From an optimization exercise on the open Yosys and OpenROAD flow, aimed at small area; shortcuts taken in it are not production practice.
RTL that was checked went through simulation tests only; none was proved equivalent to the original.
Not every run is shown, and edits may drop behaviour that the tests do not exercise.
The RTL of run 18 was laid out without a check of its function.
No activity file was given, so power comes from the tool's default toggle rates.

===== config.mk =====
export PLATFORM = sky130hd
export DESIGN_NAME = uart_top
export DESIGN_NICKNAME = uart_top
export VERILOG_FILES = /design/flow/design.v
export SDC_FILE = /design/flow/constraint.sdc
export NUM_CORES = 4
export LEC_CHECK = 0
export CAP_MARGIN = 20
export CORE_MARGIN = 2
export CORE_UTILIZATION = 40
export SLEW_MARGIN = 20

===== constraint.sdc =====
create_clock -name core_clock -period 10.0 [get_ports {pclk}]
set_input_delay 2.0000 -clock core_clock [delete_from_list [all_inputs] [get_ports {pclk}]]
set_output_delay 2.0000 -clock core_clock [all_outputs]
set_load 0.01 [all_outputs]

===== design.v =====
module dff #(
  parameter FLOP_WIDTH  = 3,
  parameter RESET_VALUE = 'b0
)(
  input logic  clk,
  input logic  reset_b,
  input logic  [FLOP_WIDTH-1 : 0]d,
  output logic [FLOP_WIDTH-1 : 0]q
);
  always @(posedge clk or negedge reset_b) begin
    if(~reset_b) begin
      q[FLOP_WIDTH-1 : 0] <= RESET_VALUE;
    end
    else begin
      q[FLOP_WIDTH-1 : 0] <= d[FLOP_WIDTH-1 : 0];
    end
  end
endmodule
module dffs #(
  parameter FLOP_WIDTH  = 3,
  parameter RESET_VALUE = 'b0
)(
  input logic  clk,
  input logic  reset_b,
  input logic  [FLOP_WIDTH-1 : 0]d,
  output logic [FLOP_WIDTH-1 : 0]q
);
  always @(posedge clk) begin
    if(~reset_b) begin
      q[FLOP_WIDTH-1 : 0] <= RESET_VALUE;
    end
    else begin
      q[FLOP_WIDTH-1 : 0] <= d[FLOP_WIDTH-1 : 0];
    end
  end
endmodule
module tff #(
	parameter 													RESET_VALUE = 1'b0
)(
  input logic  clk,
  input logic  reset_b,
  input logic  t,
  input logic  clear,
  output logic q
);
  always @(posedge clk or negedge reset_b) begin
    if(~reset_b) begin
      q <= RESET_VALUE;
    end
    else begin
      q <= clear ? 1'b0 : (t ? ~q : q);
    end
  end
endmodule
module counter #(
	parameter 													RESET_VALUE = 1'b0,
	parameter														COUNTER_WIDTH = 1
)(
	input logic 												clk,
	input logic 												reset_b,
	input logic 												clear,
	input logic                         en,
	output logic[COUNTER_WIDTH - 1 : 0] count
);
	always@(posedge clk or negedge reset_b) begin
		if(~reset_b)begin
			count[COUNTER_WIDTH-1 : 0] <= {COUNTER_WIDTH{RESET_VALUE}};
		end
		else begin
			count[COUNTER_WIDTH-1 : 0] <= clear ? {COUNTER_WIDTH{RESET_VALUE}} : count + en;
		end
	end
endmodule
module mod_n_counter #(
	parameter RESET_VALUE = 1'b0,
	parameter	COUNTER_WIDTH = 1
)(
	input logic 												clk,
	input logic 												reset_b,
	input logic[COUNTER_WIDTH - 1 : 0] 	n,
	input logic 												clear,
	output logic[COUNTER_WIDTH - 1 : 0] count
);
	always@(posedge clk or negedge reset_b) begin
		if(~reset_b)begin
			count[COUNTER_WIDTH-1 : 0] <= {COUNTER_WIDTH{RESET_VALUE}};
		end
		else begin
			count[COUNTER_WIDTH-1 : 0] <= clear | (count + 1'b1 == n) ? {COUNTER_WIDTH{RESET_VALUE}} : count + 1'b1;
		end
	end
endmodule
module mux8to1 (
  input logic  in0,
  input logic  in1,
  input logic  in2,
  input logic  in3,
  input logic  in4,
  input logic  in5,
  input logic  in6,
  input logic  in7, 
  input logic [2:0] sel,      
  output logic data_out        
);
  always @(*) begin
    casez (sel)
      3'b000: data_out = in0;
      3'b001: data_out = in1;
      3'b010: data_out = in2;
      3'b011: data_out = in3;
      3'b100: data_out = in4;
      3'b101: data_out = in5;
      3'b110: data_out = in6;
      3'b111: data_out = in7;
      default: data_out = 'bx;
    endcase
  end
endmodule
module updown_counter #(
	parameter 													RESET_VALUE = 1'b0,
	parameter														COUNTER_WIDTH = 1
)(
	input logic 												clk,
	input logic 												reset_b,
	input logic 												clear,
	input logic                         en,
	input logic                         dir,
	output logic[COUNTER_WIDTH - 1 : 0] count
);
	always@(posedge clk or negedge reset_b) begin
		if(~reset_b)begin
			count[COUNTER_WIDTH-1 : 0] <= {COUNTER_WIDTH{RESET_VALUE}};
		end
		else begin
			count[COUNTER_WIDTH-1 : 0] <= clear ? {COUNTER_WIDTH{RESET_VALUE}} :  (dir  ? count-en : count+en) ;
		end
	end
endmodule
module counter_ld #(
	parameter 													RESET_VALUE = 1'b0,
	parameter														COUNTER_WIDTH = 1
)(
	input logic 												clk,
	input logic 												reset_b,
	input logic 												clear,
	input logic                         load,
	input logic                         en,
	input logic[COUNTER_WIDTH - 1 : 0] load_data,
	output logic[COUNTER_WIDTH - 1 : 0] count
);
	always@(posedge clk or negedge reset_b) begin
		if(~reset_b)begin
			count[COUNTER_WIDTH-1 : 0] <= {COUNTER_WIDTH{RESET_VALUE}};
		end
		else begin
			count[COUNTER_WIDTH-1 : 0] <= clear ? {COUNTER_WIDTH{RESET_VALUE}} : load ? load_data : count - en;
		end
	end
endmodule
  module posedge_detector (
  input logic clk,
  input logic reset,
  input logic in,
  output logic pos_edge
);
  logic q;
  dff #(
    .FLOP_WIDTH ( 1     ),
    .RESET_VALUE( 1'b0 )
  )u_psr(  
    .clk     ( clk     ),
    .reset_b ( reset  ),
    .d       ( in  ),
    .q       ( q  )
  );
  assign pos_edge = in & ~q;
  endmodule
 module negedge_detector (
  input logic clk,
  input logic reset,
  input logic in,
  output logic neg_edge
);
  logic q;
  dff #(
    .FLOP_WIDTH ( 1     ),
    .RESET_VALUE( 1'b0 )
  )u_psr(  
    .clk     ( clk     ),
    .reset_b ( reset  ),
    .d       ( in  ),
    .q       ( q  )
  );
  assign neg_edge = ~in & q;
  endmodule
 module edge_detector (
  input logic clk,
  input logic reset_b,
  input logic in,
  output logic out
);
  logic q;
  dff #(
    .FLOP_WIDTH ( 1     ),
    .RESET_VALUE( 1'b0 )
  )u_psr(  
    .clk     ( clk     ),
    .reset_b ( reset_b ),
    .d       ( in      ),
    .q       ( q       )
  );
  assign out = in ^ q;
  endmodule
module right_shift_register #(
    parameter WIDTH = 8  
)(
    input logic              clk,              
    input logic              reset_b,            
    input logic              shift_en,            
    input logic              serial_in,        
    input logic  [WIDTH-1:0] load_data, 
    input logic              load_en,    
    output logic [WIDTH-1:0] q,
    output logic             serial_out
);
    always @(posedge clk or negedge reset_b) begin
        if (~reset_b) begin
            q[WIDTH-1 : 0] <= {WIDTH{1'b0}};  
        end 
        else begin
            q[WIDTH-1 : 0] <= load_en ? load_data[WIDTH-1 : 0] : ( shift_en ? {serial_in, q[WIDTH-1:1]} : q[WIDTH-1:0] ) ;  
        end
    end
    assign serial_out = q[0];
endmodule
module shift_reg #(
	parameter 													RESET_VALUE = 'b0,
	parameter														REG_WIDTH = 8
)(
	input logic 												clk,
	input logic 												reset_b,
	input logic 												clear,
	input logic                         shift_en,
	input logic                         dir,
	output logic[REG_WIDTH - 1 : 0] q
);
	always@(posedge clk or negedge reset_b) begin
		if(~reset_b)begin
			q[REG_WIDTH-1 : 0] <= {REG_WIDTH{RESET_VALUE}};
		end
		else begin
			q[REG_WIDTH-1 : 0] <= clear ? {REG_WIDTH{RESET_VALUE}} :  (dir  ? q << shift_en : q >> shift_en) ;
		end
	end
endmodule
module shift_reg_wload #(
	parameter 													RESET_VALUE = 'b0,
	parameter														REG_WIDTH = 8
)(
	input logic 												clk,
	input logic 												reset_b,
	input logic 												load,
	input logic                         shift_en,
	input logic                         dir,
	input logic       [REG_WIDTH-1 : 0] data_in,
	output logic    [REG_WIDTH - 1 : 0] q
);
	always@(posedge clk or negedge reset_b) begin
		if(~reset_b)begin
			q[REG_WIDTH-1 : 0] <= {REG_WIDTH{RESET_VALUE}};
		end
		else begin
			q[REG_WIDTH-1 : 0] <= load ? data_in[REG_WIDTH-1 : 0]  :  (dir  ? q << shift_en : q >> shift_en) ;
		end
	end
endmodule
module register #(
	parameter 													RESET_VALUE = 'b0,
	parameter														REG_WIDTH = 8
)(
	input logic 												clk,
	input logic 												reset_b,
	input logic 												load_en,
	input logic       [REG_WIDTH-1 : 0] load_data,
	output logic    [REG_WIDTH - 1 : 0] q
);
	always@(posedge clk or negedge reset_b) begin
		if(~reset_b)begin
			q[REG_WIDTH-1 : 0] <= {REG_WIDTH{RESET_VALUE}};
		end
		else begin
			q[REG_WIDTH-1 : 0] <= load_en ? load_data[REG_WIDTH-1:0] : q[REG_WIDTH-1:0]; 
    end
	end
endmodule
module two_flop_sync (
  input logic clk,
  input logic reset_b,
  input logic in,
  output logic out
);
  logic q1;
  dff #(                      
    .FLOP_WIDTH ( 1     ),
    .RESET_VALUE( 1'b0 )
  )u1(  
    .clk     ( clk     ),
    .reset_b ( reset_b ),
    .d       ( in      ),
    .q       ( q1      )
  );
  dff #(                      
    .FLOP_WIDTH ( 1     ),
    .RESET_VALUE( 1'b0 )
  )u2(  
    .clk     ( clk     ),
    .reset_b ( reset_b ),
    .d       ( q1      ),
    .q       ( out      )
  );   
endmodule
module full_adder #(
  parameter N = 4
)(
  input logic [N-1:0]a,
  input logic [N-1:0]b,
  input logic cin,
  output logic [N-1:0]sum,
  output logic cout,
  output logic [N:0] data_count
); 
 logic [N:0] total;
  assign total[N:0] = a[N-1:0] + b[N-1:0] ; 
  assign sum[N-1:0] = total[N-1:0];
  assign cout = total[N];
endmodule
module fifo_sync #( 
     parameter FIFO_DEPTH = 8,
	   parameter DATA_WIDTH = 32,
     parameter FIFO_DEPTH_LOG = 3
	   )(
	     input logic clk, 
       input logic rst_n,
       input logic wr_en, 
       input logic rd_en, 
       input logic clear,
       input logic [DATA_WIDTH-1:0] data_in, 
       output logic [DATA_WIDTH-1:0] data_out, 
       output logic [FIFO_DEPTH_LOG:0] data_count, 
	     output logic empty,
	     output logic full
	   ); 
  logic [DATA_WIDTH-1:0] fifo [0:FIFO_DEPTH-1]; 
  logic [FIFO_DEPTH_LOG-1:0] write_pointer; 
  logic [FIFO_DEPTH_LOG-1:0] read_pointer; 
  logic fifo_wr_en;
  logic fifo_rd_en;
  assign fifo_wr_en = ~full & wr_en;
  assign fifo_rd_en = ~empty & rd_en;
    always @(posedge clk or negedge rst_n) begin
      if(~rst_n) begin
        for (int i = 0; i < FIFO_DEPTH; i++) fifo[i] <= '0;
      end
      else if (fifo_wr_en && ~full) begin
        fifo[write_pointer[FIFO_DEPTH_LOG-1:0]] <= data_in;
      end
    end
    always @(posedge clk or negedge rst_n) begin
      if(~rst_n)
		    write_pointer <= 0;
      else  begin
	       write_pointer <= clear ? ( write_pointer <= 'b0 ) : ( (fifo_wr_en && ~full) ? ( write_pointer + 1'b1 ) :  write_pointer ) ;
      end
    end
	always @(posedge clk or negedge rst_n) begin
	    if(~rst_n) begin
		    read_pointer <= 0;
		  end
      else begin
	      read_pointer <= clear ? ( write_pointer <= 'b0 ) : ((fifo_rd_en && ~empty) ?  (read_pointer + 1'b1) : read_pointer) ;
      end
	end
  assign data_out[DATA_WIDTH-1:0] =  fifo[read_pointer[FIFO_DEPTH_LOG-1:0]] ;
  always @(posedge clk or negedge rst_n) begin
        if(~rst_n) begin
		      data_count[FIFO_DEPTH_LOG:0] <= 'b0;
		    end 
        else  begin
          if(clear) begin
            data_count[FIFO_DEPTH_LOG:0] <= 'b0;
          end
          else begin
            casez({fifo_wr_en,fifo_rd_en})
              2'b00   : data_count[FIFO_DEPTH_LOG:0] <= data_count[FIFO_DEPTH_LOG:0];
              2'b01   : data_count[FIFO_DEPTH_LOG:0] <= empty ? data_count[FIFO_DEPTH_LOG:0] : data_count[FIFO_DEPTH_LOG:0] - 1;
              2'b10   : data_count[FIFO_DEPTH_LOG:0] <= full ? data_count[FIFO_DEPTH_LOG:0] : data_count[FIFO_DEPTH_LOG:0] + 1;
              2'b11   : data_count[FIFO_DEPTH_LOG:0] <= data_count[FIFO_DEPTH_LOG:0]; 
              default : data_count[FIFO_DEPTH_LOG:0] <= 'bx;            
            endcase
          end
        end
  end
  assign empty             = data_count == 0;
  assign full              = data_count == FIFO_DEPTH;
endmodule
module counter_en #(
  parameter COUNTER_WIDTH = 16
)(
  input logic                        clk,
  input logic                        reset_b,
  input logic                        counter_clear,
  input logic                        en,
  output logic [COUNTER_WIDTH-1 : 0] count
);
  always @(posedge clk or negedge reset_b) begin
    if (~reset_b) begin
      count[COUNTER_WIDTH -1 : 0] <= 'b0;
    end
    else begin
      count[COUNTER_WIDTH -1 : 0] <= counter_clear ? 'b0 : (en ? (count [COUNTER_WIDTH -1 : 'b0] + 1'b1) : count);
    end
  end
endmodule
module universal_shift_reg #(
  parameter DATA_WIDTH = 8
)(
  input  logic                      clk, 
  input  logic                      rst, 
  input  logic                [1:0] select,                         
  input  logic [DATA_WIDTH - 1 : 0] p_din,                          
  input  logic                      s_left_din,                     
  input  logic                      s_right_din,                    
  output logic [DATA_WIDTH - 1 : 0] p_dout,                         
  output logic                      s_left_dout,                    
  output logic                      s_right_dout                    
);
  always@(posedge clk or negedge rst) begin
    if(~ rst) begin
      p_dout <= 'b0;
    end
    else begin
      casez (select)
        2'b00    : p_dout <= p_dout;                                     
        2'b01    : p_dout <= {s_right_din,p_dout[DATA_WIDTH - 1 : 1]};   
        2'b10    : p_dout <= {p_dout[DATA_WIDTH - 2 : 0], s_left_din};   
        2'b11    : p_dout <= p_din;                                      
        default  : p_dout <= 'bx; 
      endcase
    end
  end
  assign s_left_dout  = p_dout[0];
  assign s_right_dout = p_dout[DATA_WIDTH - 1];
endmodule
module mux4to1#(
  parameter LINE_WIDTH = 1
)(
  input  logic [1:0]sel,
  input  logic [LINE_WIDTH-1:0] in0,
  input  logic [LINE_WIDTH-1:0] in1,
  input  logic [LINE_WIDTH-1:0] in2,
  input  logic [LINE_WIDTH-1:0] in3,
  output logic [LINE_WIDTH-1:0] out
);
  always @(*) begin
    casez(sel)
      2'b00   : out = in0;
      2'b01   : out = in1;
      2'b10   : out = in2;
      2'b11   : out = in3;
      default : out = 'bx; 
    endcase
  end
endmodule
module fifo_syncs #( 
  parameter FIFO_DEPTH = 8,
  parameter DATA_WIDTH = 32,
  parameter FIFO_DEPTH_LOG = 3
  )(
  input logic clk, 
  input logic rst_n,
  input logic wr_en, 
  input logic rd_en, 
  input logic clear,
  input logic [DATA_WIDTH-1:0] data_in, 
  output logic [DATA_WIDTH-1:0] data_out, 
  output logic [FIFO_DEPTH_LOG:0] data_count, 
  output logic empty,
  output logic full
       ); 
  logic [DATA_WIDTH-1:0] fifo [0:FIFO_DEPTH-1]; 
  logic [FIFO_DEPTH_LOG-1:0] write_pointer; 
  logic [FIFO_DEPTH_LOG-1:0] read_pointer; 
  logic fifo_wr_en;
  logic fifo_rd_en;
  assign fifo_wr_en = ~full & wr_en;
  assign fifo_rd_en = ~empty & rd_en;
    always @(posedge clk or negedge rst_n) begin
      if(~rst_n)
            write_pointer <= 0;
      else  begin
         fifo[write_pointer[FIFO_DEPTH_LOG-1:0]] <= (fifo_wr_en && ~full) ?  data_in : fifo[write_pointer[FIFO_DEPTH_LOG-1:0]];
           write_pointer <= clear ? ( write_pointer <= 'b0 ) : ( (fifo_wr_en && ~full) ? ( write_pointer + 1'b1 ) :  write_pointer ) ;
      end
    end
    always @(posedge clk or negedge rst_n) begin
        if(~rst_n) begin
            read_pointer <= 0;
          end
      else begin        
          read_pointer <= clear ? ( write_pointer <= 'b0 ) : ((fifo_rd_en && ~empty) ?  (read_pointer + 1'b1) : read_pointer) ;
      end
    end
    assign data_out =  fifo[read_pointer[FIFO_DEPTH_LOG-1:0]] ;
  always @(posedge clk or negedge rst_n) begin
        if(~rst_n) begin
              data_count[FIFO_DEPTH_LOG:0] <= 'b0;
            end 
        else  begin
          if(clear) begin
            data_count[FIFO_DEPTH_LOG:0] <= 'b0;
          end
          else begin
            casez({fifo_wr_en,fifo_rd_en})
              2'b00   : data_count[FIFO_DEPTH_LOG:0] <= data_count[FIFO_DEPTH_LOG:0];
              2'b01   : data_count[FIFO_DEPTH_LOG:0] <= empty ? data_count[FIFO_DEPTH_LOG:0] : data_count[FIFO_DEPTH_LOG:0] - 1;
              2'b10   : data_count[FIFO_DEPTH_LOG:0] <= full ? data_count[FIFO_DEPTH_LOG:0] : data_count[FIFO_DEPTH_LOG:0] + 1;
              2'b11   : data_count[FIFO_DEPTH_LOG:0] <= data_count[FIFO_DEPTH_LOG:0]; 
              default : data_count[FIFO_DEPTH_LOG:0] <= 'bx;            
            endcase
          end
        end
  end
  assign empty             = data_count == 0;
  assign full              = data_count == FIFO_DEPTH;
endmodule
module fsm_apb_protocol (
  input  logic pclk,
  input  logic preset_n,
  input  logic psel,
  input  logic pwrite,
  input  logic penable,
  output logic pready,
  output logic rd_en,
  output logic wr_en
);
  localparam IDLE   = 1'b0,
             ACCESS = 1'b1;
  logic pstate;
  logic nstate;
  always@(*) begin
    case (pstate)
      IDLE   : nstate = psel ? ACCESS : IDLE;
      ACCESS : nstate = IDLE;
    endcase
  end
  assign rd_en  = (pstate == ACCESS) ? (penable & (~pwrite)) : 0;
  assign wr_en  = (pstate == ACCESS) ? (penable & (pwrite)) : 0;
  assign pready = 1'b1;
    dff #(
    .FLOP_WIDTH(1)
  )u_dff(
    .clk(pclk),
    .reset_b(preset_n),
    .q (pstate),
    .d (nstate)
  );
endmodule
module apb_intfc(
  input  logic        pclk,
  input  logic        presetn,
  input  logic        psel,
  input  logic        pwrite,
  input  logic        penable,
  input  logic[31:0]  paddr,
  input  logic[31:0]  pwdata,
  input  logic[10:0]  rbr,
  input  logic        parity_error,
  input  logic        frame_error,
  input  logic        error_check,
  input  logic        shift_cnt_eq,
  input  logic        rx_fifo_empty,
  input  logic        tsr_load,
  input  logic        receive_done,
  input  logic        tx_fifo_empty,
  input  logic        uart_intpt,
  input  logic        uart_break,
  input  logic        rx_fifo_full,
  input  logic        rbrf,
  output logic        loop,
  output logic        thr_wr_en,
  output logic        rbr_rd_en,
  output logic[1:0]   rxfiftl,
  output logic        txclr,
  output logic        rxclr,
  output logic        fifoen,
  output logic        sp,
  output logic        eps,
  output logic        pen,
  output logic        stb,
  output logic [1:0]  wls,
  output logic [7:0]  dll,
  output logic [7:0]  dlh,
  output logic        urrst,
  output logic        utrst,
  output logic        thre,
  output logic        etbei,
  output logic        pe,
  output logic        elsi,
  output logic        fe,
  output logic        bi,
  output logic        dr,
  output logic        erbi,
  output logic        pready,
  output logic[31:0]  prdata
);
  logic ier_wr_en;
  logic fcr_wr_en;
  logic lcr_wr_en;
  logic lsr_wr_en;
  logic dll_wr_en;
  logic dlh_wr_en;
  logic pwremu_mgmt_wr_en;
  logic wr_en;
  logic rd_en;
  fsm_apb_protocol i_fsm_apb_protocol (
    .pclk    (pclk    ),
    .preset_n(presetn),
    .psel    (psel    ),
    .pwrite  (pwrite  ),
    .penable (penable ),
    .pready  (pready  ),
    .rd_en   (rd_en   ),
    .wr_en   (wr_en   )
  );
  assign thr_wr_en = (paddr[7:0] == 8'b0) & wr_en;
  assign ier_wr_en = (paddr[7:0] == 8'h4) & wr_en;
  assign fcr_wr_en = (paddr[7:0] == 8'h8) & wr_en;
  assign lcr_wr_en = (paddr[7:0] == 8'hC) & wr_en;
  assign lsr_wr_en = (paddr[7:0] == 8'h14) & wr_en;
  assign dll_wr_en = (paddr[7:0] == 8'h20) & wr_en;
  assign dlh_wr_en = (paddr[7:0] == 8'h24) & wr_en;
  assign pwremu_mgmt_wr_en = (paddr[7:0] == 8'h30) & wr_en;
  logic[2:0] ier_d;
  logic[2:0] ier_q;
  assign ier_d = ier_wr_en ? pwdata[2:0] : ier_q;
  assign erbi  = ier_q[0];
  assign etbei = ier_q[1];
  assign elsi  = ier_q[2];
  dff #(
   .RESET_VALUE ( 1'b0    ),
   .FLOP_WIDTH  ( 3       )
  )u_ier(
   .clk         ( pclk    ),
   .reset_b     ( presetn ),
   .d           ( ier_d   ),
   .q           ( ier_q   )
  );
  logic[4:0] fcr_d;
  logic[4:0] fcr_q;
  assign fcr_d   = fcr_wr_en ? {pwdata[7:6], pwdata[2:0]} : fcr_q;
  assign fifoen  = fcr_q[0];
  assign rxclr   = fcr_q[1];
  assign txclr   = fcr_q[2];
  assign rxfiftl = fcr_q[4:3];
  dff #(
   .RESET_VALUE ( 1'b0    ),
   .FLOP_WIDTH  ( 5       )
  )u_fcr(
   .clk         ( pclk    ),
   .reset_b     ( presetn ),
   .d           ( fcr_d   ),
   .q           ( fcr_q   )
  );
  logic[7:0] lcr_q;
  logic[7:0] lcr_d;
  assign lcr_d = lcr_wr_en ? pwdata[7:0] : lcr_q ;
  assign wls   = lcr_q[1:0];
  assign stb   = lcr_q[2];
  assign pen   = lcr_q[3];
  assign eps   = lcr_q[4];
  assign sp    = lcr_q[5];
  assign bc    = lcr_q[6];
  assign loop  = lcr_q[7];
  dff #(
   .RESET_VALUE ( 1'b0    ),
   .FLOP_WIDTH  ( 8       )
  )u_lcr(
   .clk         ( pclk    ),
   .reset_b     ( presetn ),
   .d           ( lcr_d   ),
   .q           ( lcr_q   )
  );
  logic parity_st_d;
  logic frame_st_d;
  logic de_st_d;
  logic thre_st_d;
  logic temt_st_d;
  logic bi_st_d;
  logic oe_st_d;
  logic rxfifoe_st_d;
  logic temt;
  logic oe;
  logic paddr_eq_rbr_thr;
  logic[7:0] lsr_d;
  logic[7:0] lsr_q;
  assign rbr_rd_en        = (paddr_eq_rbr_thr & rd_en);  
  assign paddr_eq_rbr_thr = (paddr[7:0] == 8'b0);
  assign parity_st_d      = fifoen ? (((rbr[8]) | pe)  & ( ~ (rd_en & paddr_eq_rbr_thr))) : ((parity_error & error_check) | pe) & ( ~ (rd_en & paddr_eq_rbr_thr));
  assign frame_st_d       = fifoen ? ((rbr[9] | fe) & ( ~ (rd_en & paddr_eq_rbr_thr))) : ((frame_error & error_check) | fe) & ( ~ (rd_en & paddr_eq_rbr_thr));
  assign de_st_d          = fifoen ? ~rx_fifo_empty : ((receive_done | dr) & ( ~ (rd_en & paddr_eq_rbr_thr)));
  assign thre_st_d        = ~thr_wr_en & ((~fifoen & tsr_load) | ((fifoen & tx_fifo_empty) | thre));
  assign temt_st_d        = shift_cnt_eq ? thre : temt;
  assign bi_st_d          = fifoen ? (rbr[10] & ( ~ (rd_en & paddr_eq_rbr_thr))) : ((uart_break | bi) & ( ~ (rd_en & paddr_eq_rbr_thr)));
  assign oe_st_d          = fifoen ? (((rx_fifo_full & receive_done) | oe) & (~ (rd_en & paddr_eq_rbr_thr))) : (rbrf & receive_done);
  assign rxfifoe_st_d     = |(lsr_d[4:0]);
  assign lsr_d = {temt_st_d, thre_st_d, bi_st_d, frame_st_d, parity_st_d, oe_st_d ,de_st_d};
  assign bi    = lsr_q[4];
  assign oe    = lsr_q[1];
  assign pe    = lsr_q[2];
  assign fe    = lsr_q[3];
  assign temt  = lsr_q[6];
  assign thre  = lsr_q[5];
  assign dr    = lsr_q[0];
  dff #(
   .RESET_VALUE ( 7'b1100000),
   .FLOP_WIDTH  ( 7       )
  )u_lsr(
   .clk         ( pclk    ),
   .reset_b     ( presetn ),
   .d           ( lsr_d   ),
   .q           ( lsr_q   )
  );
  logic[7:0] dll_d;
  assign dll_d = dll_wr_en ? pwdata[7:0] : dll;
  dff #(
   .RESET_VALUE ( 1'b0    ),
   .FLOP_WIDTH  ( 8       )
  )u_dll(
   .clk         ( pclk    ),
   .reset_b     ( presetn ),
   .d           ( dll_d   ),
   .q           ( dll     )
  );
  logic[7:0] dlh_d;
  assign dlh_d = dlh_wr_en ? pwdata[7:0] : dlh;
  dff #(
   .RESET_VALUE ( 1'b0    ),
   .FLOP_WIDTH  ( 8       )
  )u_dlh(
   .clk         ( pclk    ),
   .reset_b     ( presetn ),
   .d           ( dlh_d   ),
   .q           ( dlh     )
  );
  logic[1:0] pwr_d;
  logic[1:0] pwr_q;
  assign pwr_d = pwremu_mgmt_wr_en ? pwdata[14:13] : pwr_q;
  assign utrst = pwr_q[1];
  assign urrst = pwr_q[0];
  dff #(
   .RESET_VALUE ( 1'b0    ),
   .FLOP_WIDTH  ( 2       )
  )u_pwr(
   .clk         ( pclk    ),
   .reset_b     ( presetn ),
   .d           ( pwr_d   ),
   .q           ( pwr_q   )
  );
  logic[31:0] rd_data;
  always@(*)begin
    case(paddr[5:0])
      6'h00   : rd_data = {21'b0, rbr};
      6'h04   : rd_data = {29'b0, ier_q[2:0]};
      6'h08   : rd_data = {24'b0, fifoen, fifoen, 5'b0, ~ uart_intpt};
      6'h0C   : rd_data = {26'b0, lcr_q [5:0]};
      6'h14   : rd_data = {25'b0, temt, thre, bi, fe, pe, oe, dr};
      6'h20   : rd_data = {24'b0, dll};
      6'h24   : rd_data = {24'b0, dlh};
      6'h30   : rd_data = {17'b0, pwr_q[1:0], 13'b0};
      default : rd_data = 32'b0;
    endcase
  end
  assign prdata = rd_en ? rd_data : 32'b0;
endmodule
module buffers(
  input  logic        pclk,
  input  logic        presetn,
  input  logic [7:0]  rsr_data,
  input  logic [31:0] pwdata,     
  input  logic        thr_wr_en,     
  input  logic        receive_done,      
  input  logic        tsr_load,       
  input  logic        rbr_rd_en,      
  input  logic        frame_error,
  input  logic        parity_error,
  input  logic        uart_break,
  input  logic        fifoen,
  input  logic        txclr,
  input  logic        rxclr,
  input  logic [1:0]  rxfiftl,
  input  logic        dr,
  output logic [7:0]  tx_data,
  output logic [10:0] rbr,
  output logic        tx_fifo_full,
  output logic        rx_fifo_full,
  output logic        tx_fifo_empty,
  output logic        rx_fifo_empty,
  output logic        rbrf,
  output logic        below_level    
);
    logic [7:0]  fifo_tx_data;
    logic [10:0] fifo_rbr;
    logic [7:0]  tx_fifo_data_in;
    logic [7:0]  thr_data_in;                
    logic [10:0] rx_fifo_data_in;                            
    logic [7:0]  thr_data;                                  
    logic [3:0]  rx_data_cnt;
    logic [3:0]  tx_data_cnt;                
    logic [3:0]  data_level;                
    logic        fifo_tx_full;
    logic        fifo_tx_empty;
    logic wr_en_tx_fifo;
    logic rd_en_tx_fifo; 
    logic wr_en_rx_fifo;
    logic rd_en_rx_fifo;
    assign wr_en_tx_fifo = thr_wr_en & fifoen;
    assign rd_en_tx_fifo = tsr_load & fifoen;
    assign wr_en_rx_fifo = receive_done & fifoen;
    assign rd_en_rx_fifo = rbr_rd_en & fifoen;
  fifo_sync  #(
    .FIFO_DEPTH(16),
    .DATA_WIDTH(8),
    .FIFO_DEPTH_LOG(4)
  ) u_tx_fifo (  
    .clk        ( pclk            ),
    .rst_n      ( presetn         ),
    .wr_en      ( wr_en_tx_fifo   ),                
    .rd_en      ( rd_en_tx_fifo   ),                
    .data_in    ( tx_fifo_data_in ),
    .clear      ( txclr           ),
    .data_out   ( fifo_tx_data    ),
    .empty      ( fifo_tx_empty   ),
    .data_count ( tx_data_cnt     ),
    .full       ( fifo_tx_full    )
  );
dff #(
    .FLOP_WIDTH  ( 8              ),
    .RESET_VALUE ( 8'b0000000000  )
  )u_thr(  
    .clk         ( pclk           ),
    .reset_b     ( presetn        ),
    .d           ( thr_data_in    ),
    .q           ( thr_data       )
  );   
  assign thr_data_in[7:0]     = ~fifoen & thr_wr_en ? pwdata[7:0] : thr_data;
  assign tx_fifo_data_in[7:0] = fifoen ? pwdata[7:0] : 8'b0; 
  assign tx_fifo_full         = fifo_tx_full;
  assign tx_fifo_empty        = fifo_tx_empty;
  assign tx_data[7:0]         = fifoen ? fifo_tx_data[7:0] : thr_data[7:0];
   logic [10:0] in_rbr;
  assign in_rbr[10:0]          = fifoen ? 11'b0 : {3'b000,rsr_data[7:0]};
  assign rx_fifo_data_in[10:0] = fifoen ? {uart_break,frame_error,parity_error,rsr_data[7:0]} : 11'b0; 
  fifo_sync  #(
    .FIFO_DEPTH(16),
    .DATA_WIDTH(11),
    .FIFO_DEPTH_LOG(4)
  ) u_rx_fifo (  
    .clk        ( pclk               ),
    .rst_n      ( presetn            ),
    .wr_en      ( wr_en_rx_fifo      ),                
    .rd_en      ( rd_en_rx_fifo      ),                
    .data_in    ( rx_fifo_data_in    ),
    .clear      ( rxclr              ),
    .data_out   ( fifo_rbr           ),
    .empty      ( fifo_rx_empty      ),
    .data_count ( rx_data_cnt        ),
    .full       ( fifo_rx_full       )
  );
  logic [10:0] d_just_rbr;
  logic [10:0] just_rbr;
  assign d_just_rbr[10:0] = (receive_done & ~rbrf & ~fifoen) ? in_rbr[10:0] : just_rbr[10:0];
  dff #(
    .FLOP_WIDTH ( 11    ),
    .RESET_VALUE( 11'b00000000000 )
  )u_rbr(  
    .clk     ( pclk       ),
    .reset_b ( presetn    ),
    .d       ( d_just_rbr ),
    .q       ( just_rbr   )
  );   
  assign rx_fifo_full  = fifo_rx_full;
  assign rx_fifo_empty = fifo_rx_empty;
  logic d_rbrf;
  assign d_rbrf = ( receive_done | rbrf ) & (~rbr_rd_en); 
  dff #(
    .FLOP_WIDTH ( 1    ),
    .RESET_VALUE( 0 )
  )u_rbrf(  
    .clk     ( pclk     ),
    .reset_b ( presetn  ),
    .d       ( d_rbrf   ),
    .q       ( rbrf     )
  );   
  assign rbr[10:0] = fifoen ?  (dr ? fifo_rbr[10:0] : 11'b0) : just_rbr[10:0];
  always @(*) begin
    casez(rxfiftl)
      2'b00   : data_level[3:0] = 4'b0001;
      2'b01   : data_level[3:0] = 4'b0100;
      2'b10   : data_level[3:0] = 4'b1000;
      2'b11   : data_level[3:0] = 4'b1110;
      default : data_level[3:0] = 'bx; 
    endcase
  end
  assign below_level =  (rx_data_cnt[3:0] < data_level[3:0]);
endmodule
module clock_gen(
  input  logic      pclk,
  input  logic      presetn,
  input  logic      sample_clk_clr,
  input  logic      transmit_clk_clr,
  input  logic[7:0] dlh,
  input  logic[7:0] dll,
  output logic      voting_edge,
  output logic      sample_edge,
  output logic      transmit_edge
);
  logic       comp_out_tx;
  logic       comp_out_rx;
  logic       bclk_tx;
  logic       bclk_rx;
  logic[3:0]  sample_edge_cnt;
  logic[3:0]  transmit_edge_cnt;
  logic[14:0] comp_value;
  logic[14:0] counter_rx;
  logic[14:0] counter_tx;
  logic[4:0]  d_edge_detection;
  logic[4:0]  q_edge_detection;
  dff #(
      .RESET_VALUE(1'b0),
      .FLOP_WIDTH(5)
  )u_flops(
   .clk     ( pclk             ),
   .reset_b ( presetn          ),
   .d       ( d_edge_detection ),
   .q       ( q_edge_detection )
  );
  always@(posedge pclk or negedge presetn)begin
    if(~presetn)begin
      bclk_tx           <= 1'b0;
      bclk_rx           <= 1'b0;
      sample_edge_cnt   <= 3'b0;
      transmit_edge_cnt <= 4'b0;
      counter_rx        <= 16'b1;
      counter_tx        <= 16'b1;
    end
    else begin
      bclk_tx           <= comp_out_tx ? ~bclk_tx : bclk_tx;
      bclk_rx           <= comp_out_rx ? ~bclk_rx : bclk_rx;
      sample_edge_cnt   <=  (bclk_rx & comp_out_rx) + sample_edge_cnt;
      transmit_edge_cnt <= (bclk_tx & comp_out_tx) + transmit_edge_cnt;
      counter_rx        <= (sample_clk_clr | comp_out_rx) ? 16'b1 : counter_rx + 1'b1;
      counter_tx        <= (transmit_clk_clr | comp_out_tx) ? 16'b1 : counter_tx + 1'b1;
    end
  end
  assign comp_out_rx = counter_rx == comp_value;
  assign comp_out_tx = counter_tx == comp_value;
  assign comp_value  = {dlh[7:0], dll[7:1]};
  assign d_edge_detection[0] = (sample_edge_cnt == 4'b0110);   
  assign d_edge_detection[1] = (sample_edge_cnt == 4'b0111);   
  assign d_edge_detection[2] = (sample_edge_cnt == 4'b1000);   
  assign d_edge_detection[3] = transmit_edge_cnt == 4'b1111;   
  assign d_edge_detection[4] = sample_edge_cnt == 4'b1001;     
  assign voting_edge    = ((~q_edge_detection[0] & d_edge_detection[0]) | (~q_edge_detection[1] & d_edge_detection[1]) | (~q_edge_detection[2] & d_edge_detection[2])) & ~sample_clk_clr;
  assign transmit_edge  = ~q_edge_detection[3] & d_edge_detection[3] & ~transmit_clk_clr;
  assign sample_edge    = ~q_edge_detection[4] & d_edge_detection[4] & ~sample_clk_clr;
endmodule
module parity_checker (
  input  logic [7:0] rsr_data,
  input  logic       received_parity,
  input  logic       pen,
  input  logic       eps,
  input  logic       sp,
  output logic       parity_error
);
  logic computed_parity;
  logic expected_parity;
  logic parity_match;
  assign computed_parity = ^ rsr_data;
  assign expected_parity = sp ? ~ eps : (eps ? computed_parity : ~ computed_parity);
  assign parity_match    = (received_parity == expected_parity);
  assign parity_error    = pen & (~parity_match);
endmodule
module receive_frame_detector (
  input  logic pclk,
  input  logic presetn,
  input  logic receive_frame_counter_en,
  input  logic receive_frame_counter_clear,
  input  logic sample_edge,
  input  logic [1:0] wls,
  input  logic       pen,
  output logic receive_done
); 
  logic [3:0] receive_cycle_count;
  counter_en #( 
   .COUNTER_WIDTH (4)
) u_frame_counter (
  .clk           ( pclk                       ),
  .reset_b       ( presetn                    ),
  .counter_clear ( receive_frame_counter_clear),
  .en            ( receive_frame_counter_en   ),
  .count         ( receive_cycle_count        )
  );
  logic [3:0] rx_data_width;
  always @ (*) begin
    casez (wls)
      2'b00   : rx_data_width = pen ? 4'd6 : 4'd5;
      2'b01   : rx_data_width = pen ? 4'd7 : 4'd6;
      2'b10   : rx_data_width = pen ? 4'd8 : 4'd7;
      2'b11   : rx_data_width = pen ? 4'd9 : 4'd8;
      default : rx_data_width = 4'bx;
    endcase
  end
  assign receive_done = (receive_cycle_count == rx_data_width) & sample_edge;
endmodule
module transmit_fsm (
  input  logic pclk,
	input  logic presetn,
  input  logic utrst,
  input  logic thre,
  input  logic shift_cnt_eq,
  input  logic data_cnt_eq,
  input  logic pen,
  input  logic transmit_edge,
  output logic transmit_clk_clr,
  output logic shift_en,
  output logic shift_count_en,
  output logic shift_count_clr,
  output logic par,
  output logic not_op,
  output logic tsr_load
);
  parameter STATE_WIDTH = 2;
  logic [STATE_WIDTH-1:0] pstate,
                          nstate;
  localparam  IDLE      = 2'b00,
              START     = 2'b01,
              TRANSMIT  = 2'b10,
              PARITY    = 2'b11;
  always @(*) begin : NSL
    case(pstate)
      IDLE     : nstate[STATE_WIDTH-1:0] = (utrst & ~thre)? START : IDLE ;
      START    : nstate[STATE_WIDTH-1:0] = utrst? ((transmit_edge)? TRANSMIT : START) : IDLE;
      TRANSMIT : nstate[STATE_WIDTH-1:0] = utrst? ((shift_cnt_eq)? (thre? (transmit_edge? IDLE : TRANSMIT) : (START)) : (data_cnt_eq & transmit_edge & pen)? PARITY : TRANSMIT) : IDLE ;
      PARITY   : nstate[STATE_WIDTH-1:0] = utrst? (transmit_edge? TRANSMIT : PARITY) : IDLE; 
      default  : nstate[STATE_WIDTH-1:0] = 2'bx ; 
    endcase
  end
  assign transmit_clk_clr = (pstate == IDLE);
  assign shift_en         = (pstate == TRANSMIT) & (transmit_edge & ~(data_cnt_eq|shift_cnt_eq)) | (pstate == PARITY) & transmit_edge  ;
  assign shift_count_en   = (pstate == START) & transmit_edge | (pstate == TRANSMIT) & (transmit_edge & ~shift_cnt_eq) | (pstate == PARITY) & transmit_edge ;
  assign par              = (pstate == PARITY);
  assign not_op           = (pstate == IDLE) | (pstate == START);
  assign shift_count_clr  = (pstate == TRANSMIT) & (thre? shift_cnt_eq & transmit_edge : shift_cnt_eq) ;
  assign tsr_load         = (pstate == START) & transmit_edge ;
  dff #(.RESET_VALUE(IDLE),
	      .FLOP_WIDTH(STATE_WIDTH)
  ) u_psr (
    .clk     ( pclk   ),
    .reset_b ( presetn),
    .d       ( nstate ),
    .q       ( pstate )
  );
endmodule
module uart_receive_fsm (
  input  logic pclk,
  input  logic presetn,
  input  logic utrrst,        
  input  logic uart_rxd,     
  input  logic all_zero,
  input  logic rx_data,
  input  logic sample_edge,
  input  logic voting_edge,
  input  logic receive_done,
  output logic receive_shift_en,
  output logic voting_shift_en,
  output logic error_check,
  output logic receive_frame_counter_en,
  output logic receive_frame_counter_clear,
  output logic uart_break,
  output logic receive_load_en
);
  localparam [2:0] IDLE    = 3'b000,
                   START   = 3'b001,
                   RECEIVE = 3'b010,
                   WAIT    = 3'b011,
                   BREAK   = 3'b100;
  logic [2:0] pstate;
  logic [2:0] nstate;
  logic receive_st;
  logic start_st;
  logic break_st;
  logic wait_st;
  assign receive_st  = pstate == RECEIVE;
  assign start_st    = pstate == START;
  assign break_st    = pstate == BREAK;
  assign wait_st     = pstate == WAIT;
  always@(*)begin
    casez (pstate)
      IDLE    : nstate = (utrrst) ? START : IDLE;
      START   : nstate = utrrst ? (sample_edge ? (rx_data ? IDLE : RECEIVE) : START) : IDLE;
      RECEIVE : nstate = utrrst ? (receive_done ? WAIT : RECEIVE) : IDLE;
      WAIT    : nstate = all_zero ? (sample_edge ? BREAK : WAIT) : (rx_data ? IDLE : WAIT);
      BREAK   : nstate = rx_data ? IDLE : BREAK;
      default : nstate = IDLE;
    endcase
  end
  assign receive_shift_en            = receive_st & sample_edge;
  assign error_check                 = (wait_st & (~ all_zero & rx_data)) | (break_st & rx_data); 
  assign receive_frame_counter_en    = receive_st & sample_edge;
  assign receive_frame_counter_clear = ~ receive_st;
  assign voting_shift_en             = (receive_st | start_st | wait_st | break_st) & voting_edge;
  assign uart_break                  = break_st & (~ rx_data);
  assign receive_load_en             = (wait_st & (~ all_zero & rx_data)) | (break_st & rx_data); 
  dff #(
    .FLOP_WIDTH(3)
  ) u_dff (
    .clk     ( pclk   ),
    .reset_b ( presetn),
    .d       ( nstate ),
    .q       ( pstate )
  );
endmodule
module uart_receiver_shift_block (
  input  logic       pclk,              
  input  logic       presetn,           
  input  logic       receive_shift_en,  
  input  logic       voting_shift_en,
  input  logic       uart_rxd,         
  input  logic       error_check,
  input  logic       loop_txd,
  input  logic       loop,
  input  logic [1:0] wls,
  input  logic       pen,
  output logic       received_parity,
  output logic       frame_error,        
  output logic [7:0] rsr_data,
  output logic       all_zero,
  output logic       rx_data
);
  logic [1:0] shift_mode_voting_reg;
  logic       serial_in;
  logic [2:0] rx_data_for_sample;
  assign shift_mode_voting_reg = voting_shift_en ? 2'b01 : 2'b00;
  assign serial_in  = loop ? loop_txd : uart_rxd; 
  universal_shift_reg #(
    .DATA_WIDTH(3)
  ) voting_shift_inst (
    .clk          ( pclk         ),
    .rst          ( presetn      ),      
    .select       ( shift_mode_voting_reg ),
    .p_din        ( 10'b0           ),
    .s_left_din   ( 1'b0           ),
    .s_right_din  ( serial_in    ),
    .p_dout       ( rx_data_for_sample),
    .s_left_dout  (              ), 
    .s_right_dout (              )
  );
  assign rx_data = (rx_data_for_sample[0] & rx_data_for_sample[1]) | (rx_data_for_sample[1] & rx_data_for_sample[2]) | (rx_data_for_sample[0] & rx_data_for_sample[2]);
  logic [9:0] shift_reg_out;
  assign shift_mode_rx_reg = receive_shift_en ? 2'b01 : 2'b00;
  universal_shift_reg #(
    .DATA_WIDTH(10)
  ) receiver_shift_inst (
    .clk          ( pclk         ),
    .rst          ( presetn      ),      
    .select       ( shift_mode_rx_reg   ),
    .p_din        ( 10'b0           ),
    .s_left_din   ( 1'b0           ),
    .s_right_din  ( rx_data    ),
    .p_dout       ( shift_reg_out),
    .s_left_dout  (              ), 
    .s_right_dout (              )
  );
  logic [7:0] data_with_parity;
  logic [7:0] data_without_parity;
  always @ (*) begin
    casez (wls)
      2'b00   : data_with_parity = {3'b0, shift_reg_out[7:3]};
      2'b01   : data_with_parity = {2'b0, shift_reg_out[7:2]};
      2'b10   : data_with_parity = {1'b0, shift_reg_out[7:1]};
      2'b11   : data_with_parity = {shift_reg_out[7:0]};
      default : data_with_parity = 8'bx;
    endcase
  end
  always @ (*) begin
    casez (wls)
      2'b00   : data_without_parity = {3'b0, shift_reg_out[8:4]};
      2'b01   : data_without_parity = {2'b0, shift_reg_out[8:3]};
      2'b10   : data_without_parity = {1'b0, shift_reg_out[8:2]};
      2'b11   : data_without_parity = {shift_reg_out[8:1]};
      default : data_without_parity = 8'bx;
    endcase
  end
  assign rsr_data        = pen ? data_with_parity : data_without_parity;
  assign received_parity = shift_reg_out[8];
  assign frame_error     = (error_check  & (~ shift_reg_out[9]));
  assign all_zero        = ~ (| shift_reg_out);
endmodule
module uart_receiver_top (
  input  logic       pclk,
  input  logic       presetn,
  input  logic       utrrst,
  input  logic       sample_edge,
  input  logic       voting_edge,
  input  logic       uart_rxd,
  input  logic       loop_txd,
  input  logic       loop,
  input  logic [1:0] wls,
  input  logic       pen,
  input  logic       eps,
  input  logic       sp,
  output logic [7:0] rsr_data,
  output logic       frame_error,
  output logic       parity_error,
  output logic       error_check,
  output logic       receive_load_en,
  output logic       uart_break
);
  logic received_parity;
  parity_checker u_parity_checker (
    .rsr_data        ( rsr_data       ),
    .received_parity ( received_parity),
    .pen             ( pen            ),
    .eps             ( eps            ),
    .sp              ( sp             ),
    .parity_error    ( parity_error   )
  );
  logic receive_shift_en;
  logic receive_frame_counter_en;
  logic receive_frame_counter_clear;
  logic voting_shift_en;
  logic receive_done;
  logic all_zero;
  logic rx_data;
  uart_receive_fsm u_uart_receive_fsm (
    .pclk                        ( pclk                        ),
    .presetn                     ( presetn                     ),
    .utrrst                      ( utrrst                      ),
    .uart_rxd                    ( uart_rxd                    ),
    .sample_edge                 ( sample_edge                 ),
    .voting_edge                 ( voting_edge                 ),
    .receive_done                ( receive_done                ),
    .all_zero                    ( all_zero                    ),
    .rx_data                     ( rx_data                     ),
    .receive_shift_en            ( receive_shift_en            ),
    .voting_shift_en             ( voting_shift_en             ),
    .error_check                 ( error_check                 ),
    .receive_frame_counter_en    ( receive_frame_counter_en    ),
    .receive_frame_counter_clear ( receive_frame_counter_clear ),
    .receive_load_en             ( receive_load_en             ),
    .uart_break                  ( uart_break                  )
  );
  receive_frame_detector u_receive_frame_detector (
    .pclk                        ( pclk                       ),
    .presetn                     ( presetn                    ),
    .receive_frame_counter_en    ( receive_frame_counter_en   ),
    .receive_frame_counter_clear ( receive_frame_counter_clear),
    .sample_edge                 ( sample_edge                ),
    .wls                         ( wls                        ),
    .pen                         ( pen                        ),
    .receive_done                ( receive_done               )
  );
  uart_receiver_shift_block u_uart_receiver_shift_block (
    .pclk             ( pclk             ),
    .presetn          ( presetn          ),
    .receive_shift_en ( receive_shift_en ),
    .voting_shift_en  ( voting_shift_en  ),
    .uart_rxd         ( uart_rxd         ),
    .error_check      ( error_check      ),
    .loop_txd         ( loop_txd         ),
    .loop             ( loop             ),
    .wls              ( wls              ),
    .pen              ( pen              ),
    .received_parity  ( received_parity  ),
    .frame_error      ( frame_error      ),
    .rsr_data         ( rsr_data         ),
    .all_zero         ( all_zero         ),
    .rx_data          ( rx_data          )
  );
endmodule
module uart_transmitter (
  input  logic       pclk,
	input  logic       presetn,
  input  logic       utrst,
  input  logic       thre,
  input  logic       pen,
  input  logic       eps,
  input  logic       sp,
  input  logic       stb,
  input  logic       loop,
  input  logic       transmit_edge,
  input  logic [7:0] tx_data,
  input  logic [1:0] wls,
  output logic       transmit_clk_clr,
  output logic       tsr_load,
  output logic       shift_cnt_eq,
  output logic       loop_txd,
  output logic       uart_txd  
);
  logic shift_en;
  logic shift_count_en;
  logic shift_count_clr;
  logic data_cnt_eq;
  logic par;
  logic not_op;
  logic parity;
  transmit_fsm u_tx_fsm (
    .pclk             ( pclk            ),
    .presetn          ( presetn         ),
    .utrst            ( utrst           ),
    .thre             ( thre            ),
    .shift_cnt_eq     ( shift_cnt_eq    ),
    .data_cnt_eq      ( data_cnt_eq     ),
    .pen              ( pen             ),
    .transmit_edge    ( transmit_edge   ),
    .transmit_clk_clr ( transmit_clk_clr),
    .shift_en         ( shift_en        ),
    .shift_count_en   ( shift_count_en  ),
    .shift_count_clr  ( shift_count_clr ),
    .par              ( par             ),
    .not_op           ( not_op          ),
    .tsr_load         ( tsr_load        )
	);
 logic [3:0] tx_cnt;
 logic [3:0] data_cnt;
 logic [3:0] shift_cnt;
 logic [3:0] shift_cnt_i0;
 logic [3:0] shift_cnt_i1;
 logic [3:0] shift_cnt_i2;
 logic [3:0] shift_cnt_i3; 
  counter #(.RESET_VALUE(0),
            .COUNTER_WIDTH(4)
  ) u_tx_counter (
    .clk     ( pclk           ),
    .reset_b ( presetn        ),
    .clear   ( shift_count_clr),
    .en      ( shift_count_en ),
    .count   ( tx_cnt         )
  );
  mux4to1 #(.LINE_WIDTH(4)
  ) u_data_cnt_mux (
    .sel ( wls     ),
    .in0 ( 4'b0110 ),
    .in1 ( 4'b0111 ),
    .in2 ( 4'b1000 ),
    .in3 ( 4'b1001 ),
    .out ( data_cnt)
  );
  assign shift_cnt_i0 = data_cnt + 1;
  assign shift_cnt_i1 = data_cnt + 2;
  assign shift_cnt_i2 = data_cnt + 2;
  assign shift_cnt_i3 = data_cnt + 3;
  mux4to1 #(.LINE_WIDTH(4)
  ) u_shift_cnt_mux (
    .sel ( {pen,stb}    ),
    .in0 ( shift_cnt_i0 ),
    .in1 ( shift_cnt_i1 ),
    .in2 ( shift_cnt_i2 ),
    .in3 ( shift_cnt_i3 ),
    .out ( shift_cnt    )
  );
  assign data_cnt_eq = (tx_cnt == data_cnt);
  assign shift_cnt_eq= (tx_cnt == shift_cnt);
  logic [7:0] data;
  logic odd_parity;
  logic even_parity;
  logic parity_gen;
  logic parity_d;
  mux4to1 #(.LINE_WIDTH(8)
  ) u_data_len_mux (
    .sel ( wls          ),
    .in0 ( {3'b0,tx_data[4:0]} ),
    .in1 ( {2'b0,tx_data[5:0]} ),
    .in2 ( {1'b0,tx_data[6:0]} ),
    .in3 ( tx_data[7:0]        ),
    .out ( data                )
  );
  assign odd_parity = ^{data,1'b1};
  assign even_parity= ^{data,1'b0};
  mux4to1 #(.LINE_WIDTH(1)
  ) u_par_type_mux (
    .sel ( {sp,eps}    ),
    .in0 ( odd_parity  ),
    .in1 ( even_parity ),
    .in2 ( 1'b1        ),
    .in3 ( 1'b0        ),
    .out ( parity_gen  )
  );
  assign parity_d = (tsr_load & pen)? parity_gen : parity;
  dff #( .RESET_VALUE(1'b0),
	       .FLOP_WIDTH(1)
  )u_par_flop(
   .clk     ( pclk    ),
   .reset_b ( presetn ),
   .d       ( parity_d),
   .q       ( parity  )
  );
  logic [10:0] shift_data;
  logic [10:0] rsr_data_d;
  logic [10:0] rsr_data;
  mux4to1 #(.LINE_WIDTH(11)
  ) u_tx_data_mux (
    .sel ( wls                          ),
    .in0 ( {3'b0,stb,1'b1,tx_data[4:0],1'b0} ),
    .in1 ( {2'b0,stb,1'b1,tx_data[5:0],1'b0} ),
    .in2 ( {1'b0,stb,1'b1,tx_data[6:0],1'b0} ),
    .in3 ( {stb,1'b1,tx_data[7:0],1'b0}      ),
    .out ( shift_data                        )
  );
  assign rsr_data_d = tsr_load? shift_data : shift_en? {1'b0,rsr_data[10:1]} : rsr_data;
   dff #( .RESET_VALUE(0),
	       .FLOP_WIDTH(11)
  )u_rsr_flop(
   .clk     ( pclk       ),
   .reset_b ( presetn    ),
   .d       ( rsr_data_d ),
   .q       ( rsr_data   )
  );
  assign uart_txd = (loop | not_op)? 1'b1 : par? parity : rsr_data[0];
  assign loop_txd = not_op? 1'b1 : par? parity : rsr_data[0];
endmodule
module uart_intpt_gen(
		input logic       thre,
    input logic       etbei,
    input logic       pe,
    input logic       elsi,
    input logic       fe,
    input logic       bi, 
    input logic       dr,
    input logic       erbi,
    input logic       below_level, 
    output logic uart_intpt
);
  logic thre_int;
  logic rx_line_st_int;
  logic dr_int;
  assign thre_int       = thre & etbei;
  assign rx_line_st_int = (pe|fe|bi)& elsi;
  assign dr_int         = dr & erbi & ~below_level;
   assign uart_intpt = thre_int | rx_line_st_int | dr_int ;
endmodule
module uart_top (
  input  logic        pclk,
  input  logic        presetn,
  input  logic        psel,
  input  logic        penable,
  input  logic        pwrite,
  input  logic [31:0] paddr,
  input  logic [31:0] pwdata,
  input  logic        uart_rxd,
  output logic        pready,
  output logic [31:0] prdata,
  output logic        uart_txd,
  output logic        uart_intpt
);
    logic [7:0]  rsr_data;
    logic        thr_wr_en;      
    logic        tsr_load;      
    logic        rbr_rd_en;      
    logic        fifoen;
    logic        txclr;
    logic        rxclr;
    logic [1:0]  rxfiftl;
    logic [7:0]  tx_data;
    logic [10:0] rbr;
    logic        tx_fifo_full;
    logic        rx_fifo_full;
    logic        tx_fifo_empty;
    logic        rx_fifo_empty;
    logic        bi;    
    logic        below_level;
    logic        frame_error;
    logic        parity_error;
    logic        receive_done;
    logic        rbrf;
    logic        uart_break;
  buffers u_buffers (
    .pclk          ( pclk          ),
    .presetn       ( presetn       ),
    .rsr_data      ( rsr_data      ),
    .pwdata        ( pwdata        ),
    .thr_wr_en     ( thr_wr_en     ),
    .receive_done  ( receive_done  ),
    .tsr_load      ( tsr_load      ),
    .rbr_rd_en     ( rbr_rd_en     ),
    .frame_error   ( frame_error   ),
    .parity_error  ( parity_error  ),
    .uart_break    ( uart_break    ),
    .fifoen        ( fifoen        ),
    .txclr         ( txclr         ),
    .rxclr         ( rxclr         ),
    .rxfiftl       ( rxfiftl       ),
    .dr            ( dr            ),
    .tx_data       ( tx_data       ),
    .rbr           ( rbr           ),
    .tx_fifo_full  ( tx_fifo_full  ),
    .rx_fifo_full  ( rx_fifo_full  ),
    .tx_fifo_empty ( tx_fifo_empty ),
    .rx_fifo_empty ( rx_fifo_empty ),
    .below_level   ( below_level   ),
    .rbrf          ( rbrf          )
  );
    logic       urrst;
    logic       sample_edge;
    logic       loop_txd;
    logic       loop;
    logic [1:0] wls;
    logic       pen;
    logic       eps;
    logic       sp;
    logic       error_check;
    logic       voting_edge;
  uart_receiver_top u_uart_receive_top (
    .pclk            ( pclk         ),
    .presetn         ( presetn      ),
    .utrrst          ( urrst        ),
    .sample_edge     ( sample_edge  ),
    .voting_edge     ( voting_edge  ),
    .uart_rxd        ( uart_rxd     ),
    .loop_txd        ( loop_txd     ),
    .loop            ( loop         ),
    .wls             ( wls          ),
    .pen             ( pen          ),
    .eps             ( eps          ),
    .sp              ( sp           ),
    .rsr_data        ( rsr_data     ),
    .frame_error     ( frame_error  ),
    .parity_error    ( parity_error ),
    .error_check     ( error_check  ),
    .receive_load_en ( receive_done ),
    .uart_break      ( uart_break   )
  );
    logic       utrst;
    logic       thre;
    logic       stb;
    logic       transmit_edge;
    logic       transmit_clk_clr;
    logic       shift_cnt_eq;
  uart_transmitter u_uart_transmitter (
    .pclk             ( pclk            ),
    .presetn          ( presetn         ),
    .utrst            ( utrst           ),
    .thre             ( thre            ),
    .pen (pen), 
    .eps              ( eps             ),
    .sp               ( sp              ),
    .stb              ( stb             ),
    .loop             ( loop            ),
    .transmit_edge    ( transmit_edge   ),
    .tx_data          ( tx_data         ),
    .wls              ( wls             ),
    .transmit_clk_clr ( transmit_clk_clr),
    .tsr_load         ( tsr_load        ),
    .shift_cnt_eq     ( shift_cnt_eq    ),
    .loop_txd         ( loop_txd        ),
    .uart_txd         ( uart_txd        )
  );
    logic [7:0] dlh;
    logic [7:0] dll;
  clock_gen u_clock_gen(
    .pclk             ( pclk            ),
    .presetn          ( presetn         ),
    .sample_clk_clr   ( ~urrst  ),
    .transmit_clk_clr ( transmit_clk_clr),
    .dlh              ( dlh             ),
    .dll              ( dll             ),
    .sample_edge   ( sample_edge   ),
    .voting_edge   ( voting_edge   ),
    .transmit_edge ( transmit_edge )
  );
  uart_intpt_gen u_uart_intpt_gen
  (
    .thre        ( thre        ),
    .etbei       ( etbei       ),
    .pe          ( pe          ),
    .elsi        ( elsi        ),
    .bi          ( bi          ),
    .fe          ( fe          ),
    .dr          ( dr          ),
    .erbi        ( erbi        ),
    .below_level ( below_level ),
    .uart_intpt ( uart_intpt )
  );
  apb_intfc u_apb_intfc (
    .pclk          ( pclk          ),
    .presetn       ( presetn       ),
    .psel          ( psel          ),
    .pwrite        ( pwrite        ),
    .penable       ( penable       ),
    .paddr         ( paddr         ),
    .pwdata        ( pwdata        ),
    .rbr           ( rbr           ),
    .parity_error  ( parity_error  ),
    .frame_error   ( frame_error   ),
    .error_check   ( error_check   ),
    .shift_cnt_eq  ( shift_cnt_eq  ),
    .tx_fifo_empty ( tx_fifo_empty ),
    .rx_fifo_empty ( rx_fifo_empty ),
    .tsr_load      ( tsr_load      ),
    .receive_done  ( receive_done  ),
    .uart_break    ( uart_break    ),
    .rx_fifo_full  ( rx_fifo_full  ),
    .rbrf          ( rbrf          ),
    .uart_intpt    ( uart_intpt    ),
    .loop          ( loop          ),
    .thr_wr_en     ( thr_wr_en     ),
    .rbr_rd_en     ( rbr_rd_en     ),
    .rxfiftl       ( rxfiftl       ),
    .txclr         ( txclr         ),
    .rxclr         ( rxclr         ),
    .fifoen        ( fifoen        ),
    .sp            ( sp            ),
    .eps           ( eps           ),
    .pen           ( pen           ),
    .stb           ( stb           ),
    .wls           ( wls           ),
    .dll           ( dll           ),
    .dlh           ( dlh           ),
    .urrst         ( urrst         ),
    .utrst         ( utrst         ),
    .thre          ( thre          ),
    .etbei         ( etbei         ),
    .pe            ( pe            ),
    .elsi          ( elsi          ),
    .bi            ( bi            ),
    .fe            ( fe            ),
    .dr            ( dr            ),
    .erbi          ( erbi          ),
    .pready        ( pready        ),
    .prdata        ( prdata        )
  ); 
endmodule

===== run.sh =====
#!/bin/bash
# synth_recipe.tcl (not shown) runs the flow's synth.tcl, then flattens the netlist and writes it again
# the make line also repeats each setting of config.mk as NAME=value (left out here)
make -C /OpenROAD-flow-scripts/flow DESIGN_CONFIG=/design/flow/config.mk WORK_HOME=/design/flow/orfs CLKGATE_MAP_FILE= SYNTH_SCRIPT=/design/flow/synth_recipe.tcl finish

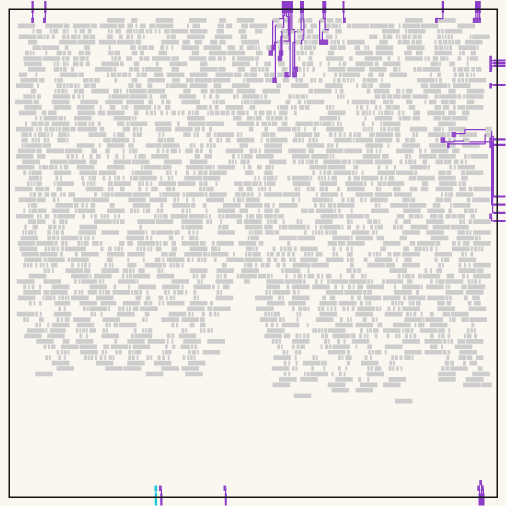
**Above:** run 1 (nets reached from selected ports).
Drawn at 2 px/um.
- cyan: `pready` (direction output; end cells 1; buffers 0; wire 3.40 um)
- purple: `prdata` (direction output; end cells 32; buffers 13; wire 510 um)

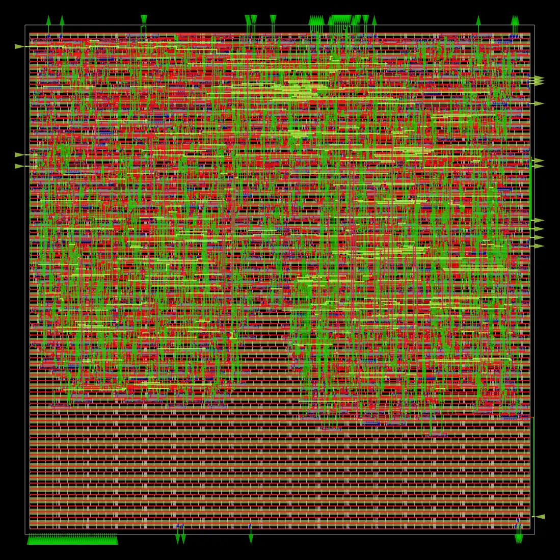
**Above:** run 1 (the routed nets).
wire length per cell: 20.3 um
DR WL met3: 4.18 mm
WL met1: 28.3 mm
Met2 Wirelength: 28.6 mm
Highest Signal Layer: met4

==> key figures, run 1 <==
Pwr
  – Combinational group share of total power: 5.4%
  – Sw frac: 23.3%
  – Leak pwr: roughly 11 nW
  – Clk power: around 1.8 mW
  – VDD IR max: 0.121 mV
  – Clk pwr share: 45.9%

Finish
  – Final net count: ~2400
  – Fraction of area in multi-input gates: between 40% and 50%
  – ANT cells: 0
  – Reg area: 0.0118 mm^2
  – Share of layout cells above drive strength 1: just over 9%
  – Fill count: 5290
  – NonClk Buf Share: 2.44%
  – Utilization after layout: between 40 and 50%
  – Final instance area: 0.0254 mm^2

Floorplan
  – Die Ht: roughly 240 um
  – Initial Util: 40.5%
  – I/O pin count: 105

STA
  – Hold Vio Cnt, Final: 0
  – RSZ-0062 raised after global routing: no

Place
  – Placed cell area: 0.0238 mm^2
  – Setup WS pre-CTS: 3.28 ns

Clock network
  – Hold Buf Count CTS: 0
  – CTS resizes: 0
  – Clk root buf: clkbuf_16
  – Htree depth: 2
  – Reg clk slew, reported paths: 0.06 ns

Global route
  – First-pass GRT wire length: 99.0 mm
  – Grt ovf: 0
  – Largest net degree at the start of global routing: 162

Critical path
  – Critical path fanouts, max: 9
  – WS Path Type: primary input to primary output

Status
  – Status: timing/DRC/antenna clean

Logic synthesis
  – Adder-Cell Fraction of Synth Area: 2.55%
  – Avg Inst Size Synth: 9.80 um^2
  – Multiplexer share of the synthesized area: 6.36%
  – Post-synthesis cell type count: 86
  – Register area share after synthesis: 51.5%

Drt
  – Drt total wl: 62.9 mm
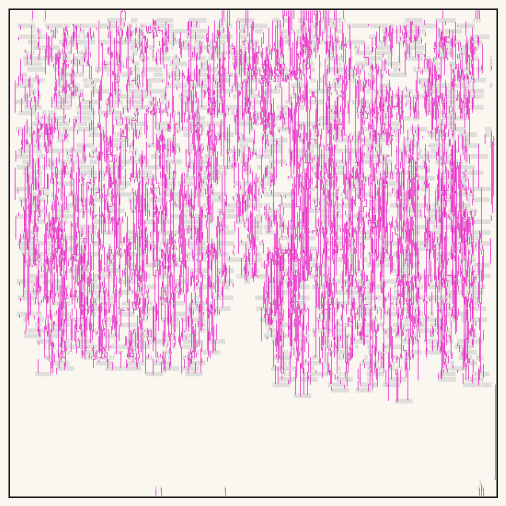
**Above:** run 1 (met2 routing).
Drawn at 2 px/um. Cells faint in the background.
- main direction: vertical
- wire length on this layer: 28.6 mm
- nets with wire on the layer: 1920

==> run 1: sequential cells by signal, summed over array words and instances (netlist names), 8 cells and up, named ones only <==
signal / cells
u_buffers.u_tx_fifo.fifo: 128
u_apb_intfc.u_dlh.q: 8
u_clock_gen.counter_rx: 15
u_apb_intfc.u_dll.q: 8
u_buffers.u_rbr.q: 8
u_uart_transmitter.u_rsr_flop.q: 11
u_buffers.u_rx_fifo.fifo: 176
u_buffers.u_thr.q: 8
u_clock_gen.counter_tx: 15
==> run 1: worst paths after layout <==
kind                            slack, ns                                     end                                   start  cells after the start
worst max-delay path                 3.18                               prdata[6]                                paddr[1]                      7
worst min-delay path                 0.44  u_apb_intfc.i_fsm_apb_protocol.u_dff.q  u_apb_intfc.i_fsm_apb_protocol.u_dff.q                      1
worst max register to register       5.96       u_buffers.u_tx_fifo.data_count[4]                  u_apb_intfc.u_fcr.q[0]                     12
worst min register to register       0.44  u_apb_intfc.i_fsm_apb_protocol.u_dff.q  u_apb_intfc.i_fsm_apb_protocol.u_dff.q                      1
max in group asynchronous            6.96               u_clock_gen.counter_tx[1]                                 presetn                      2
min in group asynchronous            1.48         u_buffers.u_rx_fifo.fifo[9][10]                                 presetn                      1
**Run 1: metal layers overlaid**

Drawn at 2 px/um.
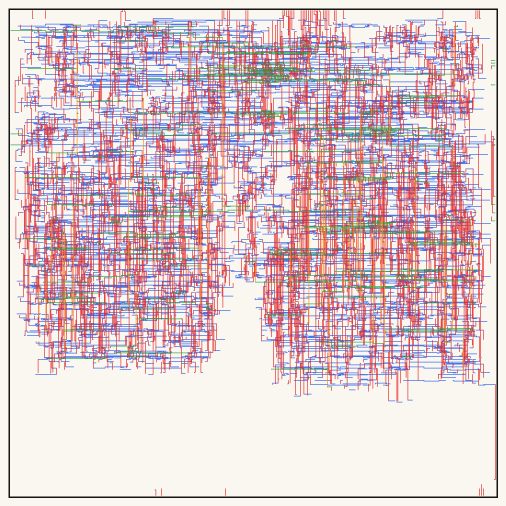

--- run 2 (changed files replaced; the others as in run 1) ---
==> design.v <==
module uart_top (
  input  logic        pclk,
  input  logic        presetn,
  input  logic        psel,
  input  logic        penable,
  input  logic        pwrite,
  input  logic [31:0] paddr,
  input  logic [31:0] pwdata,
  input  logic        uart_rxd,
  output logic        pready,
  output logic [31:0] prdata,
  output logic        uart_txd,
  output logic        uart_intpt
);
  logic apb_acc;
  always_ff @(posedge pclk or negedge presetn)
    if (!presetn) apb_acc <= 1'b0;
    else          apb_acc <= ~apb_acc & psel;
  logic rd_en, wr_en;
  assign rd_en  = apb_acc & penable & ~pwrite;
  assign wr_en  = apb_acc & penable &  pwrite;
  assign pready = 1'b1;
  logic thr_wr_en, rbr_rd_en;
  assign thr_wr_en = wr_en & (paddr[7:0] == 8'h00);
  assign rbr_rd_en = rd_en & (paddr[7:0] == 8'h00);
  logic [2:0] ier;
  logic       fifoen, rxclr, txclr;
  logic [1:0] rxfiftl;
  logic [1:0] wls;
  logic       stb, pen, eps, sp, loop;
  logic [7:0] dll, dlh;
  logic       utrst, urrst;
  always_ff @(posedge pclk or negedge presetn)
    if (!presetn) begin
      ier     <= 3'b0;
      fifoen  <= 1'b0;
      rxclr   <= 1'b0;
      txclr   <= 1'b0;
      rxfiftl <= 2'b0;
      wls     <= 2'b0;
      stb     <= 1'b0;
      pen     <= 1'b0;
      eps     <= 1'b0;
      sp      <= 1'b0;
      loop    <= 1'b0;
      dll     <= 8'b0;
      dlh     <= 8'b0;
      utrst   <= 1'b0;
      urrst   <= 1'b0;
    end else if (wr_en) begin
      case (paddr[7:0])
        8'h04: ier <= pwdata[2:0];
        8'h08: {rxfiftl, txclr, rxclr, fifoen} <= {pwdata[7:6], pwdata[2:0]};
        8'h0C: {loop, sp, eps, pen, stb, wls} <= {pwdata[7], pwdata[5:0]};
        8'h20: dll <= pwdata[7:0];
        8'h24: dlh <= pwdata[7:0];
        8'h30: {utrst, urrst} <= pwdata[14:13];
        default: ;
      endcase
    end
  logic [14:0] comp_value;
  assign comp_value = {dlh, dll[7:1]};
  logic [14:0] cnt_rx, cnt_tx;
  logic [4:0]  bc_rx, bc_tx;      
  logic        inc_rx, inc_tx;    
  logic        comp_rx, comp_tx;
  logic        tx_idle;
  assign comp_rx = (cnt_rx == comp_value);
  assign comp_tx = (cnt_tx == comp_value);
  always_ff @(posedge pclk or negedge presetn)
    if (!presetn) begin
      cnt_rx <= 15'd1;
      cnt_tx <= 15'd1;
      bc_rx  <= 5'd0;
      bc_tx  <= 5'd0;
      inc_rx <= 1'b0;
      inc_tx <= 1'b0;
    end else begin
      cnt_rx <= (~urrst | comp_rx) ? 15'd1 : cnt_rx + 15'd1;
      cnt_tx <= (tx_idle | comp_tx) ? 15'd1 : cnt_tx + 15'd1;
      bc_rx  <= bc_rx + comp_rx;
      bc_tx  <= bc_tx + comp_tx;
      inc_rx <= comp_rx & bc_rx[0];
      inc_tx <= comp_tx & bc_tx[0];
    end
  logic [3:0] sc;
  assign sc = bc_rx[4:1];
  logic voting_edge, sample_edge, transmit_edge;
  assign voting_edge   = inc_rx & urrst & ((sc == 4'd6) | (sc == 4'd7) | (sc == 4'd8));
  assign sample_edge   = inc_rx & urrst & (sc == 4'd9);
  assign transmit_edge = inc_tx & ~tx_idle & (bc_tx[4:1] == 4'd15);
  logic dr, oe, pe, fe, bi, thre, temt;
  logic shift_cnt_eq, tsr_load;
  logic receive_done, parity_error, frame_error, uart_break;
  logic rx_fifo_empty, rx_fifo_full, tx_fifo_empty;
  logic [9:0] rx_head;
  logic [10:0] rbr;
  logic rbrf;
  always_ff @(posedge pclk or negedge presetn)
    if (!presetn) begin
      dr   <= 1'b0;
      oe   <= 1'b0;
      pe   <= 1'b0;
      fe   <= 1'b0;
      bi   <= 1'b0;
      thre <= 1'b1;
      temt <= 1'b1;
    end else begin
      if (fifoen) begin
        pe <= (rbr[8] | pe) & ~rbr_rd_en;
        fe <= (rbr[9] | fe) & ~rbr_rd_en;
        dr <= ~rx_fifo_empty;
        bi <= 1'b0;
        oe <= ((rx_fifo_full & receive_done) | oe) & ~rbr_rd_en;
      end else begin
        pe <= ((parity_error & receive_done) | pe) & ~rbr_rd_en;
        fe <= ((frame_error & receive_done) | fe) & ~rbr_rd_en;
        dr <= (receive_done | dr) & ~rbr_rd_en;
        bi <= (uart_break | bi) & ~rbr_rd_en;
        oe <= rbrf & receive_done;
      end
      thre <= ~thr_wr_en & ((~fifoen & tsr_load) | (fifoen & tx_fifo_empty) | thre);
      if (shift_cnt_eq) temt <= thre;
    end
  logic [7:0] thr;
  logic [7:0] txm [0:15];
  logic [4:0] twp, trp;
  logic       t_wr, t_rd;
  assign tx_fifo_empty = (twp == trp);
  assign t_wr = thr_wr_en & fifoen & ~((twp[3:0] == trp[3:0]) & (twp[4] ^ trp[4]));
  assign t_rd = tsr_load & fifoen & ~tx_fifo_empty;
  always_ff @(posedge pclk or negedge presetn)
    if (!presetn) thr <= 8'b0;
    else if (thr_wr_en & ~fifoen) thr <= pwdata[7:0];
  always_ff @(posedge pclk or negedge presetn)
    if (!presetn) begin
      for (int i = 0; i < 16; i++) txm[i] <= 8'b0;
    end else if (t_wr) begin
      txm[twp[3:0]] <= pwdata[7:0];
    end
  always_ff @(posedge pclk or negedge presetn)
    if (!presetn) begin
      twp <= 5'd0;
      trp <= 5'd0;
    end else if (txclr) begin
      twp <= {4'd0, twp[3:0] == 4'd0};
      trp <= {4'd0, twp[3:0] == 4'd0};
    end else begin
      twp <= twp + t_wr;
      trp <= trp + t_rd;
    end
  logic [7:0] tx_data;
  assign tx_data = fifoen ? txm[trp[3:0]] : thr;
  logic [9:0] rxm [0:15];
  logic [4:0] rwp, rrp;
  logic       r_wr, r_rd;
  logic [7:0] rsr_data;
  logic [7:0] just_rbr;
  assign rx_fifo_empty = (rwp == rrp);
  assign rx_fifo_full  = (rwp[3:0] == rrp[3:0]) & (rwp[4] ^ rrp[4]);
  assign r_wr = receive_done & fifoen & ~rx_fifo_full;
  assign r_rd = rbr_rd_en & fifoen & ~rx_fifo_empty;
  always_ff @(posedge pclk or negedge presetn)
    if (!presetn) begin
      for (int i = 0; i < 16; i++) rxm[i] <= 10'b0;
    end else if (r_wr) begin
      rxm[rwp[3:0]] <= {frame_error, parity_error, rsr_data};
    end
  always_ff @(posedge pclk or negedge presetn)
    if (!presetn) begin
      rwp <= 5'd0;
      rrp <= 5'd0;
    end else if (rxclr) begin
      rwp <= {4'd0, rwp[3:0] == 4'd0};
      rrp <= {4'd0, rwp[3:0] == 4'd0};
    end else begin
      rwp <= rwp + r_wr;
      rrp <= rrp + r_rd;
    end
  always_ff @(posedge pclk or negedge presetn)
    if (!presetn) begin
      just_rbr <= 8'b0;
      rbrf     <= 1'b0;
    end else begin
      if (receive_done & ~rbrf & ~fifoen) just_rbr <= rsr_data;
      rbrf <= (receive_done | rbrf) & ~rbr_rd_en;
    end
  assign rx_head = rxm[rrp[3:0]];
  assign rbr = fifoen ? (dr ? {1'b0, rx_head} : 11'b0) : {3'b0, just_rbr};
  logic [3:0] rx_cnt;
  logic       below_level;
  assign rx_cnt = rwp[3:0] - rrp[3:0];
  always_comb
    case (rxfiftl)
      2'b00:   below_level = (rx_cnt == 4'd0);
      2'b01:   below_level = (rx_cnt[3:2] == 2'b00);
      2'b10:   below_level = ~rx_cnt[3];
      default: below_level = (rx_cnt < 4'd14);
    endcase
  assign uart_intpt = (thre & ier[1]) | ((pe | fe | bi) & ier[2]) | (dr & ier[0] & ~below_level);
  localparam logic [1:0] T_IDLE = 2'b00, T_START = 2'b01, T_TRANSMIT = 2'b10, T_PARITY = 2'b11;
  logic [1:0]  tstate;
  logic [3:0]  tx_cnt;
  logic        parity;
  logic [10:0] tsr;
  logic [3:0] data_cnt, shift_cnt;
  logic       data_cnt_eq;
  assign data_cnt  = 4'd6 + {2'b0, wls};
  assign shift_cnt = data_cnt + ((pen & stb) ? 4'd3 : (pen | stb) ? 4'd2 : 4'd1);
  assign data_cnt_eq  = (tx_cnt == data_cnt);
  assign shift_cnt_eq = (tx_cnt == shift_cnt);
  logic st_idle, st_start, st_tx, st_par;
  assign st_idle  = (tstate == T_IDLE);
  assign st_start = (tstate == T_START);
  assign st_tx    = (tstate == T_TRANSMIT);
  assign st_par   = (tstate == T_PARITY);
  assign tx_idle  = st_idle;
  logic shift_en, shift_count_en, shift_count_clr;
  assign shift_en        = (st_tx & transmit_edge & ~(data_cnt_eq | shift_cnt_eq)) | (st_par & transmit_edge);
  assign shift_count_en  = (st_start & transmit_edge) | (st_tx & transmit_edge & ~shift_cnt_eq) | (st_par & transmit_edge);
  assign shift_count_clr = st_tx & shift_cnt_eq & (~thre | transmit_edge);
  assign tsr_load        = st_start & transmit_edge;
  logic [1:0] tnext;
  always_comb
    case (tstate)
      T_IDLE:     tnext = (utrst & ~thre) ? T_START : T_IDLE;
      T_START:    tnext = ~utrst ? T_IDLE : transmit_edge ? T_TRANSMIT : T_START;
      T_TRANSMIT: tnext = ~utrst ? T_IDLE :
                          shift_cnt_eq ? (thre ? (transmit_edge ? T_IDLE : T_TRANSMIT) : T_START) :
                          (data_cnt_eq & transmit_edge & pen) ? T_PARITY : T_TRANSMIT;
      default:    tnext = ~utrst ? T_IDLE : transmit_edge ? T_TRANSMIT : T_PARITY;
    endcase
  logic [7:0]  tdata_m;
  logic [10:0] shift_data;
  always_comb
    case (wls)
      2'b00:   begin tdata_m = {3'b0, tx_data[4:0]}; shift_data = {3'b0, stb, 1'b1, tx_data[4:0], 1'b0}; end
      2'b01:   begin tdata_m = {2'b0, tx_data[5:0]}; shift_data = {2'b0, stb, 1'b1, tx_data[5:0], 1'b0}; end
      2'b10:   begin tdata_m = {1'b0, tx_data[6:0]}; shift_data = {1'b0, stb, 1'b1, tx_data[6:0], 1'b0}; end
      default: begin tdata_m = tx_data;               shift_data = {stb, 1'b1, tx_data, 1'b0}; end
    endcase
  logic parity_gen;
  assign parity_gen = sp ? ~eps : (eps ? ^tdata_m : ~^tdata_m);
  always_ff @(posedge pclk or negedge presetn)
    if (!presetn) begin
      tstate <= T_IDLE;
      tx_cnt <= 4'd0;
      parity <= 1'b0;
      tsr    <= 11'b0;
    end else begin
      tstate <= tnext;
      tx_cnt <= shift_count_clr ? 4'd0 : tx_cnt + shift_count_en;
      if (tsr_load & pen) parity <= parity_gen;
      if (tsr_load)      tsr <= shift_data;
      else if (shift_en) tsr <= {1'b0, tsr[10:1]};
    end
  logic tx_bit;
  assign tx_bit   = st_par ? parity : tsr[0];
  assign uart_txd = loop | st_idle | st_start | tx_bit;
  logic loop_txd;
  assign loop_txd = st_idle | st_start | tx_bit;
  localparam logic [2:0] R_IDLE = 3'b000, R_START = 3'b001, R_RECEIVE = 3'b010, R_WAIT = 3'b011, R_BREAK = 3'b100;
  logic [2:0] rstate, rnext;
  logic [2:0] vote;
  logic [9:0] rsh;
  logic [3:0] fcnt;
  logic       rx_data, all_zero, receive_cnt_done;
  logic rs_idle, rs_start, rs_recv, rs_wait, rs_break;
  assign rs_idle  = (rstate == R_IDLE);
  assign rs_start = (rstate == R_START);
  assign rs_recv  = (rstate == R_RECEIVE);
  assign rs_wait  = (rstate == R_WAIT);
  assign rs_break = (rstate == R_BREAK);
  assign rx_data  = (vote[0] & vote[1]) | (vote[1] & vote[2]) | (vote[0] & vote[2]);
  assign all_zero = ~|rsh;
  assign receive_cnt_done = (fcnt == ({2'b0, wls} + 4'd5 + {3'b0, pen})) & sample_edge;
  always_comb
    case (rstate)
      R_IDLE:    rnext = urrst ? R_START : R_IDLE;
      R_START:   rnext = ~urrst ? R_IDLE : sample_edge ? (rx_data ? R_IDLE : R_RECEIVE) : R_START;
      R_RECEIVE: rnext = ~urrst ? R_IDLE : receive_cnt_done ? R_WAIT : R_RECEIVE;
      R_WAIT:    rnext = all_zero ? (sample_edge ? R_BREAK : R_WAIT) : (rx_data ? R_IDLE : R_WAIT);
      R_BREAK:   rnext = rx_data ? R_IDLE : R_BREAK;
      default:   rnext = R_IDLE;
    endcase
  assign receive_done = (rs_wait & ~all_zero & rx_data) | (rs_break & rx_data);
  assign uart_break   = rs_break & ~rx_data;
  logic serial_in;
  assign serial_in = loop ? loop_txd : uart_rxd;
  always_ff @(posedge pclk or negedge presetn)
    if (!presetn) begin
      rstate <= R_IDLE;
      vote   <= 3'b0;
      rsh    <= 10'b0;
      fcnt   <= 4'd0;
    end else begin
      rstate <= rnext;
      if (~rs_idle & voting_edge)   vote <= {serial_in, vote[2:1]};
      if (rs_recv & sample_edge)    rsh  <= {rx_data, rsh[9:1]};
      fcnt <= ~rs_recv ? 4'd0 : fcnt + sample_edge;
    end
  always_comb
    case ({pen, wls})
      3'b000: rsr_data = {3'b0, rsh[8:4]};
      3'b001: rsr_data = {2'b0, rsh[8:3]};
      3'b010: rsr_data = {1'b0, rsh[8:2]};
      3'b011: rsr_data = rsh[8:1];
      3'b100: rsr_data = {3'b0, rsh[7:3]};
      3'b101: rsr_data = {2'b0, rsh[7:2]};
      3'b110: rsr_data = {1'b0, rsh[7:1]};
      default: rsr_data = rsh[7:0];
    endcase
  logic expected_parity;
  assign expected_parity = sp ? ~eps : (eps ? ^rsr_data : ~^rsr_data);
  assign parity_error    = pen & (rsh[8] != expected_parity);
  assign frame_error     = receive_done & ~rsh[9];
  logic [31:0] rd_data;
  always_comb
    case (paddr[5:0])
      6'h00:   rd_data = {21'b0, rbr};
      6'h04:   rd_data = {29'b0, ier};
      6'h08:   rd_data = {24'b0, fifoen, fifoen, 5'b0, ~uart_intpt};
      6'h0C:   rd_data = {26'b0, sp, eps, pen, stb, wls};
      6'h14:   rd_data = {25'b0, temt, thre, bi, fe, pe, oe, dr};
      6'h20:   rd_data = {24'b0, dll};
      6'h24:   rd_data = {24'b0, dlh};
      6'h30:   rd_data = {17'b0, utrst, urrst, 13'b0};
      default: rd_data = 32'b0;
    endcase
  assign prdata = rd_en ? rd_data : 32'b0;
endmodule
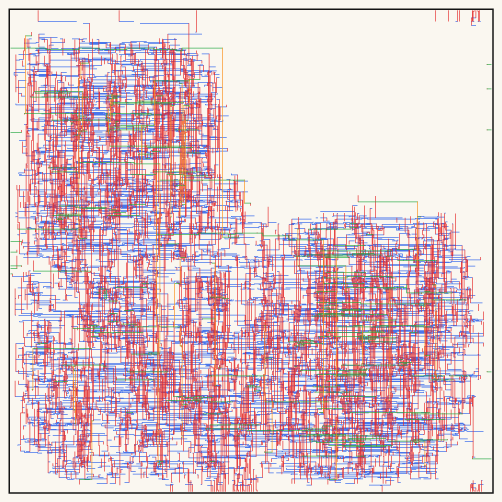
**Above:** run 2 (metal layers overlaid).
Drawn at 2 px/um.
- red: met2 (wire length 29.2 mm)
- green: met3 (wire length 3010 um)
- orange: met4 (wire length 1500 um)
- blue: met1 (wire length 28.0 mm)

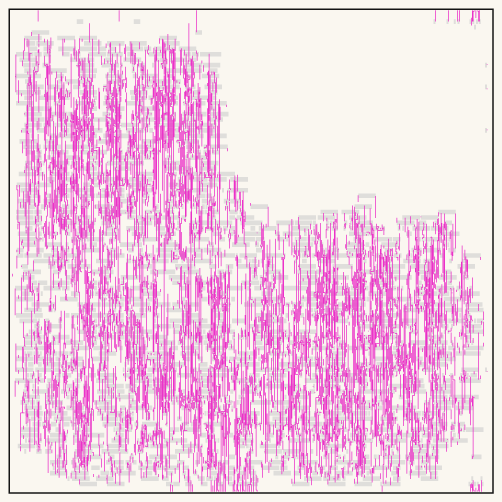
**Above:** run 2 (met2 routing).
Drawn at 2 px/um. Cells faint in the background.
- wire length on this layer: 29.2 mm
- nets with wire on the layer: 1806

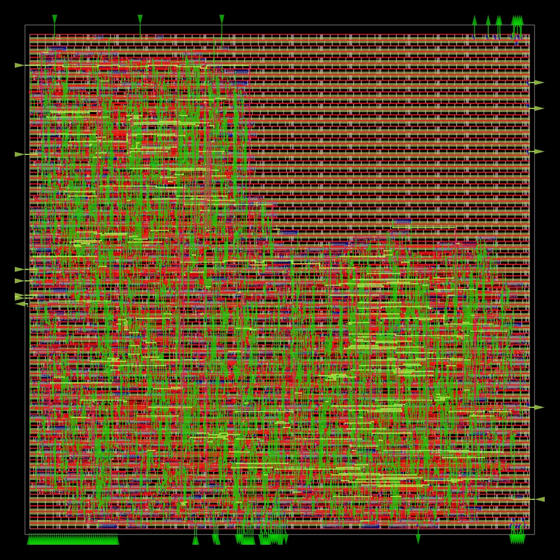
**Above:** run 2 (the routed nets).
Total GRT Usage: 21.6%
wire length per cell: 21.4 um
WL met1: 28.0 mm

==> run 2 against run 1 <==
Effect of this change: still clean; cell count decreased by 7.1%; sequential power shrank 4%; sequential share of layout area is 2.0 points lower; via count down 5.7%; flip-flop and latch count is 25 lower; final area down 1.1%; die area down 1.7%; synthesized cell count is 9.5% lower; clock skew increased by 0.017 ns; worst hold slack got worse by 0.0024 ns; clock power is 5% higher; non-clock buffer count fell by 2; critical path type unchanged.
==> key figures, run 2 <==
Status
  – Status: timing/DRC/antenna clean

Drt
  – Drt total wl: 61.7 mm (-2.0%)
  – Met2 Wirelength: 29.2 mm (+2.2%)

Finish
  – Max reg flops: 160 (-9.1%)
  – Fill count: 5200 (-1.7%)
  – Final net count: 2192 (-9.5%)
  – ANT cells: 0 (unchanged)
  – Share of layout cells above drive strength 1: 19.3% (+10 points)
  – Utilization after layout: 45.5% (+0.48 points)
  – Fraction of area in multi-input gates: 41.9% (+1.5 points)
  – NonClk Buf Share: 2.39% (-0.043 points)

Clock network
  – CTS resizes: 0 (unchanged)
  – Hold Buf Count CTS: 0 (unchanged)
  – Reg clk slew, reported paths: 0.06 ns (about the same)

Place
  – Placed cell area: 0.0234 mm^2 (-1.7%)
  – Setup WS pre-CTS: 3.09 ns (-0.187 ns)

Pwr
  – Clk pwr share: 47.5% (+1.6 points)
  – Leak pwr: 11.4 nW (+2.1%)
  – Clk power: 1.93 mW (+5%)
  – Sw frac: 25.0% (+1.8 points)
  – Combinational group share of total power: 6.9% (+1.5 points)

STA
  – RSZ-0062 raised after global routing: no

Critical path
  – WS Path Type: primary input to primary output
  – R2R Path End: tsr[8]
  – Worst r2r src: pen
  – R2R cell count: 15 (+3)

Floorplan
  – Die Ht: 241 um (-0.86%)
  – I/O pin count: 105 (unchanged)

Min path
  – Worst hold start: apb_acc
==> run 2: cell count changes in the layout (fill, tap and decap cells not counted), sizes merged, moves of 29 or more <==
cell   change
mux2     +175
a22oi     -29
nor2      +81
nand2    -252
o21ai    -224
a21oi     +49
==> run 2: cell families (layout without fill, tap and decap cells) <==
family                   count (synthesis)  in the layout  share of synthesized area [%]
AO/OA/AOI/OAI                          422            422                           12.3
other                                    2             21                         0.0334
AND/OR/NAND/NOR                        617            617                           13.0
adder cells (fa/ha/maj)                 30             30                           1.72
buffers and inverters                  190            194                           3.84
multiplexers                           302            302                           15.3
XOR/XNOR                               103            103                           4.17
flip-flops                             446            446                           49.7
==> run 2: worst max-delay path by stage <==
stage              from   endpoint  slack (ns)  cells after the start
2_1_floorplan  paddr[1]  prdata[6]        4.77                      6
3_3_place_gp   paddr[1]  prdata[6]        3.16                      7
3_5_place_dp   paddr[3]  prdata[6]        3.09                      7
4_1_cts        paddr[3]  prdata[6]        3.07                      7
5_1_grt          rrp[1]  prdata[3]        3.26                     10
6_report       paddr[3]  prdata[0]        3.43                      7
**Run 2: nets reached from selected ports**

Drawn at 2 px/um.
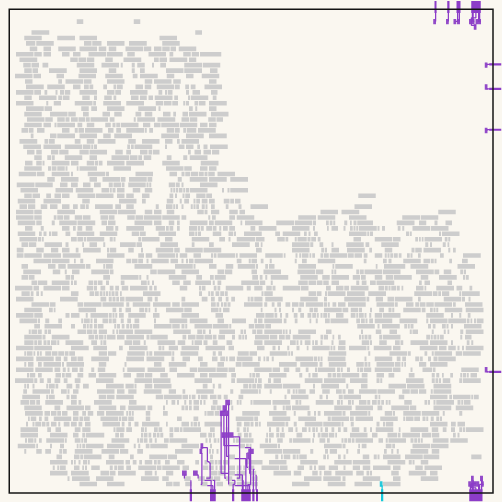

==> run 2 -> run 3 <==
--- a/design.v
+++ b/design.v
@@ -133,10 +133,18 @@
     if (!presetn) thr <= 8'b0;
     else if (thr_wr_en & ~fifoen) thr <= pwdata[7:0];
+  always_ff @(posedge pclk)
+    if (t_wr) txm[twp[3:0]] <= pwdata[7:0];
+  logic       t_z;
+  logic [3:0] t_h;
+  logic       tx_valid;
   always_ff @(posedge pclk or negedge presetn)
     if (!presetn) begin
-      for (int i = 0; i < 16; i++) txm[i] <= 8'b0;
+      t_z <= 1'b0;
+      t_h <= 4'd0;
     end else if (t_wr) begin
-      txm[twp[3:0]] <= pwdata[7:0];
+      if (twp[3:0] == 4'd0) t_z <= 1'b1;
+      if (twp[3:0] > t_h)   t_h <= twp[3:0];
     end
+  assign tx_valid = (trp[3:0] == 4'd0) ? t_z : (trp[3:0] <= t_h);
   always_ff @(posedge pclk or negedge presetn)
     if (!presetn) begin
@@ -151,5 +159,5 @@
     end
   logic [7:0] tx_data;
-  assign tx_data = fifoen ? txm[trp[3:0]] : thr;
+  assign tx_data = fifoen ? (tx_valid ? txm[trp[3:0]] : 8'b0) : thr;
   logic [9:0] rxm [0:15];
   logic [4:0] rwp, rrp;
@@ -161,10 +169,18 @@
   assign r_wr = receive_done & fifoen & ~rx_fifo_full;
   assign r_rd = rbr_rd_en & fifoen & ~rx_fifo_empty;
+  always_ff @(posedge pclk)
+    if (r_wr) rxm[rwp[3:0]] <= {frame_error, parity_error, rsr_data};
+  logic       r_z;
+  logic [3:0] r_h;
+  logic       rx_valid;
   always_ff @(posedge pclk or negedge presetn)
     if (!presetn) begin
-      for (int i = 0; i < 16; i++) rxm[i] <= 10'b0;
+      r_z <= 1'b0;
+      r_h <= 4'd0;
     end else if (r_wr) begin
-      rxm[rwp[3:0]] <= {frame_error, parity_error, rsr_data};
+      if (rwp[3:0] == 4'd0) r_z <= 1'b1;
+      if (rwp[3:0] > r_h)   r_h <= rwp[3:0];
     end
+  assign rx_valid = (rrp[3:0] == 4'd0) ? r_z : (rrp[3:0] <= r_h);
   always_ff @(posedge pclk or negedge presetn)
     if (!presetn) begin
@@ -187,5 +203,5 @@
     end
   assign rx_head = rxm[rrp[3:0]];
-  assign rbr = fifoen ? (dr ? {1'b0, rx_head} : 11'b0) : {3'b0, just_rbr};
+  assign rbr = fifoen ? ((dr & rx_valid) ? {1'b0, rx_head} : 11'b0) : {3'b0, just_rbr};
   logic [3:0] rx_cnt;
   logic       below_level;
--- a/config.mk
+++ b/config.mk
@@ -6,6 +6,9 @@
 export NUM_CORES = 4
 export LEC_CHECK = 0
-export CAP_MARGIN = 20
+export CAP_MARGIN = 0
 export CORE_MARGIN = 2
 export CORE_UTILIZATION = 40
-export SLEW_MARGIN = 20
+export CTS_BUF_LIST = sky130_fd_sc_hd__clkbuf_4
+export CTS_CLUSTER_DIAMETER = 40
+export CTS_CLUSTER_SIZE = 10
+export SLEW_MARGIN = 0
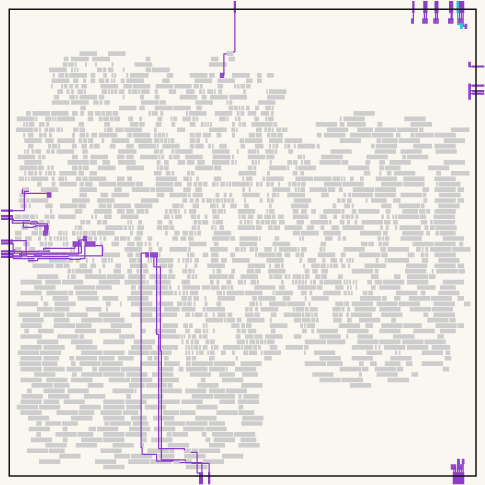
**Above:** run 3 (nets reached from selected ports).
Drawn at 2 px/um.
- cyan: `pready` (direction output; end cells 1; buffers 0; wire 8.30 um)
- purple: `prdata` (direction output; end cells 32; buffers 12; wire 872 um)

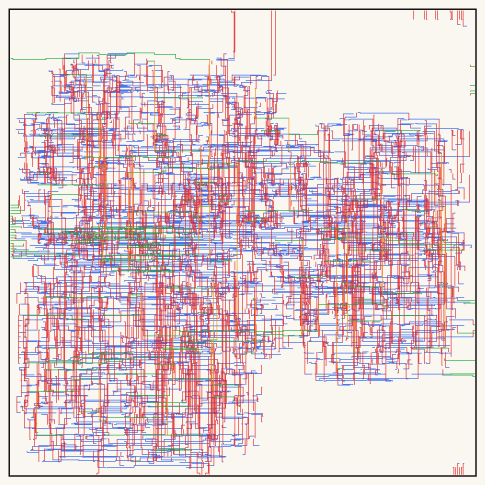
**Above:** run 3 (metal layers overlaid).
Drawn at 2 px/um.
DR vias: 12600
Total GRT Usage: 18.2%
wire length per cell: 20.9 um
drt total wl: 48.4 mm

==> run 3 against run 2 <==
Effect of this change: still clean on timing, DRC and antenna; register-to-register slack got worse by 0.17 ns; global-route usage decreased by 3.4 points; combinational power decreased by 13%; non-clock buffer count increased by 10; critical path type unchanged; highest routed layer unchanged.
==> key figures, run 3 <==
Clock network
  – Reg clk slew, reported paths: 0.08 ns (+0.02 ns)
  – Hold Buf Count CTS: 0 (unchanged)
  – CTS resizes: 0 (unchanged)

Critical path
  – R2R cell count: 16 (+1)
  – R2R Path End: tsr[8]
  – Crit. Startpoint: paddr[1]
  – Critical path required time: 8.00 ns
  – Worst r2r src: pen
  – Worst path top cell family by delay: simple AND/OR/NAND/NOR gates
  – CP max-delay cell: nor3_1
  – Setup crit end: prdata[1]
  – Critical path fanouts, max: 10
  – WS Path Type: primary input to primary output
  – WP depth: 7 (unchanged)
  – Crit-path cells: clkdlybuf4s50_1, nor3_1, nand2_1, nor3_1, nand2_1, a21oi_1, clkdlybuf4s50_1

Logic synthesis
  – Multiplexer share of the synthesized area: 12.9% (-2.4 points)
  – Post-Synth XOR/XNOR Area: 4.55% (+0.38 points)
  – Simple-gate share of the synthesized area: 9.36% (-3.6 points)
  – Top-count cell post-synth: edfxtp_1
  – Main combinational cell family by area after synthesis: multiplexers
  – Adder-Cell Fraction of Synth Area: 2.86% (+1.1 points)

Finish
  – Fill count: 4693 (-9.8%)
  – Share of layout cells above drive strength 1: 18.6% (-0.68 points)
  – Layout area overhead: 10.9%
  – Utilization after layout: 45.0% (-0.46 points)
  – Max reg flops: 160 (unchanged)

Floorplan
  – Core Region: 0.0515 mm^2
  – Initial Util: about two fifths
  – I/O pin count: 105 (unchanged)
  – Die area: 0.0541 mm^2
  – Die Ht: 233 um (-3.5%)

Place
  – Setup WS pre-CTS: 3.08 ns (-0.0113 ns)
  – Dpl hpwl: about 32 mm
  – Placed cell area: 0.0221 mm^2 (-5.5%)

Pwr
  – Combinational group share of total power: 6.7% (-0.2 points)
  – Clk pwr share: 36.8% (-11 points)
  – Sw frac: 24.7% (-0.37 points)
  – Clk power: 1.34 mW (-31%)
  – Leak pwr: 8.53 nW (-25%)
  – Comb pwr: between 0.2 and 0.25 mW

STA
  – RSZ-0062 raised after global routing: no
  – Worst clock skew: 0.0875 ns

Status
  – Status: timing/DRC/antenna clean

Drt
  – Detail Route Antenna Nets: 0

Min path
  – Hold endpoint: apb_acc
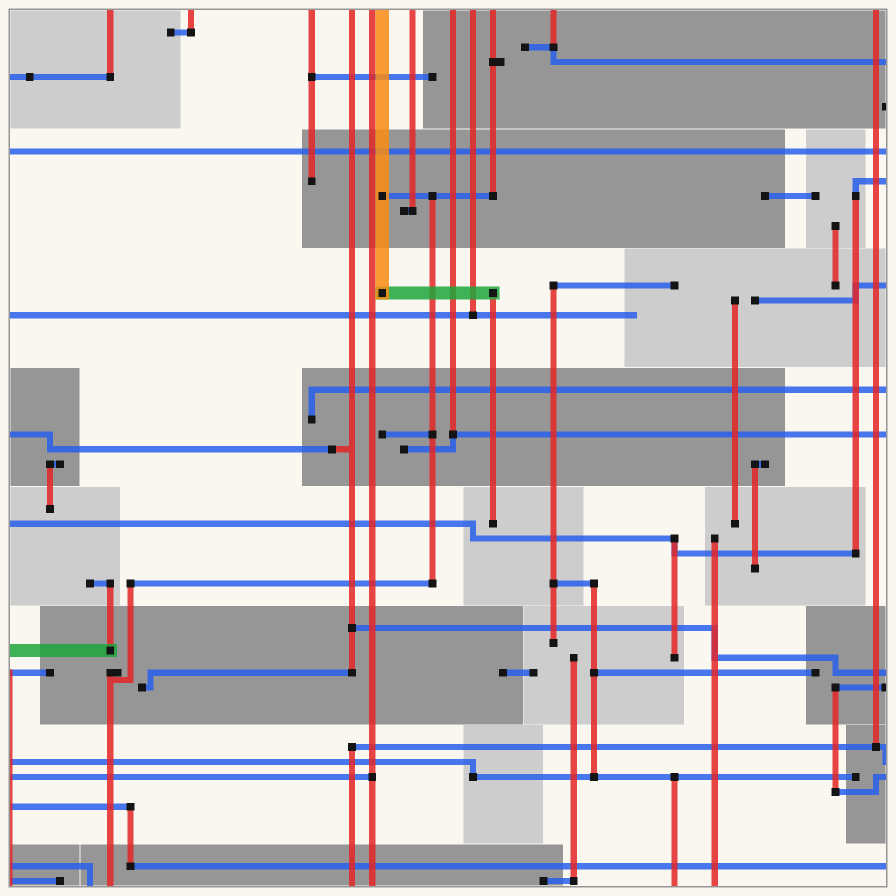
**Above:** run 3 (close-up of the layout).
Region (164, 48) to (184, 68) um. Cells in gray, sequential cells in the stronger gray; small squares are vias.
- green: met3
- orange: met4
- blue: met1
- red: met2
- most frequent: edfxtp_1 (4), mux2i_1 (2)
- sequential cells in the window: 4
- cells with their middle in the window: 10
- netlist names of flops here include: `txm` (4)

## run 3: cell count changes after synthesis, sizes merged, moves of 21 or more
cell / before / now
clkbuf: 91 / 38
buf: 64 / 43
a21oi: 105 / 37
mux2: 263 / 67
nand3: 78 / 54
nor2: 192 / 112
dfrtp: 442 / 164
o21ai: 120 / 49
mux4: 7 / 72
nand2: 160 / 81
edfxtp: 0 / 288
## run 3: cell type report
| cell class | count | area [um^2] | share of cell area [%] |
|---|---|---|---|
| timing repair buffer | 75 | 657 | 2.83 |
| multi-input combinational | 930 | 7540 | 32.5 |
| sequential | 456 | 12900 | 55.5 |
| tap | 680 | 851 | 3.67 |
| inverter | 48 | 180 | 0.777 |
| antenna | 4 | 10.0 | 0.0432 |
| clock buffer | 83 | 623 | 2.69 |
| clock inverter | 46 | 453 | 1.95 |
## run 3: layer usage
metal	part of all wire, %	GRT usage [%]	vias to the layer above
met4	2.6	5.89	0
met3	5.8	4.04	94
met1	46	25.6	6373
li1	-	-	5791
met2	46	28.3	354
met5	0	0	-
## run 3: cell families after synthesis
logic type      Yosys count
buf+inv                 129
other cells               2
compound gates          186
simple gates            401
fa+ha+maj                47
xor+xnor                107
flops                   456
mux                     168
**Run 3: the routed nets**

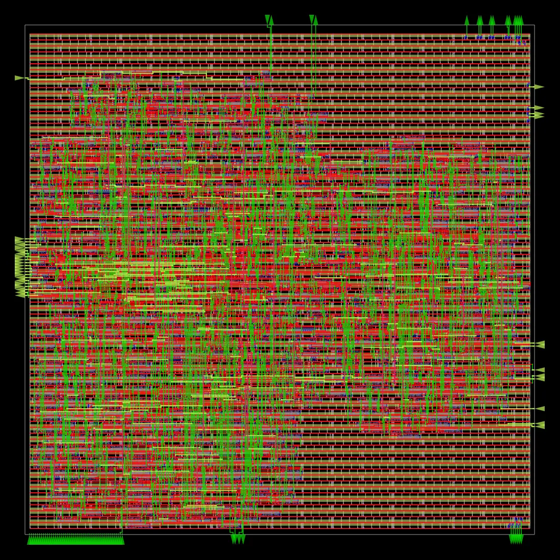

==> run 3 -> run 4 <==
--- a/config.mk
+++ b/config.mk
@@ -9,6 +9,6 @@
 export CORE_MARGIN = 2
 export CORE_UTILIZATION = 40
-export CTS_BUF_LIST = sky130_fd_sc_hd__clkbuf_4
-export CTS_CLUSTER_DIAMETER = 40
-export CTS_CLUSTER_SIZE = 10
+export CTS_BUF_LIST = sky130_fd_sc_hd__clkbuf_8
+export CTS_CLUSTER_DIAMETER = 50
+export CTS_CLUSTER_SIZE = 20
 export SLEW_MARGIN = 0
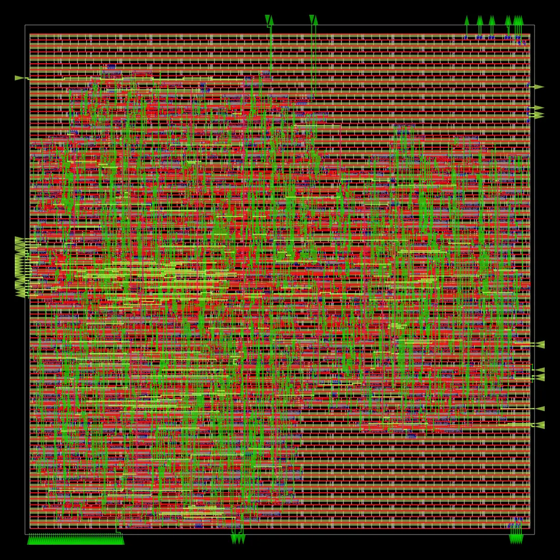
**Above:** run 4 (the routed nets).
WL met1: 21.9 mm
DR vias: 12300
drt total wl: 47.9 mm
DR WL met3: 2.74 mm
wire length per cell: 21.1 um

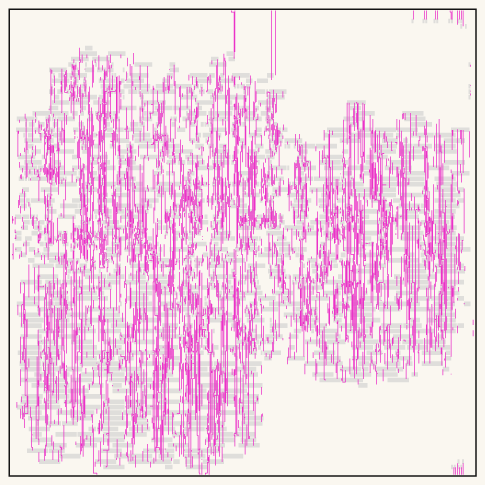
**Above:** run 4 (met2 routing).
Drawn at 2 px/um. Cells faint in the background.
met2 GRT Util: 28.4%

==> run 4 against run 3 <==
Effect of this change: still clean on timing, DRC and antenna; synthesized area did not move; sequential share of layout area rose by 0.25 points; combinational power barely moved; critical path depth unchanged; largest cell class unchanged.
==> key figures, run 4 <==
Logic synthesis
  – Adder-Cell Fraction of Synth Area: 2.86% (unchanged)
  – Main combinational cell family by area after synthesis: multiplexers
  – Simple-gate share of the synthesized area: 9.36% (unchanged)
  – EDFF count, synth: between 200 and 300
  – Post-Synth XOR/XNOR Area: 4.55% (unchanged)
  – Top-count cell post-synth: edfxtp_1
  – Multiplexer share of the synthesized area: 12.9% (unchanged)

Clock network
  – Reg clk slew, reported paths: 0.08 ns (about the same)
  – CTS resizes: 0 (unchanged)
  – Hold Buf Count CTS: 0 (unchanged)
  – Clk root buf: clkbuf_8

Drt
  – 1st-iter DRT viols: 1066
  – Detail Route Antenna Nets: 0 (unchanged)
  – Vias per cell: 5.43

Floorplan
  – Initial Util: 40.6% (unchanged)
  – Die Ht: 233 um (unchanged)
  – Core Region: 0.0515 mm^2 (unchanged)
  – Num tapcells: 680 (unchanged)
  – I/O pin count: 105 (unchanged)

Finish
  – Share of layout cells above drive strength 1: 16.7% (-1.9 points)
  – Utilization after layout: 44.8% (-0.20 points)
  – Fraction of area in multi-input gates: 32.7% (+0.15 points)
  – Non-CTS buffers: 75 (unchanged)
  – Reg area: 0.0129 mm^2 (unchanged)
  – ANT cells: 1 (-3)
  – Clock buffer cells: 46 (-45%)
  – Seq/total area: 55.7% (+0.25 points)
  – #MultiIn Comb: 930 (unchanged)
  – Inverter count: 48 (unchanged)
  – Clk tree area frac: 4.25% (-0.40 points)
  – Multi-input gate area: 0.00754 mm^2 (unchanged)
  – Area-dominant cell class after layout: registers
  – NonClk Buf Share: 2.85% (+0.013 points)
  – Fill count: 4675 (-0.38%)
  – Max reg flops: 160 (unchanged)

STA
  – RSZ-0062 raised after global routing: no
  – Worst clock skew: 0.0346 ns (-0.0529 ns)
  – Slew at the pin closest to its max-slew limit: 1.18 ns

Pwr
  – Leak pwr: 8.45 nW (-0.98%)

Place
  – Setup WS pre-CTS: 3.08 ns (unchanged)
  – Dpl hpwl: 31.9 mm (unchanged)
  – Placed cell area: 0.0221 mm^2 (unchanged)
  – Dpl cells: 2189

Critical path
  – WS Path Type: primary input to primary output
  – Critical path fanouts, max: 10 (unchanged)
  – Critical path required time: 8.00 ns (about the same)

Global route
  – Total GRT Usage: 18.0% (-0.26 points)
  – Grt ovf: 0

Status
  – Status: timing/DRC/antenna clean
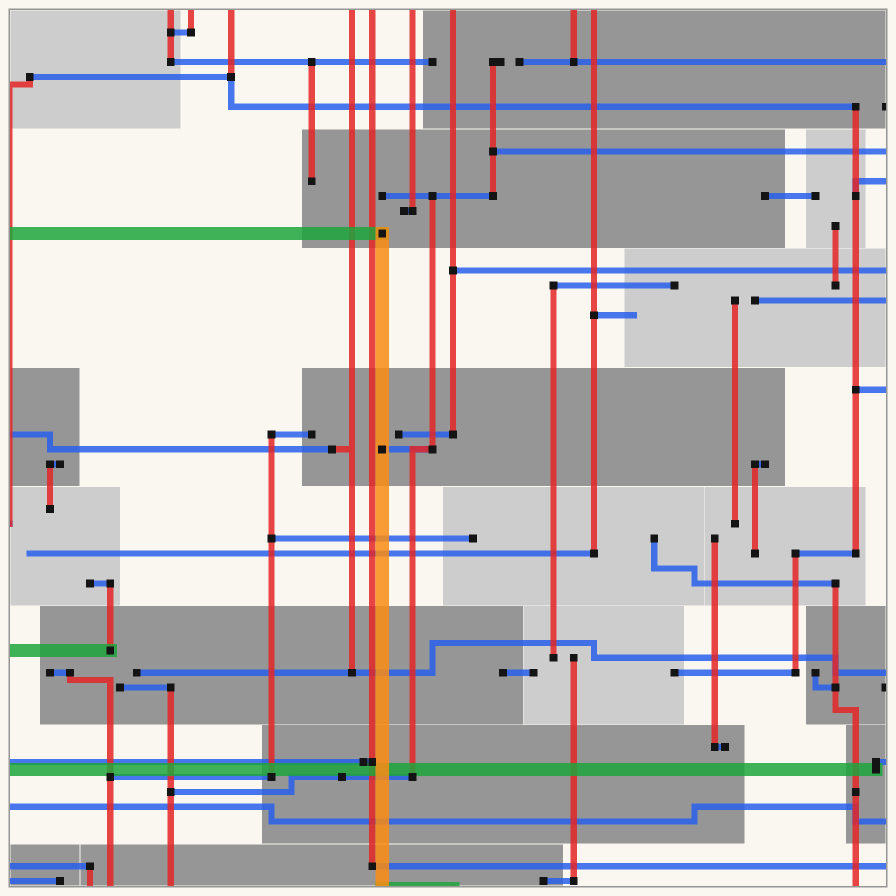
**Above:** run 4 (close-up of the layout).
Region (164, 48) to (184, 68) um. Cells in gray, sequential cells in the stronger gray; small squares are vias.
- red: met2
- orange: met4
- blue: met1
- green: met3
- sequential cells in the window: 5
- cells with their middle in the window: 10
- most frequent: edfxtp_1 (5), mux2i_1 (2)
- netlist names of flops here include: `txm` (5)

[run 4: worst paths after layout]
check                      startpoint     endpoint  slack [ns]  depth (start not counted)
max                          paddr[1]    prdata[0]        3.07                          7
min                           apb_acc      apb_acc        0.44                          1
max reg2reg                       pen       tsr[8]        5.39                         16
min reg2reg                   apb_acc      apb_acc        0.44                          1
max in group asynchronous     presetn       rrp[1]        7.13                          2
min in group asynchronous     presetn  just_rbr[3]        1.46                          1
[run 4: per-layer routing]
| layer | track usage (%) | part of all wire (%) | vias up |
|---|---|---|---|
| li1 | - | - | 5695 |
| met1 | 25.6 | 46 | 6240 |
| met2 | 28.4 | 46 | 334 |
| met3 | 2.89 | 5.7 | 70 |
| met4 | 5.49 | 2.5 | 0 |
| met5 | 0 | 0 | - |
[run 4: power breakdown]
| group | internal [mW] | total [mW] | switching [mW] |
|---|---|---|---|
| clock | 0.488 | 1.24 | 0.750 |
| sequential | 2.03 | 2.05 | 0.0275 |
| combinational | 0.104 | 0.244 | 0.140 |
[run 4: critical path, cell delays in order]
cell and delay [ns]:
clkdlybuf4s50_1 0.44, nor3_1 0.32, nand2_1 0.12, nor3_1 0.89, nand2_1 0.10, a31oi_1 0.42, clkdlybuf4s50_1 0.64
**Run 4: metal layers overlaid**

Drawn at 2 px/um.
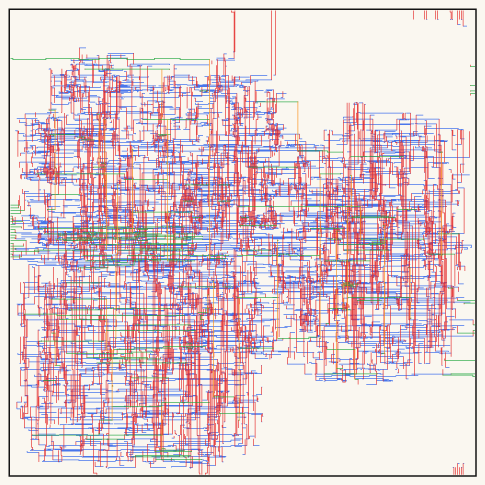

==> run 4 -> run 5 <==
==> config.mk (replaced) <==
export PLATFORM = sky130hd
export DESIGN_NAME = uart_top
export DESIGN_NICKNAME = uart_top
export VERILOG_FILES = /design/flow/design.v
export SDC_FILE = /design/flow/constraint.sdc
export NUM_CORES = 4
export LEC_CHECK = 0
export CAP_MARGIN = 20
export CORE_MARGIN = 2
export CORE_UTILIZATION = 40
export SLEW_MARGIN = 20
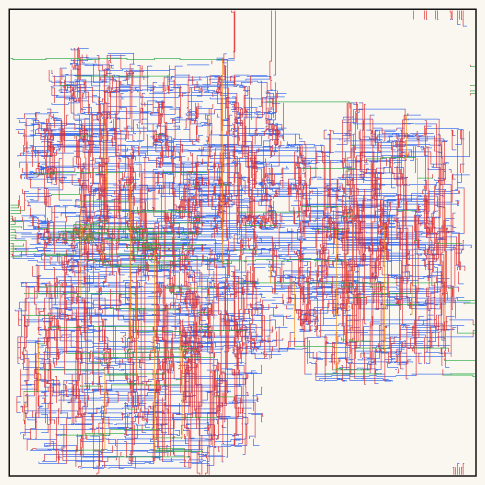
**Above:** run 5 (metal layers overlaid).
Drawn at 2 px/um.
- blue: met1 (wire length 22.2 mm)
- green: met3 (wire length 2600 um)
- orange: met4 (wire length 1300 um)
- red: met2 (wire length 22.5 mm)

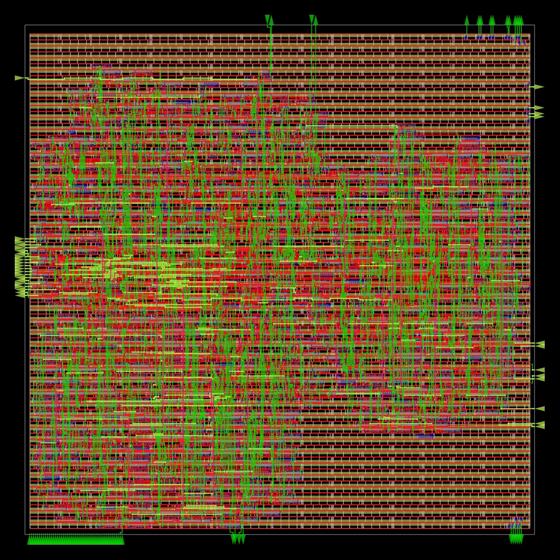
**Above:** run 5 (the routed nets).
drt total wl: 48.6 mm
WL met1: 22.2 mm
DR WL met3: 2.60 mm
wire length per cell: 21.3 um

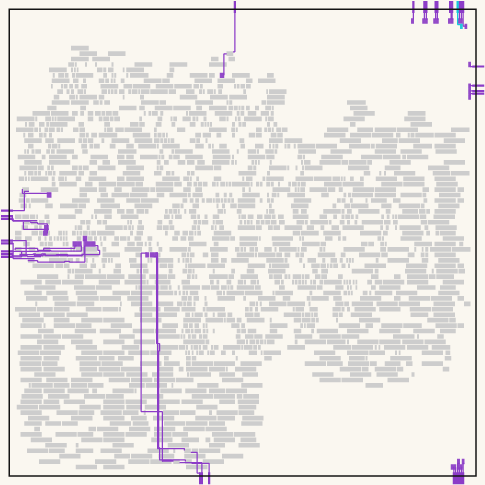
**Above:** run 5 (nets reached from selected ports).
Drawn at 2 px/um.
- cyan: `pready` (direction output; end cells 1; buffers 0; wire 8.30 um)
- purple: `prdata` (direction output; end cells 32; buffers 12; wire 872 um)

==> run 5 against run 4 <==
Effect of this change: synthesized cell count stayed put; critical path type unchanged; power is 16% higher; still clean on timing, DRC and antenna; setup slack better by 0.10 ns; count of clock-buffer cells in the layout is 12 higher; sequential power hardly changed; critical path depth is 1 lower; flip-flop and latch count stayed put; cell count is 0.35% higher.
==> key figures, run 5 <==
Drt
  – DR vias: 12500 (+0.97%)
  – Met2 Wirelength: 22.5 mm (+1.7%)
  – Detail Route Antenna Nets: 0 (unchanged)

Critical path
  – Critical path required time: 8.00 ns (about the same)
  – Worst r2r src: pen
  – R2R cell count: 16 (unchanged)
  – R2R setup slack: 5.41 ns (+0.02 ns)

Global route
  – Busiest metal layer after global routing: met2
  – Met3 GRT Util: 2.86% (-0.037 points)

Status
  – Status: timing/DRC/antenna clean

Finish
  – Fill count: 4589 (-1.8%)
  – Utilization after layout: 46.1% (+1.3 points)
  – Multi-input gate area: 0.00755 mm^2 (about the same)
  – Max reg flops: 160 (unchanged)

Clock network
  – Reg clk slew, reported paths: 0.06 ns (-0.02 ns)

Place
  – Dpl hpwl: 31.9 mm (unchanged)

Pwr
  – Sequential Power Share: 50.0% (-8.1 points)
  – Leak pwr: 8.75 nW (+3.6%)
  – Combinational group share of total power: 6.0% (-0.9 points)
  – Heaviest power group: sequential cells
  – Seq pwr: 2.06 mW (about the same)
  – Comb pwr: 0.246 mW (about the same)

STA
  – RSZ-0062 raised after global routing: no

Logic synthesis
  – Top-count cell post-synth: edfxtp_1

Floorplan
  – Core Region: 0.0515 mm^2 (unchanged)
## run 5: cell counts after synthesis
Identical to the previous run, type by type.
## run 5: area by class of cell
type                    count  share of cell area, %
clock buffers              58                   5.39
flip-flops and latches    456                   54.2
well taps                 680                   3.58
repair buffers             77                   2.88
clock inverters            33                   1.44
inverters                  48                  0.759
multi-input cells         930                   31.8
## run 5: worst max-delay path by stage
stage | start | endpoint | slack, ns | depth (start not counted)
2_1_floorplan | paddr[1] | prdata[6] | 4.69 | 5
3_3_place_gp | paddr[1] | prdata[0] | 3.05 | 7
3_5_place_dp | paddr[1] | prdata[0] | 3.08 | 7
4_1_cts | paddr[1] | prdata[0] | 3.07 | 7
5_1_grt | paddr[4] | prdata[0] | 3.16 | 6
6_report | paddr[4] | prdata[0] | 3.17 | 6
## run 5: worst max-delay path, cell delays in order
cell and delay, ns:
clkdlybuf4s50_1 0.67, nand2b_1 0.28, nor2_1 0.48, a222oi_1 0.25, a31oi_1 0.49, clkdlybuf4s50_1 0.65
## run 5: cells by family after synthesis
logic type / synth area share [%]
fa+ha+maj: 2.86
xor+xnor: 4.55
mux: 12.9
buf+inv: 2.88
compound gates: 5.87
other cells: 0.0359
simple gates: 9.36
flops: 61.5
**Run 5: met2 routing**

Drawn at 2 px/um. Cells faint in the background.
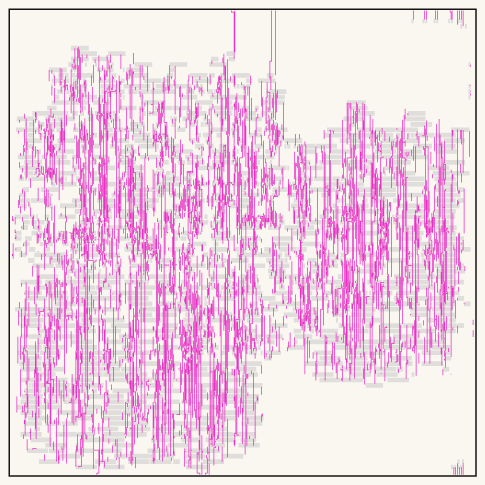

==> run 5 -> run 6 <==
--- a/design.v
+++ b/design.v
@@ -66,21 +66,24 @@
   logic        comp_rx, comp_tx;
   logic        tx_idle;
-  assign comp_rx = (cnt_rx == comp_value);
-  assign comp_tx = (cnt_tx == comp_value);
+  logic first_q;
+  assign comp_rx = (cnt_rx == comp_value) & ~first_q;
+  assign comp_tx = (cnt_tx == comp_value) & ~first_q;
+  always_ff @(posedge pclk) begin
+    cnt_rx <= (~urrst | comp_rx) ? 15'd1 : cnt_rx + 15'd1;
+    cnt_tx <= (tx_idle | comp_tx) ? 15'd1 : cnt_tx + 15'd1;
+  end
   always_ff @(posedge pclk or negedge presetn)
     if (!presetn) begin
-      cnt_rx <= 15'd1;
-      cnt_tx <= 15'd1;
-      bc_rx  <= 5'd0;
-      bc_tx  <= 5'd0;
-      inc_rx <= 1'b0;
-      inc_tx <= 1'b0;
-    end else begin
-      cnt_rx <= (~urrst | comp_rx) ? 15'd1 : cnt_rx + 15'd1;
-      cnt_tx <= (tx_idle | comp_tx) ? 15'd1 : cnt_tx + 15'd1;
-      bc_rx  <= bc_rx + comp_rx;
-      bc_tx  <= bc_tx + comp_tx;
-      inc_rx <= comp_rx & bc_rx[0];
-      inc_tx <= comp_tx & bc_tx[0];
+      first_q <= 1'b1;
+      bc_rx   <= 5'd0;
+      bc_tx   <= 5'd0;
+      inc_rx  <= 1'b0;
+      inc_tx  <= 1'b0;
+    end else begin
+      first_q <= 1'b0;
+      bc_rx   <= bc_rx + comp_rx;
+      bc_tx   <= bc_tx + comp_tx;
+      inc_rx  <= comp_rx & bc_rx[0];
+      inc_tx  <= comp_tx & bc_tx[0];
     end
   logic [3:0] sc;
@@ -263,12 +266,12 @@
       tx_cnt <= 4'd0;
       parity <= 1'b0;
-      tsr    <= 11'b0;
     end else begin
       tstate <= tnext;
       tx_cnt <= shift_count_clr ? 4'd0 : tx_cnt + shift_count_en;
       if (tsr_load & pen) parity <= parity_gen;
-      if (tsr_load)      tsr <= shift_data;
-      else if (shift_en) tsr <= {1'b0, tsr[10:1]};
     end
+  always_ff @(posedge pclk)
+    if (tsr_load)      tsr <= shift_data;
+    else if (shift_en) tsr <= {1'b0, tsr[10:1]};
   logic tx_bit;
   assign tx_bit   = st_par ? parity : tsr[0];
@@ -309,11 +312,11 @@
       vote   <= 3'b0;
       rsh    <= 10'b0;
-      fcnt   <= 4'd0;
     end else begin
       rstate <= rnext;
       if (~rs_idle & voting_edge)   vote <= {serial_in, vote[2:1]};
       if (rs_recv & sample_edge)    rsh  <= {rx_data, rsh[9:1]};
-      fcnt <= ~rs_recv ? 4'd0 : fcnt + sample_edge;
     end
+  always_ff @(posedge pclk)
+    fcnt <= ~rs_recv ? 4'd0 : fcnt + sample_edge;
   always_comb
     case ({pen, wls})
--- a/config.mk
+++ b/config.mk
@@ -6,6 +6,9 @@
 export NUM_CORES = 4
 export LEC_CHECK = 0
-export CAP_MARGIN = 20
+export CAP_MARGIN = 0
 export CORE_MARGIN = 2
-export CORE_UTILIZATION = 40
-export SLEW_MARGIN = 20
+export CORE_UTILIZATION = 65
+export CTS_BUF_LIST = sky130_fd_sc_hd__clkbuf_8
+export CTS_CLUSTER_DIAMETER = 50
+export CTS_CLUSTER_SIZE = 20
+export SLEW_MARGIN = 0
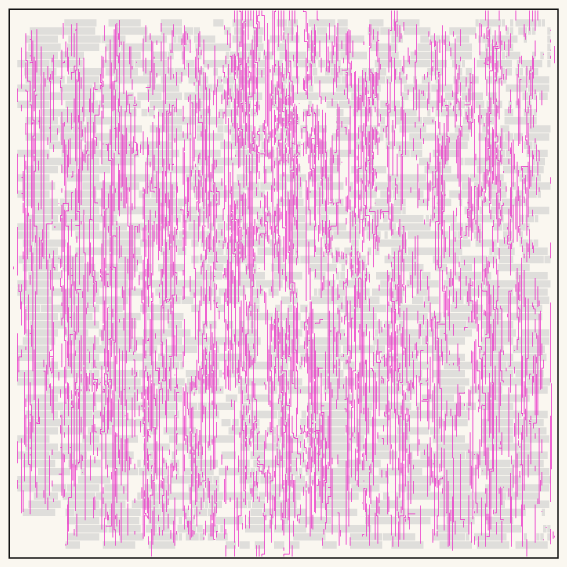
**Above:** run 6 (met2 routing).
Drawn at 3 px/um. Cells faint in the background.
- nets with wire on the layer: 1342
- main direction: vertical
- longest straight run: 89.1 um
- wire length on this layer: 22.5 mm
- share of all routed wire: 52%

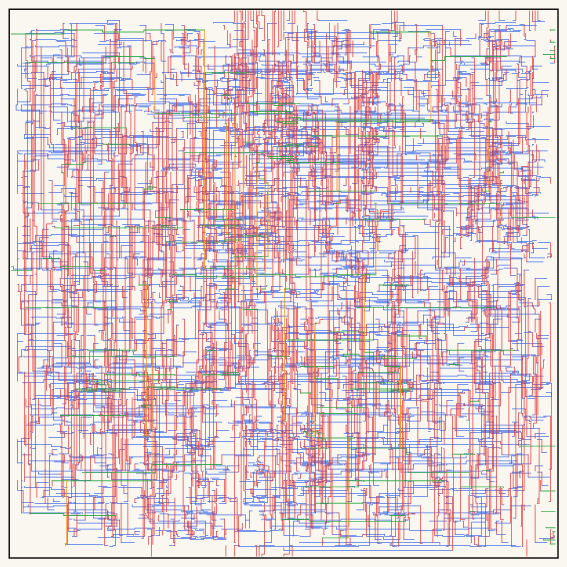
**Above:** run 6 (metal layers overlaid).
Drawn at 3 px/um.
- blue: met1 (wire length 17900 um)
- orange: met4 (wire length 943 um)
- red: met2 (wire length 22.5 mm)
- green: met3 (wire length 1840 um)

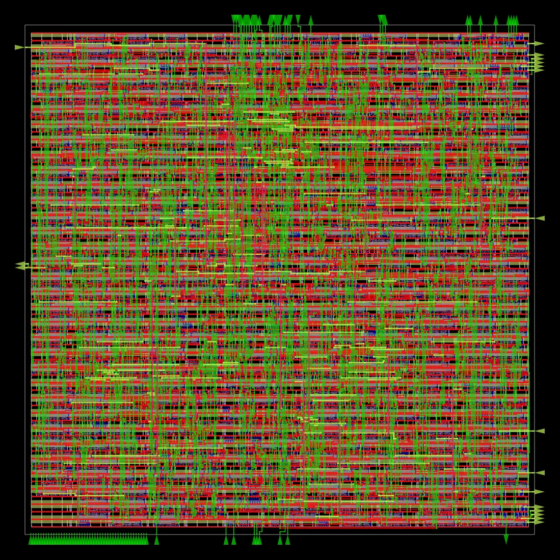
**Above:** run 6 (the routed nets).
WL met1: 17.9 mm
drt total wl: 43.2 mm
DR vias: 11800
wire length per cell: 22.6 um
DR WL met3: 1.84 mm

==> run 6 against run 5 <==
Effect of this change: still clean on timing, DRC and antenna; die area is 38% lower; via count is 5.5% lower; power is 16% lower; first-iteration DRC count is 37% lower; worst hold slack better by 0.00098 ns; flip-flop and latch count is 1 higher; register-to-register slack better by 0.21 ns; non-clock buffer count is 21 lower; sequential power hardly changed; critical path type unchanged.
==> key figures, run 6 <==
Finish
  – Final instance area: around 0.022 mm^2
  – Utilization after layout: 70.9% (+25 points)
  – Highest-count cells in the layout ignoring fill and taps: 299 x edfxtp_1, 120 x nor2_1, 118 x dfrtp_1
  – Max reg flops: 160 (unchanged)

Floorplan
  – Num rows: 65
  – Core Region: 0.0315 mm^2 (-39%)
  – Die area: between 0.03 and 0.04 mm^2

Critical path
  – WS Path Type: primary input to primary output
  – Critical path required time: 8.00 ns (about the same)
  – Crit. Startpoint: paddr[4]
  – R2R cell count: 12 (-4)
  – R2R setup slack: 5.62 ns (+0.21 ns)
  – Worst path top cell family by delay: buffers and inverters
  – CP max-delay cell: clkdlybuf4s50_1
  – CP max stage delay: 0.64 ns (-0.03 ns)
  – Setup crit end: prdata[3]
  – Most common cell on crit path: clkdlybuf4s50_1
  – R2R Path End: tsr[2]
  – Worst r2r src: pen
  – WP buf/inv: 2 (unchanged)
  – Crit-path cells: clkdlybuf4s50_1, nor2b_1, and2_1, a221oi_1, o22ai_1, clkdlybuf4s50_1
  – WP depth: 6 (unchanged)

Run
  – Max Cap Violations: 0

STA
  – Slew at the pin closest to its max-slew limit: 1.13 ns
  – Final Cycle Share: between 60% and 70%
  – RSZ-0062 raised after global routing: no
  – Final worst slack: 3.28 ns
  – Setup TNS: 0 ns
  – Fmax: 149 MHz

Place
  – Routability cong.: roughly 0.91
  – Setup WS pre-CTS: approximately 3.4 ns
  – Dpl hpwl: 29.3 mm (-8.0%)
  – Placed cell area: 0.0214 mm^2

Clock network
  – Clk root buf: clkbuf_8
  – Htree depth: 2
  – Total CTS buffers: 42
  – CTS resizes: 0
  – Post-CTS setup buffer count: 0
  – Reg clk slew, reported paths: 0.10 ns (+0.04 ns)
  – Hold Buf Count CTS: 0

Global route
  – Largest net degree at the start of global routing: 72

Pwr
  – Leak pwr: 8.03 nW (-8.1%)
  – Pwr per Cell Area: 156 mW/mm^2
  – Pwr Total: 3.47 mW

Logic synthesis
  – Share of the synthesized area in the top cell type: 43.4%
  – Mapped Area: 0.0207 mm^2
  – Top-count cell post-synth: edfxtp_1
  – Ys async rst share: 27.1%

Drt
  – 1st-iter DRT viols: 801
  – Detail Route Antenna Nets: 0 (unchanged)

Status
  – Status: timing/DRC/antenna clean
run 6: cells by family after synthesis:
kind of cell / share of synthesized area [%]
muxes: 14.3
DFF: 61.7
other: 0.0363
and+or+nand+nor: 8.85
AOI/OAI and AO/OA: 4.89
adders and majority gates: 2.84
buffers and inverters: 2.88
xor gates and xnor gates: 4.53
run 6: cell type report:
| type | count | area, um^2 |
|---|---|---|
| diodes | 1 | 2.50 |
| clock buffers | 46 | 633 |
| clock inverters | 31 | 309 |
| fillers | 2149 | 9150 |
| inverters | 46 | 173 |
| multi-input cells | 869 | 7420 |
| flip-flops and latches | 457 | 12800 |
| well taps | 402 | 503 |
| repair buffers | 56 | 514 |
run 6: report_power, final:
group / switching (mW) / total (mW) / internal [mW] / leakage (nW)
clock: 0.686 / 1.20 / 0.516 / 0.491
combinational: 0.134 / 0.231 / 0.0971 / 3.13
sequential: 0.0154 / 2.04 / 2.02 / 4.42
run 6: routing by layer:
layer	part of all wire (%)	up-vias	GRT usage, %
li1	-	5432	-
met1	41	5970	35.6
met2	52	307	47.7
met3	4.3	64	2.97
met4	2.2	0	7.45
met5	0	-	0
**Run 6: nets reached from selected ports**

Drawn at 3 px/um.
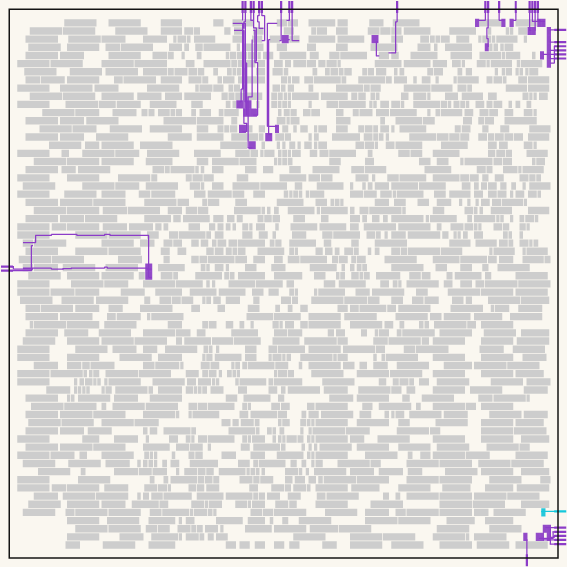

==> run 6 -> run 7 <==
==> flow/run.sh (new file) <==
#!/bin/bash
set -euo pipefail
export BUFFER_PORTS_ARGS="-buffer_cell sky130_fd_sc_hd__buf_1"
export CTS_ARGS="-sink_clustering_enable -repair_clock_nets -sink_clustering_size 10 -sink_clustering_max_diameter 30 -buf_list sky130_fd_sc_hd__clkbuf_4 -dont_use_dummy_load"
bash standard.sh finish > standard.log 2>&1
==> standard.sh (new file) <==
#!/bin/bash
# synth_recipe.tcl (not shown) runs the flow's synth.tcl, then flattens the netlist and writes it again
# the make line also repeats each setting of config.mk as NAME=value (left out here)
make -C /OpenROAD-flow-scripts/flow DESIGN_CONFIG=/design/flow/config.mk WORK_HOME=/design/flow/orfs CLKGATE_MAP_FILE= SYNTH_SCRIPT=/design/flow/synth_recipe.tcl "${@:-finish}"
removed: run.sh
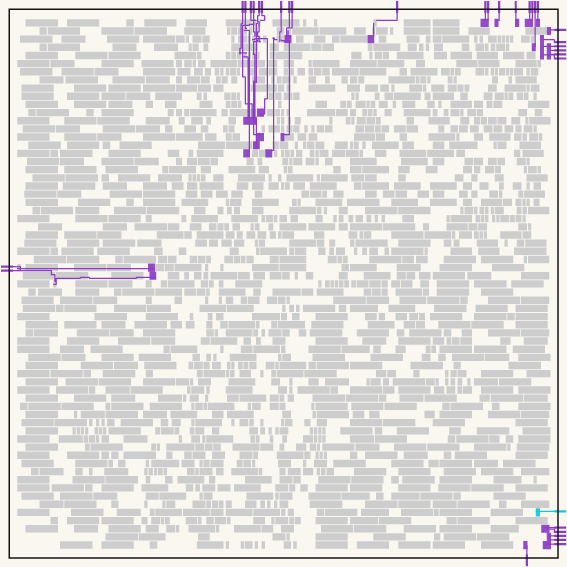
**Above:** run 7 (nets reached from selected ports).
Drawn at 3 px/um.
- cyan: `pready` (direction output; end cells 1; buffers 0; wire 6.40 um)
- purple: `prdata` (direction output; end cells 32; buffers 12; wire 577 um)

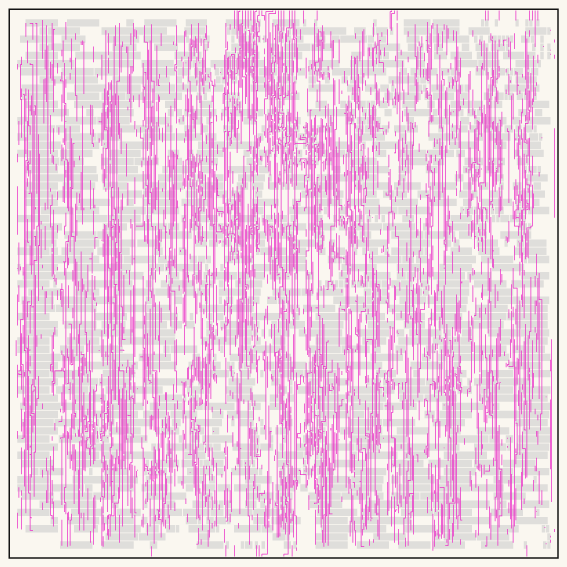
**Above:** run 7 (met2 routing).
Drawn at 3 px/um. Cells faint in the background.
DR vias: 12000
drt total wl: 43.3 mm
met2 GRT Util: 45.9%

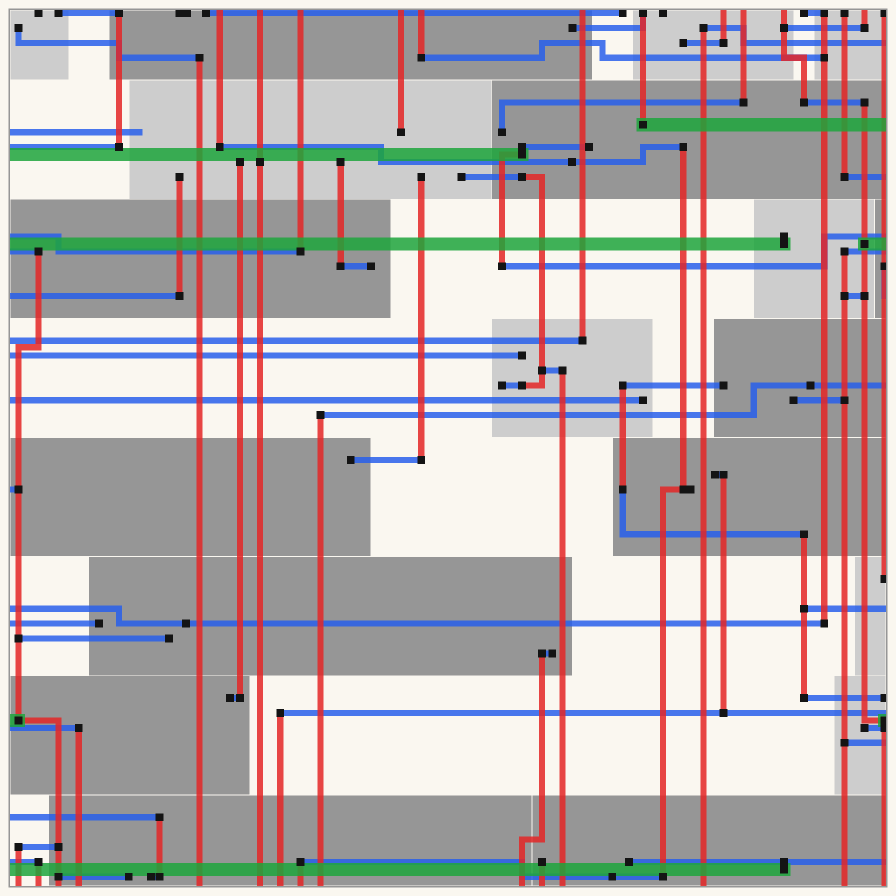
**Above:** run 7 (close-up of the layout).
Region (127, 36) to (147, 56) um. Cells in gray, sequential cells in the stronger gray; small squares are vias.
- red: met2
- green: met3
- blue: met1
- most frequent: edfxtp_1 (8), mux2i_1 (2)
- sequential cells in the window: 8
- netlist names of flops here include: `txm` (8)
- cells with their middle in the window: 13

==> run 7 against run 6 <==
Effect of this change: sequential power about the same; cell count is 0.58% higher; core utilization is 1.6 points lower; worst hold slack improved by 0.010 ns; non-clock buffer count increased by 1; flip-flop and latch count unchanged.
==> key figures, run 7 <==
Status
  – Status: timing/DRC/antenna clean

Floorplan
  – Num rows: 65 (unchanged)

Pwr
  – Clk power: 0.980 mW (-18%)
  – Clk pwr share: 30.2% (-4.4 points)
  – Pwr Total: 3.25 mW (-6.5%)
  – Leak pwr: 7.86 nW (-2.2%)
  – Comb pwr: 0.226 mW (-2%)
  – Internal power: 2.51 mW (-4.9%)
  – Pwr per Cell Area: 149 mW/mm^2 (-4.3%)

STA
  – Setup TNS: 0 ns (unchanged)
  – RSZ-0062 raised after global routing: no
  – Slew at the pin closest to its max-slew limit: 1.21 ns (+0.0802 ns)
  – Final worst slack: 4.07 ns (+0.785 ns)

Place
  – Placed cell area: 0.0212 mm^2 (-0.99%)
  – Dpl hpwl: 29.1 mm (-0.75%)
  – Routability cong.: 0.919 (+1.4%)

Run
  – Max Cap Violations: 0 (unchanged)

Clock network
  – CTS resizes: 0 (unchanged)
  – Total CTS buffers: 86 (+100%)
  – Post-CTS setup buffer count: 0 (unchanged)
  – Reg clk slew, reported paths: 0.07 ns (-0.03 ns)
  – Htree depth: 3 (+1)
  – Hold Buf Count CTS: 0 (unchanged)
  – Clk root buf: clkbuf_4

Drt
  – Wire length per cell: 22.6 um (-0.24%)
  – 1st-iter DRT viols: 856 (+6.9%)

Finish
  – Utilization after layout: 69.3% (-1.6 points)

Critical path
  – WS Path Type: primary input to primary output
  – Most common cell on crit path: buf_1
  – Worst path top cell family by delay: simple AND/OR/NAND/NOR gates
  – Crit-path cells: buf_1, nor2b_1, and2_1, a221oi_1, a31oi_1, buf_1
  – WP buf/inv: 2 (unchanged)

Logic synthesis
  – Mapped Area: 0.0207 mm^2 (unchanged)
  – Ys async rst share: 27.1% (unchanged)
  – Top-count cell post-synth: edfxtp_1
  – Share of the synthesized area in the top cell type: 43.4% (unchanged)
==> run 7: cell counts after synthesis <==
No cell type changed its count.
==> run 7: cell families after synthesis <==
logic type      Yosys count  share of synthesized area [%]
flops                   457                           61.7
simple gates            366                           8.85
mux                     180                           14.3
compound gates          151                           4.89
buf+inv                 127                           2.88
xor+xnor                104                           4.53
fa+ha+maj                46                           2.84
other cells               2                         0.0363
==> run 7: worst paths after layout <==
kind                       startpoint   endpoint  cells past startpoint
min in group asynchronous     presetn     rwp[1]                      1
setup reg to reg                  pen    tsr[10]                     12
max in group asynchronous     presetn     rsh[4]                      2
hold / removal                apb_acc    apb_acc                      1
hold reg to reg               apb_acc    apb_acc                      1
setup / recovery             paddr[5]  prdata[0]                      6
==> run 7: cell type report <==
cell class                 instances  area (um^2)
multi-input combinational        869         7430
inverter                          46          173
fill                            2176         9650
tap                              402          503
sequential                       457        12800
antenna                            2         5.00
timing repair buffer              57          293
clock buffer                      86          646
==> run 7: metal layers <==
metal,vias to the layer above,wire (um),GRT usage (%)
li1,5507,-,-
met1,6015,18100,35.9
met2,358,22200,45.9
met3,71,2120,4.63
met4,0,906,9.77
met5,-,0,0
**Run 7: metal layers overlaid**

Drawn at 3 px/um.
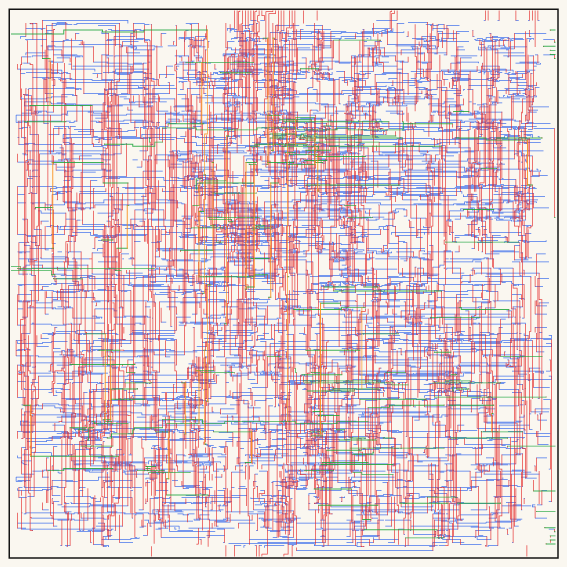

==> run 7 -> run 8 <==
==> flow/run.sh (replaced) <==
#!/bin/bash
set -euo pipefail
export BUFFER_PORTS_ARGS="-buffer_cell sky130_fd_sc_hd__buf_1"
export CTS_ARGS="-sink_clustering_enable -repair_clock_nets -sink_clustering_size 40 -sink_clustering_max_diameter 60 -buf_list sky130_fd_sc_hd__clkbuf_16 -dont_use_dummy_load"
bash standard.sh finish > standard.log 2>&1
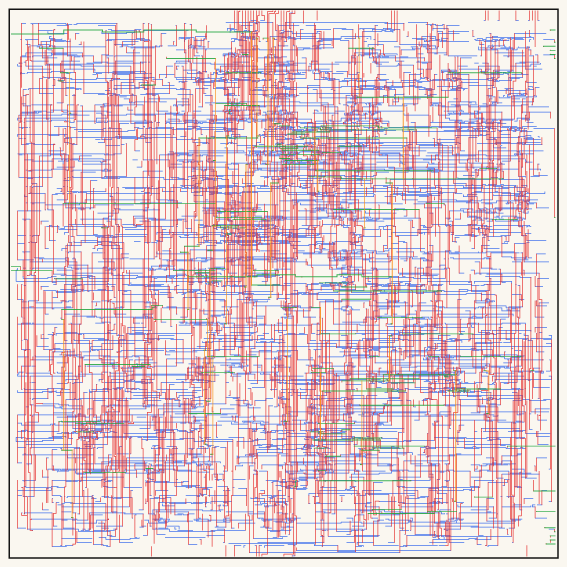
**Above:** run 8 (metal layers overlaid).
Drawn at 3 px/um.
- green: met3 (wire length 1630 um)
- orange: met4 (wire length 991 um)
- red: met2 (wire length 22.1 mm)
- blue: met1 (wire length 18000 um)

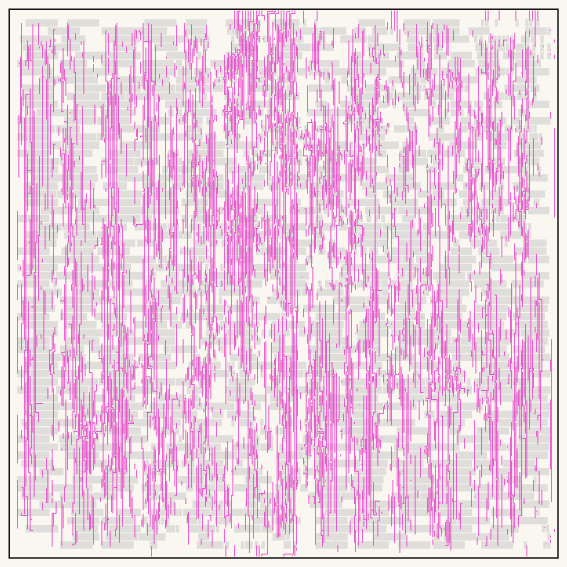
**Above:** run 8 (met2 routing).
Drawn at 3 px/um. Cells faint in the background.
- nets with wire on the layer: 1310
- wire length on this layer: 22.1 mm
- main direction: vertical

==> run 8 against run 7 <==
Effect of this change: setup slack gained 0.018 ns; clock power rose by about 20%; maximum frequency is 0.30% higher; flip-flop and latch count stayed put; count of clock-buffer cells in the layout down 52; combinational power hardly changed; synthesized area is the same; critical path type unchanged; register-to-register slack worse by 0.03 ns; global-route usage decreased by 0.46 points; sequential share of layout area down 0.54 points.
==> key figures, run 8 <==
Status
  – Status: timing/DRC/antenna clean

Critical path
  – WS Path Type: primary input to primary output

STA
  – Slew at the pin closest to its max-slew limit: 1.22 ns (+0.00915 ns)

Drt
  – DR WL met3: 1.63 mm (-23%)
  – Met2 Wirelength: 22.1 mm (-0.37%)
  – DR vias: 11600 (-2.7%)
  – Wire length per cell: 22.9 um (+1.4%)
  – Highest Signal Layer: met4
  – WL met1: 18.0 mm (-0.54%)

Finish
  – Multi-input gate area: 0.00743 mm^2 (unchanged)
  – Utilization after layout: 70.0% (+0.64 points)
  – Reg area: 0.0128 mm^2 (unchanged)

Clock network
  – Clk root buf: clkbuf_16
  – Reg clk slew, reported paths: 0.05 ns (-0.02 ns)
  – Htree depth: 2 (-1)
  – CTS resizes: 0 (unchanged)
  – Total CTS buffers: 34 (-60%)

Logic synthesis
  – Multiplexer share of the synthesized area: 14.3% (unchanged)
  – Share of the synthesized area in the top cell type: 43.4% (unchanged)
  – Mapped Area: 0.0207 mm^2 (unchanged)

Pwr
  – Pwr Total: 3.45 mW (+6.1%)

Place
  – Routability cong.: 0.919 (unchanged)
  – Dpl hpwl: 29.1 mm (unchanged)

Global route
  – Grt met1 use: 36.1% (+0.17 points)

Floorplan
  – Num rows: 65 (unchanged)
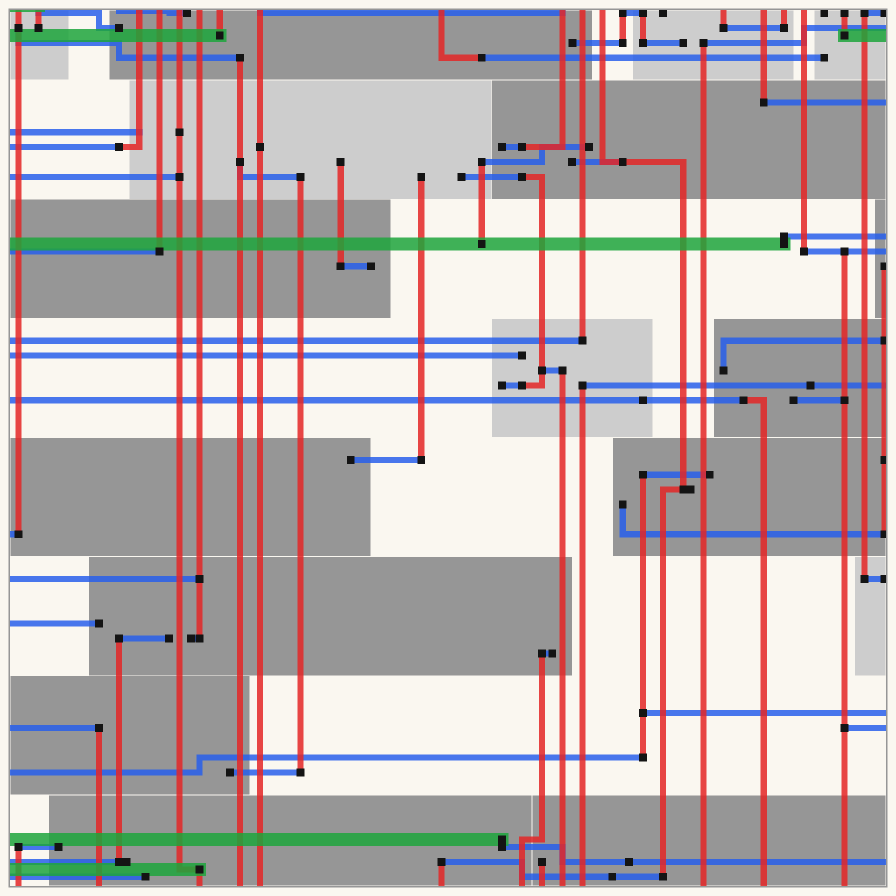
**Above:** run 8 (close-up of the layout).
Region (127, 36) to (147, 56) um. Cells in gray, sequential cells in the stronger gray; small squares are vias.

run 8: critical path, stage by stage:
cell      delay (ns)
buf_1           0.31
nor2b_1         0.58
and2_1          0.37
a221oi_1        0.16
o22ai_1         0.30
buf_1           0.19
run 8: path summary, 6_finish.rpt:
kind | end | startpoint | depth (start not counted) | slack (ns)
setup / recovery | prdata[3] | paddr[5] | 6 | 4.08
hold / removal | apb_acc | apb_acc | 1 | 0.44
setup reg to reg | tsr[4] | pen | 12 | 5.58
hold reg to reg | apb_acc | apb_acc | 1 | 0.44
max in group asynchronous | dll[6] | presetn | 2 | 6.98
min in group asynchronous | rwp[4] | presetn | 1 | 1.62
run 8: layout make-up:
type,count,share of cell area (%)
diodes,1,0.0114
clock buffers,34,3.86
inverters,46,0.784
multi-input cells,869,33.7
flip-flops and latches,457,58.0
well taps,402,2.28
repair buffers,57,1.33
run 8: where the power goes:
group          leakage (nW)  internal [mW]  switching [mW]
combinational          3.05         0.0916           0.135
clock                 0.419          0.602           0.577
sequential             4.42           2.03          0.0146
total                  7.88           2.72           0.726
**Run 8: nets reached from selected ports**

Drawn at 3 px/um.
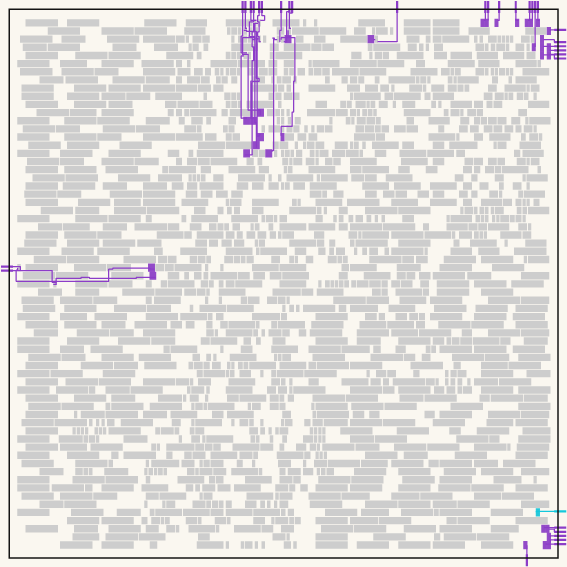

==> run 8 -> run 9 <==
==> flow/run.sh (replaced) <==
#!/bin/bash
set -euo pipefail
export BUFFER_PORTS_ARGS="-buffer_cell sky130_fd_sc_hd__buf_1"
export CTS_ARGS="-sink_clustering_enable -repair_clock_nets -buf_list sky130_fd_sc_hd__clkbuf_8 -dont_use_dummy_load"
bash standard.sh finish > standard.log 2>&1
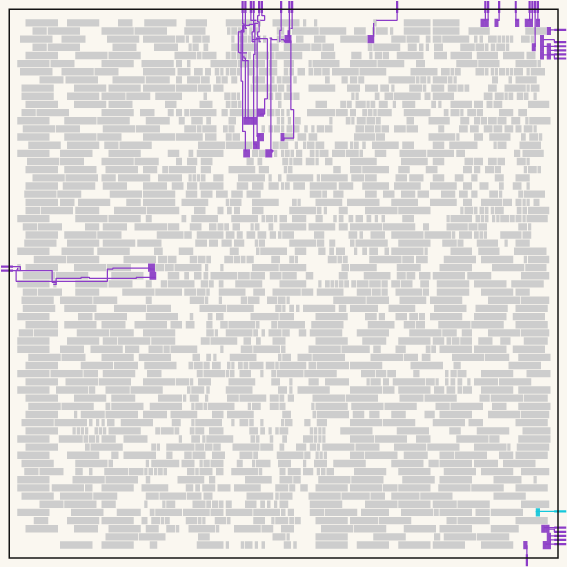
**Above:** run 9 (nets reached from selected ports).
Drawn at 3 px/um.
- purple: `prdata` (direction output; end cells 32; buffers 12; wire 595 um)
- cyan: `pready` (direction output; end cells 1; buffers 0; wire 6.40 um)

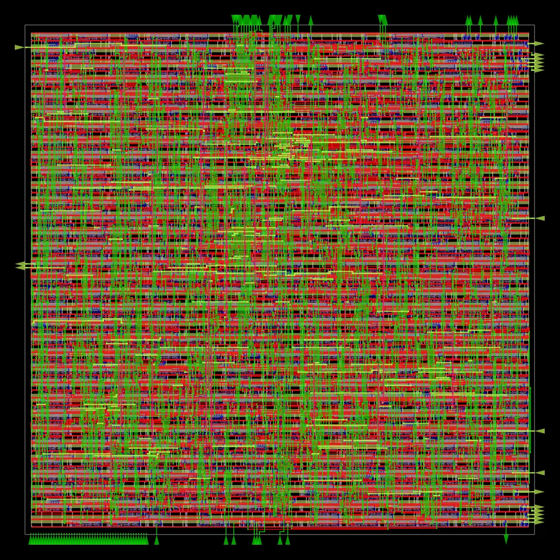
**Above:** run 9 (the routed nets).
DR WL met3: 1.96 mm
WL met1: 18.2 mm

==> run 9 against run 8 <==
Effect of this change: synthesized cell count unchanged; power rose by 3.2%; maximum frequency decreased by 0.43%; core utilization rose by 0.53 points; sequential share of layout area shrank 0.44 points; wire length grew 1.5%; clock power is 8% higher; flip-flop and latch count did not move; critical path depth did not move; die area did not move; register-to-register slack improved by 0.03 ns; largest cell class unchanged; largest power group unchanged; highest routed layer unchanged.
==> key figures, run 9 <==
Logic synthesis
  – Share of the synthesized area in the top cell type: 43.4% (unchanged)
  – Top-count cell post-synth: edfxtp_1
  – Multiplexer share of the synthesized area: 14.3% (unchanged)
  – Synth Area in Compound Gates: 4.89%
  – Synthesis-stage register bit count: ~460
  – Most used flip-flop cell after synthesis: edfxtp_1
  – Adder-Cell Fraction of Synth Area: 2.84%
  – EDFF count, synth: 299
  – Simple-gate share of the synthesized area: 8.85%
  – Main combinational cell family by area after synthesis: multiplexers
  – Mapped Area: 0.0207 mm^2 (unchanged)

Critical path
  – Crit. End Element: primary output
  – Critical path required time: approximately 8.0 ns
  – CP Launch Type: primary input
  – WS Path Type: primary input to primary output

Pwr
  – Comb pwr: 0.227 mW (about the same)
  – Sw frac: 22.0% (+0.93 points)
  – Heaviest power group: sequential cells
  – Sequential Power Share: 57.5% (-1.7 points)
  – Pwr Total: 3.56 mW (+3.2%)
  – Clk power: 1.28 mW (+8%)
  – Leak pwr: 7.99 nW
  – Internal power: 2.77 mW (+2.0%)
  – Sw Pwr: 0.782 mW (+7.7%)
  – Clk pwr share: 36.1% (+1.9 points)
  – Combinational group share of total power: 6.4% (-0.2 points)
  – Seq pwr: 2.04 mW (about the same)

Place
  – Dpl hpwl: 29.1 mm (unchanged)
  – Routability cong.: 0.919 (unchanged)

Clock network
  – Post-CTS setup buffer count: 0
  – Total CTS buffers: 74 (+120%)
  – Htree depth: 3 (+1)
  – Clk root buf: clkbuf_8
  – CTS resizes: 0 (unchanged)
  – Reg clk slew, reported paths: 0.04 ns (about the same)

Finish
  – Multi-input gate area: 0.00743 mm^2 (unchanged)
  – Utilization after layout: 70.5% (+0.53 points)
  – Layout area overhead: 7.23%
  – Share of layout cells above drive strength 1: about 17%
  – Fill count: 2117
  – Reg area: 0.0128 mm^2 (unchanged)
  – Final net count: between 1500 and 2000

Drt
  – Detail Route Antenna Nets: 0
  – DR vias: 11800 (+1.7%)
  – Drt total wl: 43.4 mm
  – Wire length per cell: 22.8 um (-0.65%)
  – Vias per cell: 6.21

STA
  – Setup Viol. Count Final: 0
  – Worst clock skew: 0.0498 ns
  – Slew at the pin closest to its max-slew limit: 1.22 ns (+0.00161 ns)
  – Hold Vio Cnt, Final: 0
  – WHS: 0.440 ns
  – Max-slew violations: 0

Status
  – Status: timing/DRC/antenna clean

Floorplan
  – Initial Util: 65.8%
  – Die area: 0.0333 mm^2
  – Die W: around 180 um
  – Num rows: 65 (unchanged)

Global route
  – First-pass GRT wire length: 68.0 mm
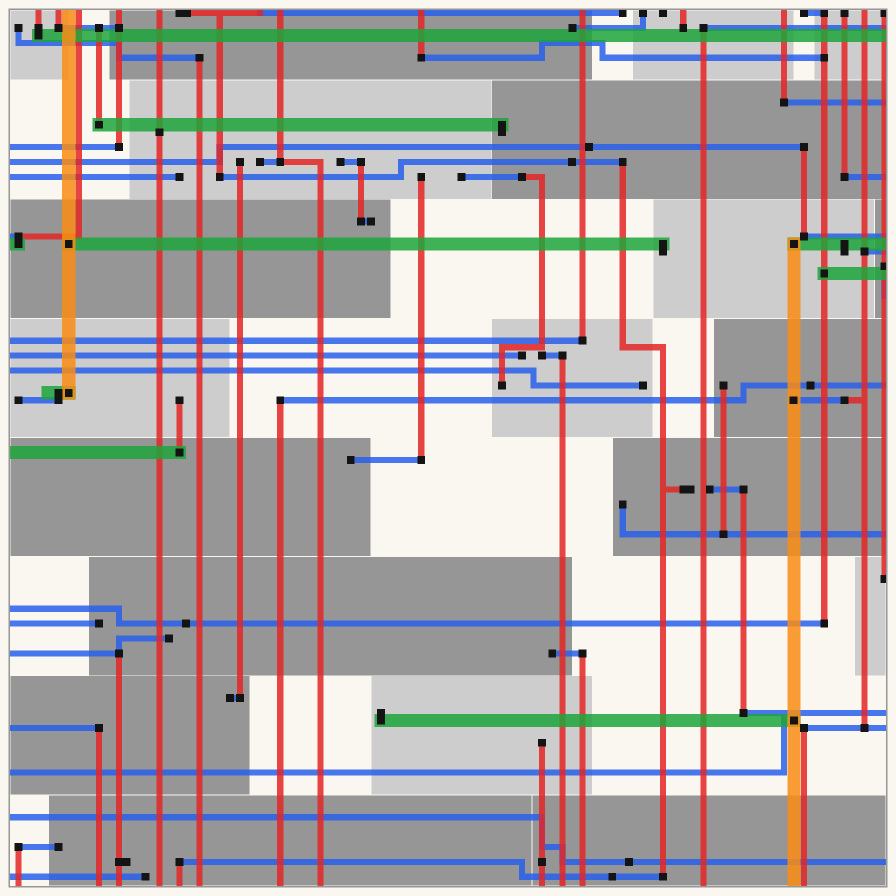
**Above:** run 9 (close-up of the layout).
Region (127, 36) to (147, 56) um. Cells in gray, sequential cells in the stronger gray; small squares are vias.
- green: met3
- orange: met4
- red: met2
- blue: met1
- netlist names of flops here include: `txm` (8)
- most frequent: edfxtp_1 (8), clkbuf_8 (3), mux2i_1 (2)
- sequential cells in the window: 8
- cells with their middle in the window: 15

[run 9: worst max-delay path: stages]
cell and delay, ns:
buf_1 0.31, nor2b_1 0.58, and2_1 0.38, a221oi_1 0.15, a31oi_1 0.32, buf_1 0.19
[run 9: per-layer routing]
metal | GRT usage, % | up-vias | wire [um] | part of all wire (%)
met1 | 35.9 | 5936 | 18200 | 42
met5 | 0 | - | 0 | 0
li1 | - | 5458 | - | -
met3 | 4.13 | 102 | 1960 | 4.5
met4 | 10.1 | 0 | 1230 | 2.8
met2 | 46.0 | 335 | 22000 | 51
[run 9: worst paths after layout]
check | startpoint | end | slack [ns] | cells past startpoint
worst min-delay path | apb_acc | apb_acc | 0.44 | 1
worst min register to register | apb_acc | apb_acc | 0.44 | 1
min in group asynchronous | presetn | rwp[1] | 1.53 | 1
worst max-delay path | paddr[5] | prdata[0] | 4.06 | 6
worst max register to register | pen | tsr[10] | 5.61 | 12
max in group asynchronous | presetn | dll[7] | 7.03 | 2
[run 9: area by class of cell]
type | instances | share of cell area (%)
repair buffers | 57 | 1.32
multi-input cells | 869 | 33.5
inverters | 46 | 0.778
clock buffers | 74 | 4.59
flip-flops and latches | 457 | 57.5
diodes | 1 | 0.0113
well taps | 402 | 2.27
**Run 9: met2 routing**

Drawn at 3 px/um. Cells faint in the background.
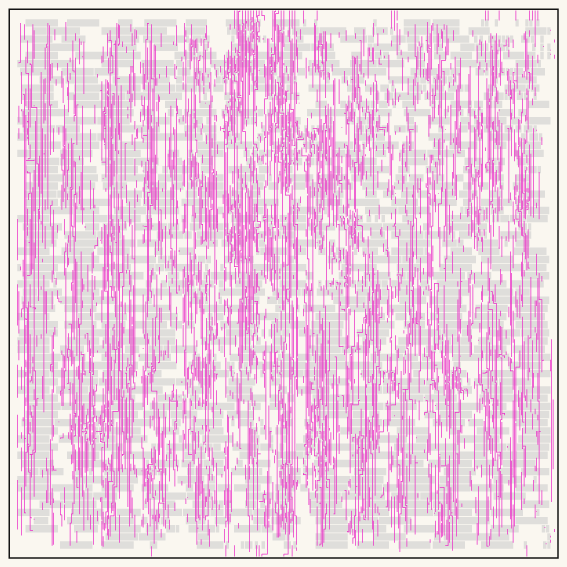

==> run 9 -> run 10 <==
==> flow/run.sh (replaced) <==
#!/bin/bash
set -euo pipefail
export BUFFER_PORTS_ARGS="-buffer_cell sky130_fd_sc_hd__buf_1"
export CTS_ARGS="-sink_clustering_enable -repair_clock_nets -sink_clustering_size 30 -sink_clustering_max_diameter 45 -buf_list sky130_fd_sc_hd__clkbuf_8 -dont_use_dummy_load"
bash standard.sh finish > standard.log 2>&1
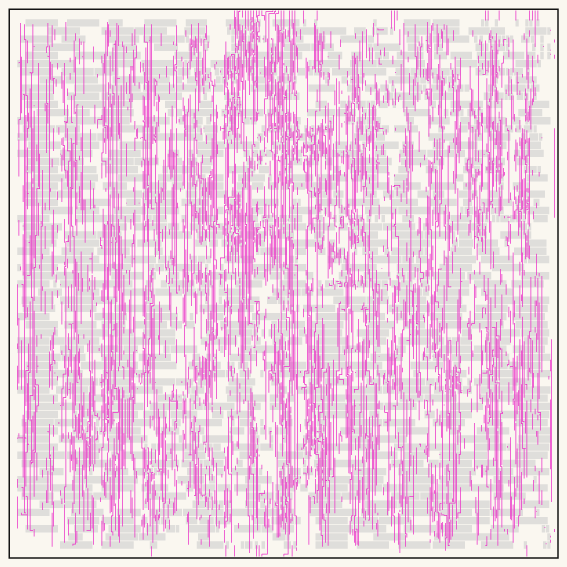
**Above:** run 10 (met2 routing).
Drawn at 3 px/um. Cells faint in the background.
met2 GRT Util: 46.0%
DR vias: 11700
drt total wl: 42.9 mm

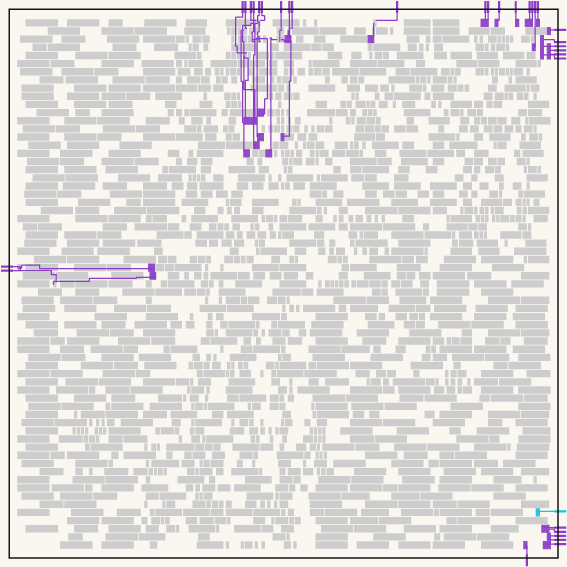
**Above:** run 10 (nets reached from selected ports).
Drawn at 3 px/um.
- purple: `prdata` (direction output; end cells 32; buffers 12; wire 588 um)
- cyan: `pready` (direction output; end cells 1; buffers 0; wire 6.40 um)

==> run 10 against run 9 <==
Effect of this change: count of clock-buffer cells in the layout fell by 29; largest power group unchanged; setup slack got worse by 0.0025 ns; critical path type unchanged; die area did not move; critical endpoint unchanged; sequential power barely moved; core utilization fell by 1.3 points.
==> key figures, run 10 <==
Status
  – Status: timing/DRC/antenna clean

Global route
  – First-pass GRT wire length: 67.1 mm (-1.3%)

Clock network
  – Reg clk slew, reported paths: 0.04 ns (about the same)
  – CTS resizes: 0 (unchanged)
  – Clk root buf: clkbuf_8

Logic synthesis
  – Main combinational cell family by area after synthesis: multiplexers
  – Share of the synthesized area in the top cell type: 43.4% (unchanged)
  – Synth Area in Compound Gates: 4.89% (unchanged)
  – Most used flip-flop cell after synthesis: edfxtp_1
  – Adder-Cell Fraction of Synth Area: 2.84% (unchanged)

Critical path
  – Critical path required time: 8.00 ns (about the same)
  – Most common cell on crit path: buf_1
  – Crit. End Element: primary output

STA
  – Setup Viol. Count Final: 0 (unchanged)
  – Slew at the pin closest to its max-slew limit: 1.22 ns (-0.00222 ns)
  – Max-slew violations: 0 (unchanged)

Finish
  – Layout area overhead: 5.30%
  – Fill count: 2151 (+1.6%)

Floorplan
  – Die W: 182 um (unchanged)
  – Initial Util: 65.8% (unchanged)
  – Die area: 0.0333 mm^2 (unchanged)

Place
  – Routability cong.: 0.919 (unchanged)
  – Dpl hpwl: 29.1 mm (unchanged)

Min path
  – Hold Crit Depth: 1 (unchanged)

Pwr
  – Pwr Total: 3.24 mW (-8.9%)
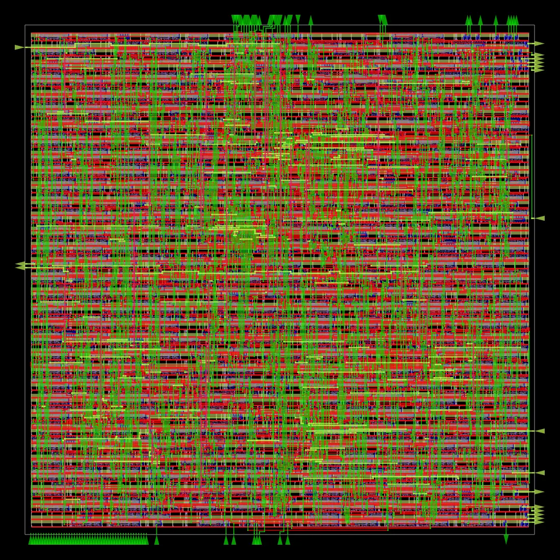
**Above:** run 10 (the routed nets).
Met2 Wirelength: 21.8 mm
DR WL met3: 2.02 mm
Total GRT Usage: 26.7%
WL met1: 18.0 mm

run 10: layer usage:
layer	track usage, %	wire, um
met2	46.0	21800
met5	0	0
met4	8.10	1090
met3	3.79	2020
met1	35.7	18000
run 10: report_power, final:
part / internal [mW] / switching, mW
logic: 0.0917 / 0.134
registers: 2.03 / 0.0146
clock network: 0.400 / 0.572
run 10: worst max-delay path: cells and delay by family:
kind	cells	cell delay (ns)
and+or+nand+nor	2	0.97
buffers and inverters	2	0.50
AOI/OAI and AO/OA	2	0.46
run 10: layout make-up:
class	instances	area [um^2]	share of cell area, %
multi-input combinational	869	7430	34.1
antenna	1	2.50	0.0115
tap	402	503	2.31
sequential	457	12800	58.6
clock buffer	45	619	2.84
timing repair buffer	57	293	1.34
inverter	46	173	0.792
run 10: final timing paths:
kind / endpoint / start / slack [ns]
max: prdata[0] / paddr[5] / 4.06
min: apb_acc / apb_acc / 0.44
max reg2reg: tsr[10] / pen / 5.59
min reg2reg: apb_acc / apb_acc / 0.44
max in group asynchronous: dlh[6] / presetn / 7.04
min in group asynchronous: rxfiftl[0] / presetn / 1.53
**Run 10: metal layers overlaid**

Drawn at 3 px/um.
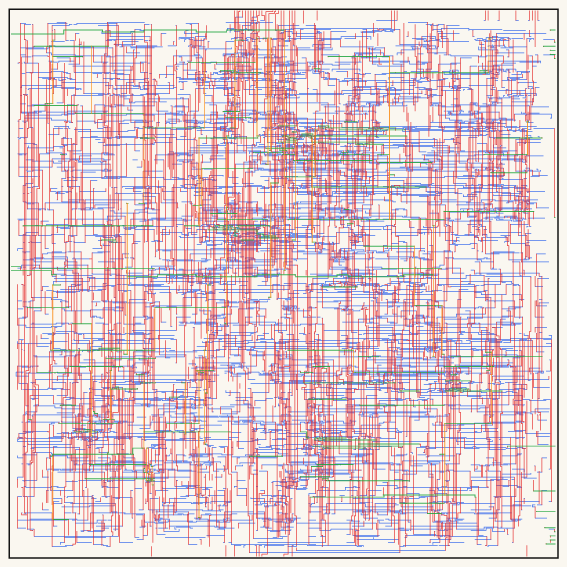

==> run 10 -> run 11 <==
==> flow/run.sh (replaced) <==
#!/bin/bash
set -euo pipefail
export BUFFER_PORTS_ARGS="-buffer_cell sky130_fd_sc_hd__buf_1"
export CTS_ARGS="-sink_clustering_enable -repair_clock_nets -sink_clustering_size 24 -sink_clustering_max_diameter 50 -buf_list sky130_fd_sc_hd__clkbuf_8 -dont_use_dummy_load"
bash standard.sh finish > standard.log 2>&1
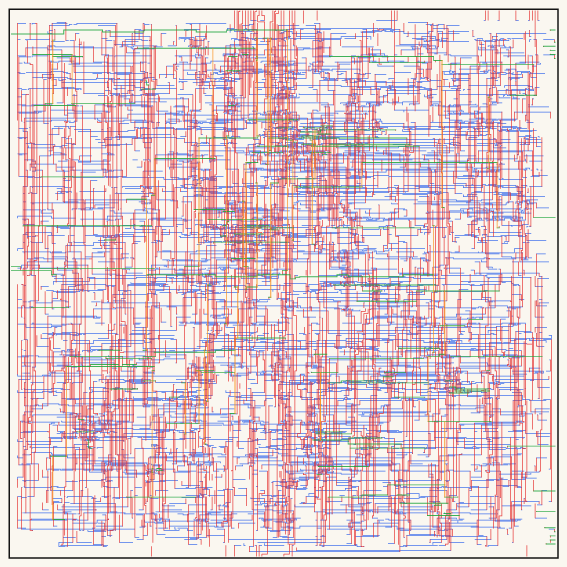
**Above:** run 11 (metal layers overlaid).
Drawn at 3 px/um.
- red: met2 (wire length 21.8 mm)
- green: met3 (wire length 1850 um)
- orange: met4 (wire length 1130 um)
- blue: met1 (wire length 18100 um)

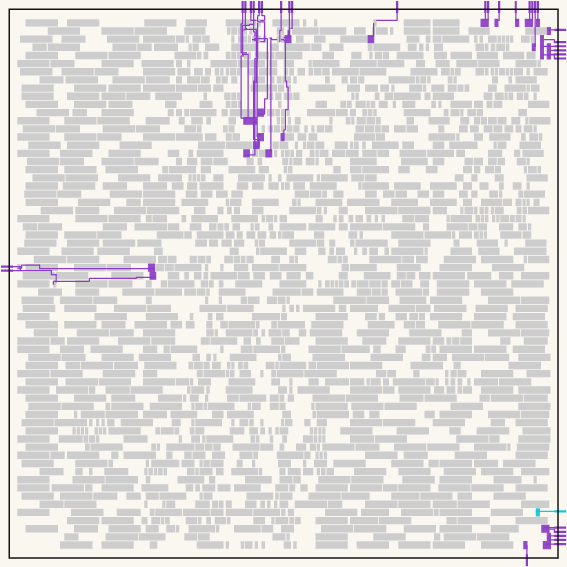
**Above:** run 11 (nets reached from selected ports).
Drawn at 3 px/um.
- purple: `prdata` (direction output; end cells 32; buffers 12; wire 591 um)
- cyan: `pready` (direction output; end cells 1; buffers 0; wire 6.40 um)

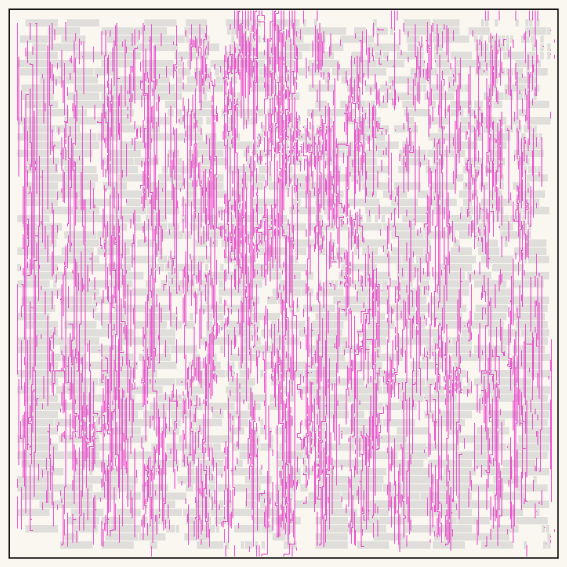
**Above:** run 11 (met2 routing).
Drawn at 3 px/um. Cells faint in the background.
met2 GRT Util: 46.0%
drt total wl: 42.8 mm
DR vias: 11700

==> run 11 against run 10 <==
Effect of this change: non-clock buffer count is the same; still clean; largest power group unchanged; register-to-register slack hardly changed; via count down 0.34%; critical endpoint unchanged; sequential power about the same; die area unchanged; clock skew shrank 0.020 ns; combinational power barely moved; synthesized cell count stayed put.
==> key figures, run 11 <==
Logic synthesis
  – Adder-Cell Fraction of Synth Area: 2.84% (unchanged)
  – Most used flip-flop cell after synthesis: edfxtp_1
  – Synth Area in Compound Gates: 4.89% (unchanged)

Min path
  – Hold Crit Depth: 1 (unchanged)
  – Worst hold start: apb_acc
  – Hold endpoint: apb_acc

Finish
  – Layout area overhead: 4.90%

Clock network
  – Clk root buf: clkbuf_8
  – CTS resizes: 0 (unchanged)

Pwr
  – Pwr Total: 3.17 mW (-2.1%)
  – Sw frac: 22.2% (-0.040 points)
  – Comb pwr: 0.226 mW (about the same)
  – Internal power: 2.47 mW (-2.0%)
  – Clk power: 0.904 mW (-7.1%)
  – Seq pwr: 2.04 mW (about the same)
  – Heaviest power group: sequential cells
  – Combinational group share of total power: 7.1% (about the same)

Floorplan
  – Die W: 182 um (unchanged)
  – Initial Util: 65.8% (unchanged)

Critical path
  – Worst path top cell family by delay: simple AND/OR/NAND/NOR gates
  – R2R Path End: tsr[10]
  – R2R setup slack: 5.59 ns (about the same)
  – Critical path required time: 8.00 ns (about the same)
  – Crit. End Element: primary output

Place
  – Routability cong.: 0.919 (unchanged)
  – Dpl hpwl: 29.1 mm (unchanged)

Global route
  – Met3 GRT Util: 3.67% (-0.12 points)
  – Grt met1 use: 35.7% (-0.071 points)
  – Busiest metal layer after global routing: met2

STA
  – Max-slew violations: 0 (unchanged)
  – Slew at the pin closest to its max-slew limit: 1.20 ns (-0.0198 ns)

Drt
  – WL met1: 18.1 mm (+0.41%)

Status
  – Status: timing/DRC/antenna clean
-- run 11: cell count changes in the layout (fill, tap and decap cells not counted) --
cell / change
clkbuf_8: -6
-- run 11: worst max-delay path by stage --
stage / from / end / depth (start not counted)
2_1_floorplan: paddr[5] / prdata[0] / 7
3_3_place_gp: paddr[5] / prdata[3] / 6
3_5_place_dp: paddr[5] / prdata[0] / 6
4_1_cts: paddr[5] / prdata[0] / 6
5_1_grt: paddr[5] / prdata[0] / 6
6_report: paddr[5] / prdata[0] / 6
-- run 11: area by class of cell --
cell class / instances / area [um^2] / area share [%]
Antenna cell: 1 / 2.50 / 0.0115
Clock buffer: 39 / 537 / 2.47
Inverter: 46 / 173 / 0.795
Multi-Input combinational cell: 869 / 7430 / 34.2
Sequential cell: 457 / 12800 / 58.8
Tap cell: 402 / 503 / 2.32
Timing Repair Buffer: 57 / 293 / 1.35
-- run 11: through the flow --
stage	std cells	hold WS [ns]
after floorplan	1453	0.403
after global placement	1831	0.414
after detailed placement	1831	0.434
after CTS	1870	0.443
after global routing	1871	0.450
final	1871	0.441
**Run 11: close-up of the layout**

Region (127, 36) to (147, 56) um. Cells in gray, sequential cells in the stronger gray; small squares are vias.
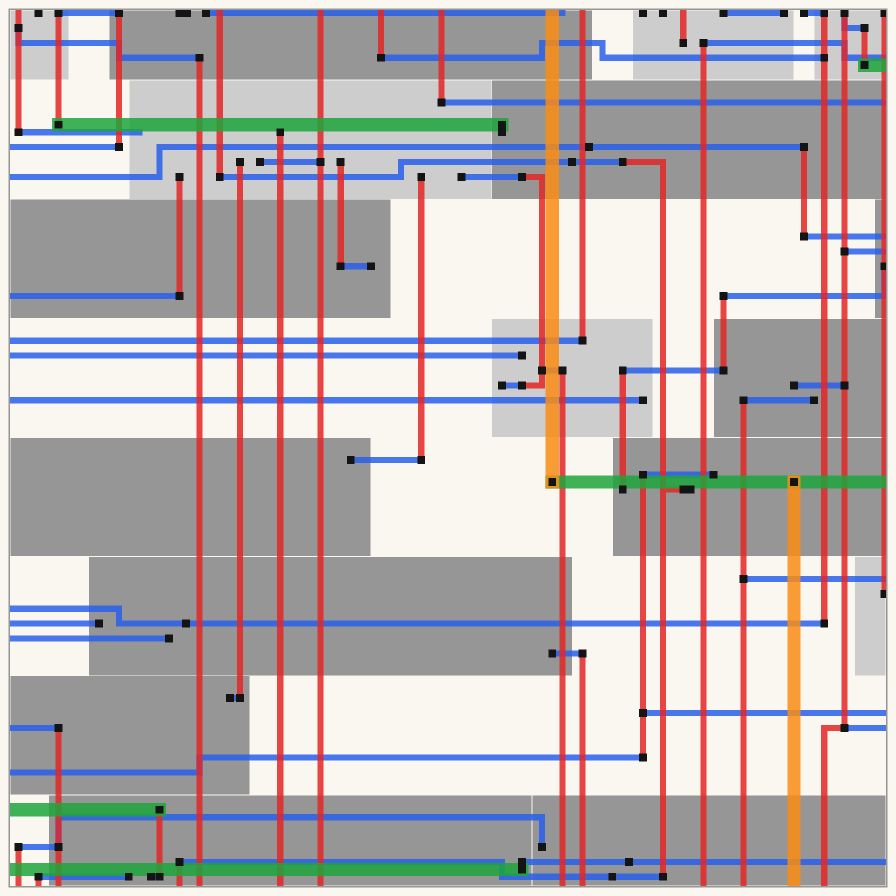

==> run 11 -> run 12 <==
==> flow/run.sh (replaced) <==
#!/bin/bash
set -euo pipefail
export BUFFER_PORTS_ARGS="-buffer_cell sky130_fd_sc_hd__buf_1"
export CTS_ARGS="-sink_clustering_enable -repair_clock_nets -sink_clustering_size 32 -sink_clustering_max_diameter 70 -buf_list sky130_fd_sc_hd__clkbuf_16 -dont_use_dummy_load"
bash standard.sh finish > standard.log 2>&1
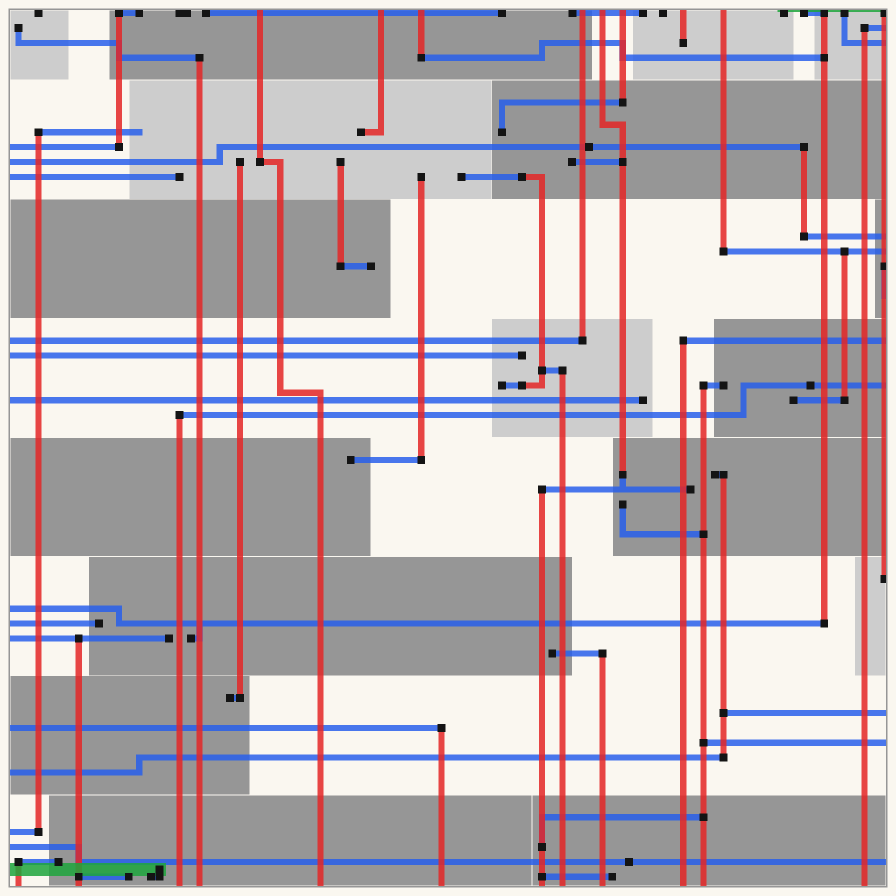
**Above:** run 12 (close-up of the layout).
Region (127, 36) to (147, 56) um. Cells in gray, sequential cells in the stronger gray; small squares are vias.
- green: met3
- red: met2
- blue: met1
- netlist names of flops here include: `txm` (8)
- sequential cells in the window: 8
- most frequent: edfxtp_1 (8), mux2i_1 (2)
- cells with their middle in the window: 12

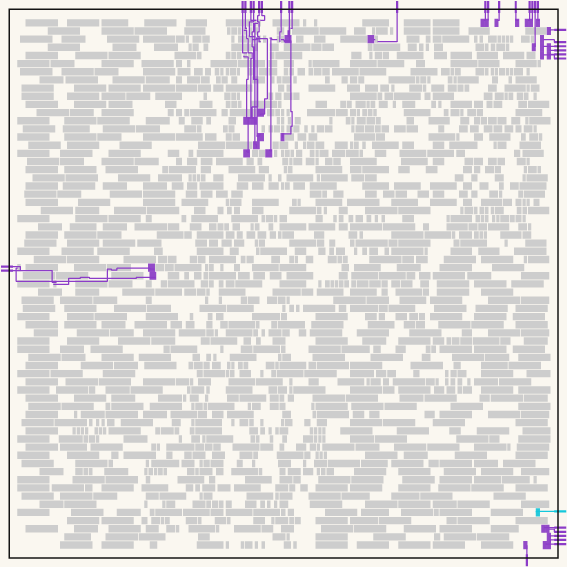
**Above:** run 12 (nets reached from selected ports).
Drawn at 3 px/um.
- cyan: `pready` (direction output; end cells 1; buffers 0; wire 6.40 um)
- purple: `prdata` (direction output; end cells 32; buffers 12; wire 593 um)

==> run 12 against run 11 <==
Effect of this change: still clean on timing, DRC and antenna; non-clock buffer count unchanged; clock skew fell by 0.015 ns; cell count is 0.59% lower; via count is 0.12% lower; clock power up 17%; register-to-register slack gained 0.07 ns; worst hold slack improved by 0.0068 ns; count of clock-buffer cells in the layout down 11; critical path type unchanged; critical endpoint unchanged; largest power group unchanged.
==> key figures, run 12 <==
Pwr
  – Combinational group share of total power: 6.8% (-0.3 points)
  – Pwr Total: 3.33 mW (+4.9%)
  – Sw frac: 21.5% (-0.71 points)
  – Internal power: 2.61 mW (+5.9%)

Place
  – Dpl hpwl: 29.1 mm (unchanged)
  – Routability cong.: 0.919 (unchanged)
  – Dpl cells: 1831 (unchanged)

STA
  – Final worst slack: 4.06 ns
  – Slew at the pin closest to its max-slew limit: 1.19 ns (-0.0139 ns)
  – Hold Vio Cnt, Final: 0
  – Max-slew violations: 0 (unchanged)

Clock network
  – Clk root buf: clkbuf_16
  – CTS tree: yes

Drt
  – Drt total wl: 42.7 mm (-0.28%)
  – WL met1: 18.0 mm (-0.22%)
  – DR vias: 11700 (-0.12%)
  – 1st-iter DRT viols: 845

Global route
  – Grt met1 use: 36.0% (+0.38 points)
  – Met3 GRT Util: 2.31% (-1.4 points)
  – Met2 GRT Util: 46.2% (+0.15 points)
  – First-pass GRT wire length: 66.9 mm
  – Busiest metal layer after global routing: met2

Logic synthesis
  – Adder-Cell Fraction of Synth Area: 2.84% (unchanged)
  – Share of the synthesized area in the top cell type: 43.4%
  – Synth Area in Compound Gates: 4.89% (unchanged)
  – Most used flip-flop cell after synthesis: edfxtp_1

Critical path
  – Crit. End Element: primary output
  – R2R setup slack: 5.66 ns (+0.07 ns)
  – Critical path required time: 8.00 ns (about the same)
  – Crit. Startpoint: paddr[5]

Finish
  – Non-Filler Instances: 1860 (-0.59%)
  – Highest-count cells in the layout ignoring fill and taps: 299 x edfxtp_1, 120 x nor2_1, 118 x dfrtp_1
  – Layout area overhead: 5.70%

Floorplan
  – Initial Util: 65.8% (unchanged)
  – Die Ht: between 150 and 200 um
  – Die W: 182 um (unchanged)

Min path
  – Hold Crit Depth: 1 (unchanged)
  – Worst hold start: apb_acc

Status
  – Status: timing/DRC/antenna clean
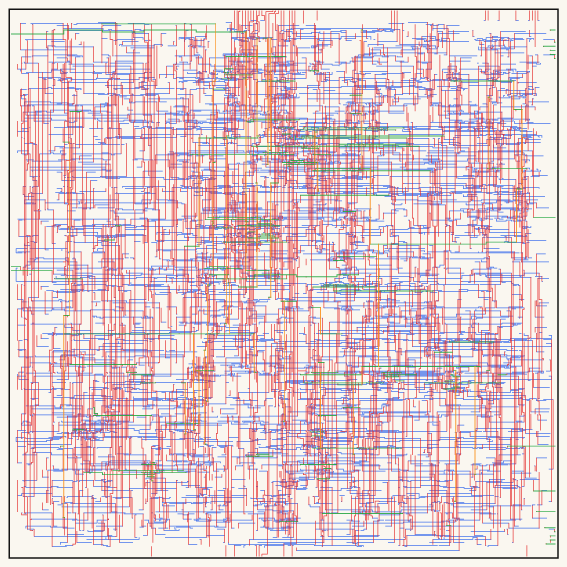
**Above:** run 12 (metal layers overlaid).
Drawn at 3 px/um.
- red: met2 (wire length 21.9 mm)
- green: met3 (wire length 1650 um)
- blue: met1 (wire length 18000 um)
- orange: met4 (wire length 1140 um)

==> run 12: area by class of cell <==
| class | count | area [um^2] | area share (%) |
|---|---|---|---|
| Sequential cell | 457 | 12800 | 58.4 |
| Timing Repair Buffer | 57 | 293 | 1.34 |
| Inverter | 46 | 173 | 0.789 |
| Antenna cell | 1 | 2.50 | 0.0114 |
| Tap cell | 402 | 503 | 2.30 |
| Clock buffer | 28 | 701 | 3.20 |
| Multi-Input combinational cell | 869 | 7430 | 34.0 |
==> run 12: power by group through the flow <==
stage | Combinational [mW] | Sequential [mW] | Clock (mW)
finish | 0.226 | 2.04 | 1.06
CTS | 0.230 | 2.04 | 1.08
global route | 0.250 | 2.04 | 1.14
detailed placement | 0.229 | 2.08 | 0
floorplan | 0.165 | 2.07 | 0
global placement | 0.225 | 2.08 | 0
==> run 12: worst max-delay path: cells and delay by family <==
family	cells	cell delay (ns)
compound gates	2	0.47
buf+inv	2	0.50
simple gates	2	0.96
==> run 12: final timing paths <==
| path | to |
|---|---|
| worst min register to register | apb_acc |
| worst max-delay path | prdata[0] |
| worst max register to register | tsr[10] |
| worst min-delay path | apb_acc |
| min in group asynchronous | rwp[0] |
| max in group asynchronous | thr[7] |
**Run 12: the routed nets**

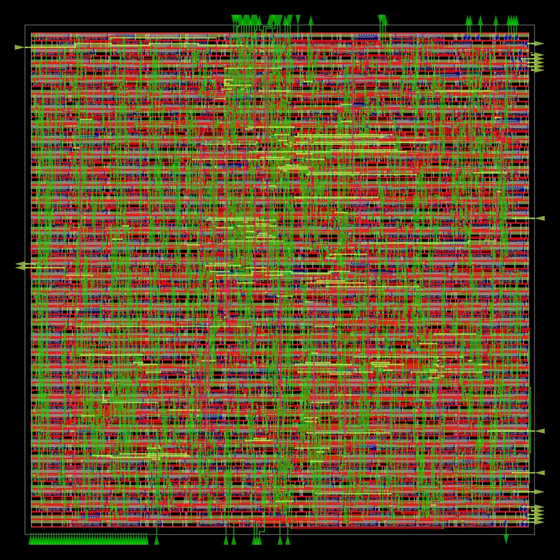

==> run 12 -> run 13 <==
==> flow/run.sh (replaced) <==
#!/bin/bash
set -euo pipefail
export BUFFER_PORTS_ARGS="-buffer_cell sky130_fd_sc_hd__buf_1"
export CTS_ARGS="-sink_clustering_enable -repair_clock_nets -sink_clustering_size 30 -sink_clustering_max_diameter 100 -buf_list sky130_fd_sc_hd__clkbuf_16 -dont_use_dummy_load"
bash standard.sh finish > standard.log 2>&1
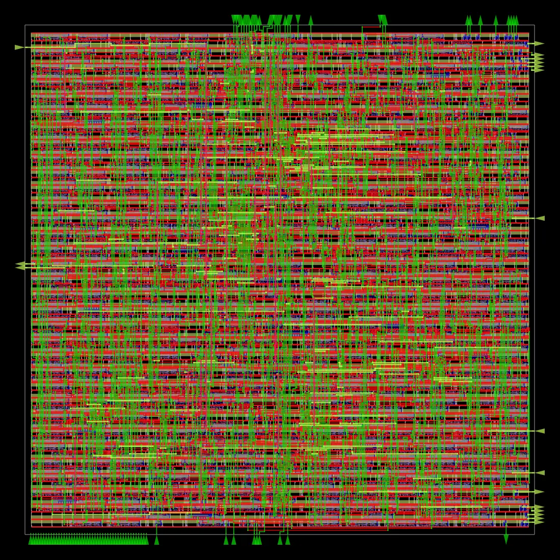
**Above:** run 13 (the routed nets).
DR WL met3: 1.93 mm
drt total wl: 42.5 mm

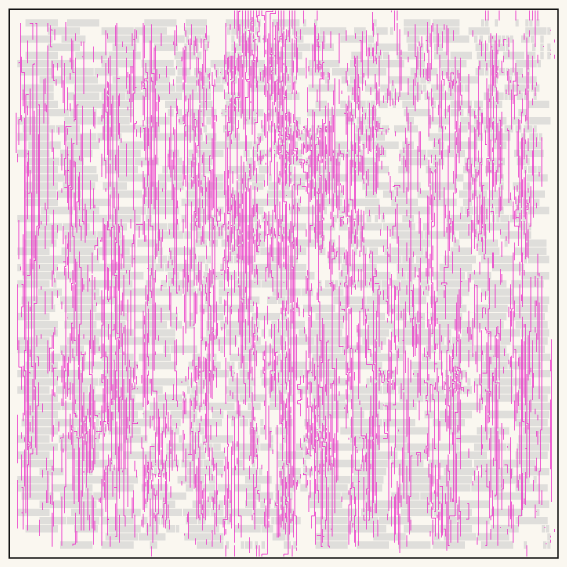
**Above:** run 13 (met2 routing).
Drawn at 3 px/um. Cells faint in the background.
- longest straight run: 92.8 um
- wire length on this layer: 21.8 mm

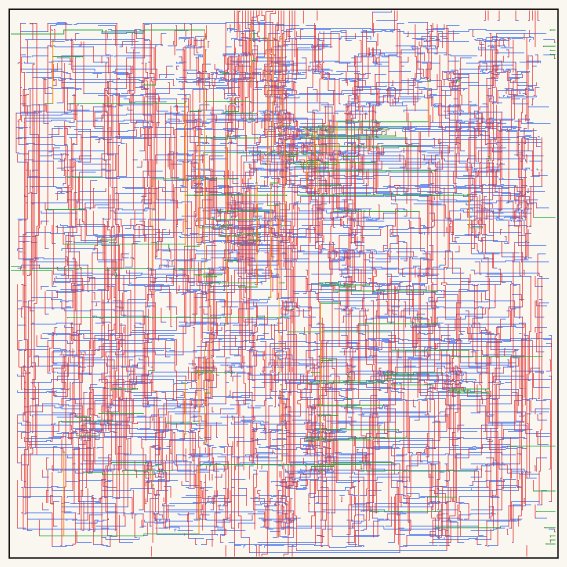
**Above:** run 13 (metal layers overlaid).
Drawn at 3 px/um.
Total GRT Usage: 26.3%
wire length per cell: 23.0 um
DR vias: 11600

==> run 13 against run 12 <==
Effect of this change: non-clock buffer count unchanged; sequential share of layout area is 0.61 points higher; via count shrank 0.68%; synthesized area stayed put; worst hold slack improved by 0.0014 ns; setup slack about the same; register-to-register slack got worse by 0.05 ns; wire length decreased by 0.41%; clock skew shrank 0.0011 ns; count of clock-buffer cells in the layout is 9 lower; combinational power about the same; final area decreased by 1.0%; critical endpoint unchanged.
==> key figures, run 13 <==
Floorplan
  – Die Ht: 182 um (unchanged)
  – I/O pin count: 105
  – Initial Util: 65.8% (unchanged)
  – Die W: 182 um (unchanged)

Critical path
  – WP buf/inv: 2 (unchanged)
  – Setup crit end: prdata[0]
  – Critical path required time: 8.00 ns (about the same)
  – Crit. End Element: primary output
  – WP depth: 6 (unchanged)
  – R2R Path End: tsr[10]
  – R2R setup slack: 5.61 ns (-0.05 ns)
  – Critical path fanouts, max: 10
  – Crit. Startpoint: paddr[5]
  – Worst path top cell family by delay: simple AND/OR/NAND/NOR gates
  – CP Launch Type: primary input
  – CP arrival: 3.94 ns

Logic synthesis
  – Most used flip-flop cell after synthesis: edfxtp_1
  – Synth Area in Compound Gates: 4.89% (unchanged)
  – Adder-Cell Fraction of Synth Area: 2.84% (unchanged)
  – Top-count cell post-synth: edfxtp_1
  – Synthesis-stage register bit count: 457
  – Share of the synthesized area in the top cell type: 43.4% (unchanged)

Place
  – Routability cong.: 0.919 (unchanged)
  – Dpl hpwl: 29.1 mm (unchanged)

Global route
  – Busiest metal layer after global routing: met2
  – Met3 GRT Util: 2.71% (+0.40 points)
  – Grt met1 use: 36.0% (about the same)
  – Met2 GRT Util: 46.2% (about the same)
  – First-pass GRT wire length: 66.7 mm (-0.28%)

Drt
  – WL met1: 17.9 mm (-0.61%)
  – Met2 Wirelength: 21.8 mm
  – DRT Pass-1 Iters: 5
  – 1st-iter DRT viols: 919 (+8.8%)

Clock network
  – Post-CTS setup buffer count: 0
  – Clk root buf: clkbuf_16
  – CTS tree: yes

STA
  – Slew at the pin closest to its max-slew limit: 1.21 ns (+0.0231 ns)
  – Max-slew violations: 0 (unchanged)
  – Worst rel slew slack: 19.1%
  – Final worst slack: 4.06 ns (+0.0000400 ns)
  – Hold Vio Cnt, Final: 0 (unchanged)

Finish
  – Final net count: roughly 1600
  – Highest-count cells in the layout ignoring fill and taps: 299 x edfxtp_1, 120 x nor2_1, 118 x dfrtp_1
  – Layout area overhead: 4.61%

Min path
  – Hold WC Path Type: register to register

Run
  – Max Cap Violations: 0

Status
  – Status: timing/DRC/antenna clean
-- run 13: per-stage QoR --
stage | utilization [%] | total power [mW] | cells
floorplan | - | 2.24 | 1453
global placement | 67.3 | 2.31 | 1831
detailed placement | 67.3 | 2.31 | 1831
CTS | 68.8 | 3.17 | 1850
global route | 68.8 | 3.26 | 1851
finish | 68.8 | 3.14 | 1851
-- run 13: report_power, final --
part           internal [mW]  switching, mW  total, mW  leakage (nW)
clock network          0.344          0.534      0.878         0.234
registers               2.02         0.0146       2.04          4.42
logic                 0.0917          0.134      0.226          3.05
-- run 13: final cells by class --
class                      count  area, um^2
inverter                      46         173
sequential                   457       12800
antenna                        1        2.50
clock buffer                  19         475
tap                          402         503
multi-input combinational    869        7430
fill                        2158        9830
timing repair buffer          57         293
-- run 13: how the worst min path moves through the flow --
stage / endpoint / depth (start not counted) / slack [ns] / startpoint
2_1_floorplan: apb_acc / 1 / 0.40 / apb_acc
3_3_place_gp: apb_acc / 1 / 0.41 / apb_acc
3_5_place_dp: apb_acc / 1 / 0.43 / apb_acc
4_1_cts: apb_acc / 1 / 0.45 / apb_acc
5_1_grt: apb_acc / 1 / 0.46 / apb_acc
6_report: apb_acc / 1 / 0.45 / apb_acc
**Run 13: close-up of the layout**

Region (127, 36) to (147, 56) um. Cells in gray, sequential cells in the stronger gray; small squares are vias.
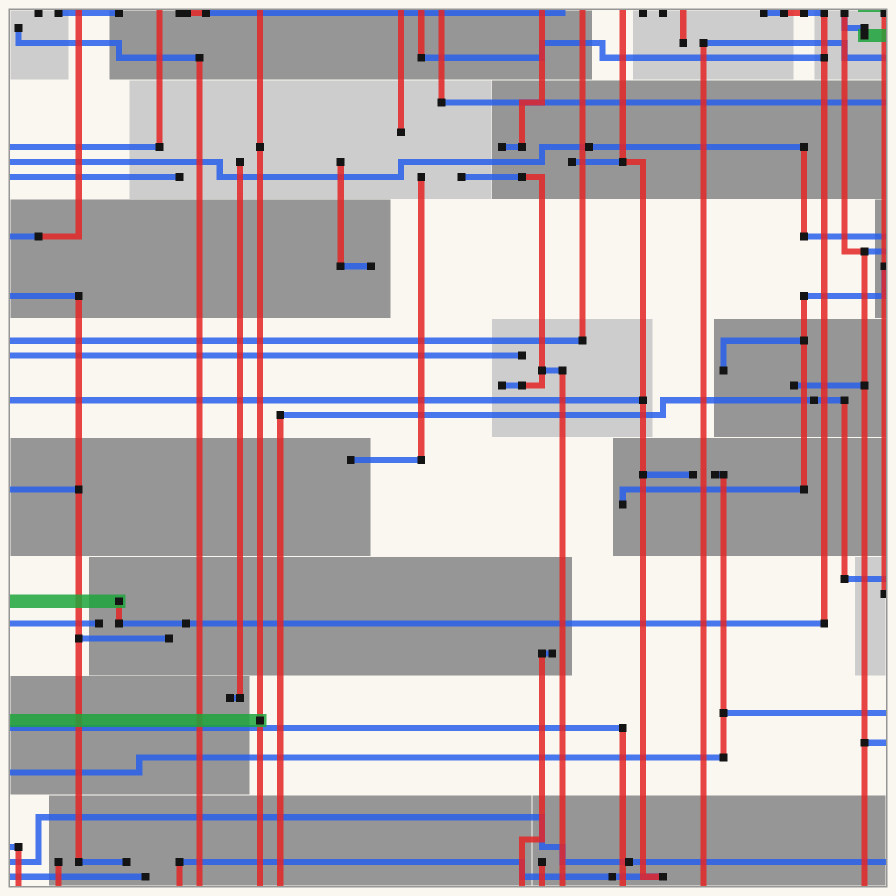

==> run 13 -> run 14 <==
--- a/config.mk
+++ b/config.mk
@@ -8,5 +8,5 @@
 export CAP_MARGIN = 0
 export CORE_MARGIN = 2
-export CORE_UTILIZATION = 65
+export CORE_UTILIZATION = 78
 export CTS_BUF_LIST = sky130_fd_sc_hd__clkbuf_8
 export CTS_CLUSTER_DIAMETER = 50
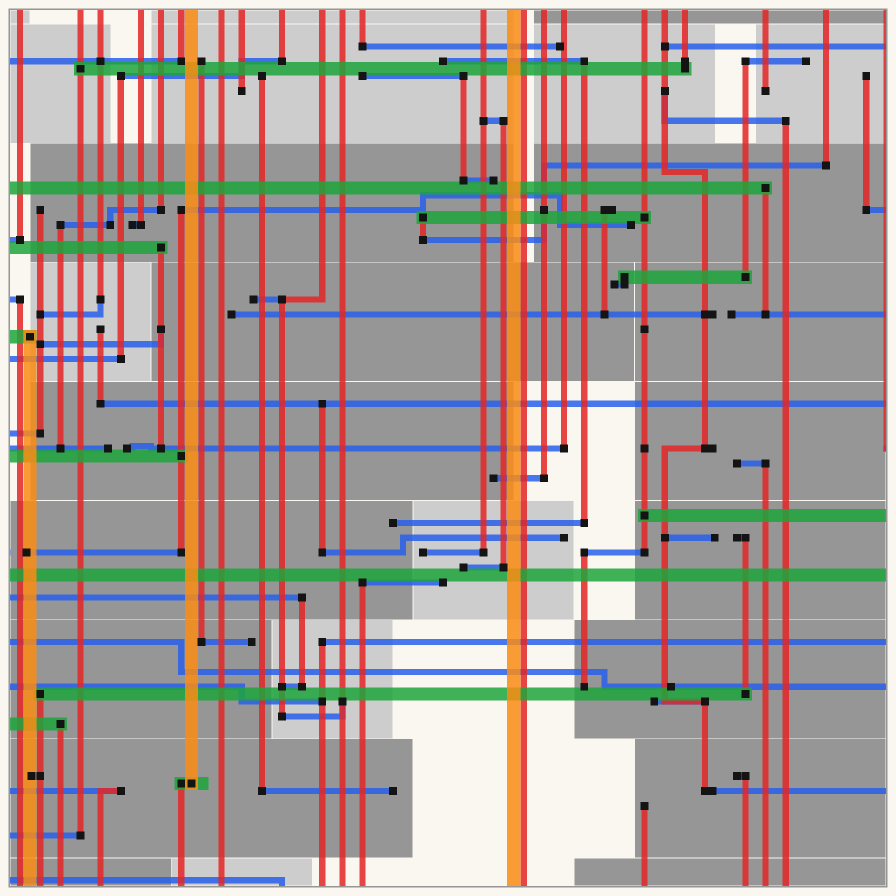
**Above:** run 14 (close-up of the layout).
Region (115, 32) to (135, 52) um. Cells in gray, sequential cells in the stronger gray; small squares are vias.
- red: met2
- blue: met1
- orange: met4
- green: met3
- cells with their middle in the window: 18
- most frequent: edfxtp_1 (12), mux2i_1 (2), buf_4 (2)
- sequential cells in the window: 12
- netlist names of flops here include: `txm` (12)

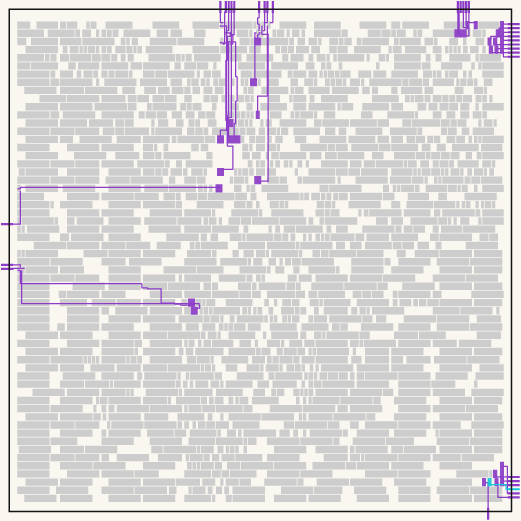
**Above:** run 14 (nets reached from selected ports).
Drawn at 3 px/um.
- purple: `prdata` (direction output; end cells 32; buffers 12; wire 735 um)
- cyan: `pready` (direction output; end cells 1; buffers 0; wire 8.60 um)

==> run 14 against run 13 <==
Effect of this change: still clean; setup slack worse by 0.013 ns; via count is 5.5% higher; sequential power hardly changed; critical path depth stayed put; sequential share of layout area is 0.27 points higher; critical endpoint unchanged.
==> key figures, run 14 <==
Status
  – Status: timing/DRC/antenna clean

Finish
  – Fill count: 1320 (-39%)
  – ANT cells: 0 (-1)
  – Final net count: 1566 (+0.064%)
  – Layout area overhead: 4.13%
  – Highest-count cells in the layout ignoring fill and taps: 299 x edfxtp_1, 120 x nor2_1, 118 x dfrtp_1

Clock network
  – Worst skew pair latency: between 0.5 and 0.6 ns
  – Clk root buf: clkbuf_16
  – CTS tree: yes
  – Post-CTS setup buffer count: 0 (unchanged)

Logic synthesis
  – Cells after synthesis: 1433
  – Multiplexer share of the synthesized area: 14.3%
  – Most used flip-flop cell after synthesis: edfxtp_1
  – Synth Area in Compound Gates: 4.89% (unchanged)
  – Synthesis-stage register bit count: 457 (unchanged)
  – Adder-Cell Fraction of Synth Area: 2.84% (unchanged)
  – Mapped Area: 0.0207 mm^2
  – Top-count cell post-synth: edfxtp_1
  – Top cells by area, synth: edfxtp_1 43%, dfrtp_1 15%, mux4_2 7.1%
  – Ys async rst share: 27.1%

Critical path
  – Crit. End Element: primary output
  – Critical path fanouts, max: 10 (unchanged)
  – WP buf/inv: 2 (unchanged)
  – Critical path required time: 8.00 ns (about the same)
  – CP arrival: 3.95 ns (about the same)
  – CP Launch Type: primary input
  – Crit-path cells: buf_1, nor2b_1, and2_1, a221oi_1, a31oi_1, buf_1

STA
  – Slew at the pin closest to its max-slew limit: 1.38 ns (+0.168 ns)
  – Max-slew violations: 0 (unchanged)
  – Setup TNS: 0 ns
  – Final worst slack: 4.05 ns (-0.0129 ns)
  – Hold Vio Cnt, Final: 0 (unchanged)
  – Worst rel slew slack: 7.79% (-11 points)

Drt
  – DR vias: 12200 (+5.5%)
  – WL met1: 17.3 mm (-3.3%)
  – DR WL met3: 2.99 mm (+55%)
  – 1st-iter DRT viols: 1399 (+52%)
  – Wire length per cell: 25.2 um (+9.6%)
  – Vias per cell: around 6.8
  – DRT Pass-1 Iters: 5 (unchanged)
  – DRC viols: 0
  – Met2 Wirelength: 23.2 mm (+6.4%)

Global route
  – Grt met1 use: 45.0% (+8.9 points)
  – Busiest metal layer after global routing: met2
  – Total GRT Usage: 33.2% (+6.9 points)
  – Number of global-route vias before repair: 12300
  – First-pass GRT wire length: 70.7 mm (+6.0%)
  – Met3 GRT Util: 4.54% (+1.8 points)

Place
  – Routability cong.: 0.934 (+1.6%)
  – Dpl hpwl: 30.3 mm (+4.1%)

Run
  – Max Cap Violations: 0 (unchanged)

Floorplan
  – Initial Util: 79.4% (+14 points)
  – Num rows: 59
  – Die W: 167 um (-8.5%)
  – Die area: around 0.028 mm^2

Pwr
  – Pwr Total: 3.14 mW (-0.21%)

Min path
  – Hold WC Path Type: register to register
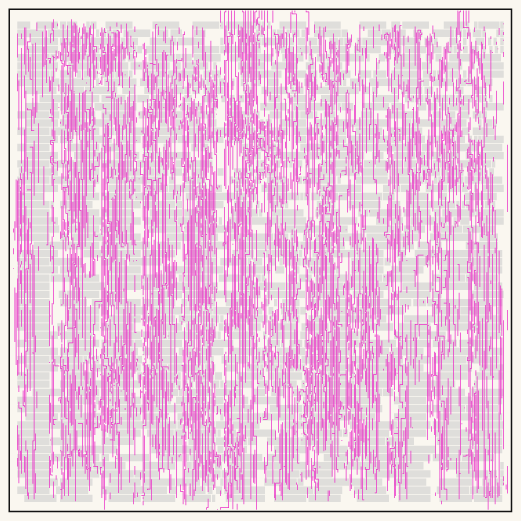
**Above:** run 14 (met2 routing).
Drawn at 3 px/um. Cells faint in the background.
met2 GRT Util: 57.3%
drt total wl: 44.9 mm

-- run 14: changes by cell type in the layout (fill, tap and decap cells not counted), sizes merged --
cell,change
buf,+1
diode,-1
-- run 14: through the flow --
step	hold slack, ns	util (%)	std cells
after global placement	0.415	80.9	1765
after global routing	0.471	82.7	1784
after detailed placement	0.443	80.9	1765
after CTS	0.458	82.7	1784
after floorplan	0.403	-	1453
final	0.455	82.7	1784
-- run 14: layout make-up --
type	count	area [um^2]	share of cell area, %
sequential	457	12800	59.3
multi-input combinational	869	7410	34.4
clock buffer	19	475	2.21
tap	335	419	1.95
timing repair buffer	58	300	1.39
inverter	46	173	0.801
-- run 14: final timing paths --
kind / slack, ns / start / to / cells past startpoint
min in group asynchronous: 1.56 / presetn / r_h[1] / 1
min reg2reg: 0.45 / apb_acc / apb_acc / 1
max: 4.05 / paddr[5] / prdata[0] / 6
min: 0.45 / apb_acc / apb_acc / 1
max reg2reg: 5.57 / pen / tsr[2] / 12
max in group asynchronous: 6.91 / presetn / trp[0] / 2
-- run 14: power by group --
part	switching, mW	total, mW	internal (mW)
Sequential	0.0196	2.04	2.02
Clock	0.527	0.871	0.344
Combinational	0.130	0.221	0.0909
Total	0.676	3.14	2.46
**Run 14: metal layers overlaid**

Drawn at 3 px/um.
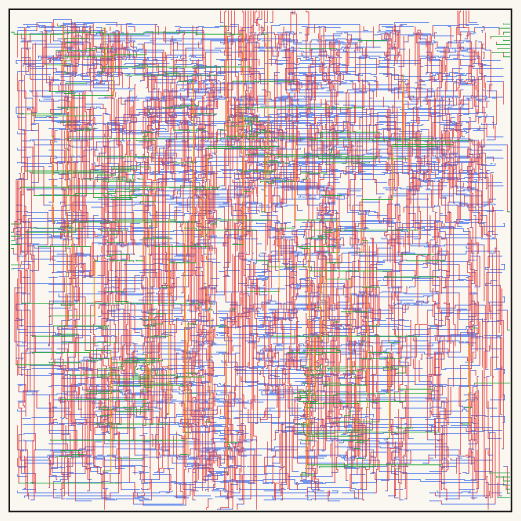

==> run 14 -> run 15 <==
==> flow/run.sh (replaced) <==
#!/bin/bash
set -euo pipefail
export BUFFER_PORTS_ARGS="-buffer_cell sky130_fd_sc_hd__buf_1"
export CTS_ARGS="-sink_clustering_enable -repair_clock_nets -sink_clustering_size 18 -sink_clustering_max_diameter 100 -buf_list sky130_fd_sc_hd__clkbuf_8 -dont_use_dummy_load"
bash standard.sh finish > standard.log 2>&1
--- a/config.mk
+++ b/config.mk
@@ -8,5 +8,5 @@
 export CAP_MARGIN = 0
 export CORE_MARGIN = 2
-export CORE_UTILIZATION = 78
+export CORE_UTILIZATION = 65
 export CTS_BUF_LIST = sky130_fd_sc_hd__clkbuf_8
 export CTS_CLUSTER_DIAMETER = 50
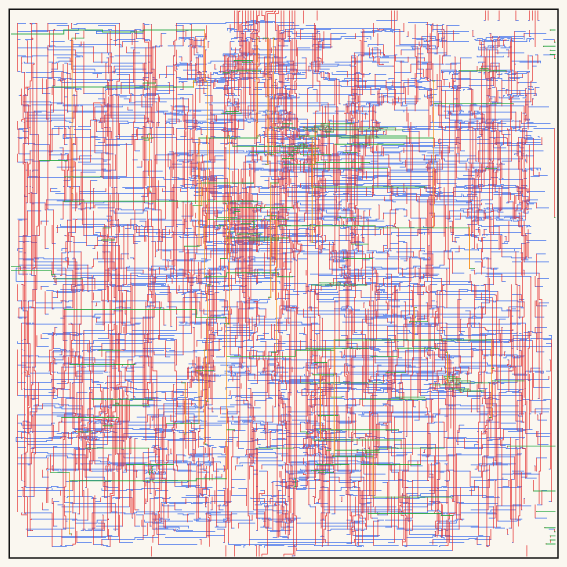
**Above:** run 15 (metal layers overlaid).
Drawn at 3 px/um.
- red: met2 (wire length 21.8 mm)
- blue: met1 (wire length 18000 um)
- orange: met4 (wire length 890 um)
- green: met3 (wire length 1820 um)

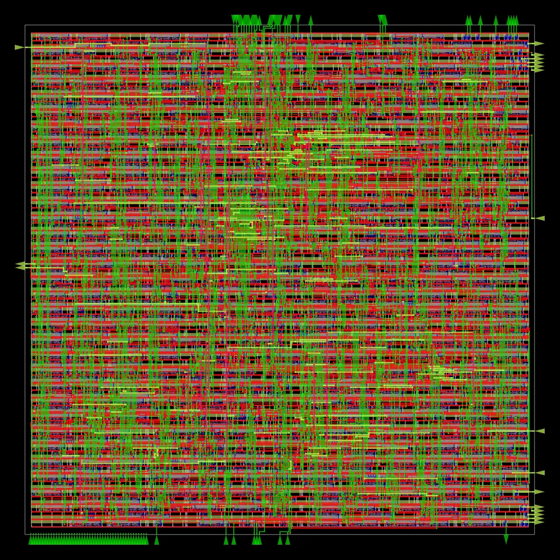
**Above:** run 15 (the routed nets).
Total GRT Usage: 26.4%
WL met1: 18.0 mm
DR vias: 11600
Met2 Wirelength: 21.8 mm
DR WL met3: 1.82 mm

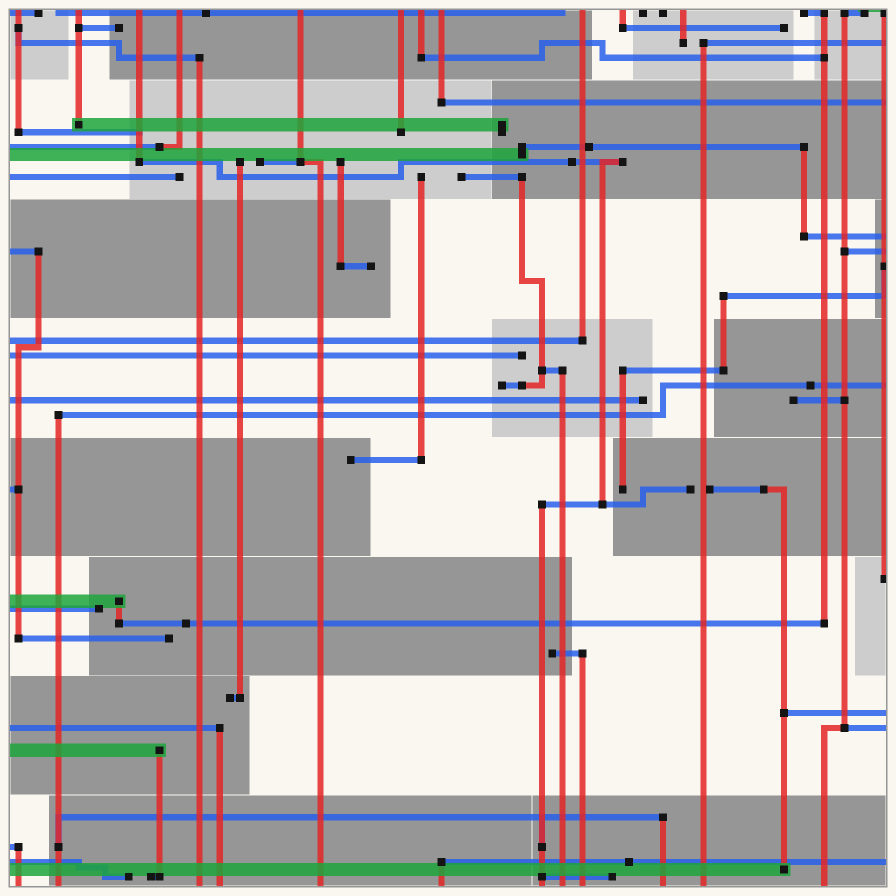
**Above:** run 15 (close-up of the layout).
Region (127, 36) to (147, 56) um. Cells in gray, sequential cells in the stronger gray; small squares are vias.
- red: met2
- blue: met1
- green: met3
- netlist names of flops here include: `txm` (8)
- most frequent: edfxtp_1 (8), mux2i_1 (2)
- sequential cells in the window: 8
- cells with their middle in the window: 12

==> run 15 against run 14 <==
Effect of this change: critical endpoint is now prdata[3]; final area increased by 0.10%; core utilization down 14 points; combinational power grew 2%.
==> key figures, run 15 <==
Pwr
  – Sw Pwr: 0.680 mW (+0.49%)
  – Sequential Power Share: 66.7% (+1.5 points)
  – Sw frac: 22.2% (+0.68 points)
  – Clk pwr share: 25.9% (-1.9 points)
  – Clk power: 0.791 mW (-9.2%)
  – Heaviest power group: sequential cells
  – Comb pwr: 0.226 mW (+2%)

Drt
  – 1st-iter DRT viols: 864 (-38%)
  – Vias per cell: 6.22 (-9.1%)
  – DRC viols: 0 (unchanged)
  – Drt total wl: 42.5 mm (-5.3%)

Finish
  – Final net count: 1575 (+0.57%)
  – Utilization after layout: 68.5% (-14 points)
  – Fill count: 2174 (+65%)
  – Layout area overhead: 4.24%

Global route
  – Grt met1 use: 36.1% (-8.9 points)
  – Number of global-route vias before repair: 11700 (-5.6%)
  – Met3 GRT Util: 2.67% (-1.9 points)

Clock network
  – Worst skew pair latency: 0.62 ns (+0.08 ns)
  – CTS tree: yes

Critical path
  – R2R cell count: 12 (unchanged)
  – Crit. End Element: primary output
  – Critical path fanouts, max: 10 (unchanged)
  – WP buf/inv: 2 (unchanged)
  – CP Launch Type: primary input
  – CP arrival: 3.96 ns (about the same)

Logic synthesis
  – Ys async rst share: 27.1% (unchanged)
  – Top-count cell post-synth: edfxtp_1
  – Most used flip-flop cell after synthesis: edfxtp_1
  – Synthesis-stage register bit count: 457 (unchanged)
  – Cells after synthesis: 1433 (unchanged)
  – Mapped Area: 0.0207 mm^2 (unchanged)

Floorplan
  – Die area: 0.0333 mm^2 (+19%)
  – Die W: 182 um (+9.3%)
  – Num rows: 65 (+10%)

Min path
  – Hold Crit Depth: 1 (unchanged)
  – Hold WC Path Type: register to register

Place
  – Dpl hpwl: 29.1 mm (-4.0%)
  – Routability cong.: 0.919 (-1.6%)

STA
  – Worst rel slew slack: 19.5% (+12 points)
  – Final worst slack: 4.04 ns (-0.0117 ns)
  – WHS: 0.449 ns (-0.00594 ns)
  – Max-slew violations: 0 (unchanged)
  – Slew at the pin closest to its max-slew limit: 1.20 ns (-0.175 ns)

Status
  – Status: timing/DRC/antenna clean

Run
  – Max Cap Violations: 0 (unchanged)
-- run 15: cell counts after synthesis --
Identical to the previous run, type by type.
-- run 15: layout make-up --
cell class	instances	area, um^2	share of cell area (%)
Antenna cell	1	2.50	0.0116
Timing Repair Buffer	57	293	1.36
Inverter	46	173	0.800
Clock buffer	29	399	1.85
Multi-Input combinational cell	869	7430	34.5
Sequential cell	457	12800	59.2
Tap cell	402	503	2.33
-- run 15: worst max-delay path by stage --
| stage | slack [ns] | startpoint | depth (start not counted) | endpoint |
|---|---|---|---|---|
| finish | 4.04 | paddr[5] | 6 | prdata[3] |
| global route | 3.99 | paddr[5] | 6 | prdata[0] |
| CTS | 4.15 | paddr[5] | 6 | prdata[0] |
| detailed placement | 4.16 | paddr[5] | 6 | prdata[0] |
| global placement | 4.20 | paddr[5] | 6 | prdata[3] |
| floorplan | 4.57 | paddr[5] | 7 | prdata[0] |
-- run 15: cells by family (layout without fill, tap and decap cells) --
kind of cell	after synthesis	in the layout	share of synthesized area [%]
other cells	2	23	0.0363
fa+ha+maj	46	46	2.84
flops	457	457	61.7
buf+inv	127	132	2.88
xor+xnor	104	104	4.53
compound gates	151	151	4.89
simple gates	366	366	8.85
mux	180	180	14.3
**Run 15: nets reached from selected ports**

Drawn at 3 px/um.
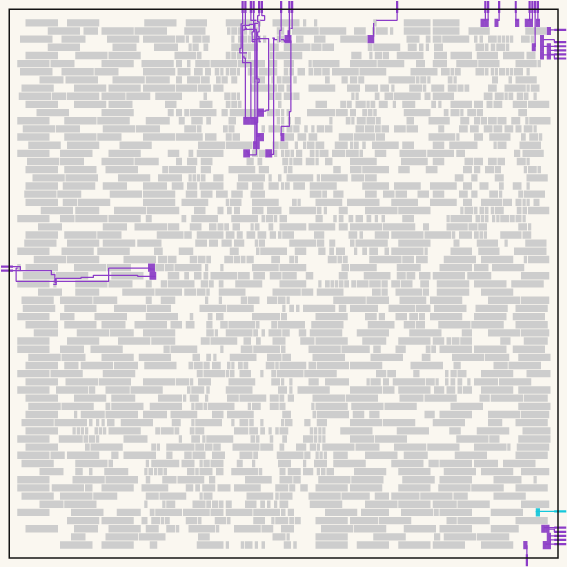

==> run 15 -> run 16 <==
==> flow/run.sh (replaced) <==
#!/bin/bash
set -euo pipefail
export BUFFER_PORTS_ARGS="-buffer_cell sky130_fd_sc_hd__buf_1"
export CTS_ARGS="-sink_clustering_enable -repair_clock_nets -sink_clustering_size 20 -sink_clustering_max_diameter 50 -buf_list sky130_fd_sc_hd__clkbuf_8 -dont_use_dummy_load"
bash standard.sh finish > standard.log 2>&1
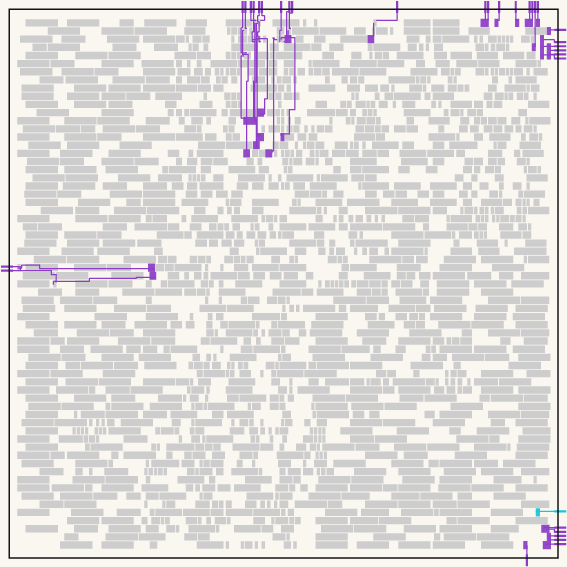
**Above:** run 16 (nets reached from selected ports).
Drawn at 3 px/um.
- purple: `prdata` (direction output; end cells 32; buffers 12; wire 580 um)
- cyan: `pready` (direction output; end cells 1; buffers 0; wire 6.40 um)

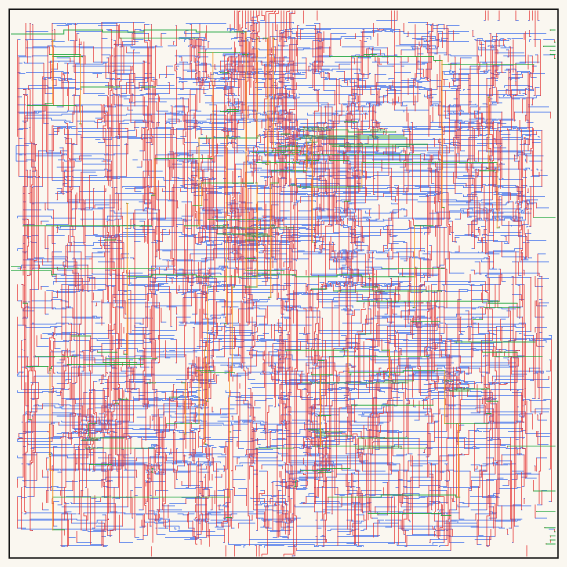
**Above:** run 16 (metal layers overlaid).
Drawn at 3 px/um.
- blue: met1 (wire length 17800 um)
- green: met3 (wire length 1960 um)
- red: met2 (wire length 21.9 mm)
- orange: met4 (wire length 1010 um)

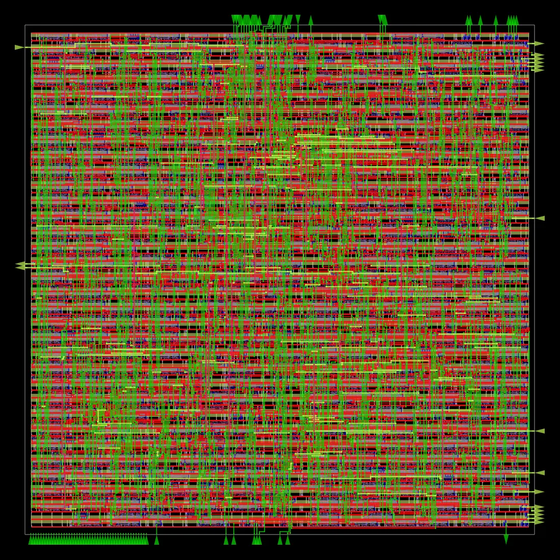
**Above:** run 16 (the routed nets).
Total GRT Usage: 26.6%
DR vias: 11700

==> run 16 against run 15 <==
Effect of this change: still clean; flip-flop and latch count is the same; non-clock buffer count unchanged; maximum frequency rose by 0.43%; combinational power about the same; core utilization is 0.44 points higher; clock power up 14%; synthesized area stayed put; largest cell class unchanged.
==> key figures, run 16 <==
Status
  – Status: timing/DRC/antenna clean

Global route
  – Grt met1 use: 35.8% (-0.31 points)
  – Met2 GRT Util: 46.1%
  – Number of global-route vias before repair: 11700 (+0.40%)
  – Met3 GRT Util: 3.59% (+0.92 points)

Logic synthesis
  – Post-Synth XOR/XNOR Area: 4.53% (unchanged)
  – Share of the synthesized area in the top cell type: 43.4%
  – Multiplexer share of the synthesized area: 14.3% (unchanged)
  – Main combinational cell family by area after synthesis: multiplexers
  – Most used flip-flop cell after synthesis: edfxtp_1
  – Synth Area in Compound Gates: 4.89% (unchanged)
  – Synthesis-stage register bit count: 457 (unchanged)
  – Simple-gate share of the synthesized area: 8.85% (unchanged)
  – Mapped Area: 0.0207 mm^2 (unchanged)

Run
  – Max Cap Violations: 0 (unchanged)

Pwr
  – Clk pwr share: 28.5% (+2.6 points)
  – Sequential Power Share: 64.4% (-2.3 points)
  – Comb pwr: 0.226 mW (about the same)
  – Sw Pwr: 0.701 mW (+3.1%)
  – Sw frac: 22.1% (-0.11 points)
  – Heaviest power group: sequential cells
  – Clk power: 0.902 mW (+14%)

Floorplan
  – Die W: 182 um (unchanged)
  – Initial Util: 65.8%
  – Die area: 0.0333 mm^2 (unchanged)

Drt
  – Vias per cell: 6.24 (+0.25%)
  – Met2 Wirelength: 21.9 mm (+0.77%)
  – Drt total wl: 42.7 mm (+0.36%)
  – DRC viols: 0 (unchanged)
  – 1st-iter DRT viols: 872 (+0.93%)

Critical path
  – WP depth: 6 (unchanged)
  – WP buf/inv: 2 (unchanged)
  – CP arrival: 3.93 ns (-0.03 ns)
  – R2R cell count: 12 (unchanged)
  – Crit. Startpoint: paddr[5]
  – Crit. End Element: primary output
  – Critical path required time: roughly 8.0 ns
  – Critical path fanouts, max: 10 (unchanged)
  – Setup crit end: prdata[0]

Clock network
  – CTS tree: yes

Place
  – Buffers on Ports: 37
  – Routability cong.: 0.919 (unchanged)
  – Dpl hpwl: 29.1 mm (unchanged)

Min path
  – Hold WC Path Type: register to register
  – Hold endpoint: apb_acc
  – Hold Crit Depth: 1 (unchanged)

STA
  – Final worst slack: 4.07 ns (+0.0255 ns)
  – Setup Viol. Count Final: 0
  – Setup TNS: 0 ns
  – WHS: 0.443 ns (-0.00565 ns)
  – Max-slew violations: 0 (unchanged)
  – Slew at the pin closest to its max-slew limit: 1.22 ns (+0.0180 ns)
  – Fmax: 169 MHz

Finish
  – Highest-count cells in the layout ignoring fill and taps: 299 x edfxtp_1, 120 x nor2_1, 118 x dfrtp_1
  – Layout area overhead: 4.90%
  – Utilization after layout: 69.0% (+0.44 points)
## run 16: cell types whose count changed in the layout (fill, tap and decap cells not counted)
cell and delta:
clkbuf_8 +10
## run 16: kinds of logic after synthesis
logic type	Yosys count
DFF	457
and+or+nand+nor	366
muxes	180
AOI/OAI and AO/OA	151
buffers and inverters	127
xor gates and xnor gates	104
adders and majority gates	46
other	2
## run 16: area by class of cell
| cell class | count | area [um^2] |
|---|---|---|
| Sequential cell | 457 | 12800 |
| Inverter | 46 | 173 |
| Clock buffer | 39 | 537 |
| Tap cell | 402 | 503 |
| Fill cell | 2162 | 9760 |
| Multi-Input combinational cell | 869 | 7430 |
| Antenna cell | 1 | 2.50 |
| Timing Repair Buffer | 57 | 293 |
## run 16: worst reg2reg max path: cells and delay by family (launching register included)
| family | cells | cell delay [ns] |
|---|---|---|
| flip-flops | 1 | 0.88 |
| XOR/XNOR | 1 | 0.18 |
| AND/OR/NAND/NOR | 3 | 1.14 |
| AO/OA/AOI/OAI | 2 | 0.36 |
| buffers and inverters | 3 | 0.49 |
| adder cells (fa/ha/maj) | 3 | 0.95 |
**Run 16: close-up of the layout**

Region (127, 36) to (147, 56) um. Cells in gray, sequential cells in the stronger gray; small squares are vias.
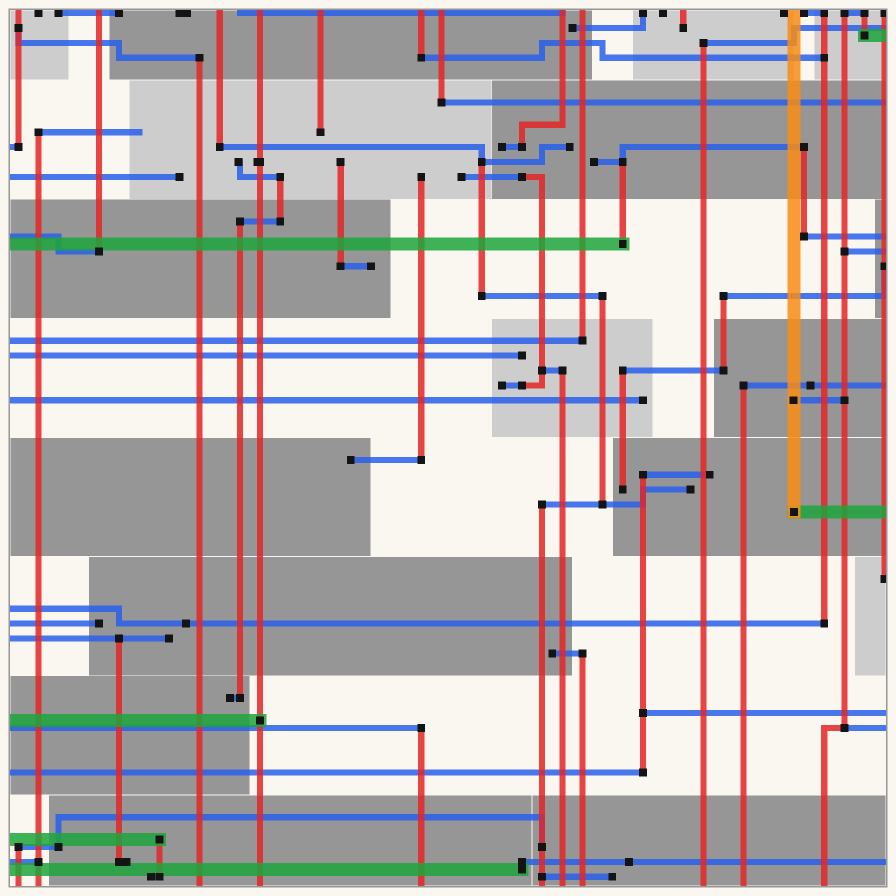

==> run 16 -> run 17 <==
==> flow/run.sh (replaced) <==
#!/bin/bash
set -euo pipefail
export BUFFER_PORTS_ARGS="-buffer_cell sky130_fd_sc_hd__buf_2"
export CTS_ARGS="-sink_clustering_enable -repair_clock_nets -sink_clustering_size 20 -sink_clustering_max_diameter 50 -buf_list sky130_fd_sc_hd__clkbuf_8 -dont_use_dummy_load"
bash standard.sh finish > standard.log 2>&1
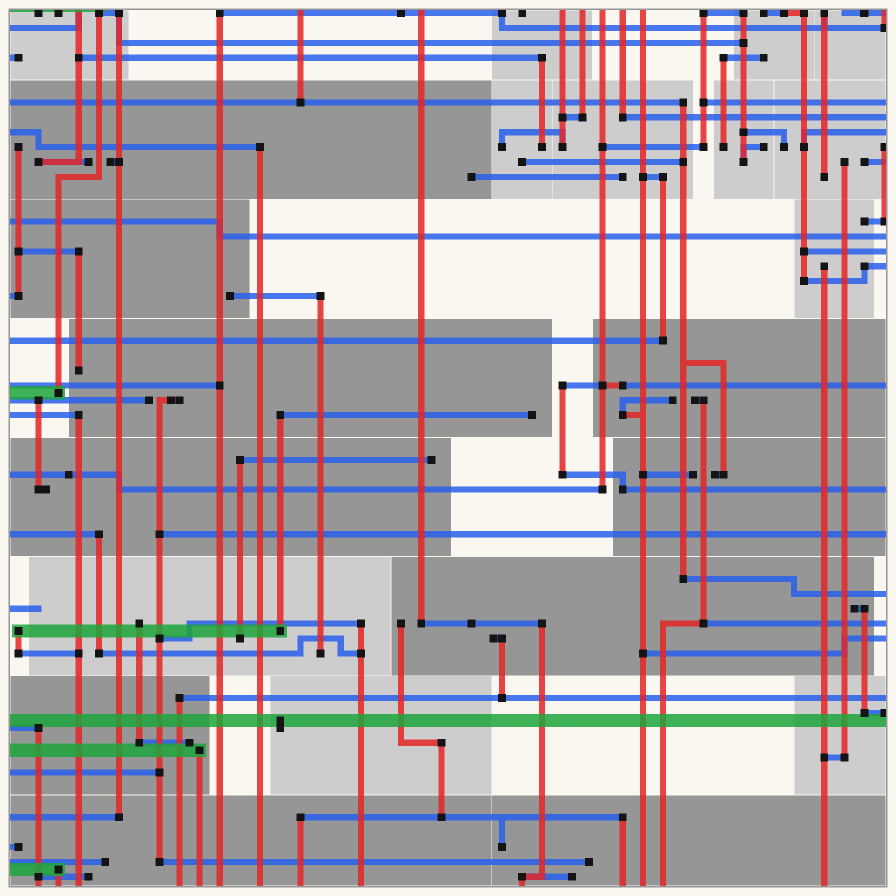
**Above:** run 17 (close-up of the layout).
Region (127, 36) to (147, 56) um. Cells in gray, sequential cells in the stronger gray; small squares are vias.
- red: met2
- green: met3
- blue: met1
- cells with their middle in the window: 20
- netlist names of flops here include: `txm` (8)
- most frequent: edfxtp_1 (8)
- sequential cells in the window: 8

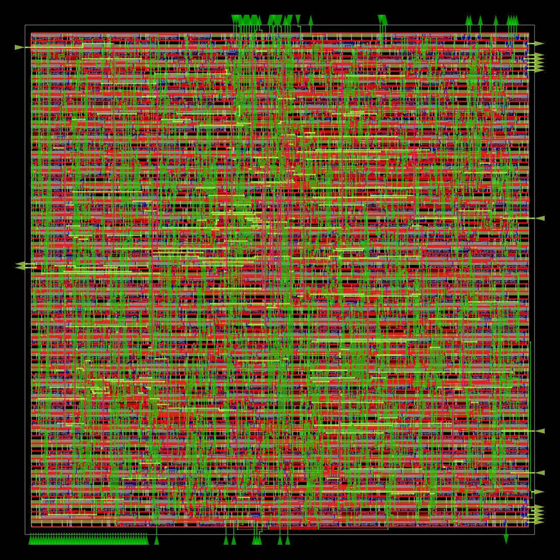
**Above:** run 17 (the routed nets).
wire length per cell: 22.9 um
DR vias: 11700
Total GRT Usage: 26.7%
Met2 Wirelength: 22.0 mm
WL met1: 17.4 mm

==> run 17 against run 16 <==
Effect of this change: register-to-register slack about the same; maximum frequency down 4.8%; largest cell class unchanged; combinational power about the same.
==> key figures, run 17 <==
Status
  – Status: timing/DRC/antenna clean

Min path
  – Hold WC Path Type: register to register
  – Hold Crit Depth: 1 (unchanged)
  – Hold endpoint: apb_acc

Global route
  – Grt met1 use: 35.6% (-0.16 points)
  – Number of global-route vias before repair: 11700 (-0.19%)
  – Met3 GRT Util: 3.51% (-0.080 points)

Logic synthesis
  – Adder-Cell Fraction of Synth Area: between 2 and 3%
  – Top cells by area, synth: edfxtp_1 43%, dfrtp_1 15%, mux4_2 7.1%
  – Syn. warnings: 1
  – Most used flip-flop cell after synthesis: edfxtp_1
  – Multiplexer share of the synthesized area: 14.3% (unchanged)
  – Synth Area in Compound Gates: 4.89% (unchanged)
  – Synthesis-stage register bit count: 457 (unchanged)
  – Main combinational cell family by area after synthesis: multiplexers
  – Mapped Area: 0.0207 mm^2 (unchanged)
  – Post-Synth XOR/XNOR Area: 4.53% (unchanged)
  – Simple-gate share of the synthesized area: 8.85% (unchanged)
  – Share of the synthesized area in the top cell type: 43.4% (unchanged)

Finish
  – Highest-count cells in the layout ignoring fill and taps: 299 x edfxtp_1, 120 x nor2_1, 118 x dfrtp_1
  – Fill count: 2215 (+2.5%)
  – Most common cell after layout, fill and taps aside: edfxtp_1
  – Utilization after layout: 69.1% (+0.12 points)
  – Layout area overhead: 5.09%
  – Share of layout cells above drive strength 1: 17.8%

Clock network
  – CTS resizes: 0
  – Clock Path Buffers: 3
  – Post-CTS setup buffer count: 0
  – Worst skew pair latency: slightly above 0.6 ns
  – CTS tree: yes

STA
  – Setup TNS: 0 ns (unchanged)
  – Slew at the pin closest to its max-slew limit: 1.19 ns (-0.0353 ns)
  – Setup Viol. Count Final: 0 (unchanged)
  – Fmax: 160 MHz (-4.8%)
  – WHS: 0.433 ns (-0.00976 ns)
  – Final worst slack: 3.77 ns (-0.298 ns)
  – Max-slew violations: 0 (unchanged)

Place
  – Placed cell area: 0.0212 mm^2
  – Dpl hpwl: 29.3 mm (+0.78%)
  – Routability cong.: 0.877 (-4.6%)
  – Buffers on Ports: 37 (unchanged)
  – Setup WS pre-CTS: 4.29 ns

Critical path
  – CP arrival: 4.23 ns (+0.30 ns)
  – WP buf/inv: 1 (-1)
  – Setup crit end: prdata[0]
  – Critical path required time: 8.00 ns (about the same)
  – Crit. Startpoint: rrp[1]
  – Critical path fanouts, max: 45 (+35)
  – R2R cell count: 12 (unchanged)
  – Crit-path cells: ha_1, nor2b_1, o21a_1, o21a_1, o211ai_1, o2111ai_1, o2bb2ai_1, nand2_1, a31oi_1, buf_2
  – Worst r2r src: pen
  – WP depth: 10 (+4)

Floorplan
  – Die area: 0.0333 mm^2 (unchanged)
  – Initial Util: 65.8% (unchanged)
  – Die W: 182 um (unchanged)

Run
  – Max Cap Violations: 0 (unchanged)

Drt
  – DRT Pass-1 Iters: 5
  – Vias per cell: 6.28 (+0.67%)
  – 1st-iter DRT viols: 734 (-16%)
  – DRC viols: 0 (unchanged)
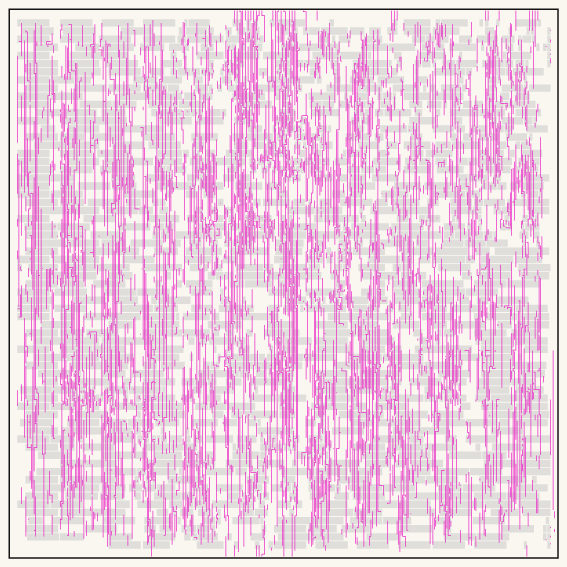
**Above:** run 17 (met2 routing).
Drawn at 3 px/um. Cells faint in the background.
met2 GRT Util: 45.8%
drt total wl: 42.9 mm

==> run 17: final cells by class <==
cell class	instances	area [um^2]	share of cell area, %
sequential	457	12800	58.7
antenna	1	2.50	0.0115
inverter	46	173	0.794
timing repair buffer	52	304	1.40
tap	402	503	2.31
clock buffer	41	564	2.59
multi-input combinational	869	7430	34.2
==> run 17: logic make-up (layout without fill, tap and decap cells) <==
family / after synthesis / after routing
adder cells (fa/ha/maj): 46 / 46
AND/OR/NAND/NOR: 366 / 366
other: 2 / 23
XOR/XNOR: 104 / 104
multiplexers: 180 / 180
AO/OA/AOI/OAI: 151 / 151
buffers and inverters: 127 / 139
flip-flops: 457 / 457
==> run 17: power breakdown <==
group | internal, mW | total [mW] | switching, mW | leakage [nW]
combinational | 0.0923 | 0.223 | 0.131 | 3.14
clock | 0.367 | 0.930 | 0.564 | 0.295
sequential | 2.02 | 2.04 | 0.0171 | 4.42
total | 2.48 | 3.20 | 0.712 | 7.85
==> run 17: metal layers <==
metal | vias to the layer above | part of all wire, %
met2 | 344 | 51
li1 | 5374 | -
met4 | 0 | 3.2
met5 | - | 0
met3 | 92 | 4.8
met1 | 5917 | 41
**Run 17: metal layers overlaid**

Drawn at 3 px/um.
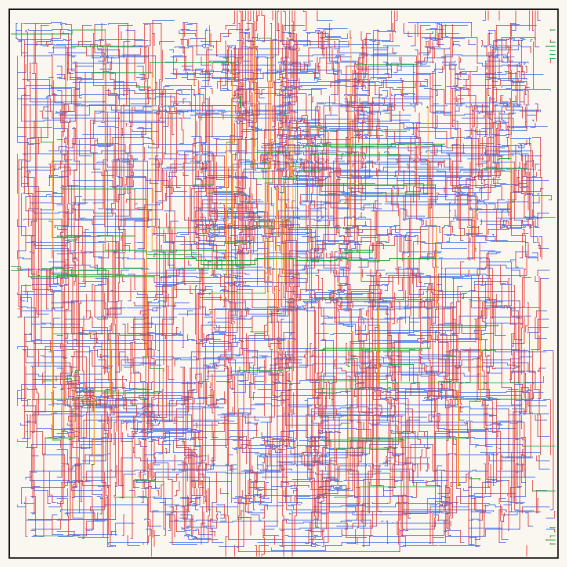

==> run 17 -> run 18 <==
--- a/design.v
+++ b/design.v
@@ -32,31 +32,21 @@
   logic       utrst, urrst;
   always_ff @(posedge pclk or negedge presetn)
-    if (!presetn) begin
-      ier     <= 3'b0;
-      fifoen  <= 1'b0;
-      rxclr   <= 1'b0;
-      txclr   <= 1'b0;
-      rxfiftl <= 2'b0;
-      wls     <= 2'b0;
-      stb     <= 1'b0;
-      pen     <= 1'b0;
-      eps     <= 1'b0;
-      sp      <= 1'b0;
-      loop    <= 1'b0;
-      dll     <= 8'b0;
-      dlh     <= 8'b0;
-      utrst   <= 1'b0;
-      urrst   <= 1'b0;
-    end else if (wr_en) begin
-      case (paddr[7:0])
-        8'h04: ier <= pwdata[2:0];
-        8'h08: {rxfiftl, txclr, rxclr, fifoen} <= {pwdata[7:6], pwdata[2:0]};
-        8'h0C: {loop, sp, eps, pen, stb, wls} <= {pwdata[7], pwdata[5:0]};
-        8'h20: dll <= pwdata[7:0];
-        8'h24: dlh <= pwdata[7:0];
-        8'h30: {utrst, urrst} <= pwdata[14:13];
-        default: ;
-      endcase
-    end
+    if (!presetn)                         ier <= 3'b0;
+    else if (wr_en & (paddr[7:0] == 8'h04)) ier <= pwdata[2:0];
+  logic [14:0] pw;
+  assign pw = pwdata[14:0] & {15{presetn}};
+  logic fcr_ld, lcr_ld, dll_ld, dlh_ld, pwr_ld;
+  assign fcr_ld = ~presetn | (wr_en & (paddr[7:0] == 8'h08));
+  assign lcr_ld = ~presetn | (wr_en & (paddr[7:0] == 8'h0C));
+  assign dll_ld = ~presetn | (wr_en & (paddr[7:0] == 8'h20));
+  assign dlh_ld = ~presetn | (wr_en & (paddr[7:0] == 8'h24));
+  assign pwr_ld = ~presetn | (wr_en & (paddr[7:0] == 8'h30));
+  always_ff @(posedge pclk) begin
+    if (fcr_ld) {rxfiftl, txclr, rxclr, fifoen} <= {pw[7:6], pw[2:0]};
+    if (lcr_ld) {loop, sp, eps, pen, stb, wls} <= {pw[7], pw[5:0]};
+    if (dll_ld) dll <= pw[7:0];
+    if (dlh_ld) dlh <= pw[7:0];
+    if (pwr_ld) {utrst, urrst} <= pw[14:13];
+  end
   logic [14:0] comp_value;
   assign comp_value = {dlh, dll[7:1]};
@@ -66,14 +56,12 @@
   logic        comp_rx, comp_tx;
   logic        tx_idle;
-  logic first_q;
-  assign comp_rx = (cnt_rx == comp_value) & ~first_q;
-  assign comp_tx = (cnt_tx == comp_value) & ~first_q;
+  assign comp_rx = (cnt_rx == comp_value);
+  assign comp_tx = (cnt_tx == comp_value);
   always_ff @(posedge pclk) begin
-    cnt_rx <= (~urrst | comp_rx) ? 15'd1 : cnt_rx + 15'd1;
+    cnt_rx <= (~presetn | ~urrst | comp_rx) ? 15'd1 : cnt_rx + 15'd1;
     cnt_tx <= (tx_idle | comp_tx) ? 15'd1 : cnt_tx + 15'd1;
   end
   always_ff @(posedge pclk or negedge presetn)
     if (!presetn) begin
-      first_q <= 1'b1;
       bc_rx   <= 5'd0;
       bc_tx   <= 5'd0;
@@ -81,5 +69,4 @@
       inc_tx  <= 1'b0;
     end else begin
-      first_q <= 1'b0;
       bc_rx   <= bc_rx + comp_rx;
       bc_tx   <= bc_tx + comp_tx;
@@ -103,10 +90,8 @@
     if (!presetn) begin
       dr   <= 1'b0;
-      oe   <= 1'b0;
       pe   <= 1'b0;
       fe   <= 1'b0;
       bi   <= 1'b0;
       thre <= 1'b1;
-      temt <= 1'b1;
     end else begin
       if (fifoen) begin
@@ -115,5 +100,4 @@
         dr <= ~rx_fifo_empty;
         bi <= 1'b0;
-        oe <= ((rx_fifo_full & receive_done) | oe) & ~rbr_rd_en;
       end else begin
         pe <= ((parity_error & receive_done) | pe) & ~rbr_rd_en;
@@ -121,9 +105,12 @@
         dr <= (receive_done | dr) & ~rbr_rd_en;
         bi <= (uart_break | bi) & ~rbr_rd_en;
-        oe <= rbrf & receive_done;
       end
       thre <= ~thr_wr_en & ((~fifoen & tsr_load) | (fifoen & tx_fifo_empty) | thre);
-      if (shift_cnt_eq) temt <= thre;
     end
+  always_ff @(posedge pclk) begin
+    oe   <= presetn & (fifoen ? (((rx_fifo_full & receive_done) | oe) & ~rbr_rd_en)
+                              : (rbrf & receive_done));
+    temt <= ~presetn | (shift_cnt_eq ? thre : temt);
+  end
   logic [7:0] thr;
   logic [7:0] txm [0:15];
@@ -133,22 +120,11 @@
   assign t_wr = thr_wr_en & fifoen & ~((twp[3:0] == trp[3:0]) & (twp[4] ^ trp[4]));
   assign t_rd = tsr_load & fifoen & ~tx_fifo_empty;
-  always_ff @(posedge pclk or negedge presetn)
-    if (!presetn) thr <= 8'b0;
-    else if (thr_wr_en & ~fifoen) thr <= pwdata[7:0];
   always_ff @(posedge pclk)
-    if (t_wr) txm[twp[3:0]] <= pwdata[7:0];
-  logic       t_z;
-  logic [3:0] t_h;
-  logic       tx_valid;
-  always_ff @(posedge pclk or negedge presetn)
-    if (!presetn) begin
-      t_z <= 1'b0;
-      t_h <= 4'd0;
-    end else if (t_wr) begin
-      if (twp[3:0] == 4'd0) t_z <= 1'b1;
-      if (twp[3:0] > t_h)   t_h <= twp[3:0];
-    end
-  assign tx_valid = (trp[3:0] == 4'd0) ? t_z : (trp[3:0] <= t_h);
-  always_ff @(posedge pclk or negedge presetn)
+    if (~presetn | (thr_wr_en & ~fifoen)) thr <= pw[7:0];
+  for (genvar i = 0; i < 16; i++) begin : g_txm
+    always_ff @(posedge pclk)
+      if (~presetn | (t_wr & (twp[3:0] == i))) txm[i] <= pw[7:0];
+  end
+  always_ff @(posedge pclk)
     if (!presetn) begin
       twp <= 5'd0;
@@ -162,5 +138,5 @@
     end
   logic [7:0] tx_data;
-  assign tx_data = fifoen ? (tx_valid ? txm[trp[3:0]] : 8'b0) : thr;
+  assign tx_data = fifoen ? txm[trp[3:0]] : thr;
   logic [9:0] rxm [0:15];
   logic [4:0] rwp, rrp;
@@ -172,19 +148,11 @@
   assign r_wr = receive_done & fifoen & ~rx_fifo_full;
   assign r_rd = rbr_rd_en & fifoen & ~rx_fifo_empty;
+  logic [9:0] rx_din;
+  assign rx_din = {frame_error, parity_error, rsr_data} & {10{presetn}};
+  for (genvar i = 0; i < 16; i++) begin : g_rxm
+    always_ff @(posedge pclk)
+      if (~presetn | (r_wr & (rwp[3:0] == i))) rxm[i] <= rx_din;
+  end
   always_ff @(posedge pclk)
-    if (r_wr) rxm[rwp[3:0]] <= {frame_error, parity_error, rsr_data};
-  logic       r_z;
-  logic [3:0] r_h;
-  logic       rx_valid;
-  always_ff @(posedge pclk or negedge presetn)
-    if (!presetn) begin
-      r_z <= 1'b0;
-      r_h <= 4'd0;
-    end else if (r_wr) begin
-      if (rwp[3:0] == 4'd0) r_z <= 1'b1;
-      if (rwp[3:0] > r_h)   r_h <= rwp[3:0];
-    end
-  assign rx_valid = (rrp[3:0] == 4'd0) ? r_z : (rrp[3:0] <= r_h);
-  always_ff @(posedge pclk or negedge presetn)
     if (!presetn) begin
       rwp <= 5'd0;
@@ -197,14 +165,10 @@
       rrp <= rrp + r_rd;
     end
-  always_ff @(posedge pclk or negedge presetn)
-    if (!presetn) begin
-      just_rbr <= 8'b0;
-      rbrf     <= 1'b0;
-    end else begin
-      if (receive_done & ~rbrf & ~fifoen) just_rbr <= rsr_data;
-      rbrf <= (receive_done | rbrf) & ~rbr_rd_en;
-    end
+  always_ff @(posedge pclk)
+    rbrf <= presetn & (receive_done | rbrf) & ~rbr_rd_en;
+  always_ff @(posedge pclk)
+    if (~presetn | (receive_done & ~rbrf & ~fifoen)) just_rbr <= rx_din[7:0];
   assign rx_head = rxm[rrp[3:0]];
-  assign rbr = fifoen ? ((dr & rx_valid) ? {1'b0, rx_head} : 11'b0) : {3'b0, just_rbr};
+  assign rbr = fifoen ? (dr ? {1'b0, rx_head} : 11'b0) : {3'b0, just_rbr};
   logic [3:0] rx_cnt;
   logic       below_level;
@@ -264,11 +228,11 @@
     if (!presetn) begin
       tstate <= T_IDLE;
-      tx_cnt <= 4'd0;
-      parity <= 1'b0;
     end else begin
       tstate <= tnext;
-      tx_cnt <= shift_count_clr ? 4'd0 : tx_cnt + shift_count_en;
-      if (tsr_load & pen) parity <= parity_gen;
     end
+  always_ff @(posedge pclk) begin
+    tx_cnt <= (~presetn | shift_count_clr) ? 4'd0 : tx_cnt + shift_count_en;
+    if (~presetn | (tsr_load & pen)) parity <= parity_gen & presetn;
+  end
   always_ff @(posedge pclk)
     if (tsr_load)      tsr <= shift_data;
==> flow/run.sh (replaced) <==
#!/bin/bash
set -euo pipefail
export BUFFER_PORTS_ARGS="-buffer_cell sky130_fd_sc_hd__buf_1"
export CTS_ARGS="-sink_clustering_enable -repair_clock_nets -sink_clustering_size 30 -sink_clustering_max_diameter 100 -buf_list sky130_fd_sc_hd__clkbuf_16 -dont_use_dummy_load"
bash standard.sh finish > standard.log 2>&1
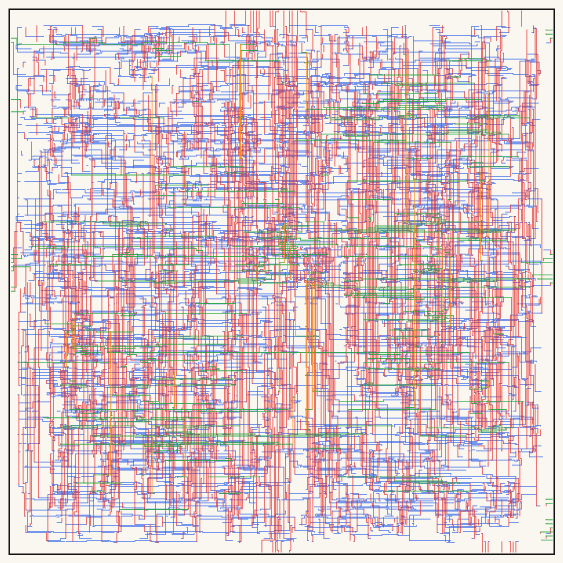
**Above:** run 18 (metal layers overlaid).
Drawn at 3 px/um.
Total GRT Usage: 30.7%
wire length per cell: 24.5 um
DR vias: 13600
drt total wl: 50.5 mm

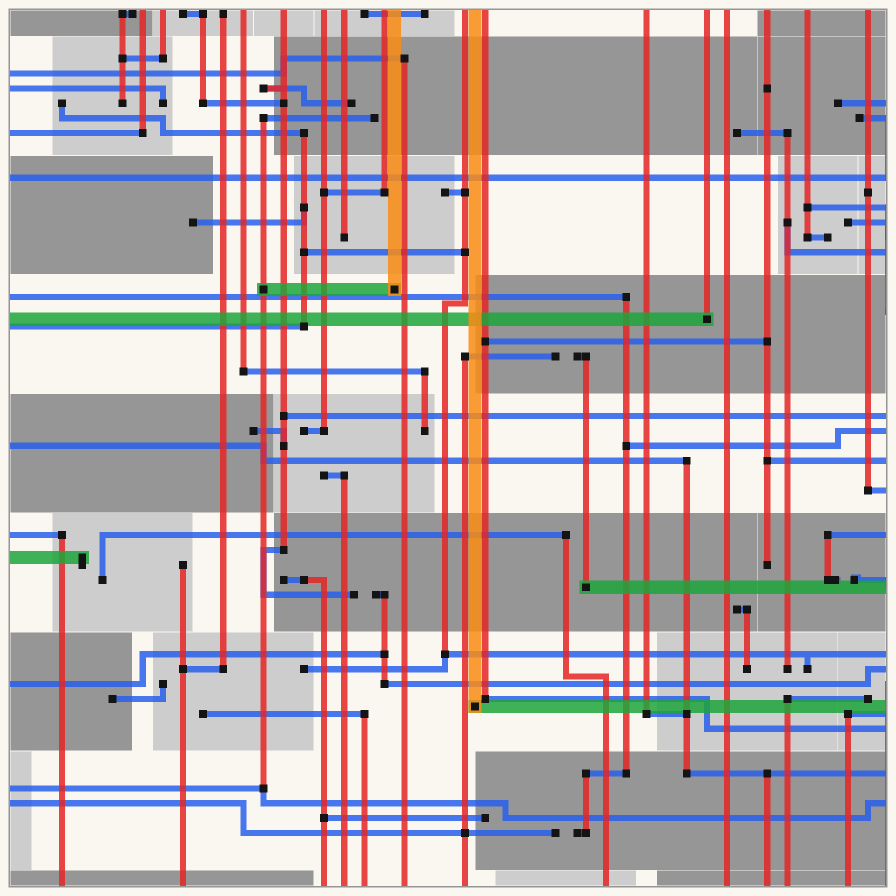
**Above:** run 18 (close-up of the layout).
Region (126, 35) to (146, 55) um. Cells in gray, sequential cells in the stronger gray; small squares are vias.
- red: met2
- orange: met4
- green: met3
- blue: met1
- sequential cells in the window: 5
- netlist names of flops here include: `rxm` (5)
- cells with their middle in the window: 12
- most frequent: edfxtp_1 (5), mux2i_1 (3)

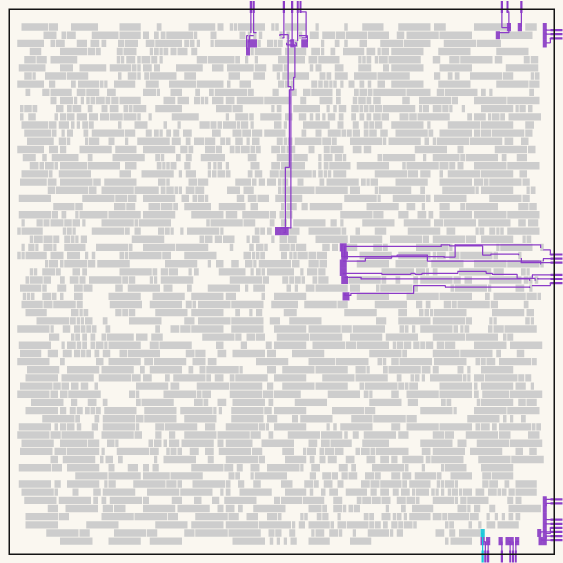
**Above:** run 18 (nets reached from selected ports).
Drawn at 3 px/um.
- purple: `prdata` (direction output; end cells 32; buffers 12; wire 750 um)
- cyan: `pready` (direction output; end cells 1; buffers 0; wire 6.80 um)

==> run 18 against run 17 <==
Effect of this change: still clean on timing, DRC and antenna; clock power is 8.5% lower; maximum frequency down 3.0%; clock skew down 0.035 ns; critical path type is now primary input to primary output; highest routed layer unchanged.
==> key figures, run 18 <==
Drt
  – Highest Signal Layer: met4
  – Vias per cell: 6.59 (+5.0%)
  – Met2 Wirelength: 25.2 mm (+14%)
  – 1st-iter DRT viols: 1733 (+140%)
  – WL met1: 20.0 mm (+15%)
  – DRC viols: 0 (unchanged)

Floorplan
  – Initial Util: 66.3% (+0.57 points)

Clock network
  – CTS resizes: 0 (unchanged)
  – Clock Path Buffers: 3 (unchanged)
  – CTS tree: yes
  – Worst skew pair latency: 0.54 ns (-0.07 ns)

Global route
  – Met3 GRT Util: 3.37% (-0.15 points)
  – Met2 GRT Util: 52.1% (+6.3 points)
  – Number of global-route vias before repair: 12700 (+8.7%)
  – Grt met1 use: 42.4% (+6.8 points)

Pwr
  – Internal power: 2.53 mW (+1.9%)
  – Combinational group share of total power: 8.8% (+1.8 points)
  – Sequential Power Share: 65.3% (+1.4 points)
  – Sw Pwr: 0.763 mW (+7.2%)
  – Clk pwr share: 25.8% (-3.3 points)

Logic synthesis
  – Top cells by area, synth: edfxtp_1 51%, dfxtp_1 6.0%, dfrtp_1 4.7%
  – Post-Synth XOR/XNOR Area: 4.43% (-0.10 points)
  – Most used flip-flop cell after synthesis: edfxtp_1
  – Syn. warnings: 3 (+2)
  – Share of the synthesized area in the top cell type: 50.9% (+7.6 points)
  – Synthesis-stage register bit count: 446 (-2.4%)
  – Synth Area in Compound Gates: 11.1% (+6.2 points)
  – Main combinational cell family by area after synthesis: simple AND/OR/NAND/NOR gates
  – Simple-gate share of the synthesized area: 12.0% (+3.1 points)

STA
  – Final worst slack: 3.58 ns (-0.193 ns)
  – Setup Viol. Count Final: 0 (unchanged)
  – Max-slew violations: 0 (unchanged)

Critical path
  – Critical path fanouts, max: 7 (-84%)
  – Crit. Startpoint: paddr[3]
  – Setup crit end: prdata[6]

Place
  – Setup WS pre-CTS: 3.72 ns (-0.563 ns)
  – Dpl hpwl: 33.8 mm (+15%)
  – Buffers on Ports: 37 (unchanged)
  – Routability cong.: 0.865 (-1.4%)
  – Placed cell area: 0.0209 mm^2 (-1.4%)

Run
  – Max Cap Violations: 0 (unchanged)

Min path
  – Hold endpoint: apb_acc
  – Hold WC Path Type: register to register

Finish
  – Share of layout cells above drive strength 1: 7.47% (-10 points)
  – Most common cell after layout, fill and taps aside: edfxtp_1
  – Highest-count cells in the layout ignoring fill and taps: 346 x edfxtp_1, 123 x nor2_1, 93 x nand2_1

Status
  – Status: timing/DRC/antenna clean
## run 18: changes by cell type in the layout (fill, tap and decap cells not counted), sizes merged, moves of 23 or more
cell and change:
mux2i +35, o21ai +71, nand3 +23, dfrtp -83
mux4 -77, buf +25, edfxtp +47, dfxtp +27
mux2 -40, nand2 +42
## run 18: power groups by stage
stage / Clock [mW] / Sequential, mW / Combinational [mW]
2_1_floorplan: 0 / 2.17 / 0.202
3_3_place_gp: 0 / 2.19 / 0.282
3_5_place_dp: 0 / 2.19 / 0.287
4_1_cts: 0.862 / 2.15 / 0.288
5_1_grt: 0.918 / 2.16 / 0.314
6_report: 0.851 / 2.15 / 0.291
## run 18: worst max-delay path, stage by stage
cell and delay [ns]:
buf_1 0.21, nor4_2 0.78, nand2_1 0.17, nor2_1 0.39, a222oi_1 0.19, a21boi_0 0.16
o22ai_1 0.32, buf_1 0.19
## run 18: final cells by class
| class | count | area [um^2] |
|---|---|---|
| flip-flops and latches | 446 | 12600 |
| fillers | 2231 | 9400 |
| multi-input cells | 1073 | 7180 |
| well taps | 396 | 495 |
| clock buffers | 18 | 450 |
| repair buffers | 78 | 450 |
| inverters | 46 | 173 |
| diodes | 2 | 5.00 |
**Run 18: the routed nets**

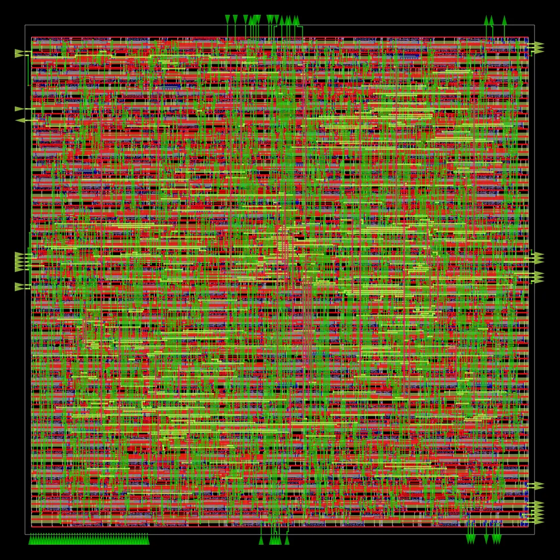

==> run 18 -> run 19 <==
--- a/design.v
+++ b/design.v
@@ -90,8 +90,10 @@
     if (!presetn) begin
       dr   <= 1'b0;
+      oe   <= 1'b0;
       pe   <= 1'b0;
       fe   <= 1'b0;
       bi   <= 1'b0;
       thre <= 1'b1;
+      temt <= 1'b1;
     end else begin
       if (fifoen) begin
@@ -100,4 +102,5 @@
         dr <= ~rx_fifo_empty;
         bi <= 1'b0;
+        oe <= ((rx_fifo_full & receive_done) | oe) & ~rbr_rd_en;
       end else begin
         pe <= ((parity_error & receive_done) | pe) & ~rbr_rd_en;
@@ -105,12 +108,9 @@
         dr <= (receive_done | dr) & ~rbr_rd_en;
         bi <= (uart_break | bi) & ~rbr_rd_en;
+        oe <= rbrf & receive_done;
       end
       thre <= ~thr_wr_en & ((~fifoen & tsr_load) | (fifoen & tx_fifo_empty) | thre);
+      if (shift_cnt_eq) temt <= thre;
     end
-  always_ff @(posedge pclk) begin
-    oe   <= presetn & (fifoen ? (((rx_fifo_full & receive_done) | oe) & ~rbr_rd_en)
-                              : (rbrf & receive_done));
-    temt <= ~presetn | (shift_cnt_eq ? thre : temt);
-  end
   logic [7:0] thr;
   logic [7:0] txm [0:15];
@@ -126,5 +126,5 @@
       if (~presetn | (t_wr & (twp[3:0] == i))) txm[i] <= pw[7:0];
   end
-  always_ff @(posedge pclk)
+  always_ff @(posedge pclk or negedge presetn)
     if (!presetn) begin
       twp <= 5'd0;
@@ -154,5 +154,5 @@
       if (~presetn | (r_wr & (rwp[3:0] == i))) rxm[i] <= rx_din;
   end
-  always_ff @(posedge pclk)
+  always_ff @(posedge pclk or negedge presetn)
     if (!presetn) begin
       rwp <= 5'd0;
@@ -165,6 +165,7 @@
       rrp <= rrp + r_rd;
     end
-  always_ff @(posedge pclk)
-    rbrf <= presetn & (receive_done | rbrf) & ~rbr_rd_en;
+  always_ff @(posedge pclk or negedge presetn)
+    if (!presetn) rbrf <= 1'b0;
+    else          rbrf <= (receive_done | rbrf) & ~rbr_rd_en;
   always_ff @(posedge pclk)
     if (~presetn | (receive_done & ~rbrf & ~fifoen)) just_rbr <= rx_din[7:0];
@@ -228,11 +229,11 @@
     if (!presetn) begin
       tstate <= T_IDLE;
+      tx_cnt <= 4'd0;
+      parity <= 1'b0;
     end else begin
       tstate <= tnext;
+      tx_cnt <= shift_count_clr ? 4'd0 : tx_cnt + shift_count_en;
+      if (tsr_load & pen) parity <= parity_gen;
     end
-  always_ff @(posedge pclk) begin
-    tx_cnt <= (~presetn | shift_count_clr) ? 4'd0 : tx_cnt + shift_count_en;
-    if (~presetn | (tsr_load & pen)) parity <= parity_gen & presetn;
-  end
   always_ff @(posedge pclk)
     if (tsr_load)      tsr <= shift_data;
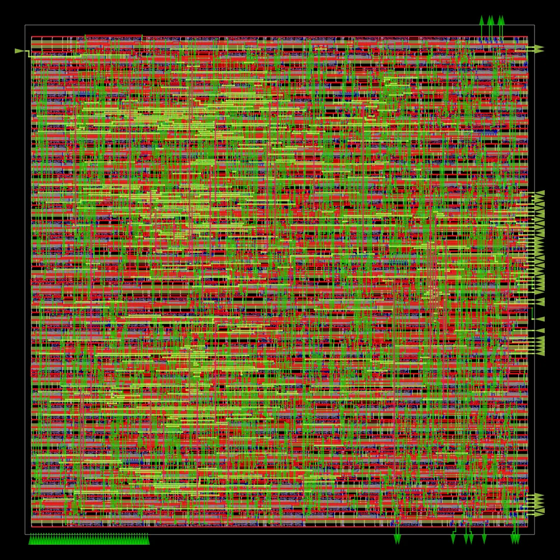
**Above:** run 19 (the routed nets).
DR vias: 13400
drt total wl: 49.5 mm
WL met1: 20.5 mm
DR WL met3: 5.09 mm
Total GRT Usage: 30.2%

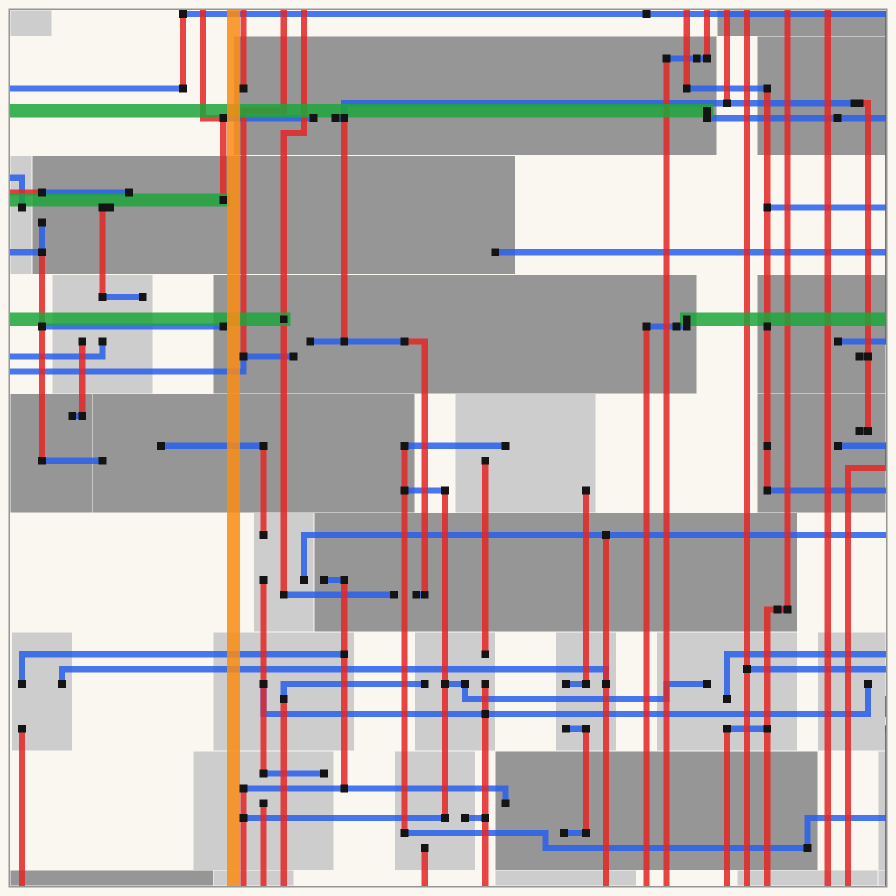
**Above:** run 19 (close-up of the layout).
Region (126, 35) to (146, 55) um. Cells in gray, sequential cells in the stronger gray; small squares are vias.
- blue: met1
- red: met2
- orange: met4
- green: met3
- sequential cells in the window: 6
- netlist names of flops here include: `dlh` (3), `cnt_tx` (2)
- most frequent: edfxtp_1 (4), nor2_1 (3)
- cells with their middle in the window: 16

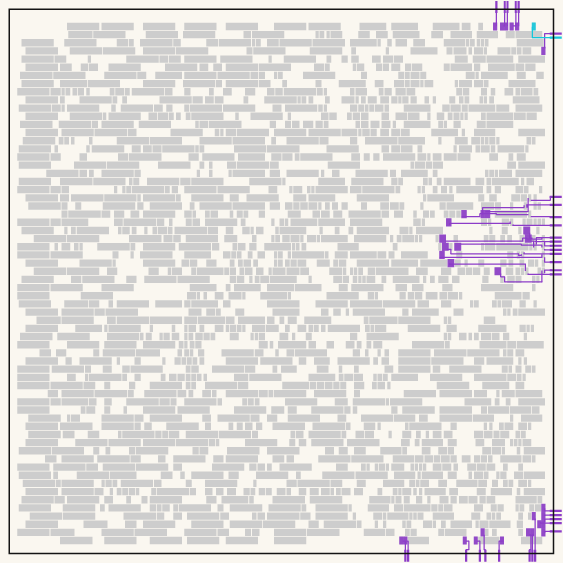
**Above:** run 19 (nets reached from selected ports).
Drawn at 3 px/um.
- purple: `prdata` (direction output; end cells 32; buffers 12; wire 442 um)
- cyan: `pready` (direction output; end cells 1; buffers 0; wire 10.0 um)

==> run 19 against run 18 <==
Effect of this change: clock power up 0.7%; combinational power is 39% higher; cell count down 2.3%; via count down 0.99%; non-clock buffer count decreased by 3; global-route usage is 0.55 points lower; power increased by 4.1%; clock skew rose by 0.034 ns; die area shrank 0.22%; sequential share of layout area increased by 0.83 points; count of clock-buffer cells in the layout unchanged; critical path type unchanged; largest power group unchanged; highest routed layer unchanged.
==> key figures, run 19 <==
Drt
  – 1st-iter DRT viols: 1593 (-8.1%)
  – Vias per cell: 6.68 (+1.3%)
  – Highest Signal Layer: met4

STA
  – Max-slew violations: 0 (unchanged)
  – Final worst slack: 3.86 ns (+0.289 ns)
  – Setup Viol. Count Final: 0 (unchanged)

Pwr
  – Sw Pwr: 0.852 mW (+12%)
  – Internal power: 2.58 mW (+1.8%)
  – Sequential Power Share: 63.2% (-2.1 points)
  – Comb pwr: 0.404 mW (+39%)

Place
  – Buffers on Ports: 37 (unchanged)
  – Placed cell area: 0.0208 mm^2 (-0.38%)
  – Routability cong.: 0.961 (+11%)
  – Setup WS pre-CTS: 3.96 ns (+0.233 ns)

Critical path
  – CP max stage delay: 0.71 ns (-0.07 ns)
  – Setup crit end: prdata[6]
  – Crit-path cells: buf_1, nor4_1, and2_1, o2111ai_1, a31o_2, a21oi_1, buf_1
  – Critical path fanouts, max: 10 (+3)
  – Crit. Startpoint: paddr[5]
  – CP max-delay cell: nor4_1

Finish
  – Highest-count cells in the layout ignoring fill and taps: 345 x edfxtp_1, 102 x nor2_1, 91 x nand2_1
  – Multi-input gate area: 0.00702 mm^2 (-2.2%)
  – Reg area: 0.0127 mm^2 (+1.0%)
  – Fill count: 2219 (-0.54%)
  – Share of layout cells above drive strength 1: 7.67% (+0.21 points)
  – Most common cell after layout, fill and taps aside: edfxtp_1

Clock network
  – Worst skew pair latency: 0.56 ns (+0.02 ns)
  – Clock Path Buffers: 3 (unchanged)

Status
  – Status: timing/DRC/antenna clean

Logic synthesis
  – Most used flip-flop cell after synthesis: edfxtp_1
  – Main combinational cell family by area after synthesis: compound AO/OA/AOI/OAI gates
  – Simple-gate share of the synthesized area: 11.5% (-0.47 points)

Global route
  – Grt met1 use: 44.7% (+2.2 points)
run 19: cell types whose count changed in the layout (fill, tap and decap cells not counted), moves of 8 or more:
| cell | before | now |
|---|---|---|
| nand3_1 | 71 | 62 |
| nor2_1 | 123 | 102 |
| and2_1 | 22 | 35 |
| dfrtp_1 | 38 | 64 |
| a31oi_1 | 14 | 23 |
| o22ai_1 | 19 | 11 |
| o211ai_1 | 12 | 4 |
| mux2i_1 | 58 | 30 |
| dfxtp_1 | 57 | 34 |
| and3_1 | 14 | 22 |
run 19: critical path: cells and delay by family:
family | cells | cell delay [ns]
AOI/OAI and AO/OA | 3 | 0.64
and+or+nand+nor | 2 | 1.15
buffers and inverters | 2 | 0.34
run 19: cell type report:
| type | instances | area share, % |
|---|---|---|
| clock buffers | 18 | 2.12 |
| inverters | 40 | 0.706 |
| multi-input cells | 1037 | 33.0 |
| flip-flops and latches | 446 | 59.8 |
| well taps | 396 | 2.33 |
| repair buffers | 75 | 2.01 |
**Run 19: met2 routing**

Drawn at 3 px/um. Cells faint in the background.
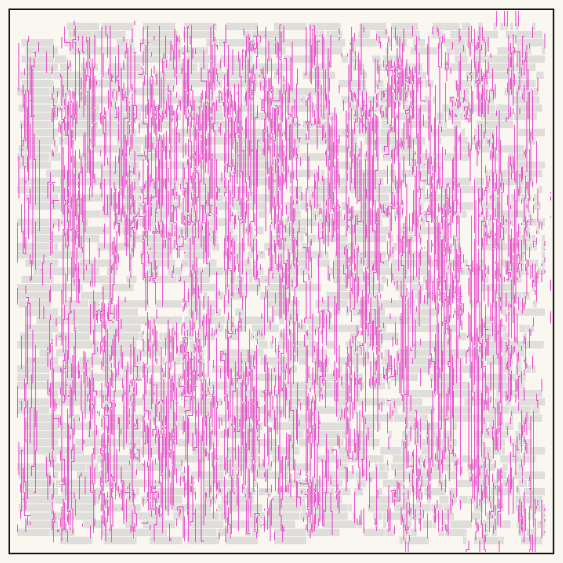

==> run 19 -> run 20 <==
--- a/config.mk
+++ b/config.mk
@@ -8,7 +8,4 @@
 export CAP_MARGIN = 0
 export CORE_MARGIN = 2
-export CORE_UTILIZATION = 65
-export CTS_BUF_LIST = sky130_fd_sc_hd__clkbuf_8
-export CTS_CLUSTER_DIAMETER = 50
-export CTS_CLUSTER_SIZE = 20
+export CORE_UTILIZATION = 72
 export SLEW_MARGIN = 0
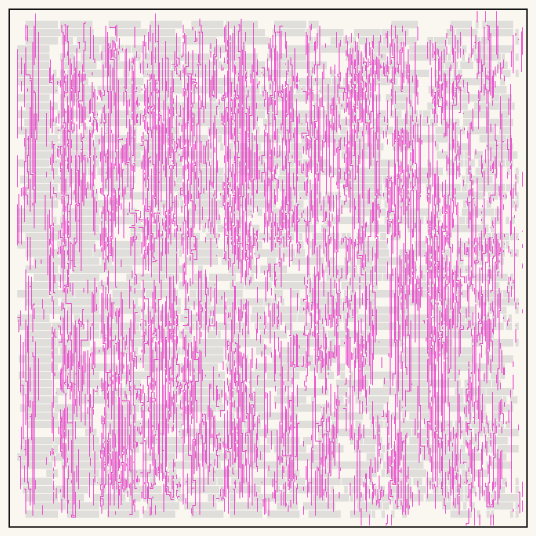
**Above:** run 20 (met2 routing).
Drawn at 3 px/um. Cells faint in the background.
- wire length on this layer: 22.3 mm
- nets with wire on the layer: 1405
- main direction: vertical

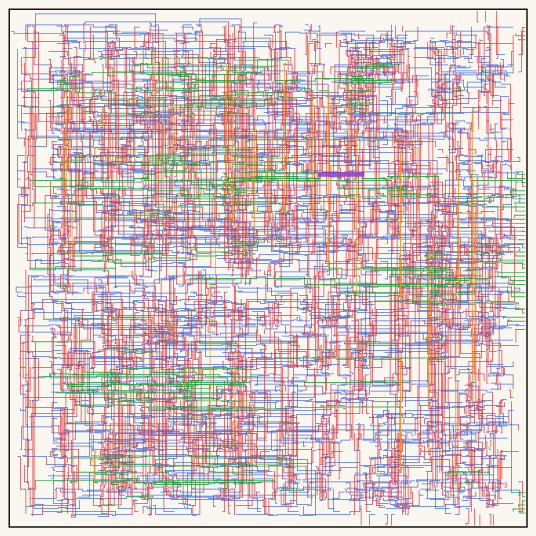
**Above:** run 20 (metal layers overlaid).
Drawn at 3 px/um.
- green: met3 (wire length 5620 um)
- red: met2 (wire length 22.3 mm)
- orange: met4 (wire length 1500 um)
- purple: met5 (wire length 13.8 um)
- blue: met1 (wire length 19400 um)

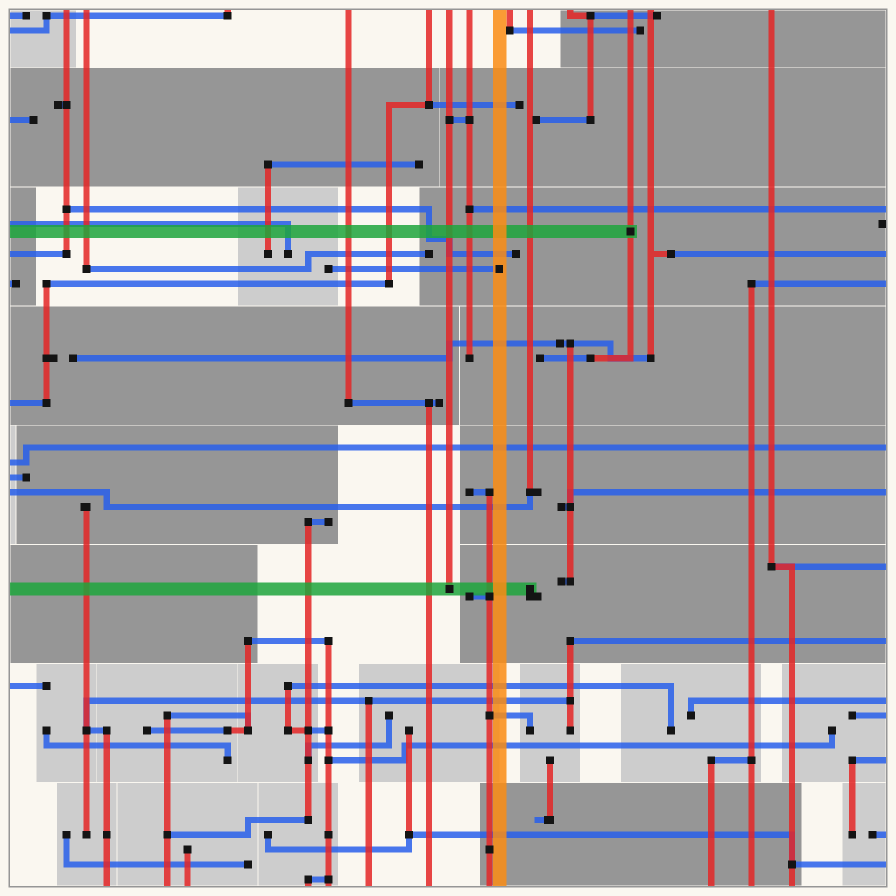
**Above:** run 20 (close-up of the layout).
Region (119, 33) to (139, 53) um. Cells in gray, sequential cells in the stronger gray; small squares are vias.

==> run 20 against run 19 <==
Effect of this change: clock power fell by 2%; sequential share of layout area rose by 0.056 points; critical endpoint is now prdata[1]; synthesized cell count did not move; first-iteration DRC count rose by 21%; cell count fell by 0.84%; sequential power barely moved; via count rose by 1.7%; largest power group unchanged; maximum frequency fell by 0.26%; largest cell class unchanged; register-to-register slack improved by 0.36 ns; wire length fell by 1.4%; critical path depth rose by 4; die area fell by 9.5%; still clean.
==> key figures, run 20 <==
Status
  – Status: timing/DRC/antenna clean

Floorplan
  – Core Region: ~0.028 mm^2
  – Num tapcells: 378 (-4.5%)

Place
  – Placed cell area: 0.0208 mm^2 (about the same)
  – Setup WS pre-CTS: 4.00 ns (+0.0391 ns)
  – Buffers on Ports: 37 (unchanged)

Critical path
  – CP max stage delay: 0.67 ns (-0.04 ns)
  – Critical path fanouts, max: 40 (+30)
  – Crit-path cells: buf_4, clkinv_1, nor2_1, a32o_1, a31oi_1, o21ai_0, a22oi_1, a211oi_1, o21ai_0, a31oi_1, buf_1
  – CP max-delay cell: nor2_1
  – WP depth: 11 (+4)
  – Worst r2r src: rrp[2]

Drt
  – 1st-iter DRT viols: 1921 (+21%)
  – DR vias: 13700 (+1.7%)
  – Drt total wl: 48.8 mm (-1.4%)

Finish
  – Clock buffer cells: 18 (unchanged)
  – Share of layout cells above drive strength 1: 7.67% (about the same)
  – NonClk Buf Share: 2.05% (+0.037 points)
  – Area-dominant cell class after layout: registers
  – Fill count: 1790 (-19%)
  – Clk tree area frac: 2.12% (about the same)
  – Non-CTS buffers: 76 (+1.3%)
  – Highest-count cells in the layout ignoring fill and taps: 345 x edfxtp_1, 102 x nor2_1, 91 x nand2_1
  – Fraction of area in multi-input gates: 33.0% (about the same)
  – Inverter count: 40 (unchanged)
  – Reg area: 0.0127 mm^2 (unchanged)

Clock network
  – Clock Path Buffers: 3 (unchanged)
  – Worst skew pair latency: 0.56 ns (about the same)

STA
  – Setup Viol. Count Final: 0 (unchanged)
  – Final worst slack: 3.85 ns (-0.0159 ns)
  – Max-slew violations: 0 (unchanged)

Logic synthesis
  – Main combinational cell family by area after synthesis: compound AO/OA/AOI/OAI gates
  – Simple-gate share of the synthesized area: 11.5% (unchanged)
  – Most used flip-flop cell after synthesis: edfxtp_1

Global route
  – Total GRT Usage: 33.2% (+3.0 points)
  – Grt ovf: 0
[run 20: cell types whose count changed in the layout (fill, tap and decap cells not counted), sizes merged]
cell	change
buf	+1
[run 20: power breakdown]
| group | internal, mW | leakage [nW] | switching [mW] |
|---|---|---|---|
| logic | 0.133 | 2.70 | 0.273 |
| registers | 2.12 | 4.55 | 0.0540 |
| clock network | 0.327 | 0.222 | 0.517 |
| total | 2.58 | 7.47 | 0.843 |
[run 20: metal layers]
metal | vias to the layer above | share of wire [%] | GRT usage, %
met1 | 6663 | 40 | 49.1
met2 | 867 | 46 | 51.4
met5 | - | 0.027 | 0
met3 | 103 | 12 | 5.52
met4 | 2 | 3.1 | 10.1
li1 | 6027 | - | -
[run 20: worst max-delay path by stage]
stage                endpoint  slack, ns     start
floorplan           prdata[6]       4.44  paddr[1]
detailed placement  prdata[6]       4.00  paddr[5]
global route        prdata[6]       3.78    rrp[2]
CTS                 prdata[6]       3.99  paddr[5]
global placement    prdata[6]       4.00  paddr[5]
finish              prdata[1]       3.85    rrp[2]

-- afterwards: timing with drivers on the ports --
Ports are ideal in the flow. The routed layouts listed here were re-timed in OpenROAD.
Step 1 sets driving cells, clkbuf_16 on the clock port and buf_2 on the other inputs (assumed; they add their load-dependent delay and slew).
Step 2 also shifts input and output timing later by t, the mid clock arrival at the registers, as if the neighbouring blocks saw the same clock.
Slacks: ideal / step 1 / step 2; pairs: ideal / step 1.
| run | t, ns | slack for setup (ns) | hold WS [ns] | clock arrival spread, ns | worst slew at a driven data input, ns |
|---|---|---|---|---|---|
| run 1 | 0.650 | 3.179 / 3.157 / 3.157 | 0.436 / 0.436 / 0.436 | 0.026 / 0.026 | 0.07 |
| run 2 | 0.672 | 3.433 / 3.380 / 3.411 | 0.433 / 0.433 / 0.433 | 0.048 / 0.048 | 0.05 |
| run 3 | 0.877 | 3.091 / 3.067 / 3.067 | 0.436 / 0.436 / 0.436 | 0.088 / 0.088 | 0.05 |
| run 4 | 0.688 | 3.066 / 3.042 / 3.042 | 0.435 / 0.435 / 0.435 | 0.036 / 0.036 | 0.05 |
| run 5 | 0.649 | 3.170 / 3.145 / 3.145 | 0.432 / 0.432 / 0.432 | 0.055 / 0.055 | 0.05 |
| run 6 | 0.629 | 3.281 / 3.216 / 3.216 | 0.433 / 0.433 / 0.433 | 0.037 / 0.037 | 0.08 |
| run 7 | 0.781 | 4.066 / 4.026 / 4.026 | 0.443 / 0.443 / 0.443 | 0.096 / 0.096 | 0.09 |
| run 8 | 0.558 | 4.084 / 4.044 / 4.044 | 0.442 / 0.442 / 0.442 | 0.039 / 0.039 | 0.09 |
| run 9 | 0.613 | 4.058 / 4.021 / 4.021 | 0.440 / 0.440 / 0.440 | 0.053 / 0.054 | 0.09 |
| run 10 | 0.619 | 4.056 / 4.018 / 4.018 | 0.439 / 0.439 / 0.439 | 0.089 / 0.090 | 0.09 |
| run 11 | 0.619 | 4.048 / 4.009 / 4.009 | 0.441 / 0.441 / 0.441 | 0.093 / 0.093 | 0.08 |
| run 12 | 0.613 | 4.065 / 4.027 / 4.027 | 0.447 / 0.447 / 0.447 | 0.058 / 0.058 | 0.09 |
| run 13 | 0.579 | 4.065 / 4.026 / 4.026 | 0.449 / 0.449 / 0.449 | 0.057 / 0.056 | 0.09 |
| run 14 | 0.565 | 4.052 / 4.009 / 4.009 | 0.455 / 0.455 / 0.455 | 0.058 / 0.057 | 0.08 |
| run 15 | 0.649 | 4.040 / 4.002 / 4.002 | 0.449 / 0.449 / 0.449 | 0.048 / 0.047 | 0.09 |
| run 16 | 0.603 | 4.066 / 4.025 / 4.025 | 0.443 / 0.443 / 0.443 | 0.071 / 0.071 | 0.09 |
| run 17 | 0.627 | 3.768 / 3.719 / 4.211 | 0.433 / 0.433 / 0.433 | 0.071 / 0.071 | 0.08 |
| run 18 | 0.581 | 3.575 / 3.549 / 3.549 | 0.470 / 0.470 / 0.470 | 0.032 / 0.032 | 0.09 |
| run 19 | 0.586 | 3.865 / 3.827 / 3.842 | 0.468 / 0.468 / 0.468 | 0.062 / 0.063 | 0.05 |
| run 20 | 0.575 | 3.849 / 3.797 / 3.914 | 0.459 / 0.459 / 0.459 | 0.064 / 0.064 | 0.04 |
After both steps setup and hold are still met in every run listed. The setup slack of run 6, which loses most, moves by -0.065 ns with the drivers and by -0.065 ns with both steps.
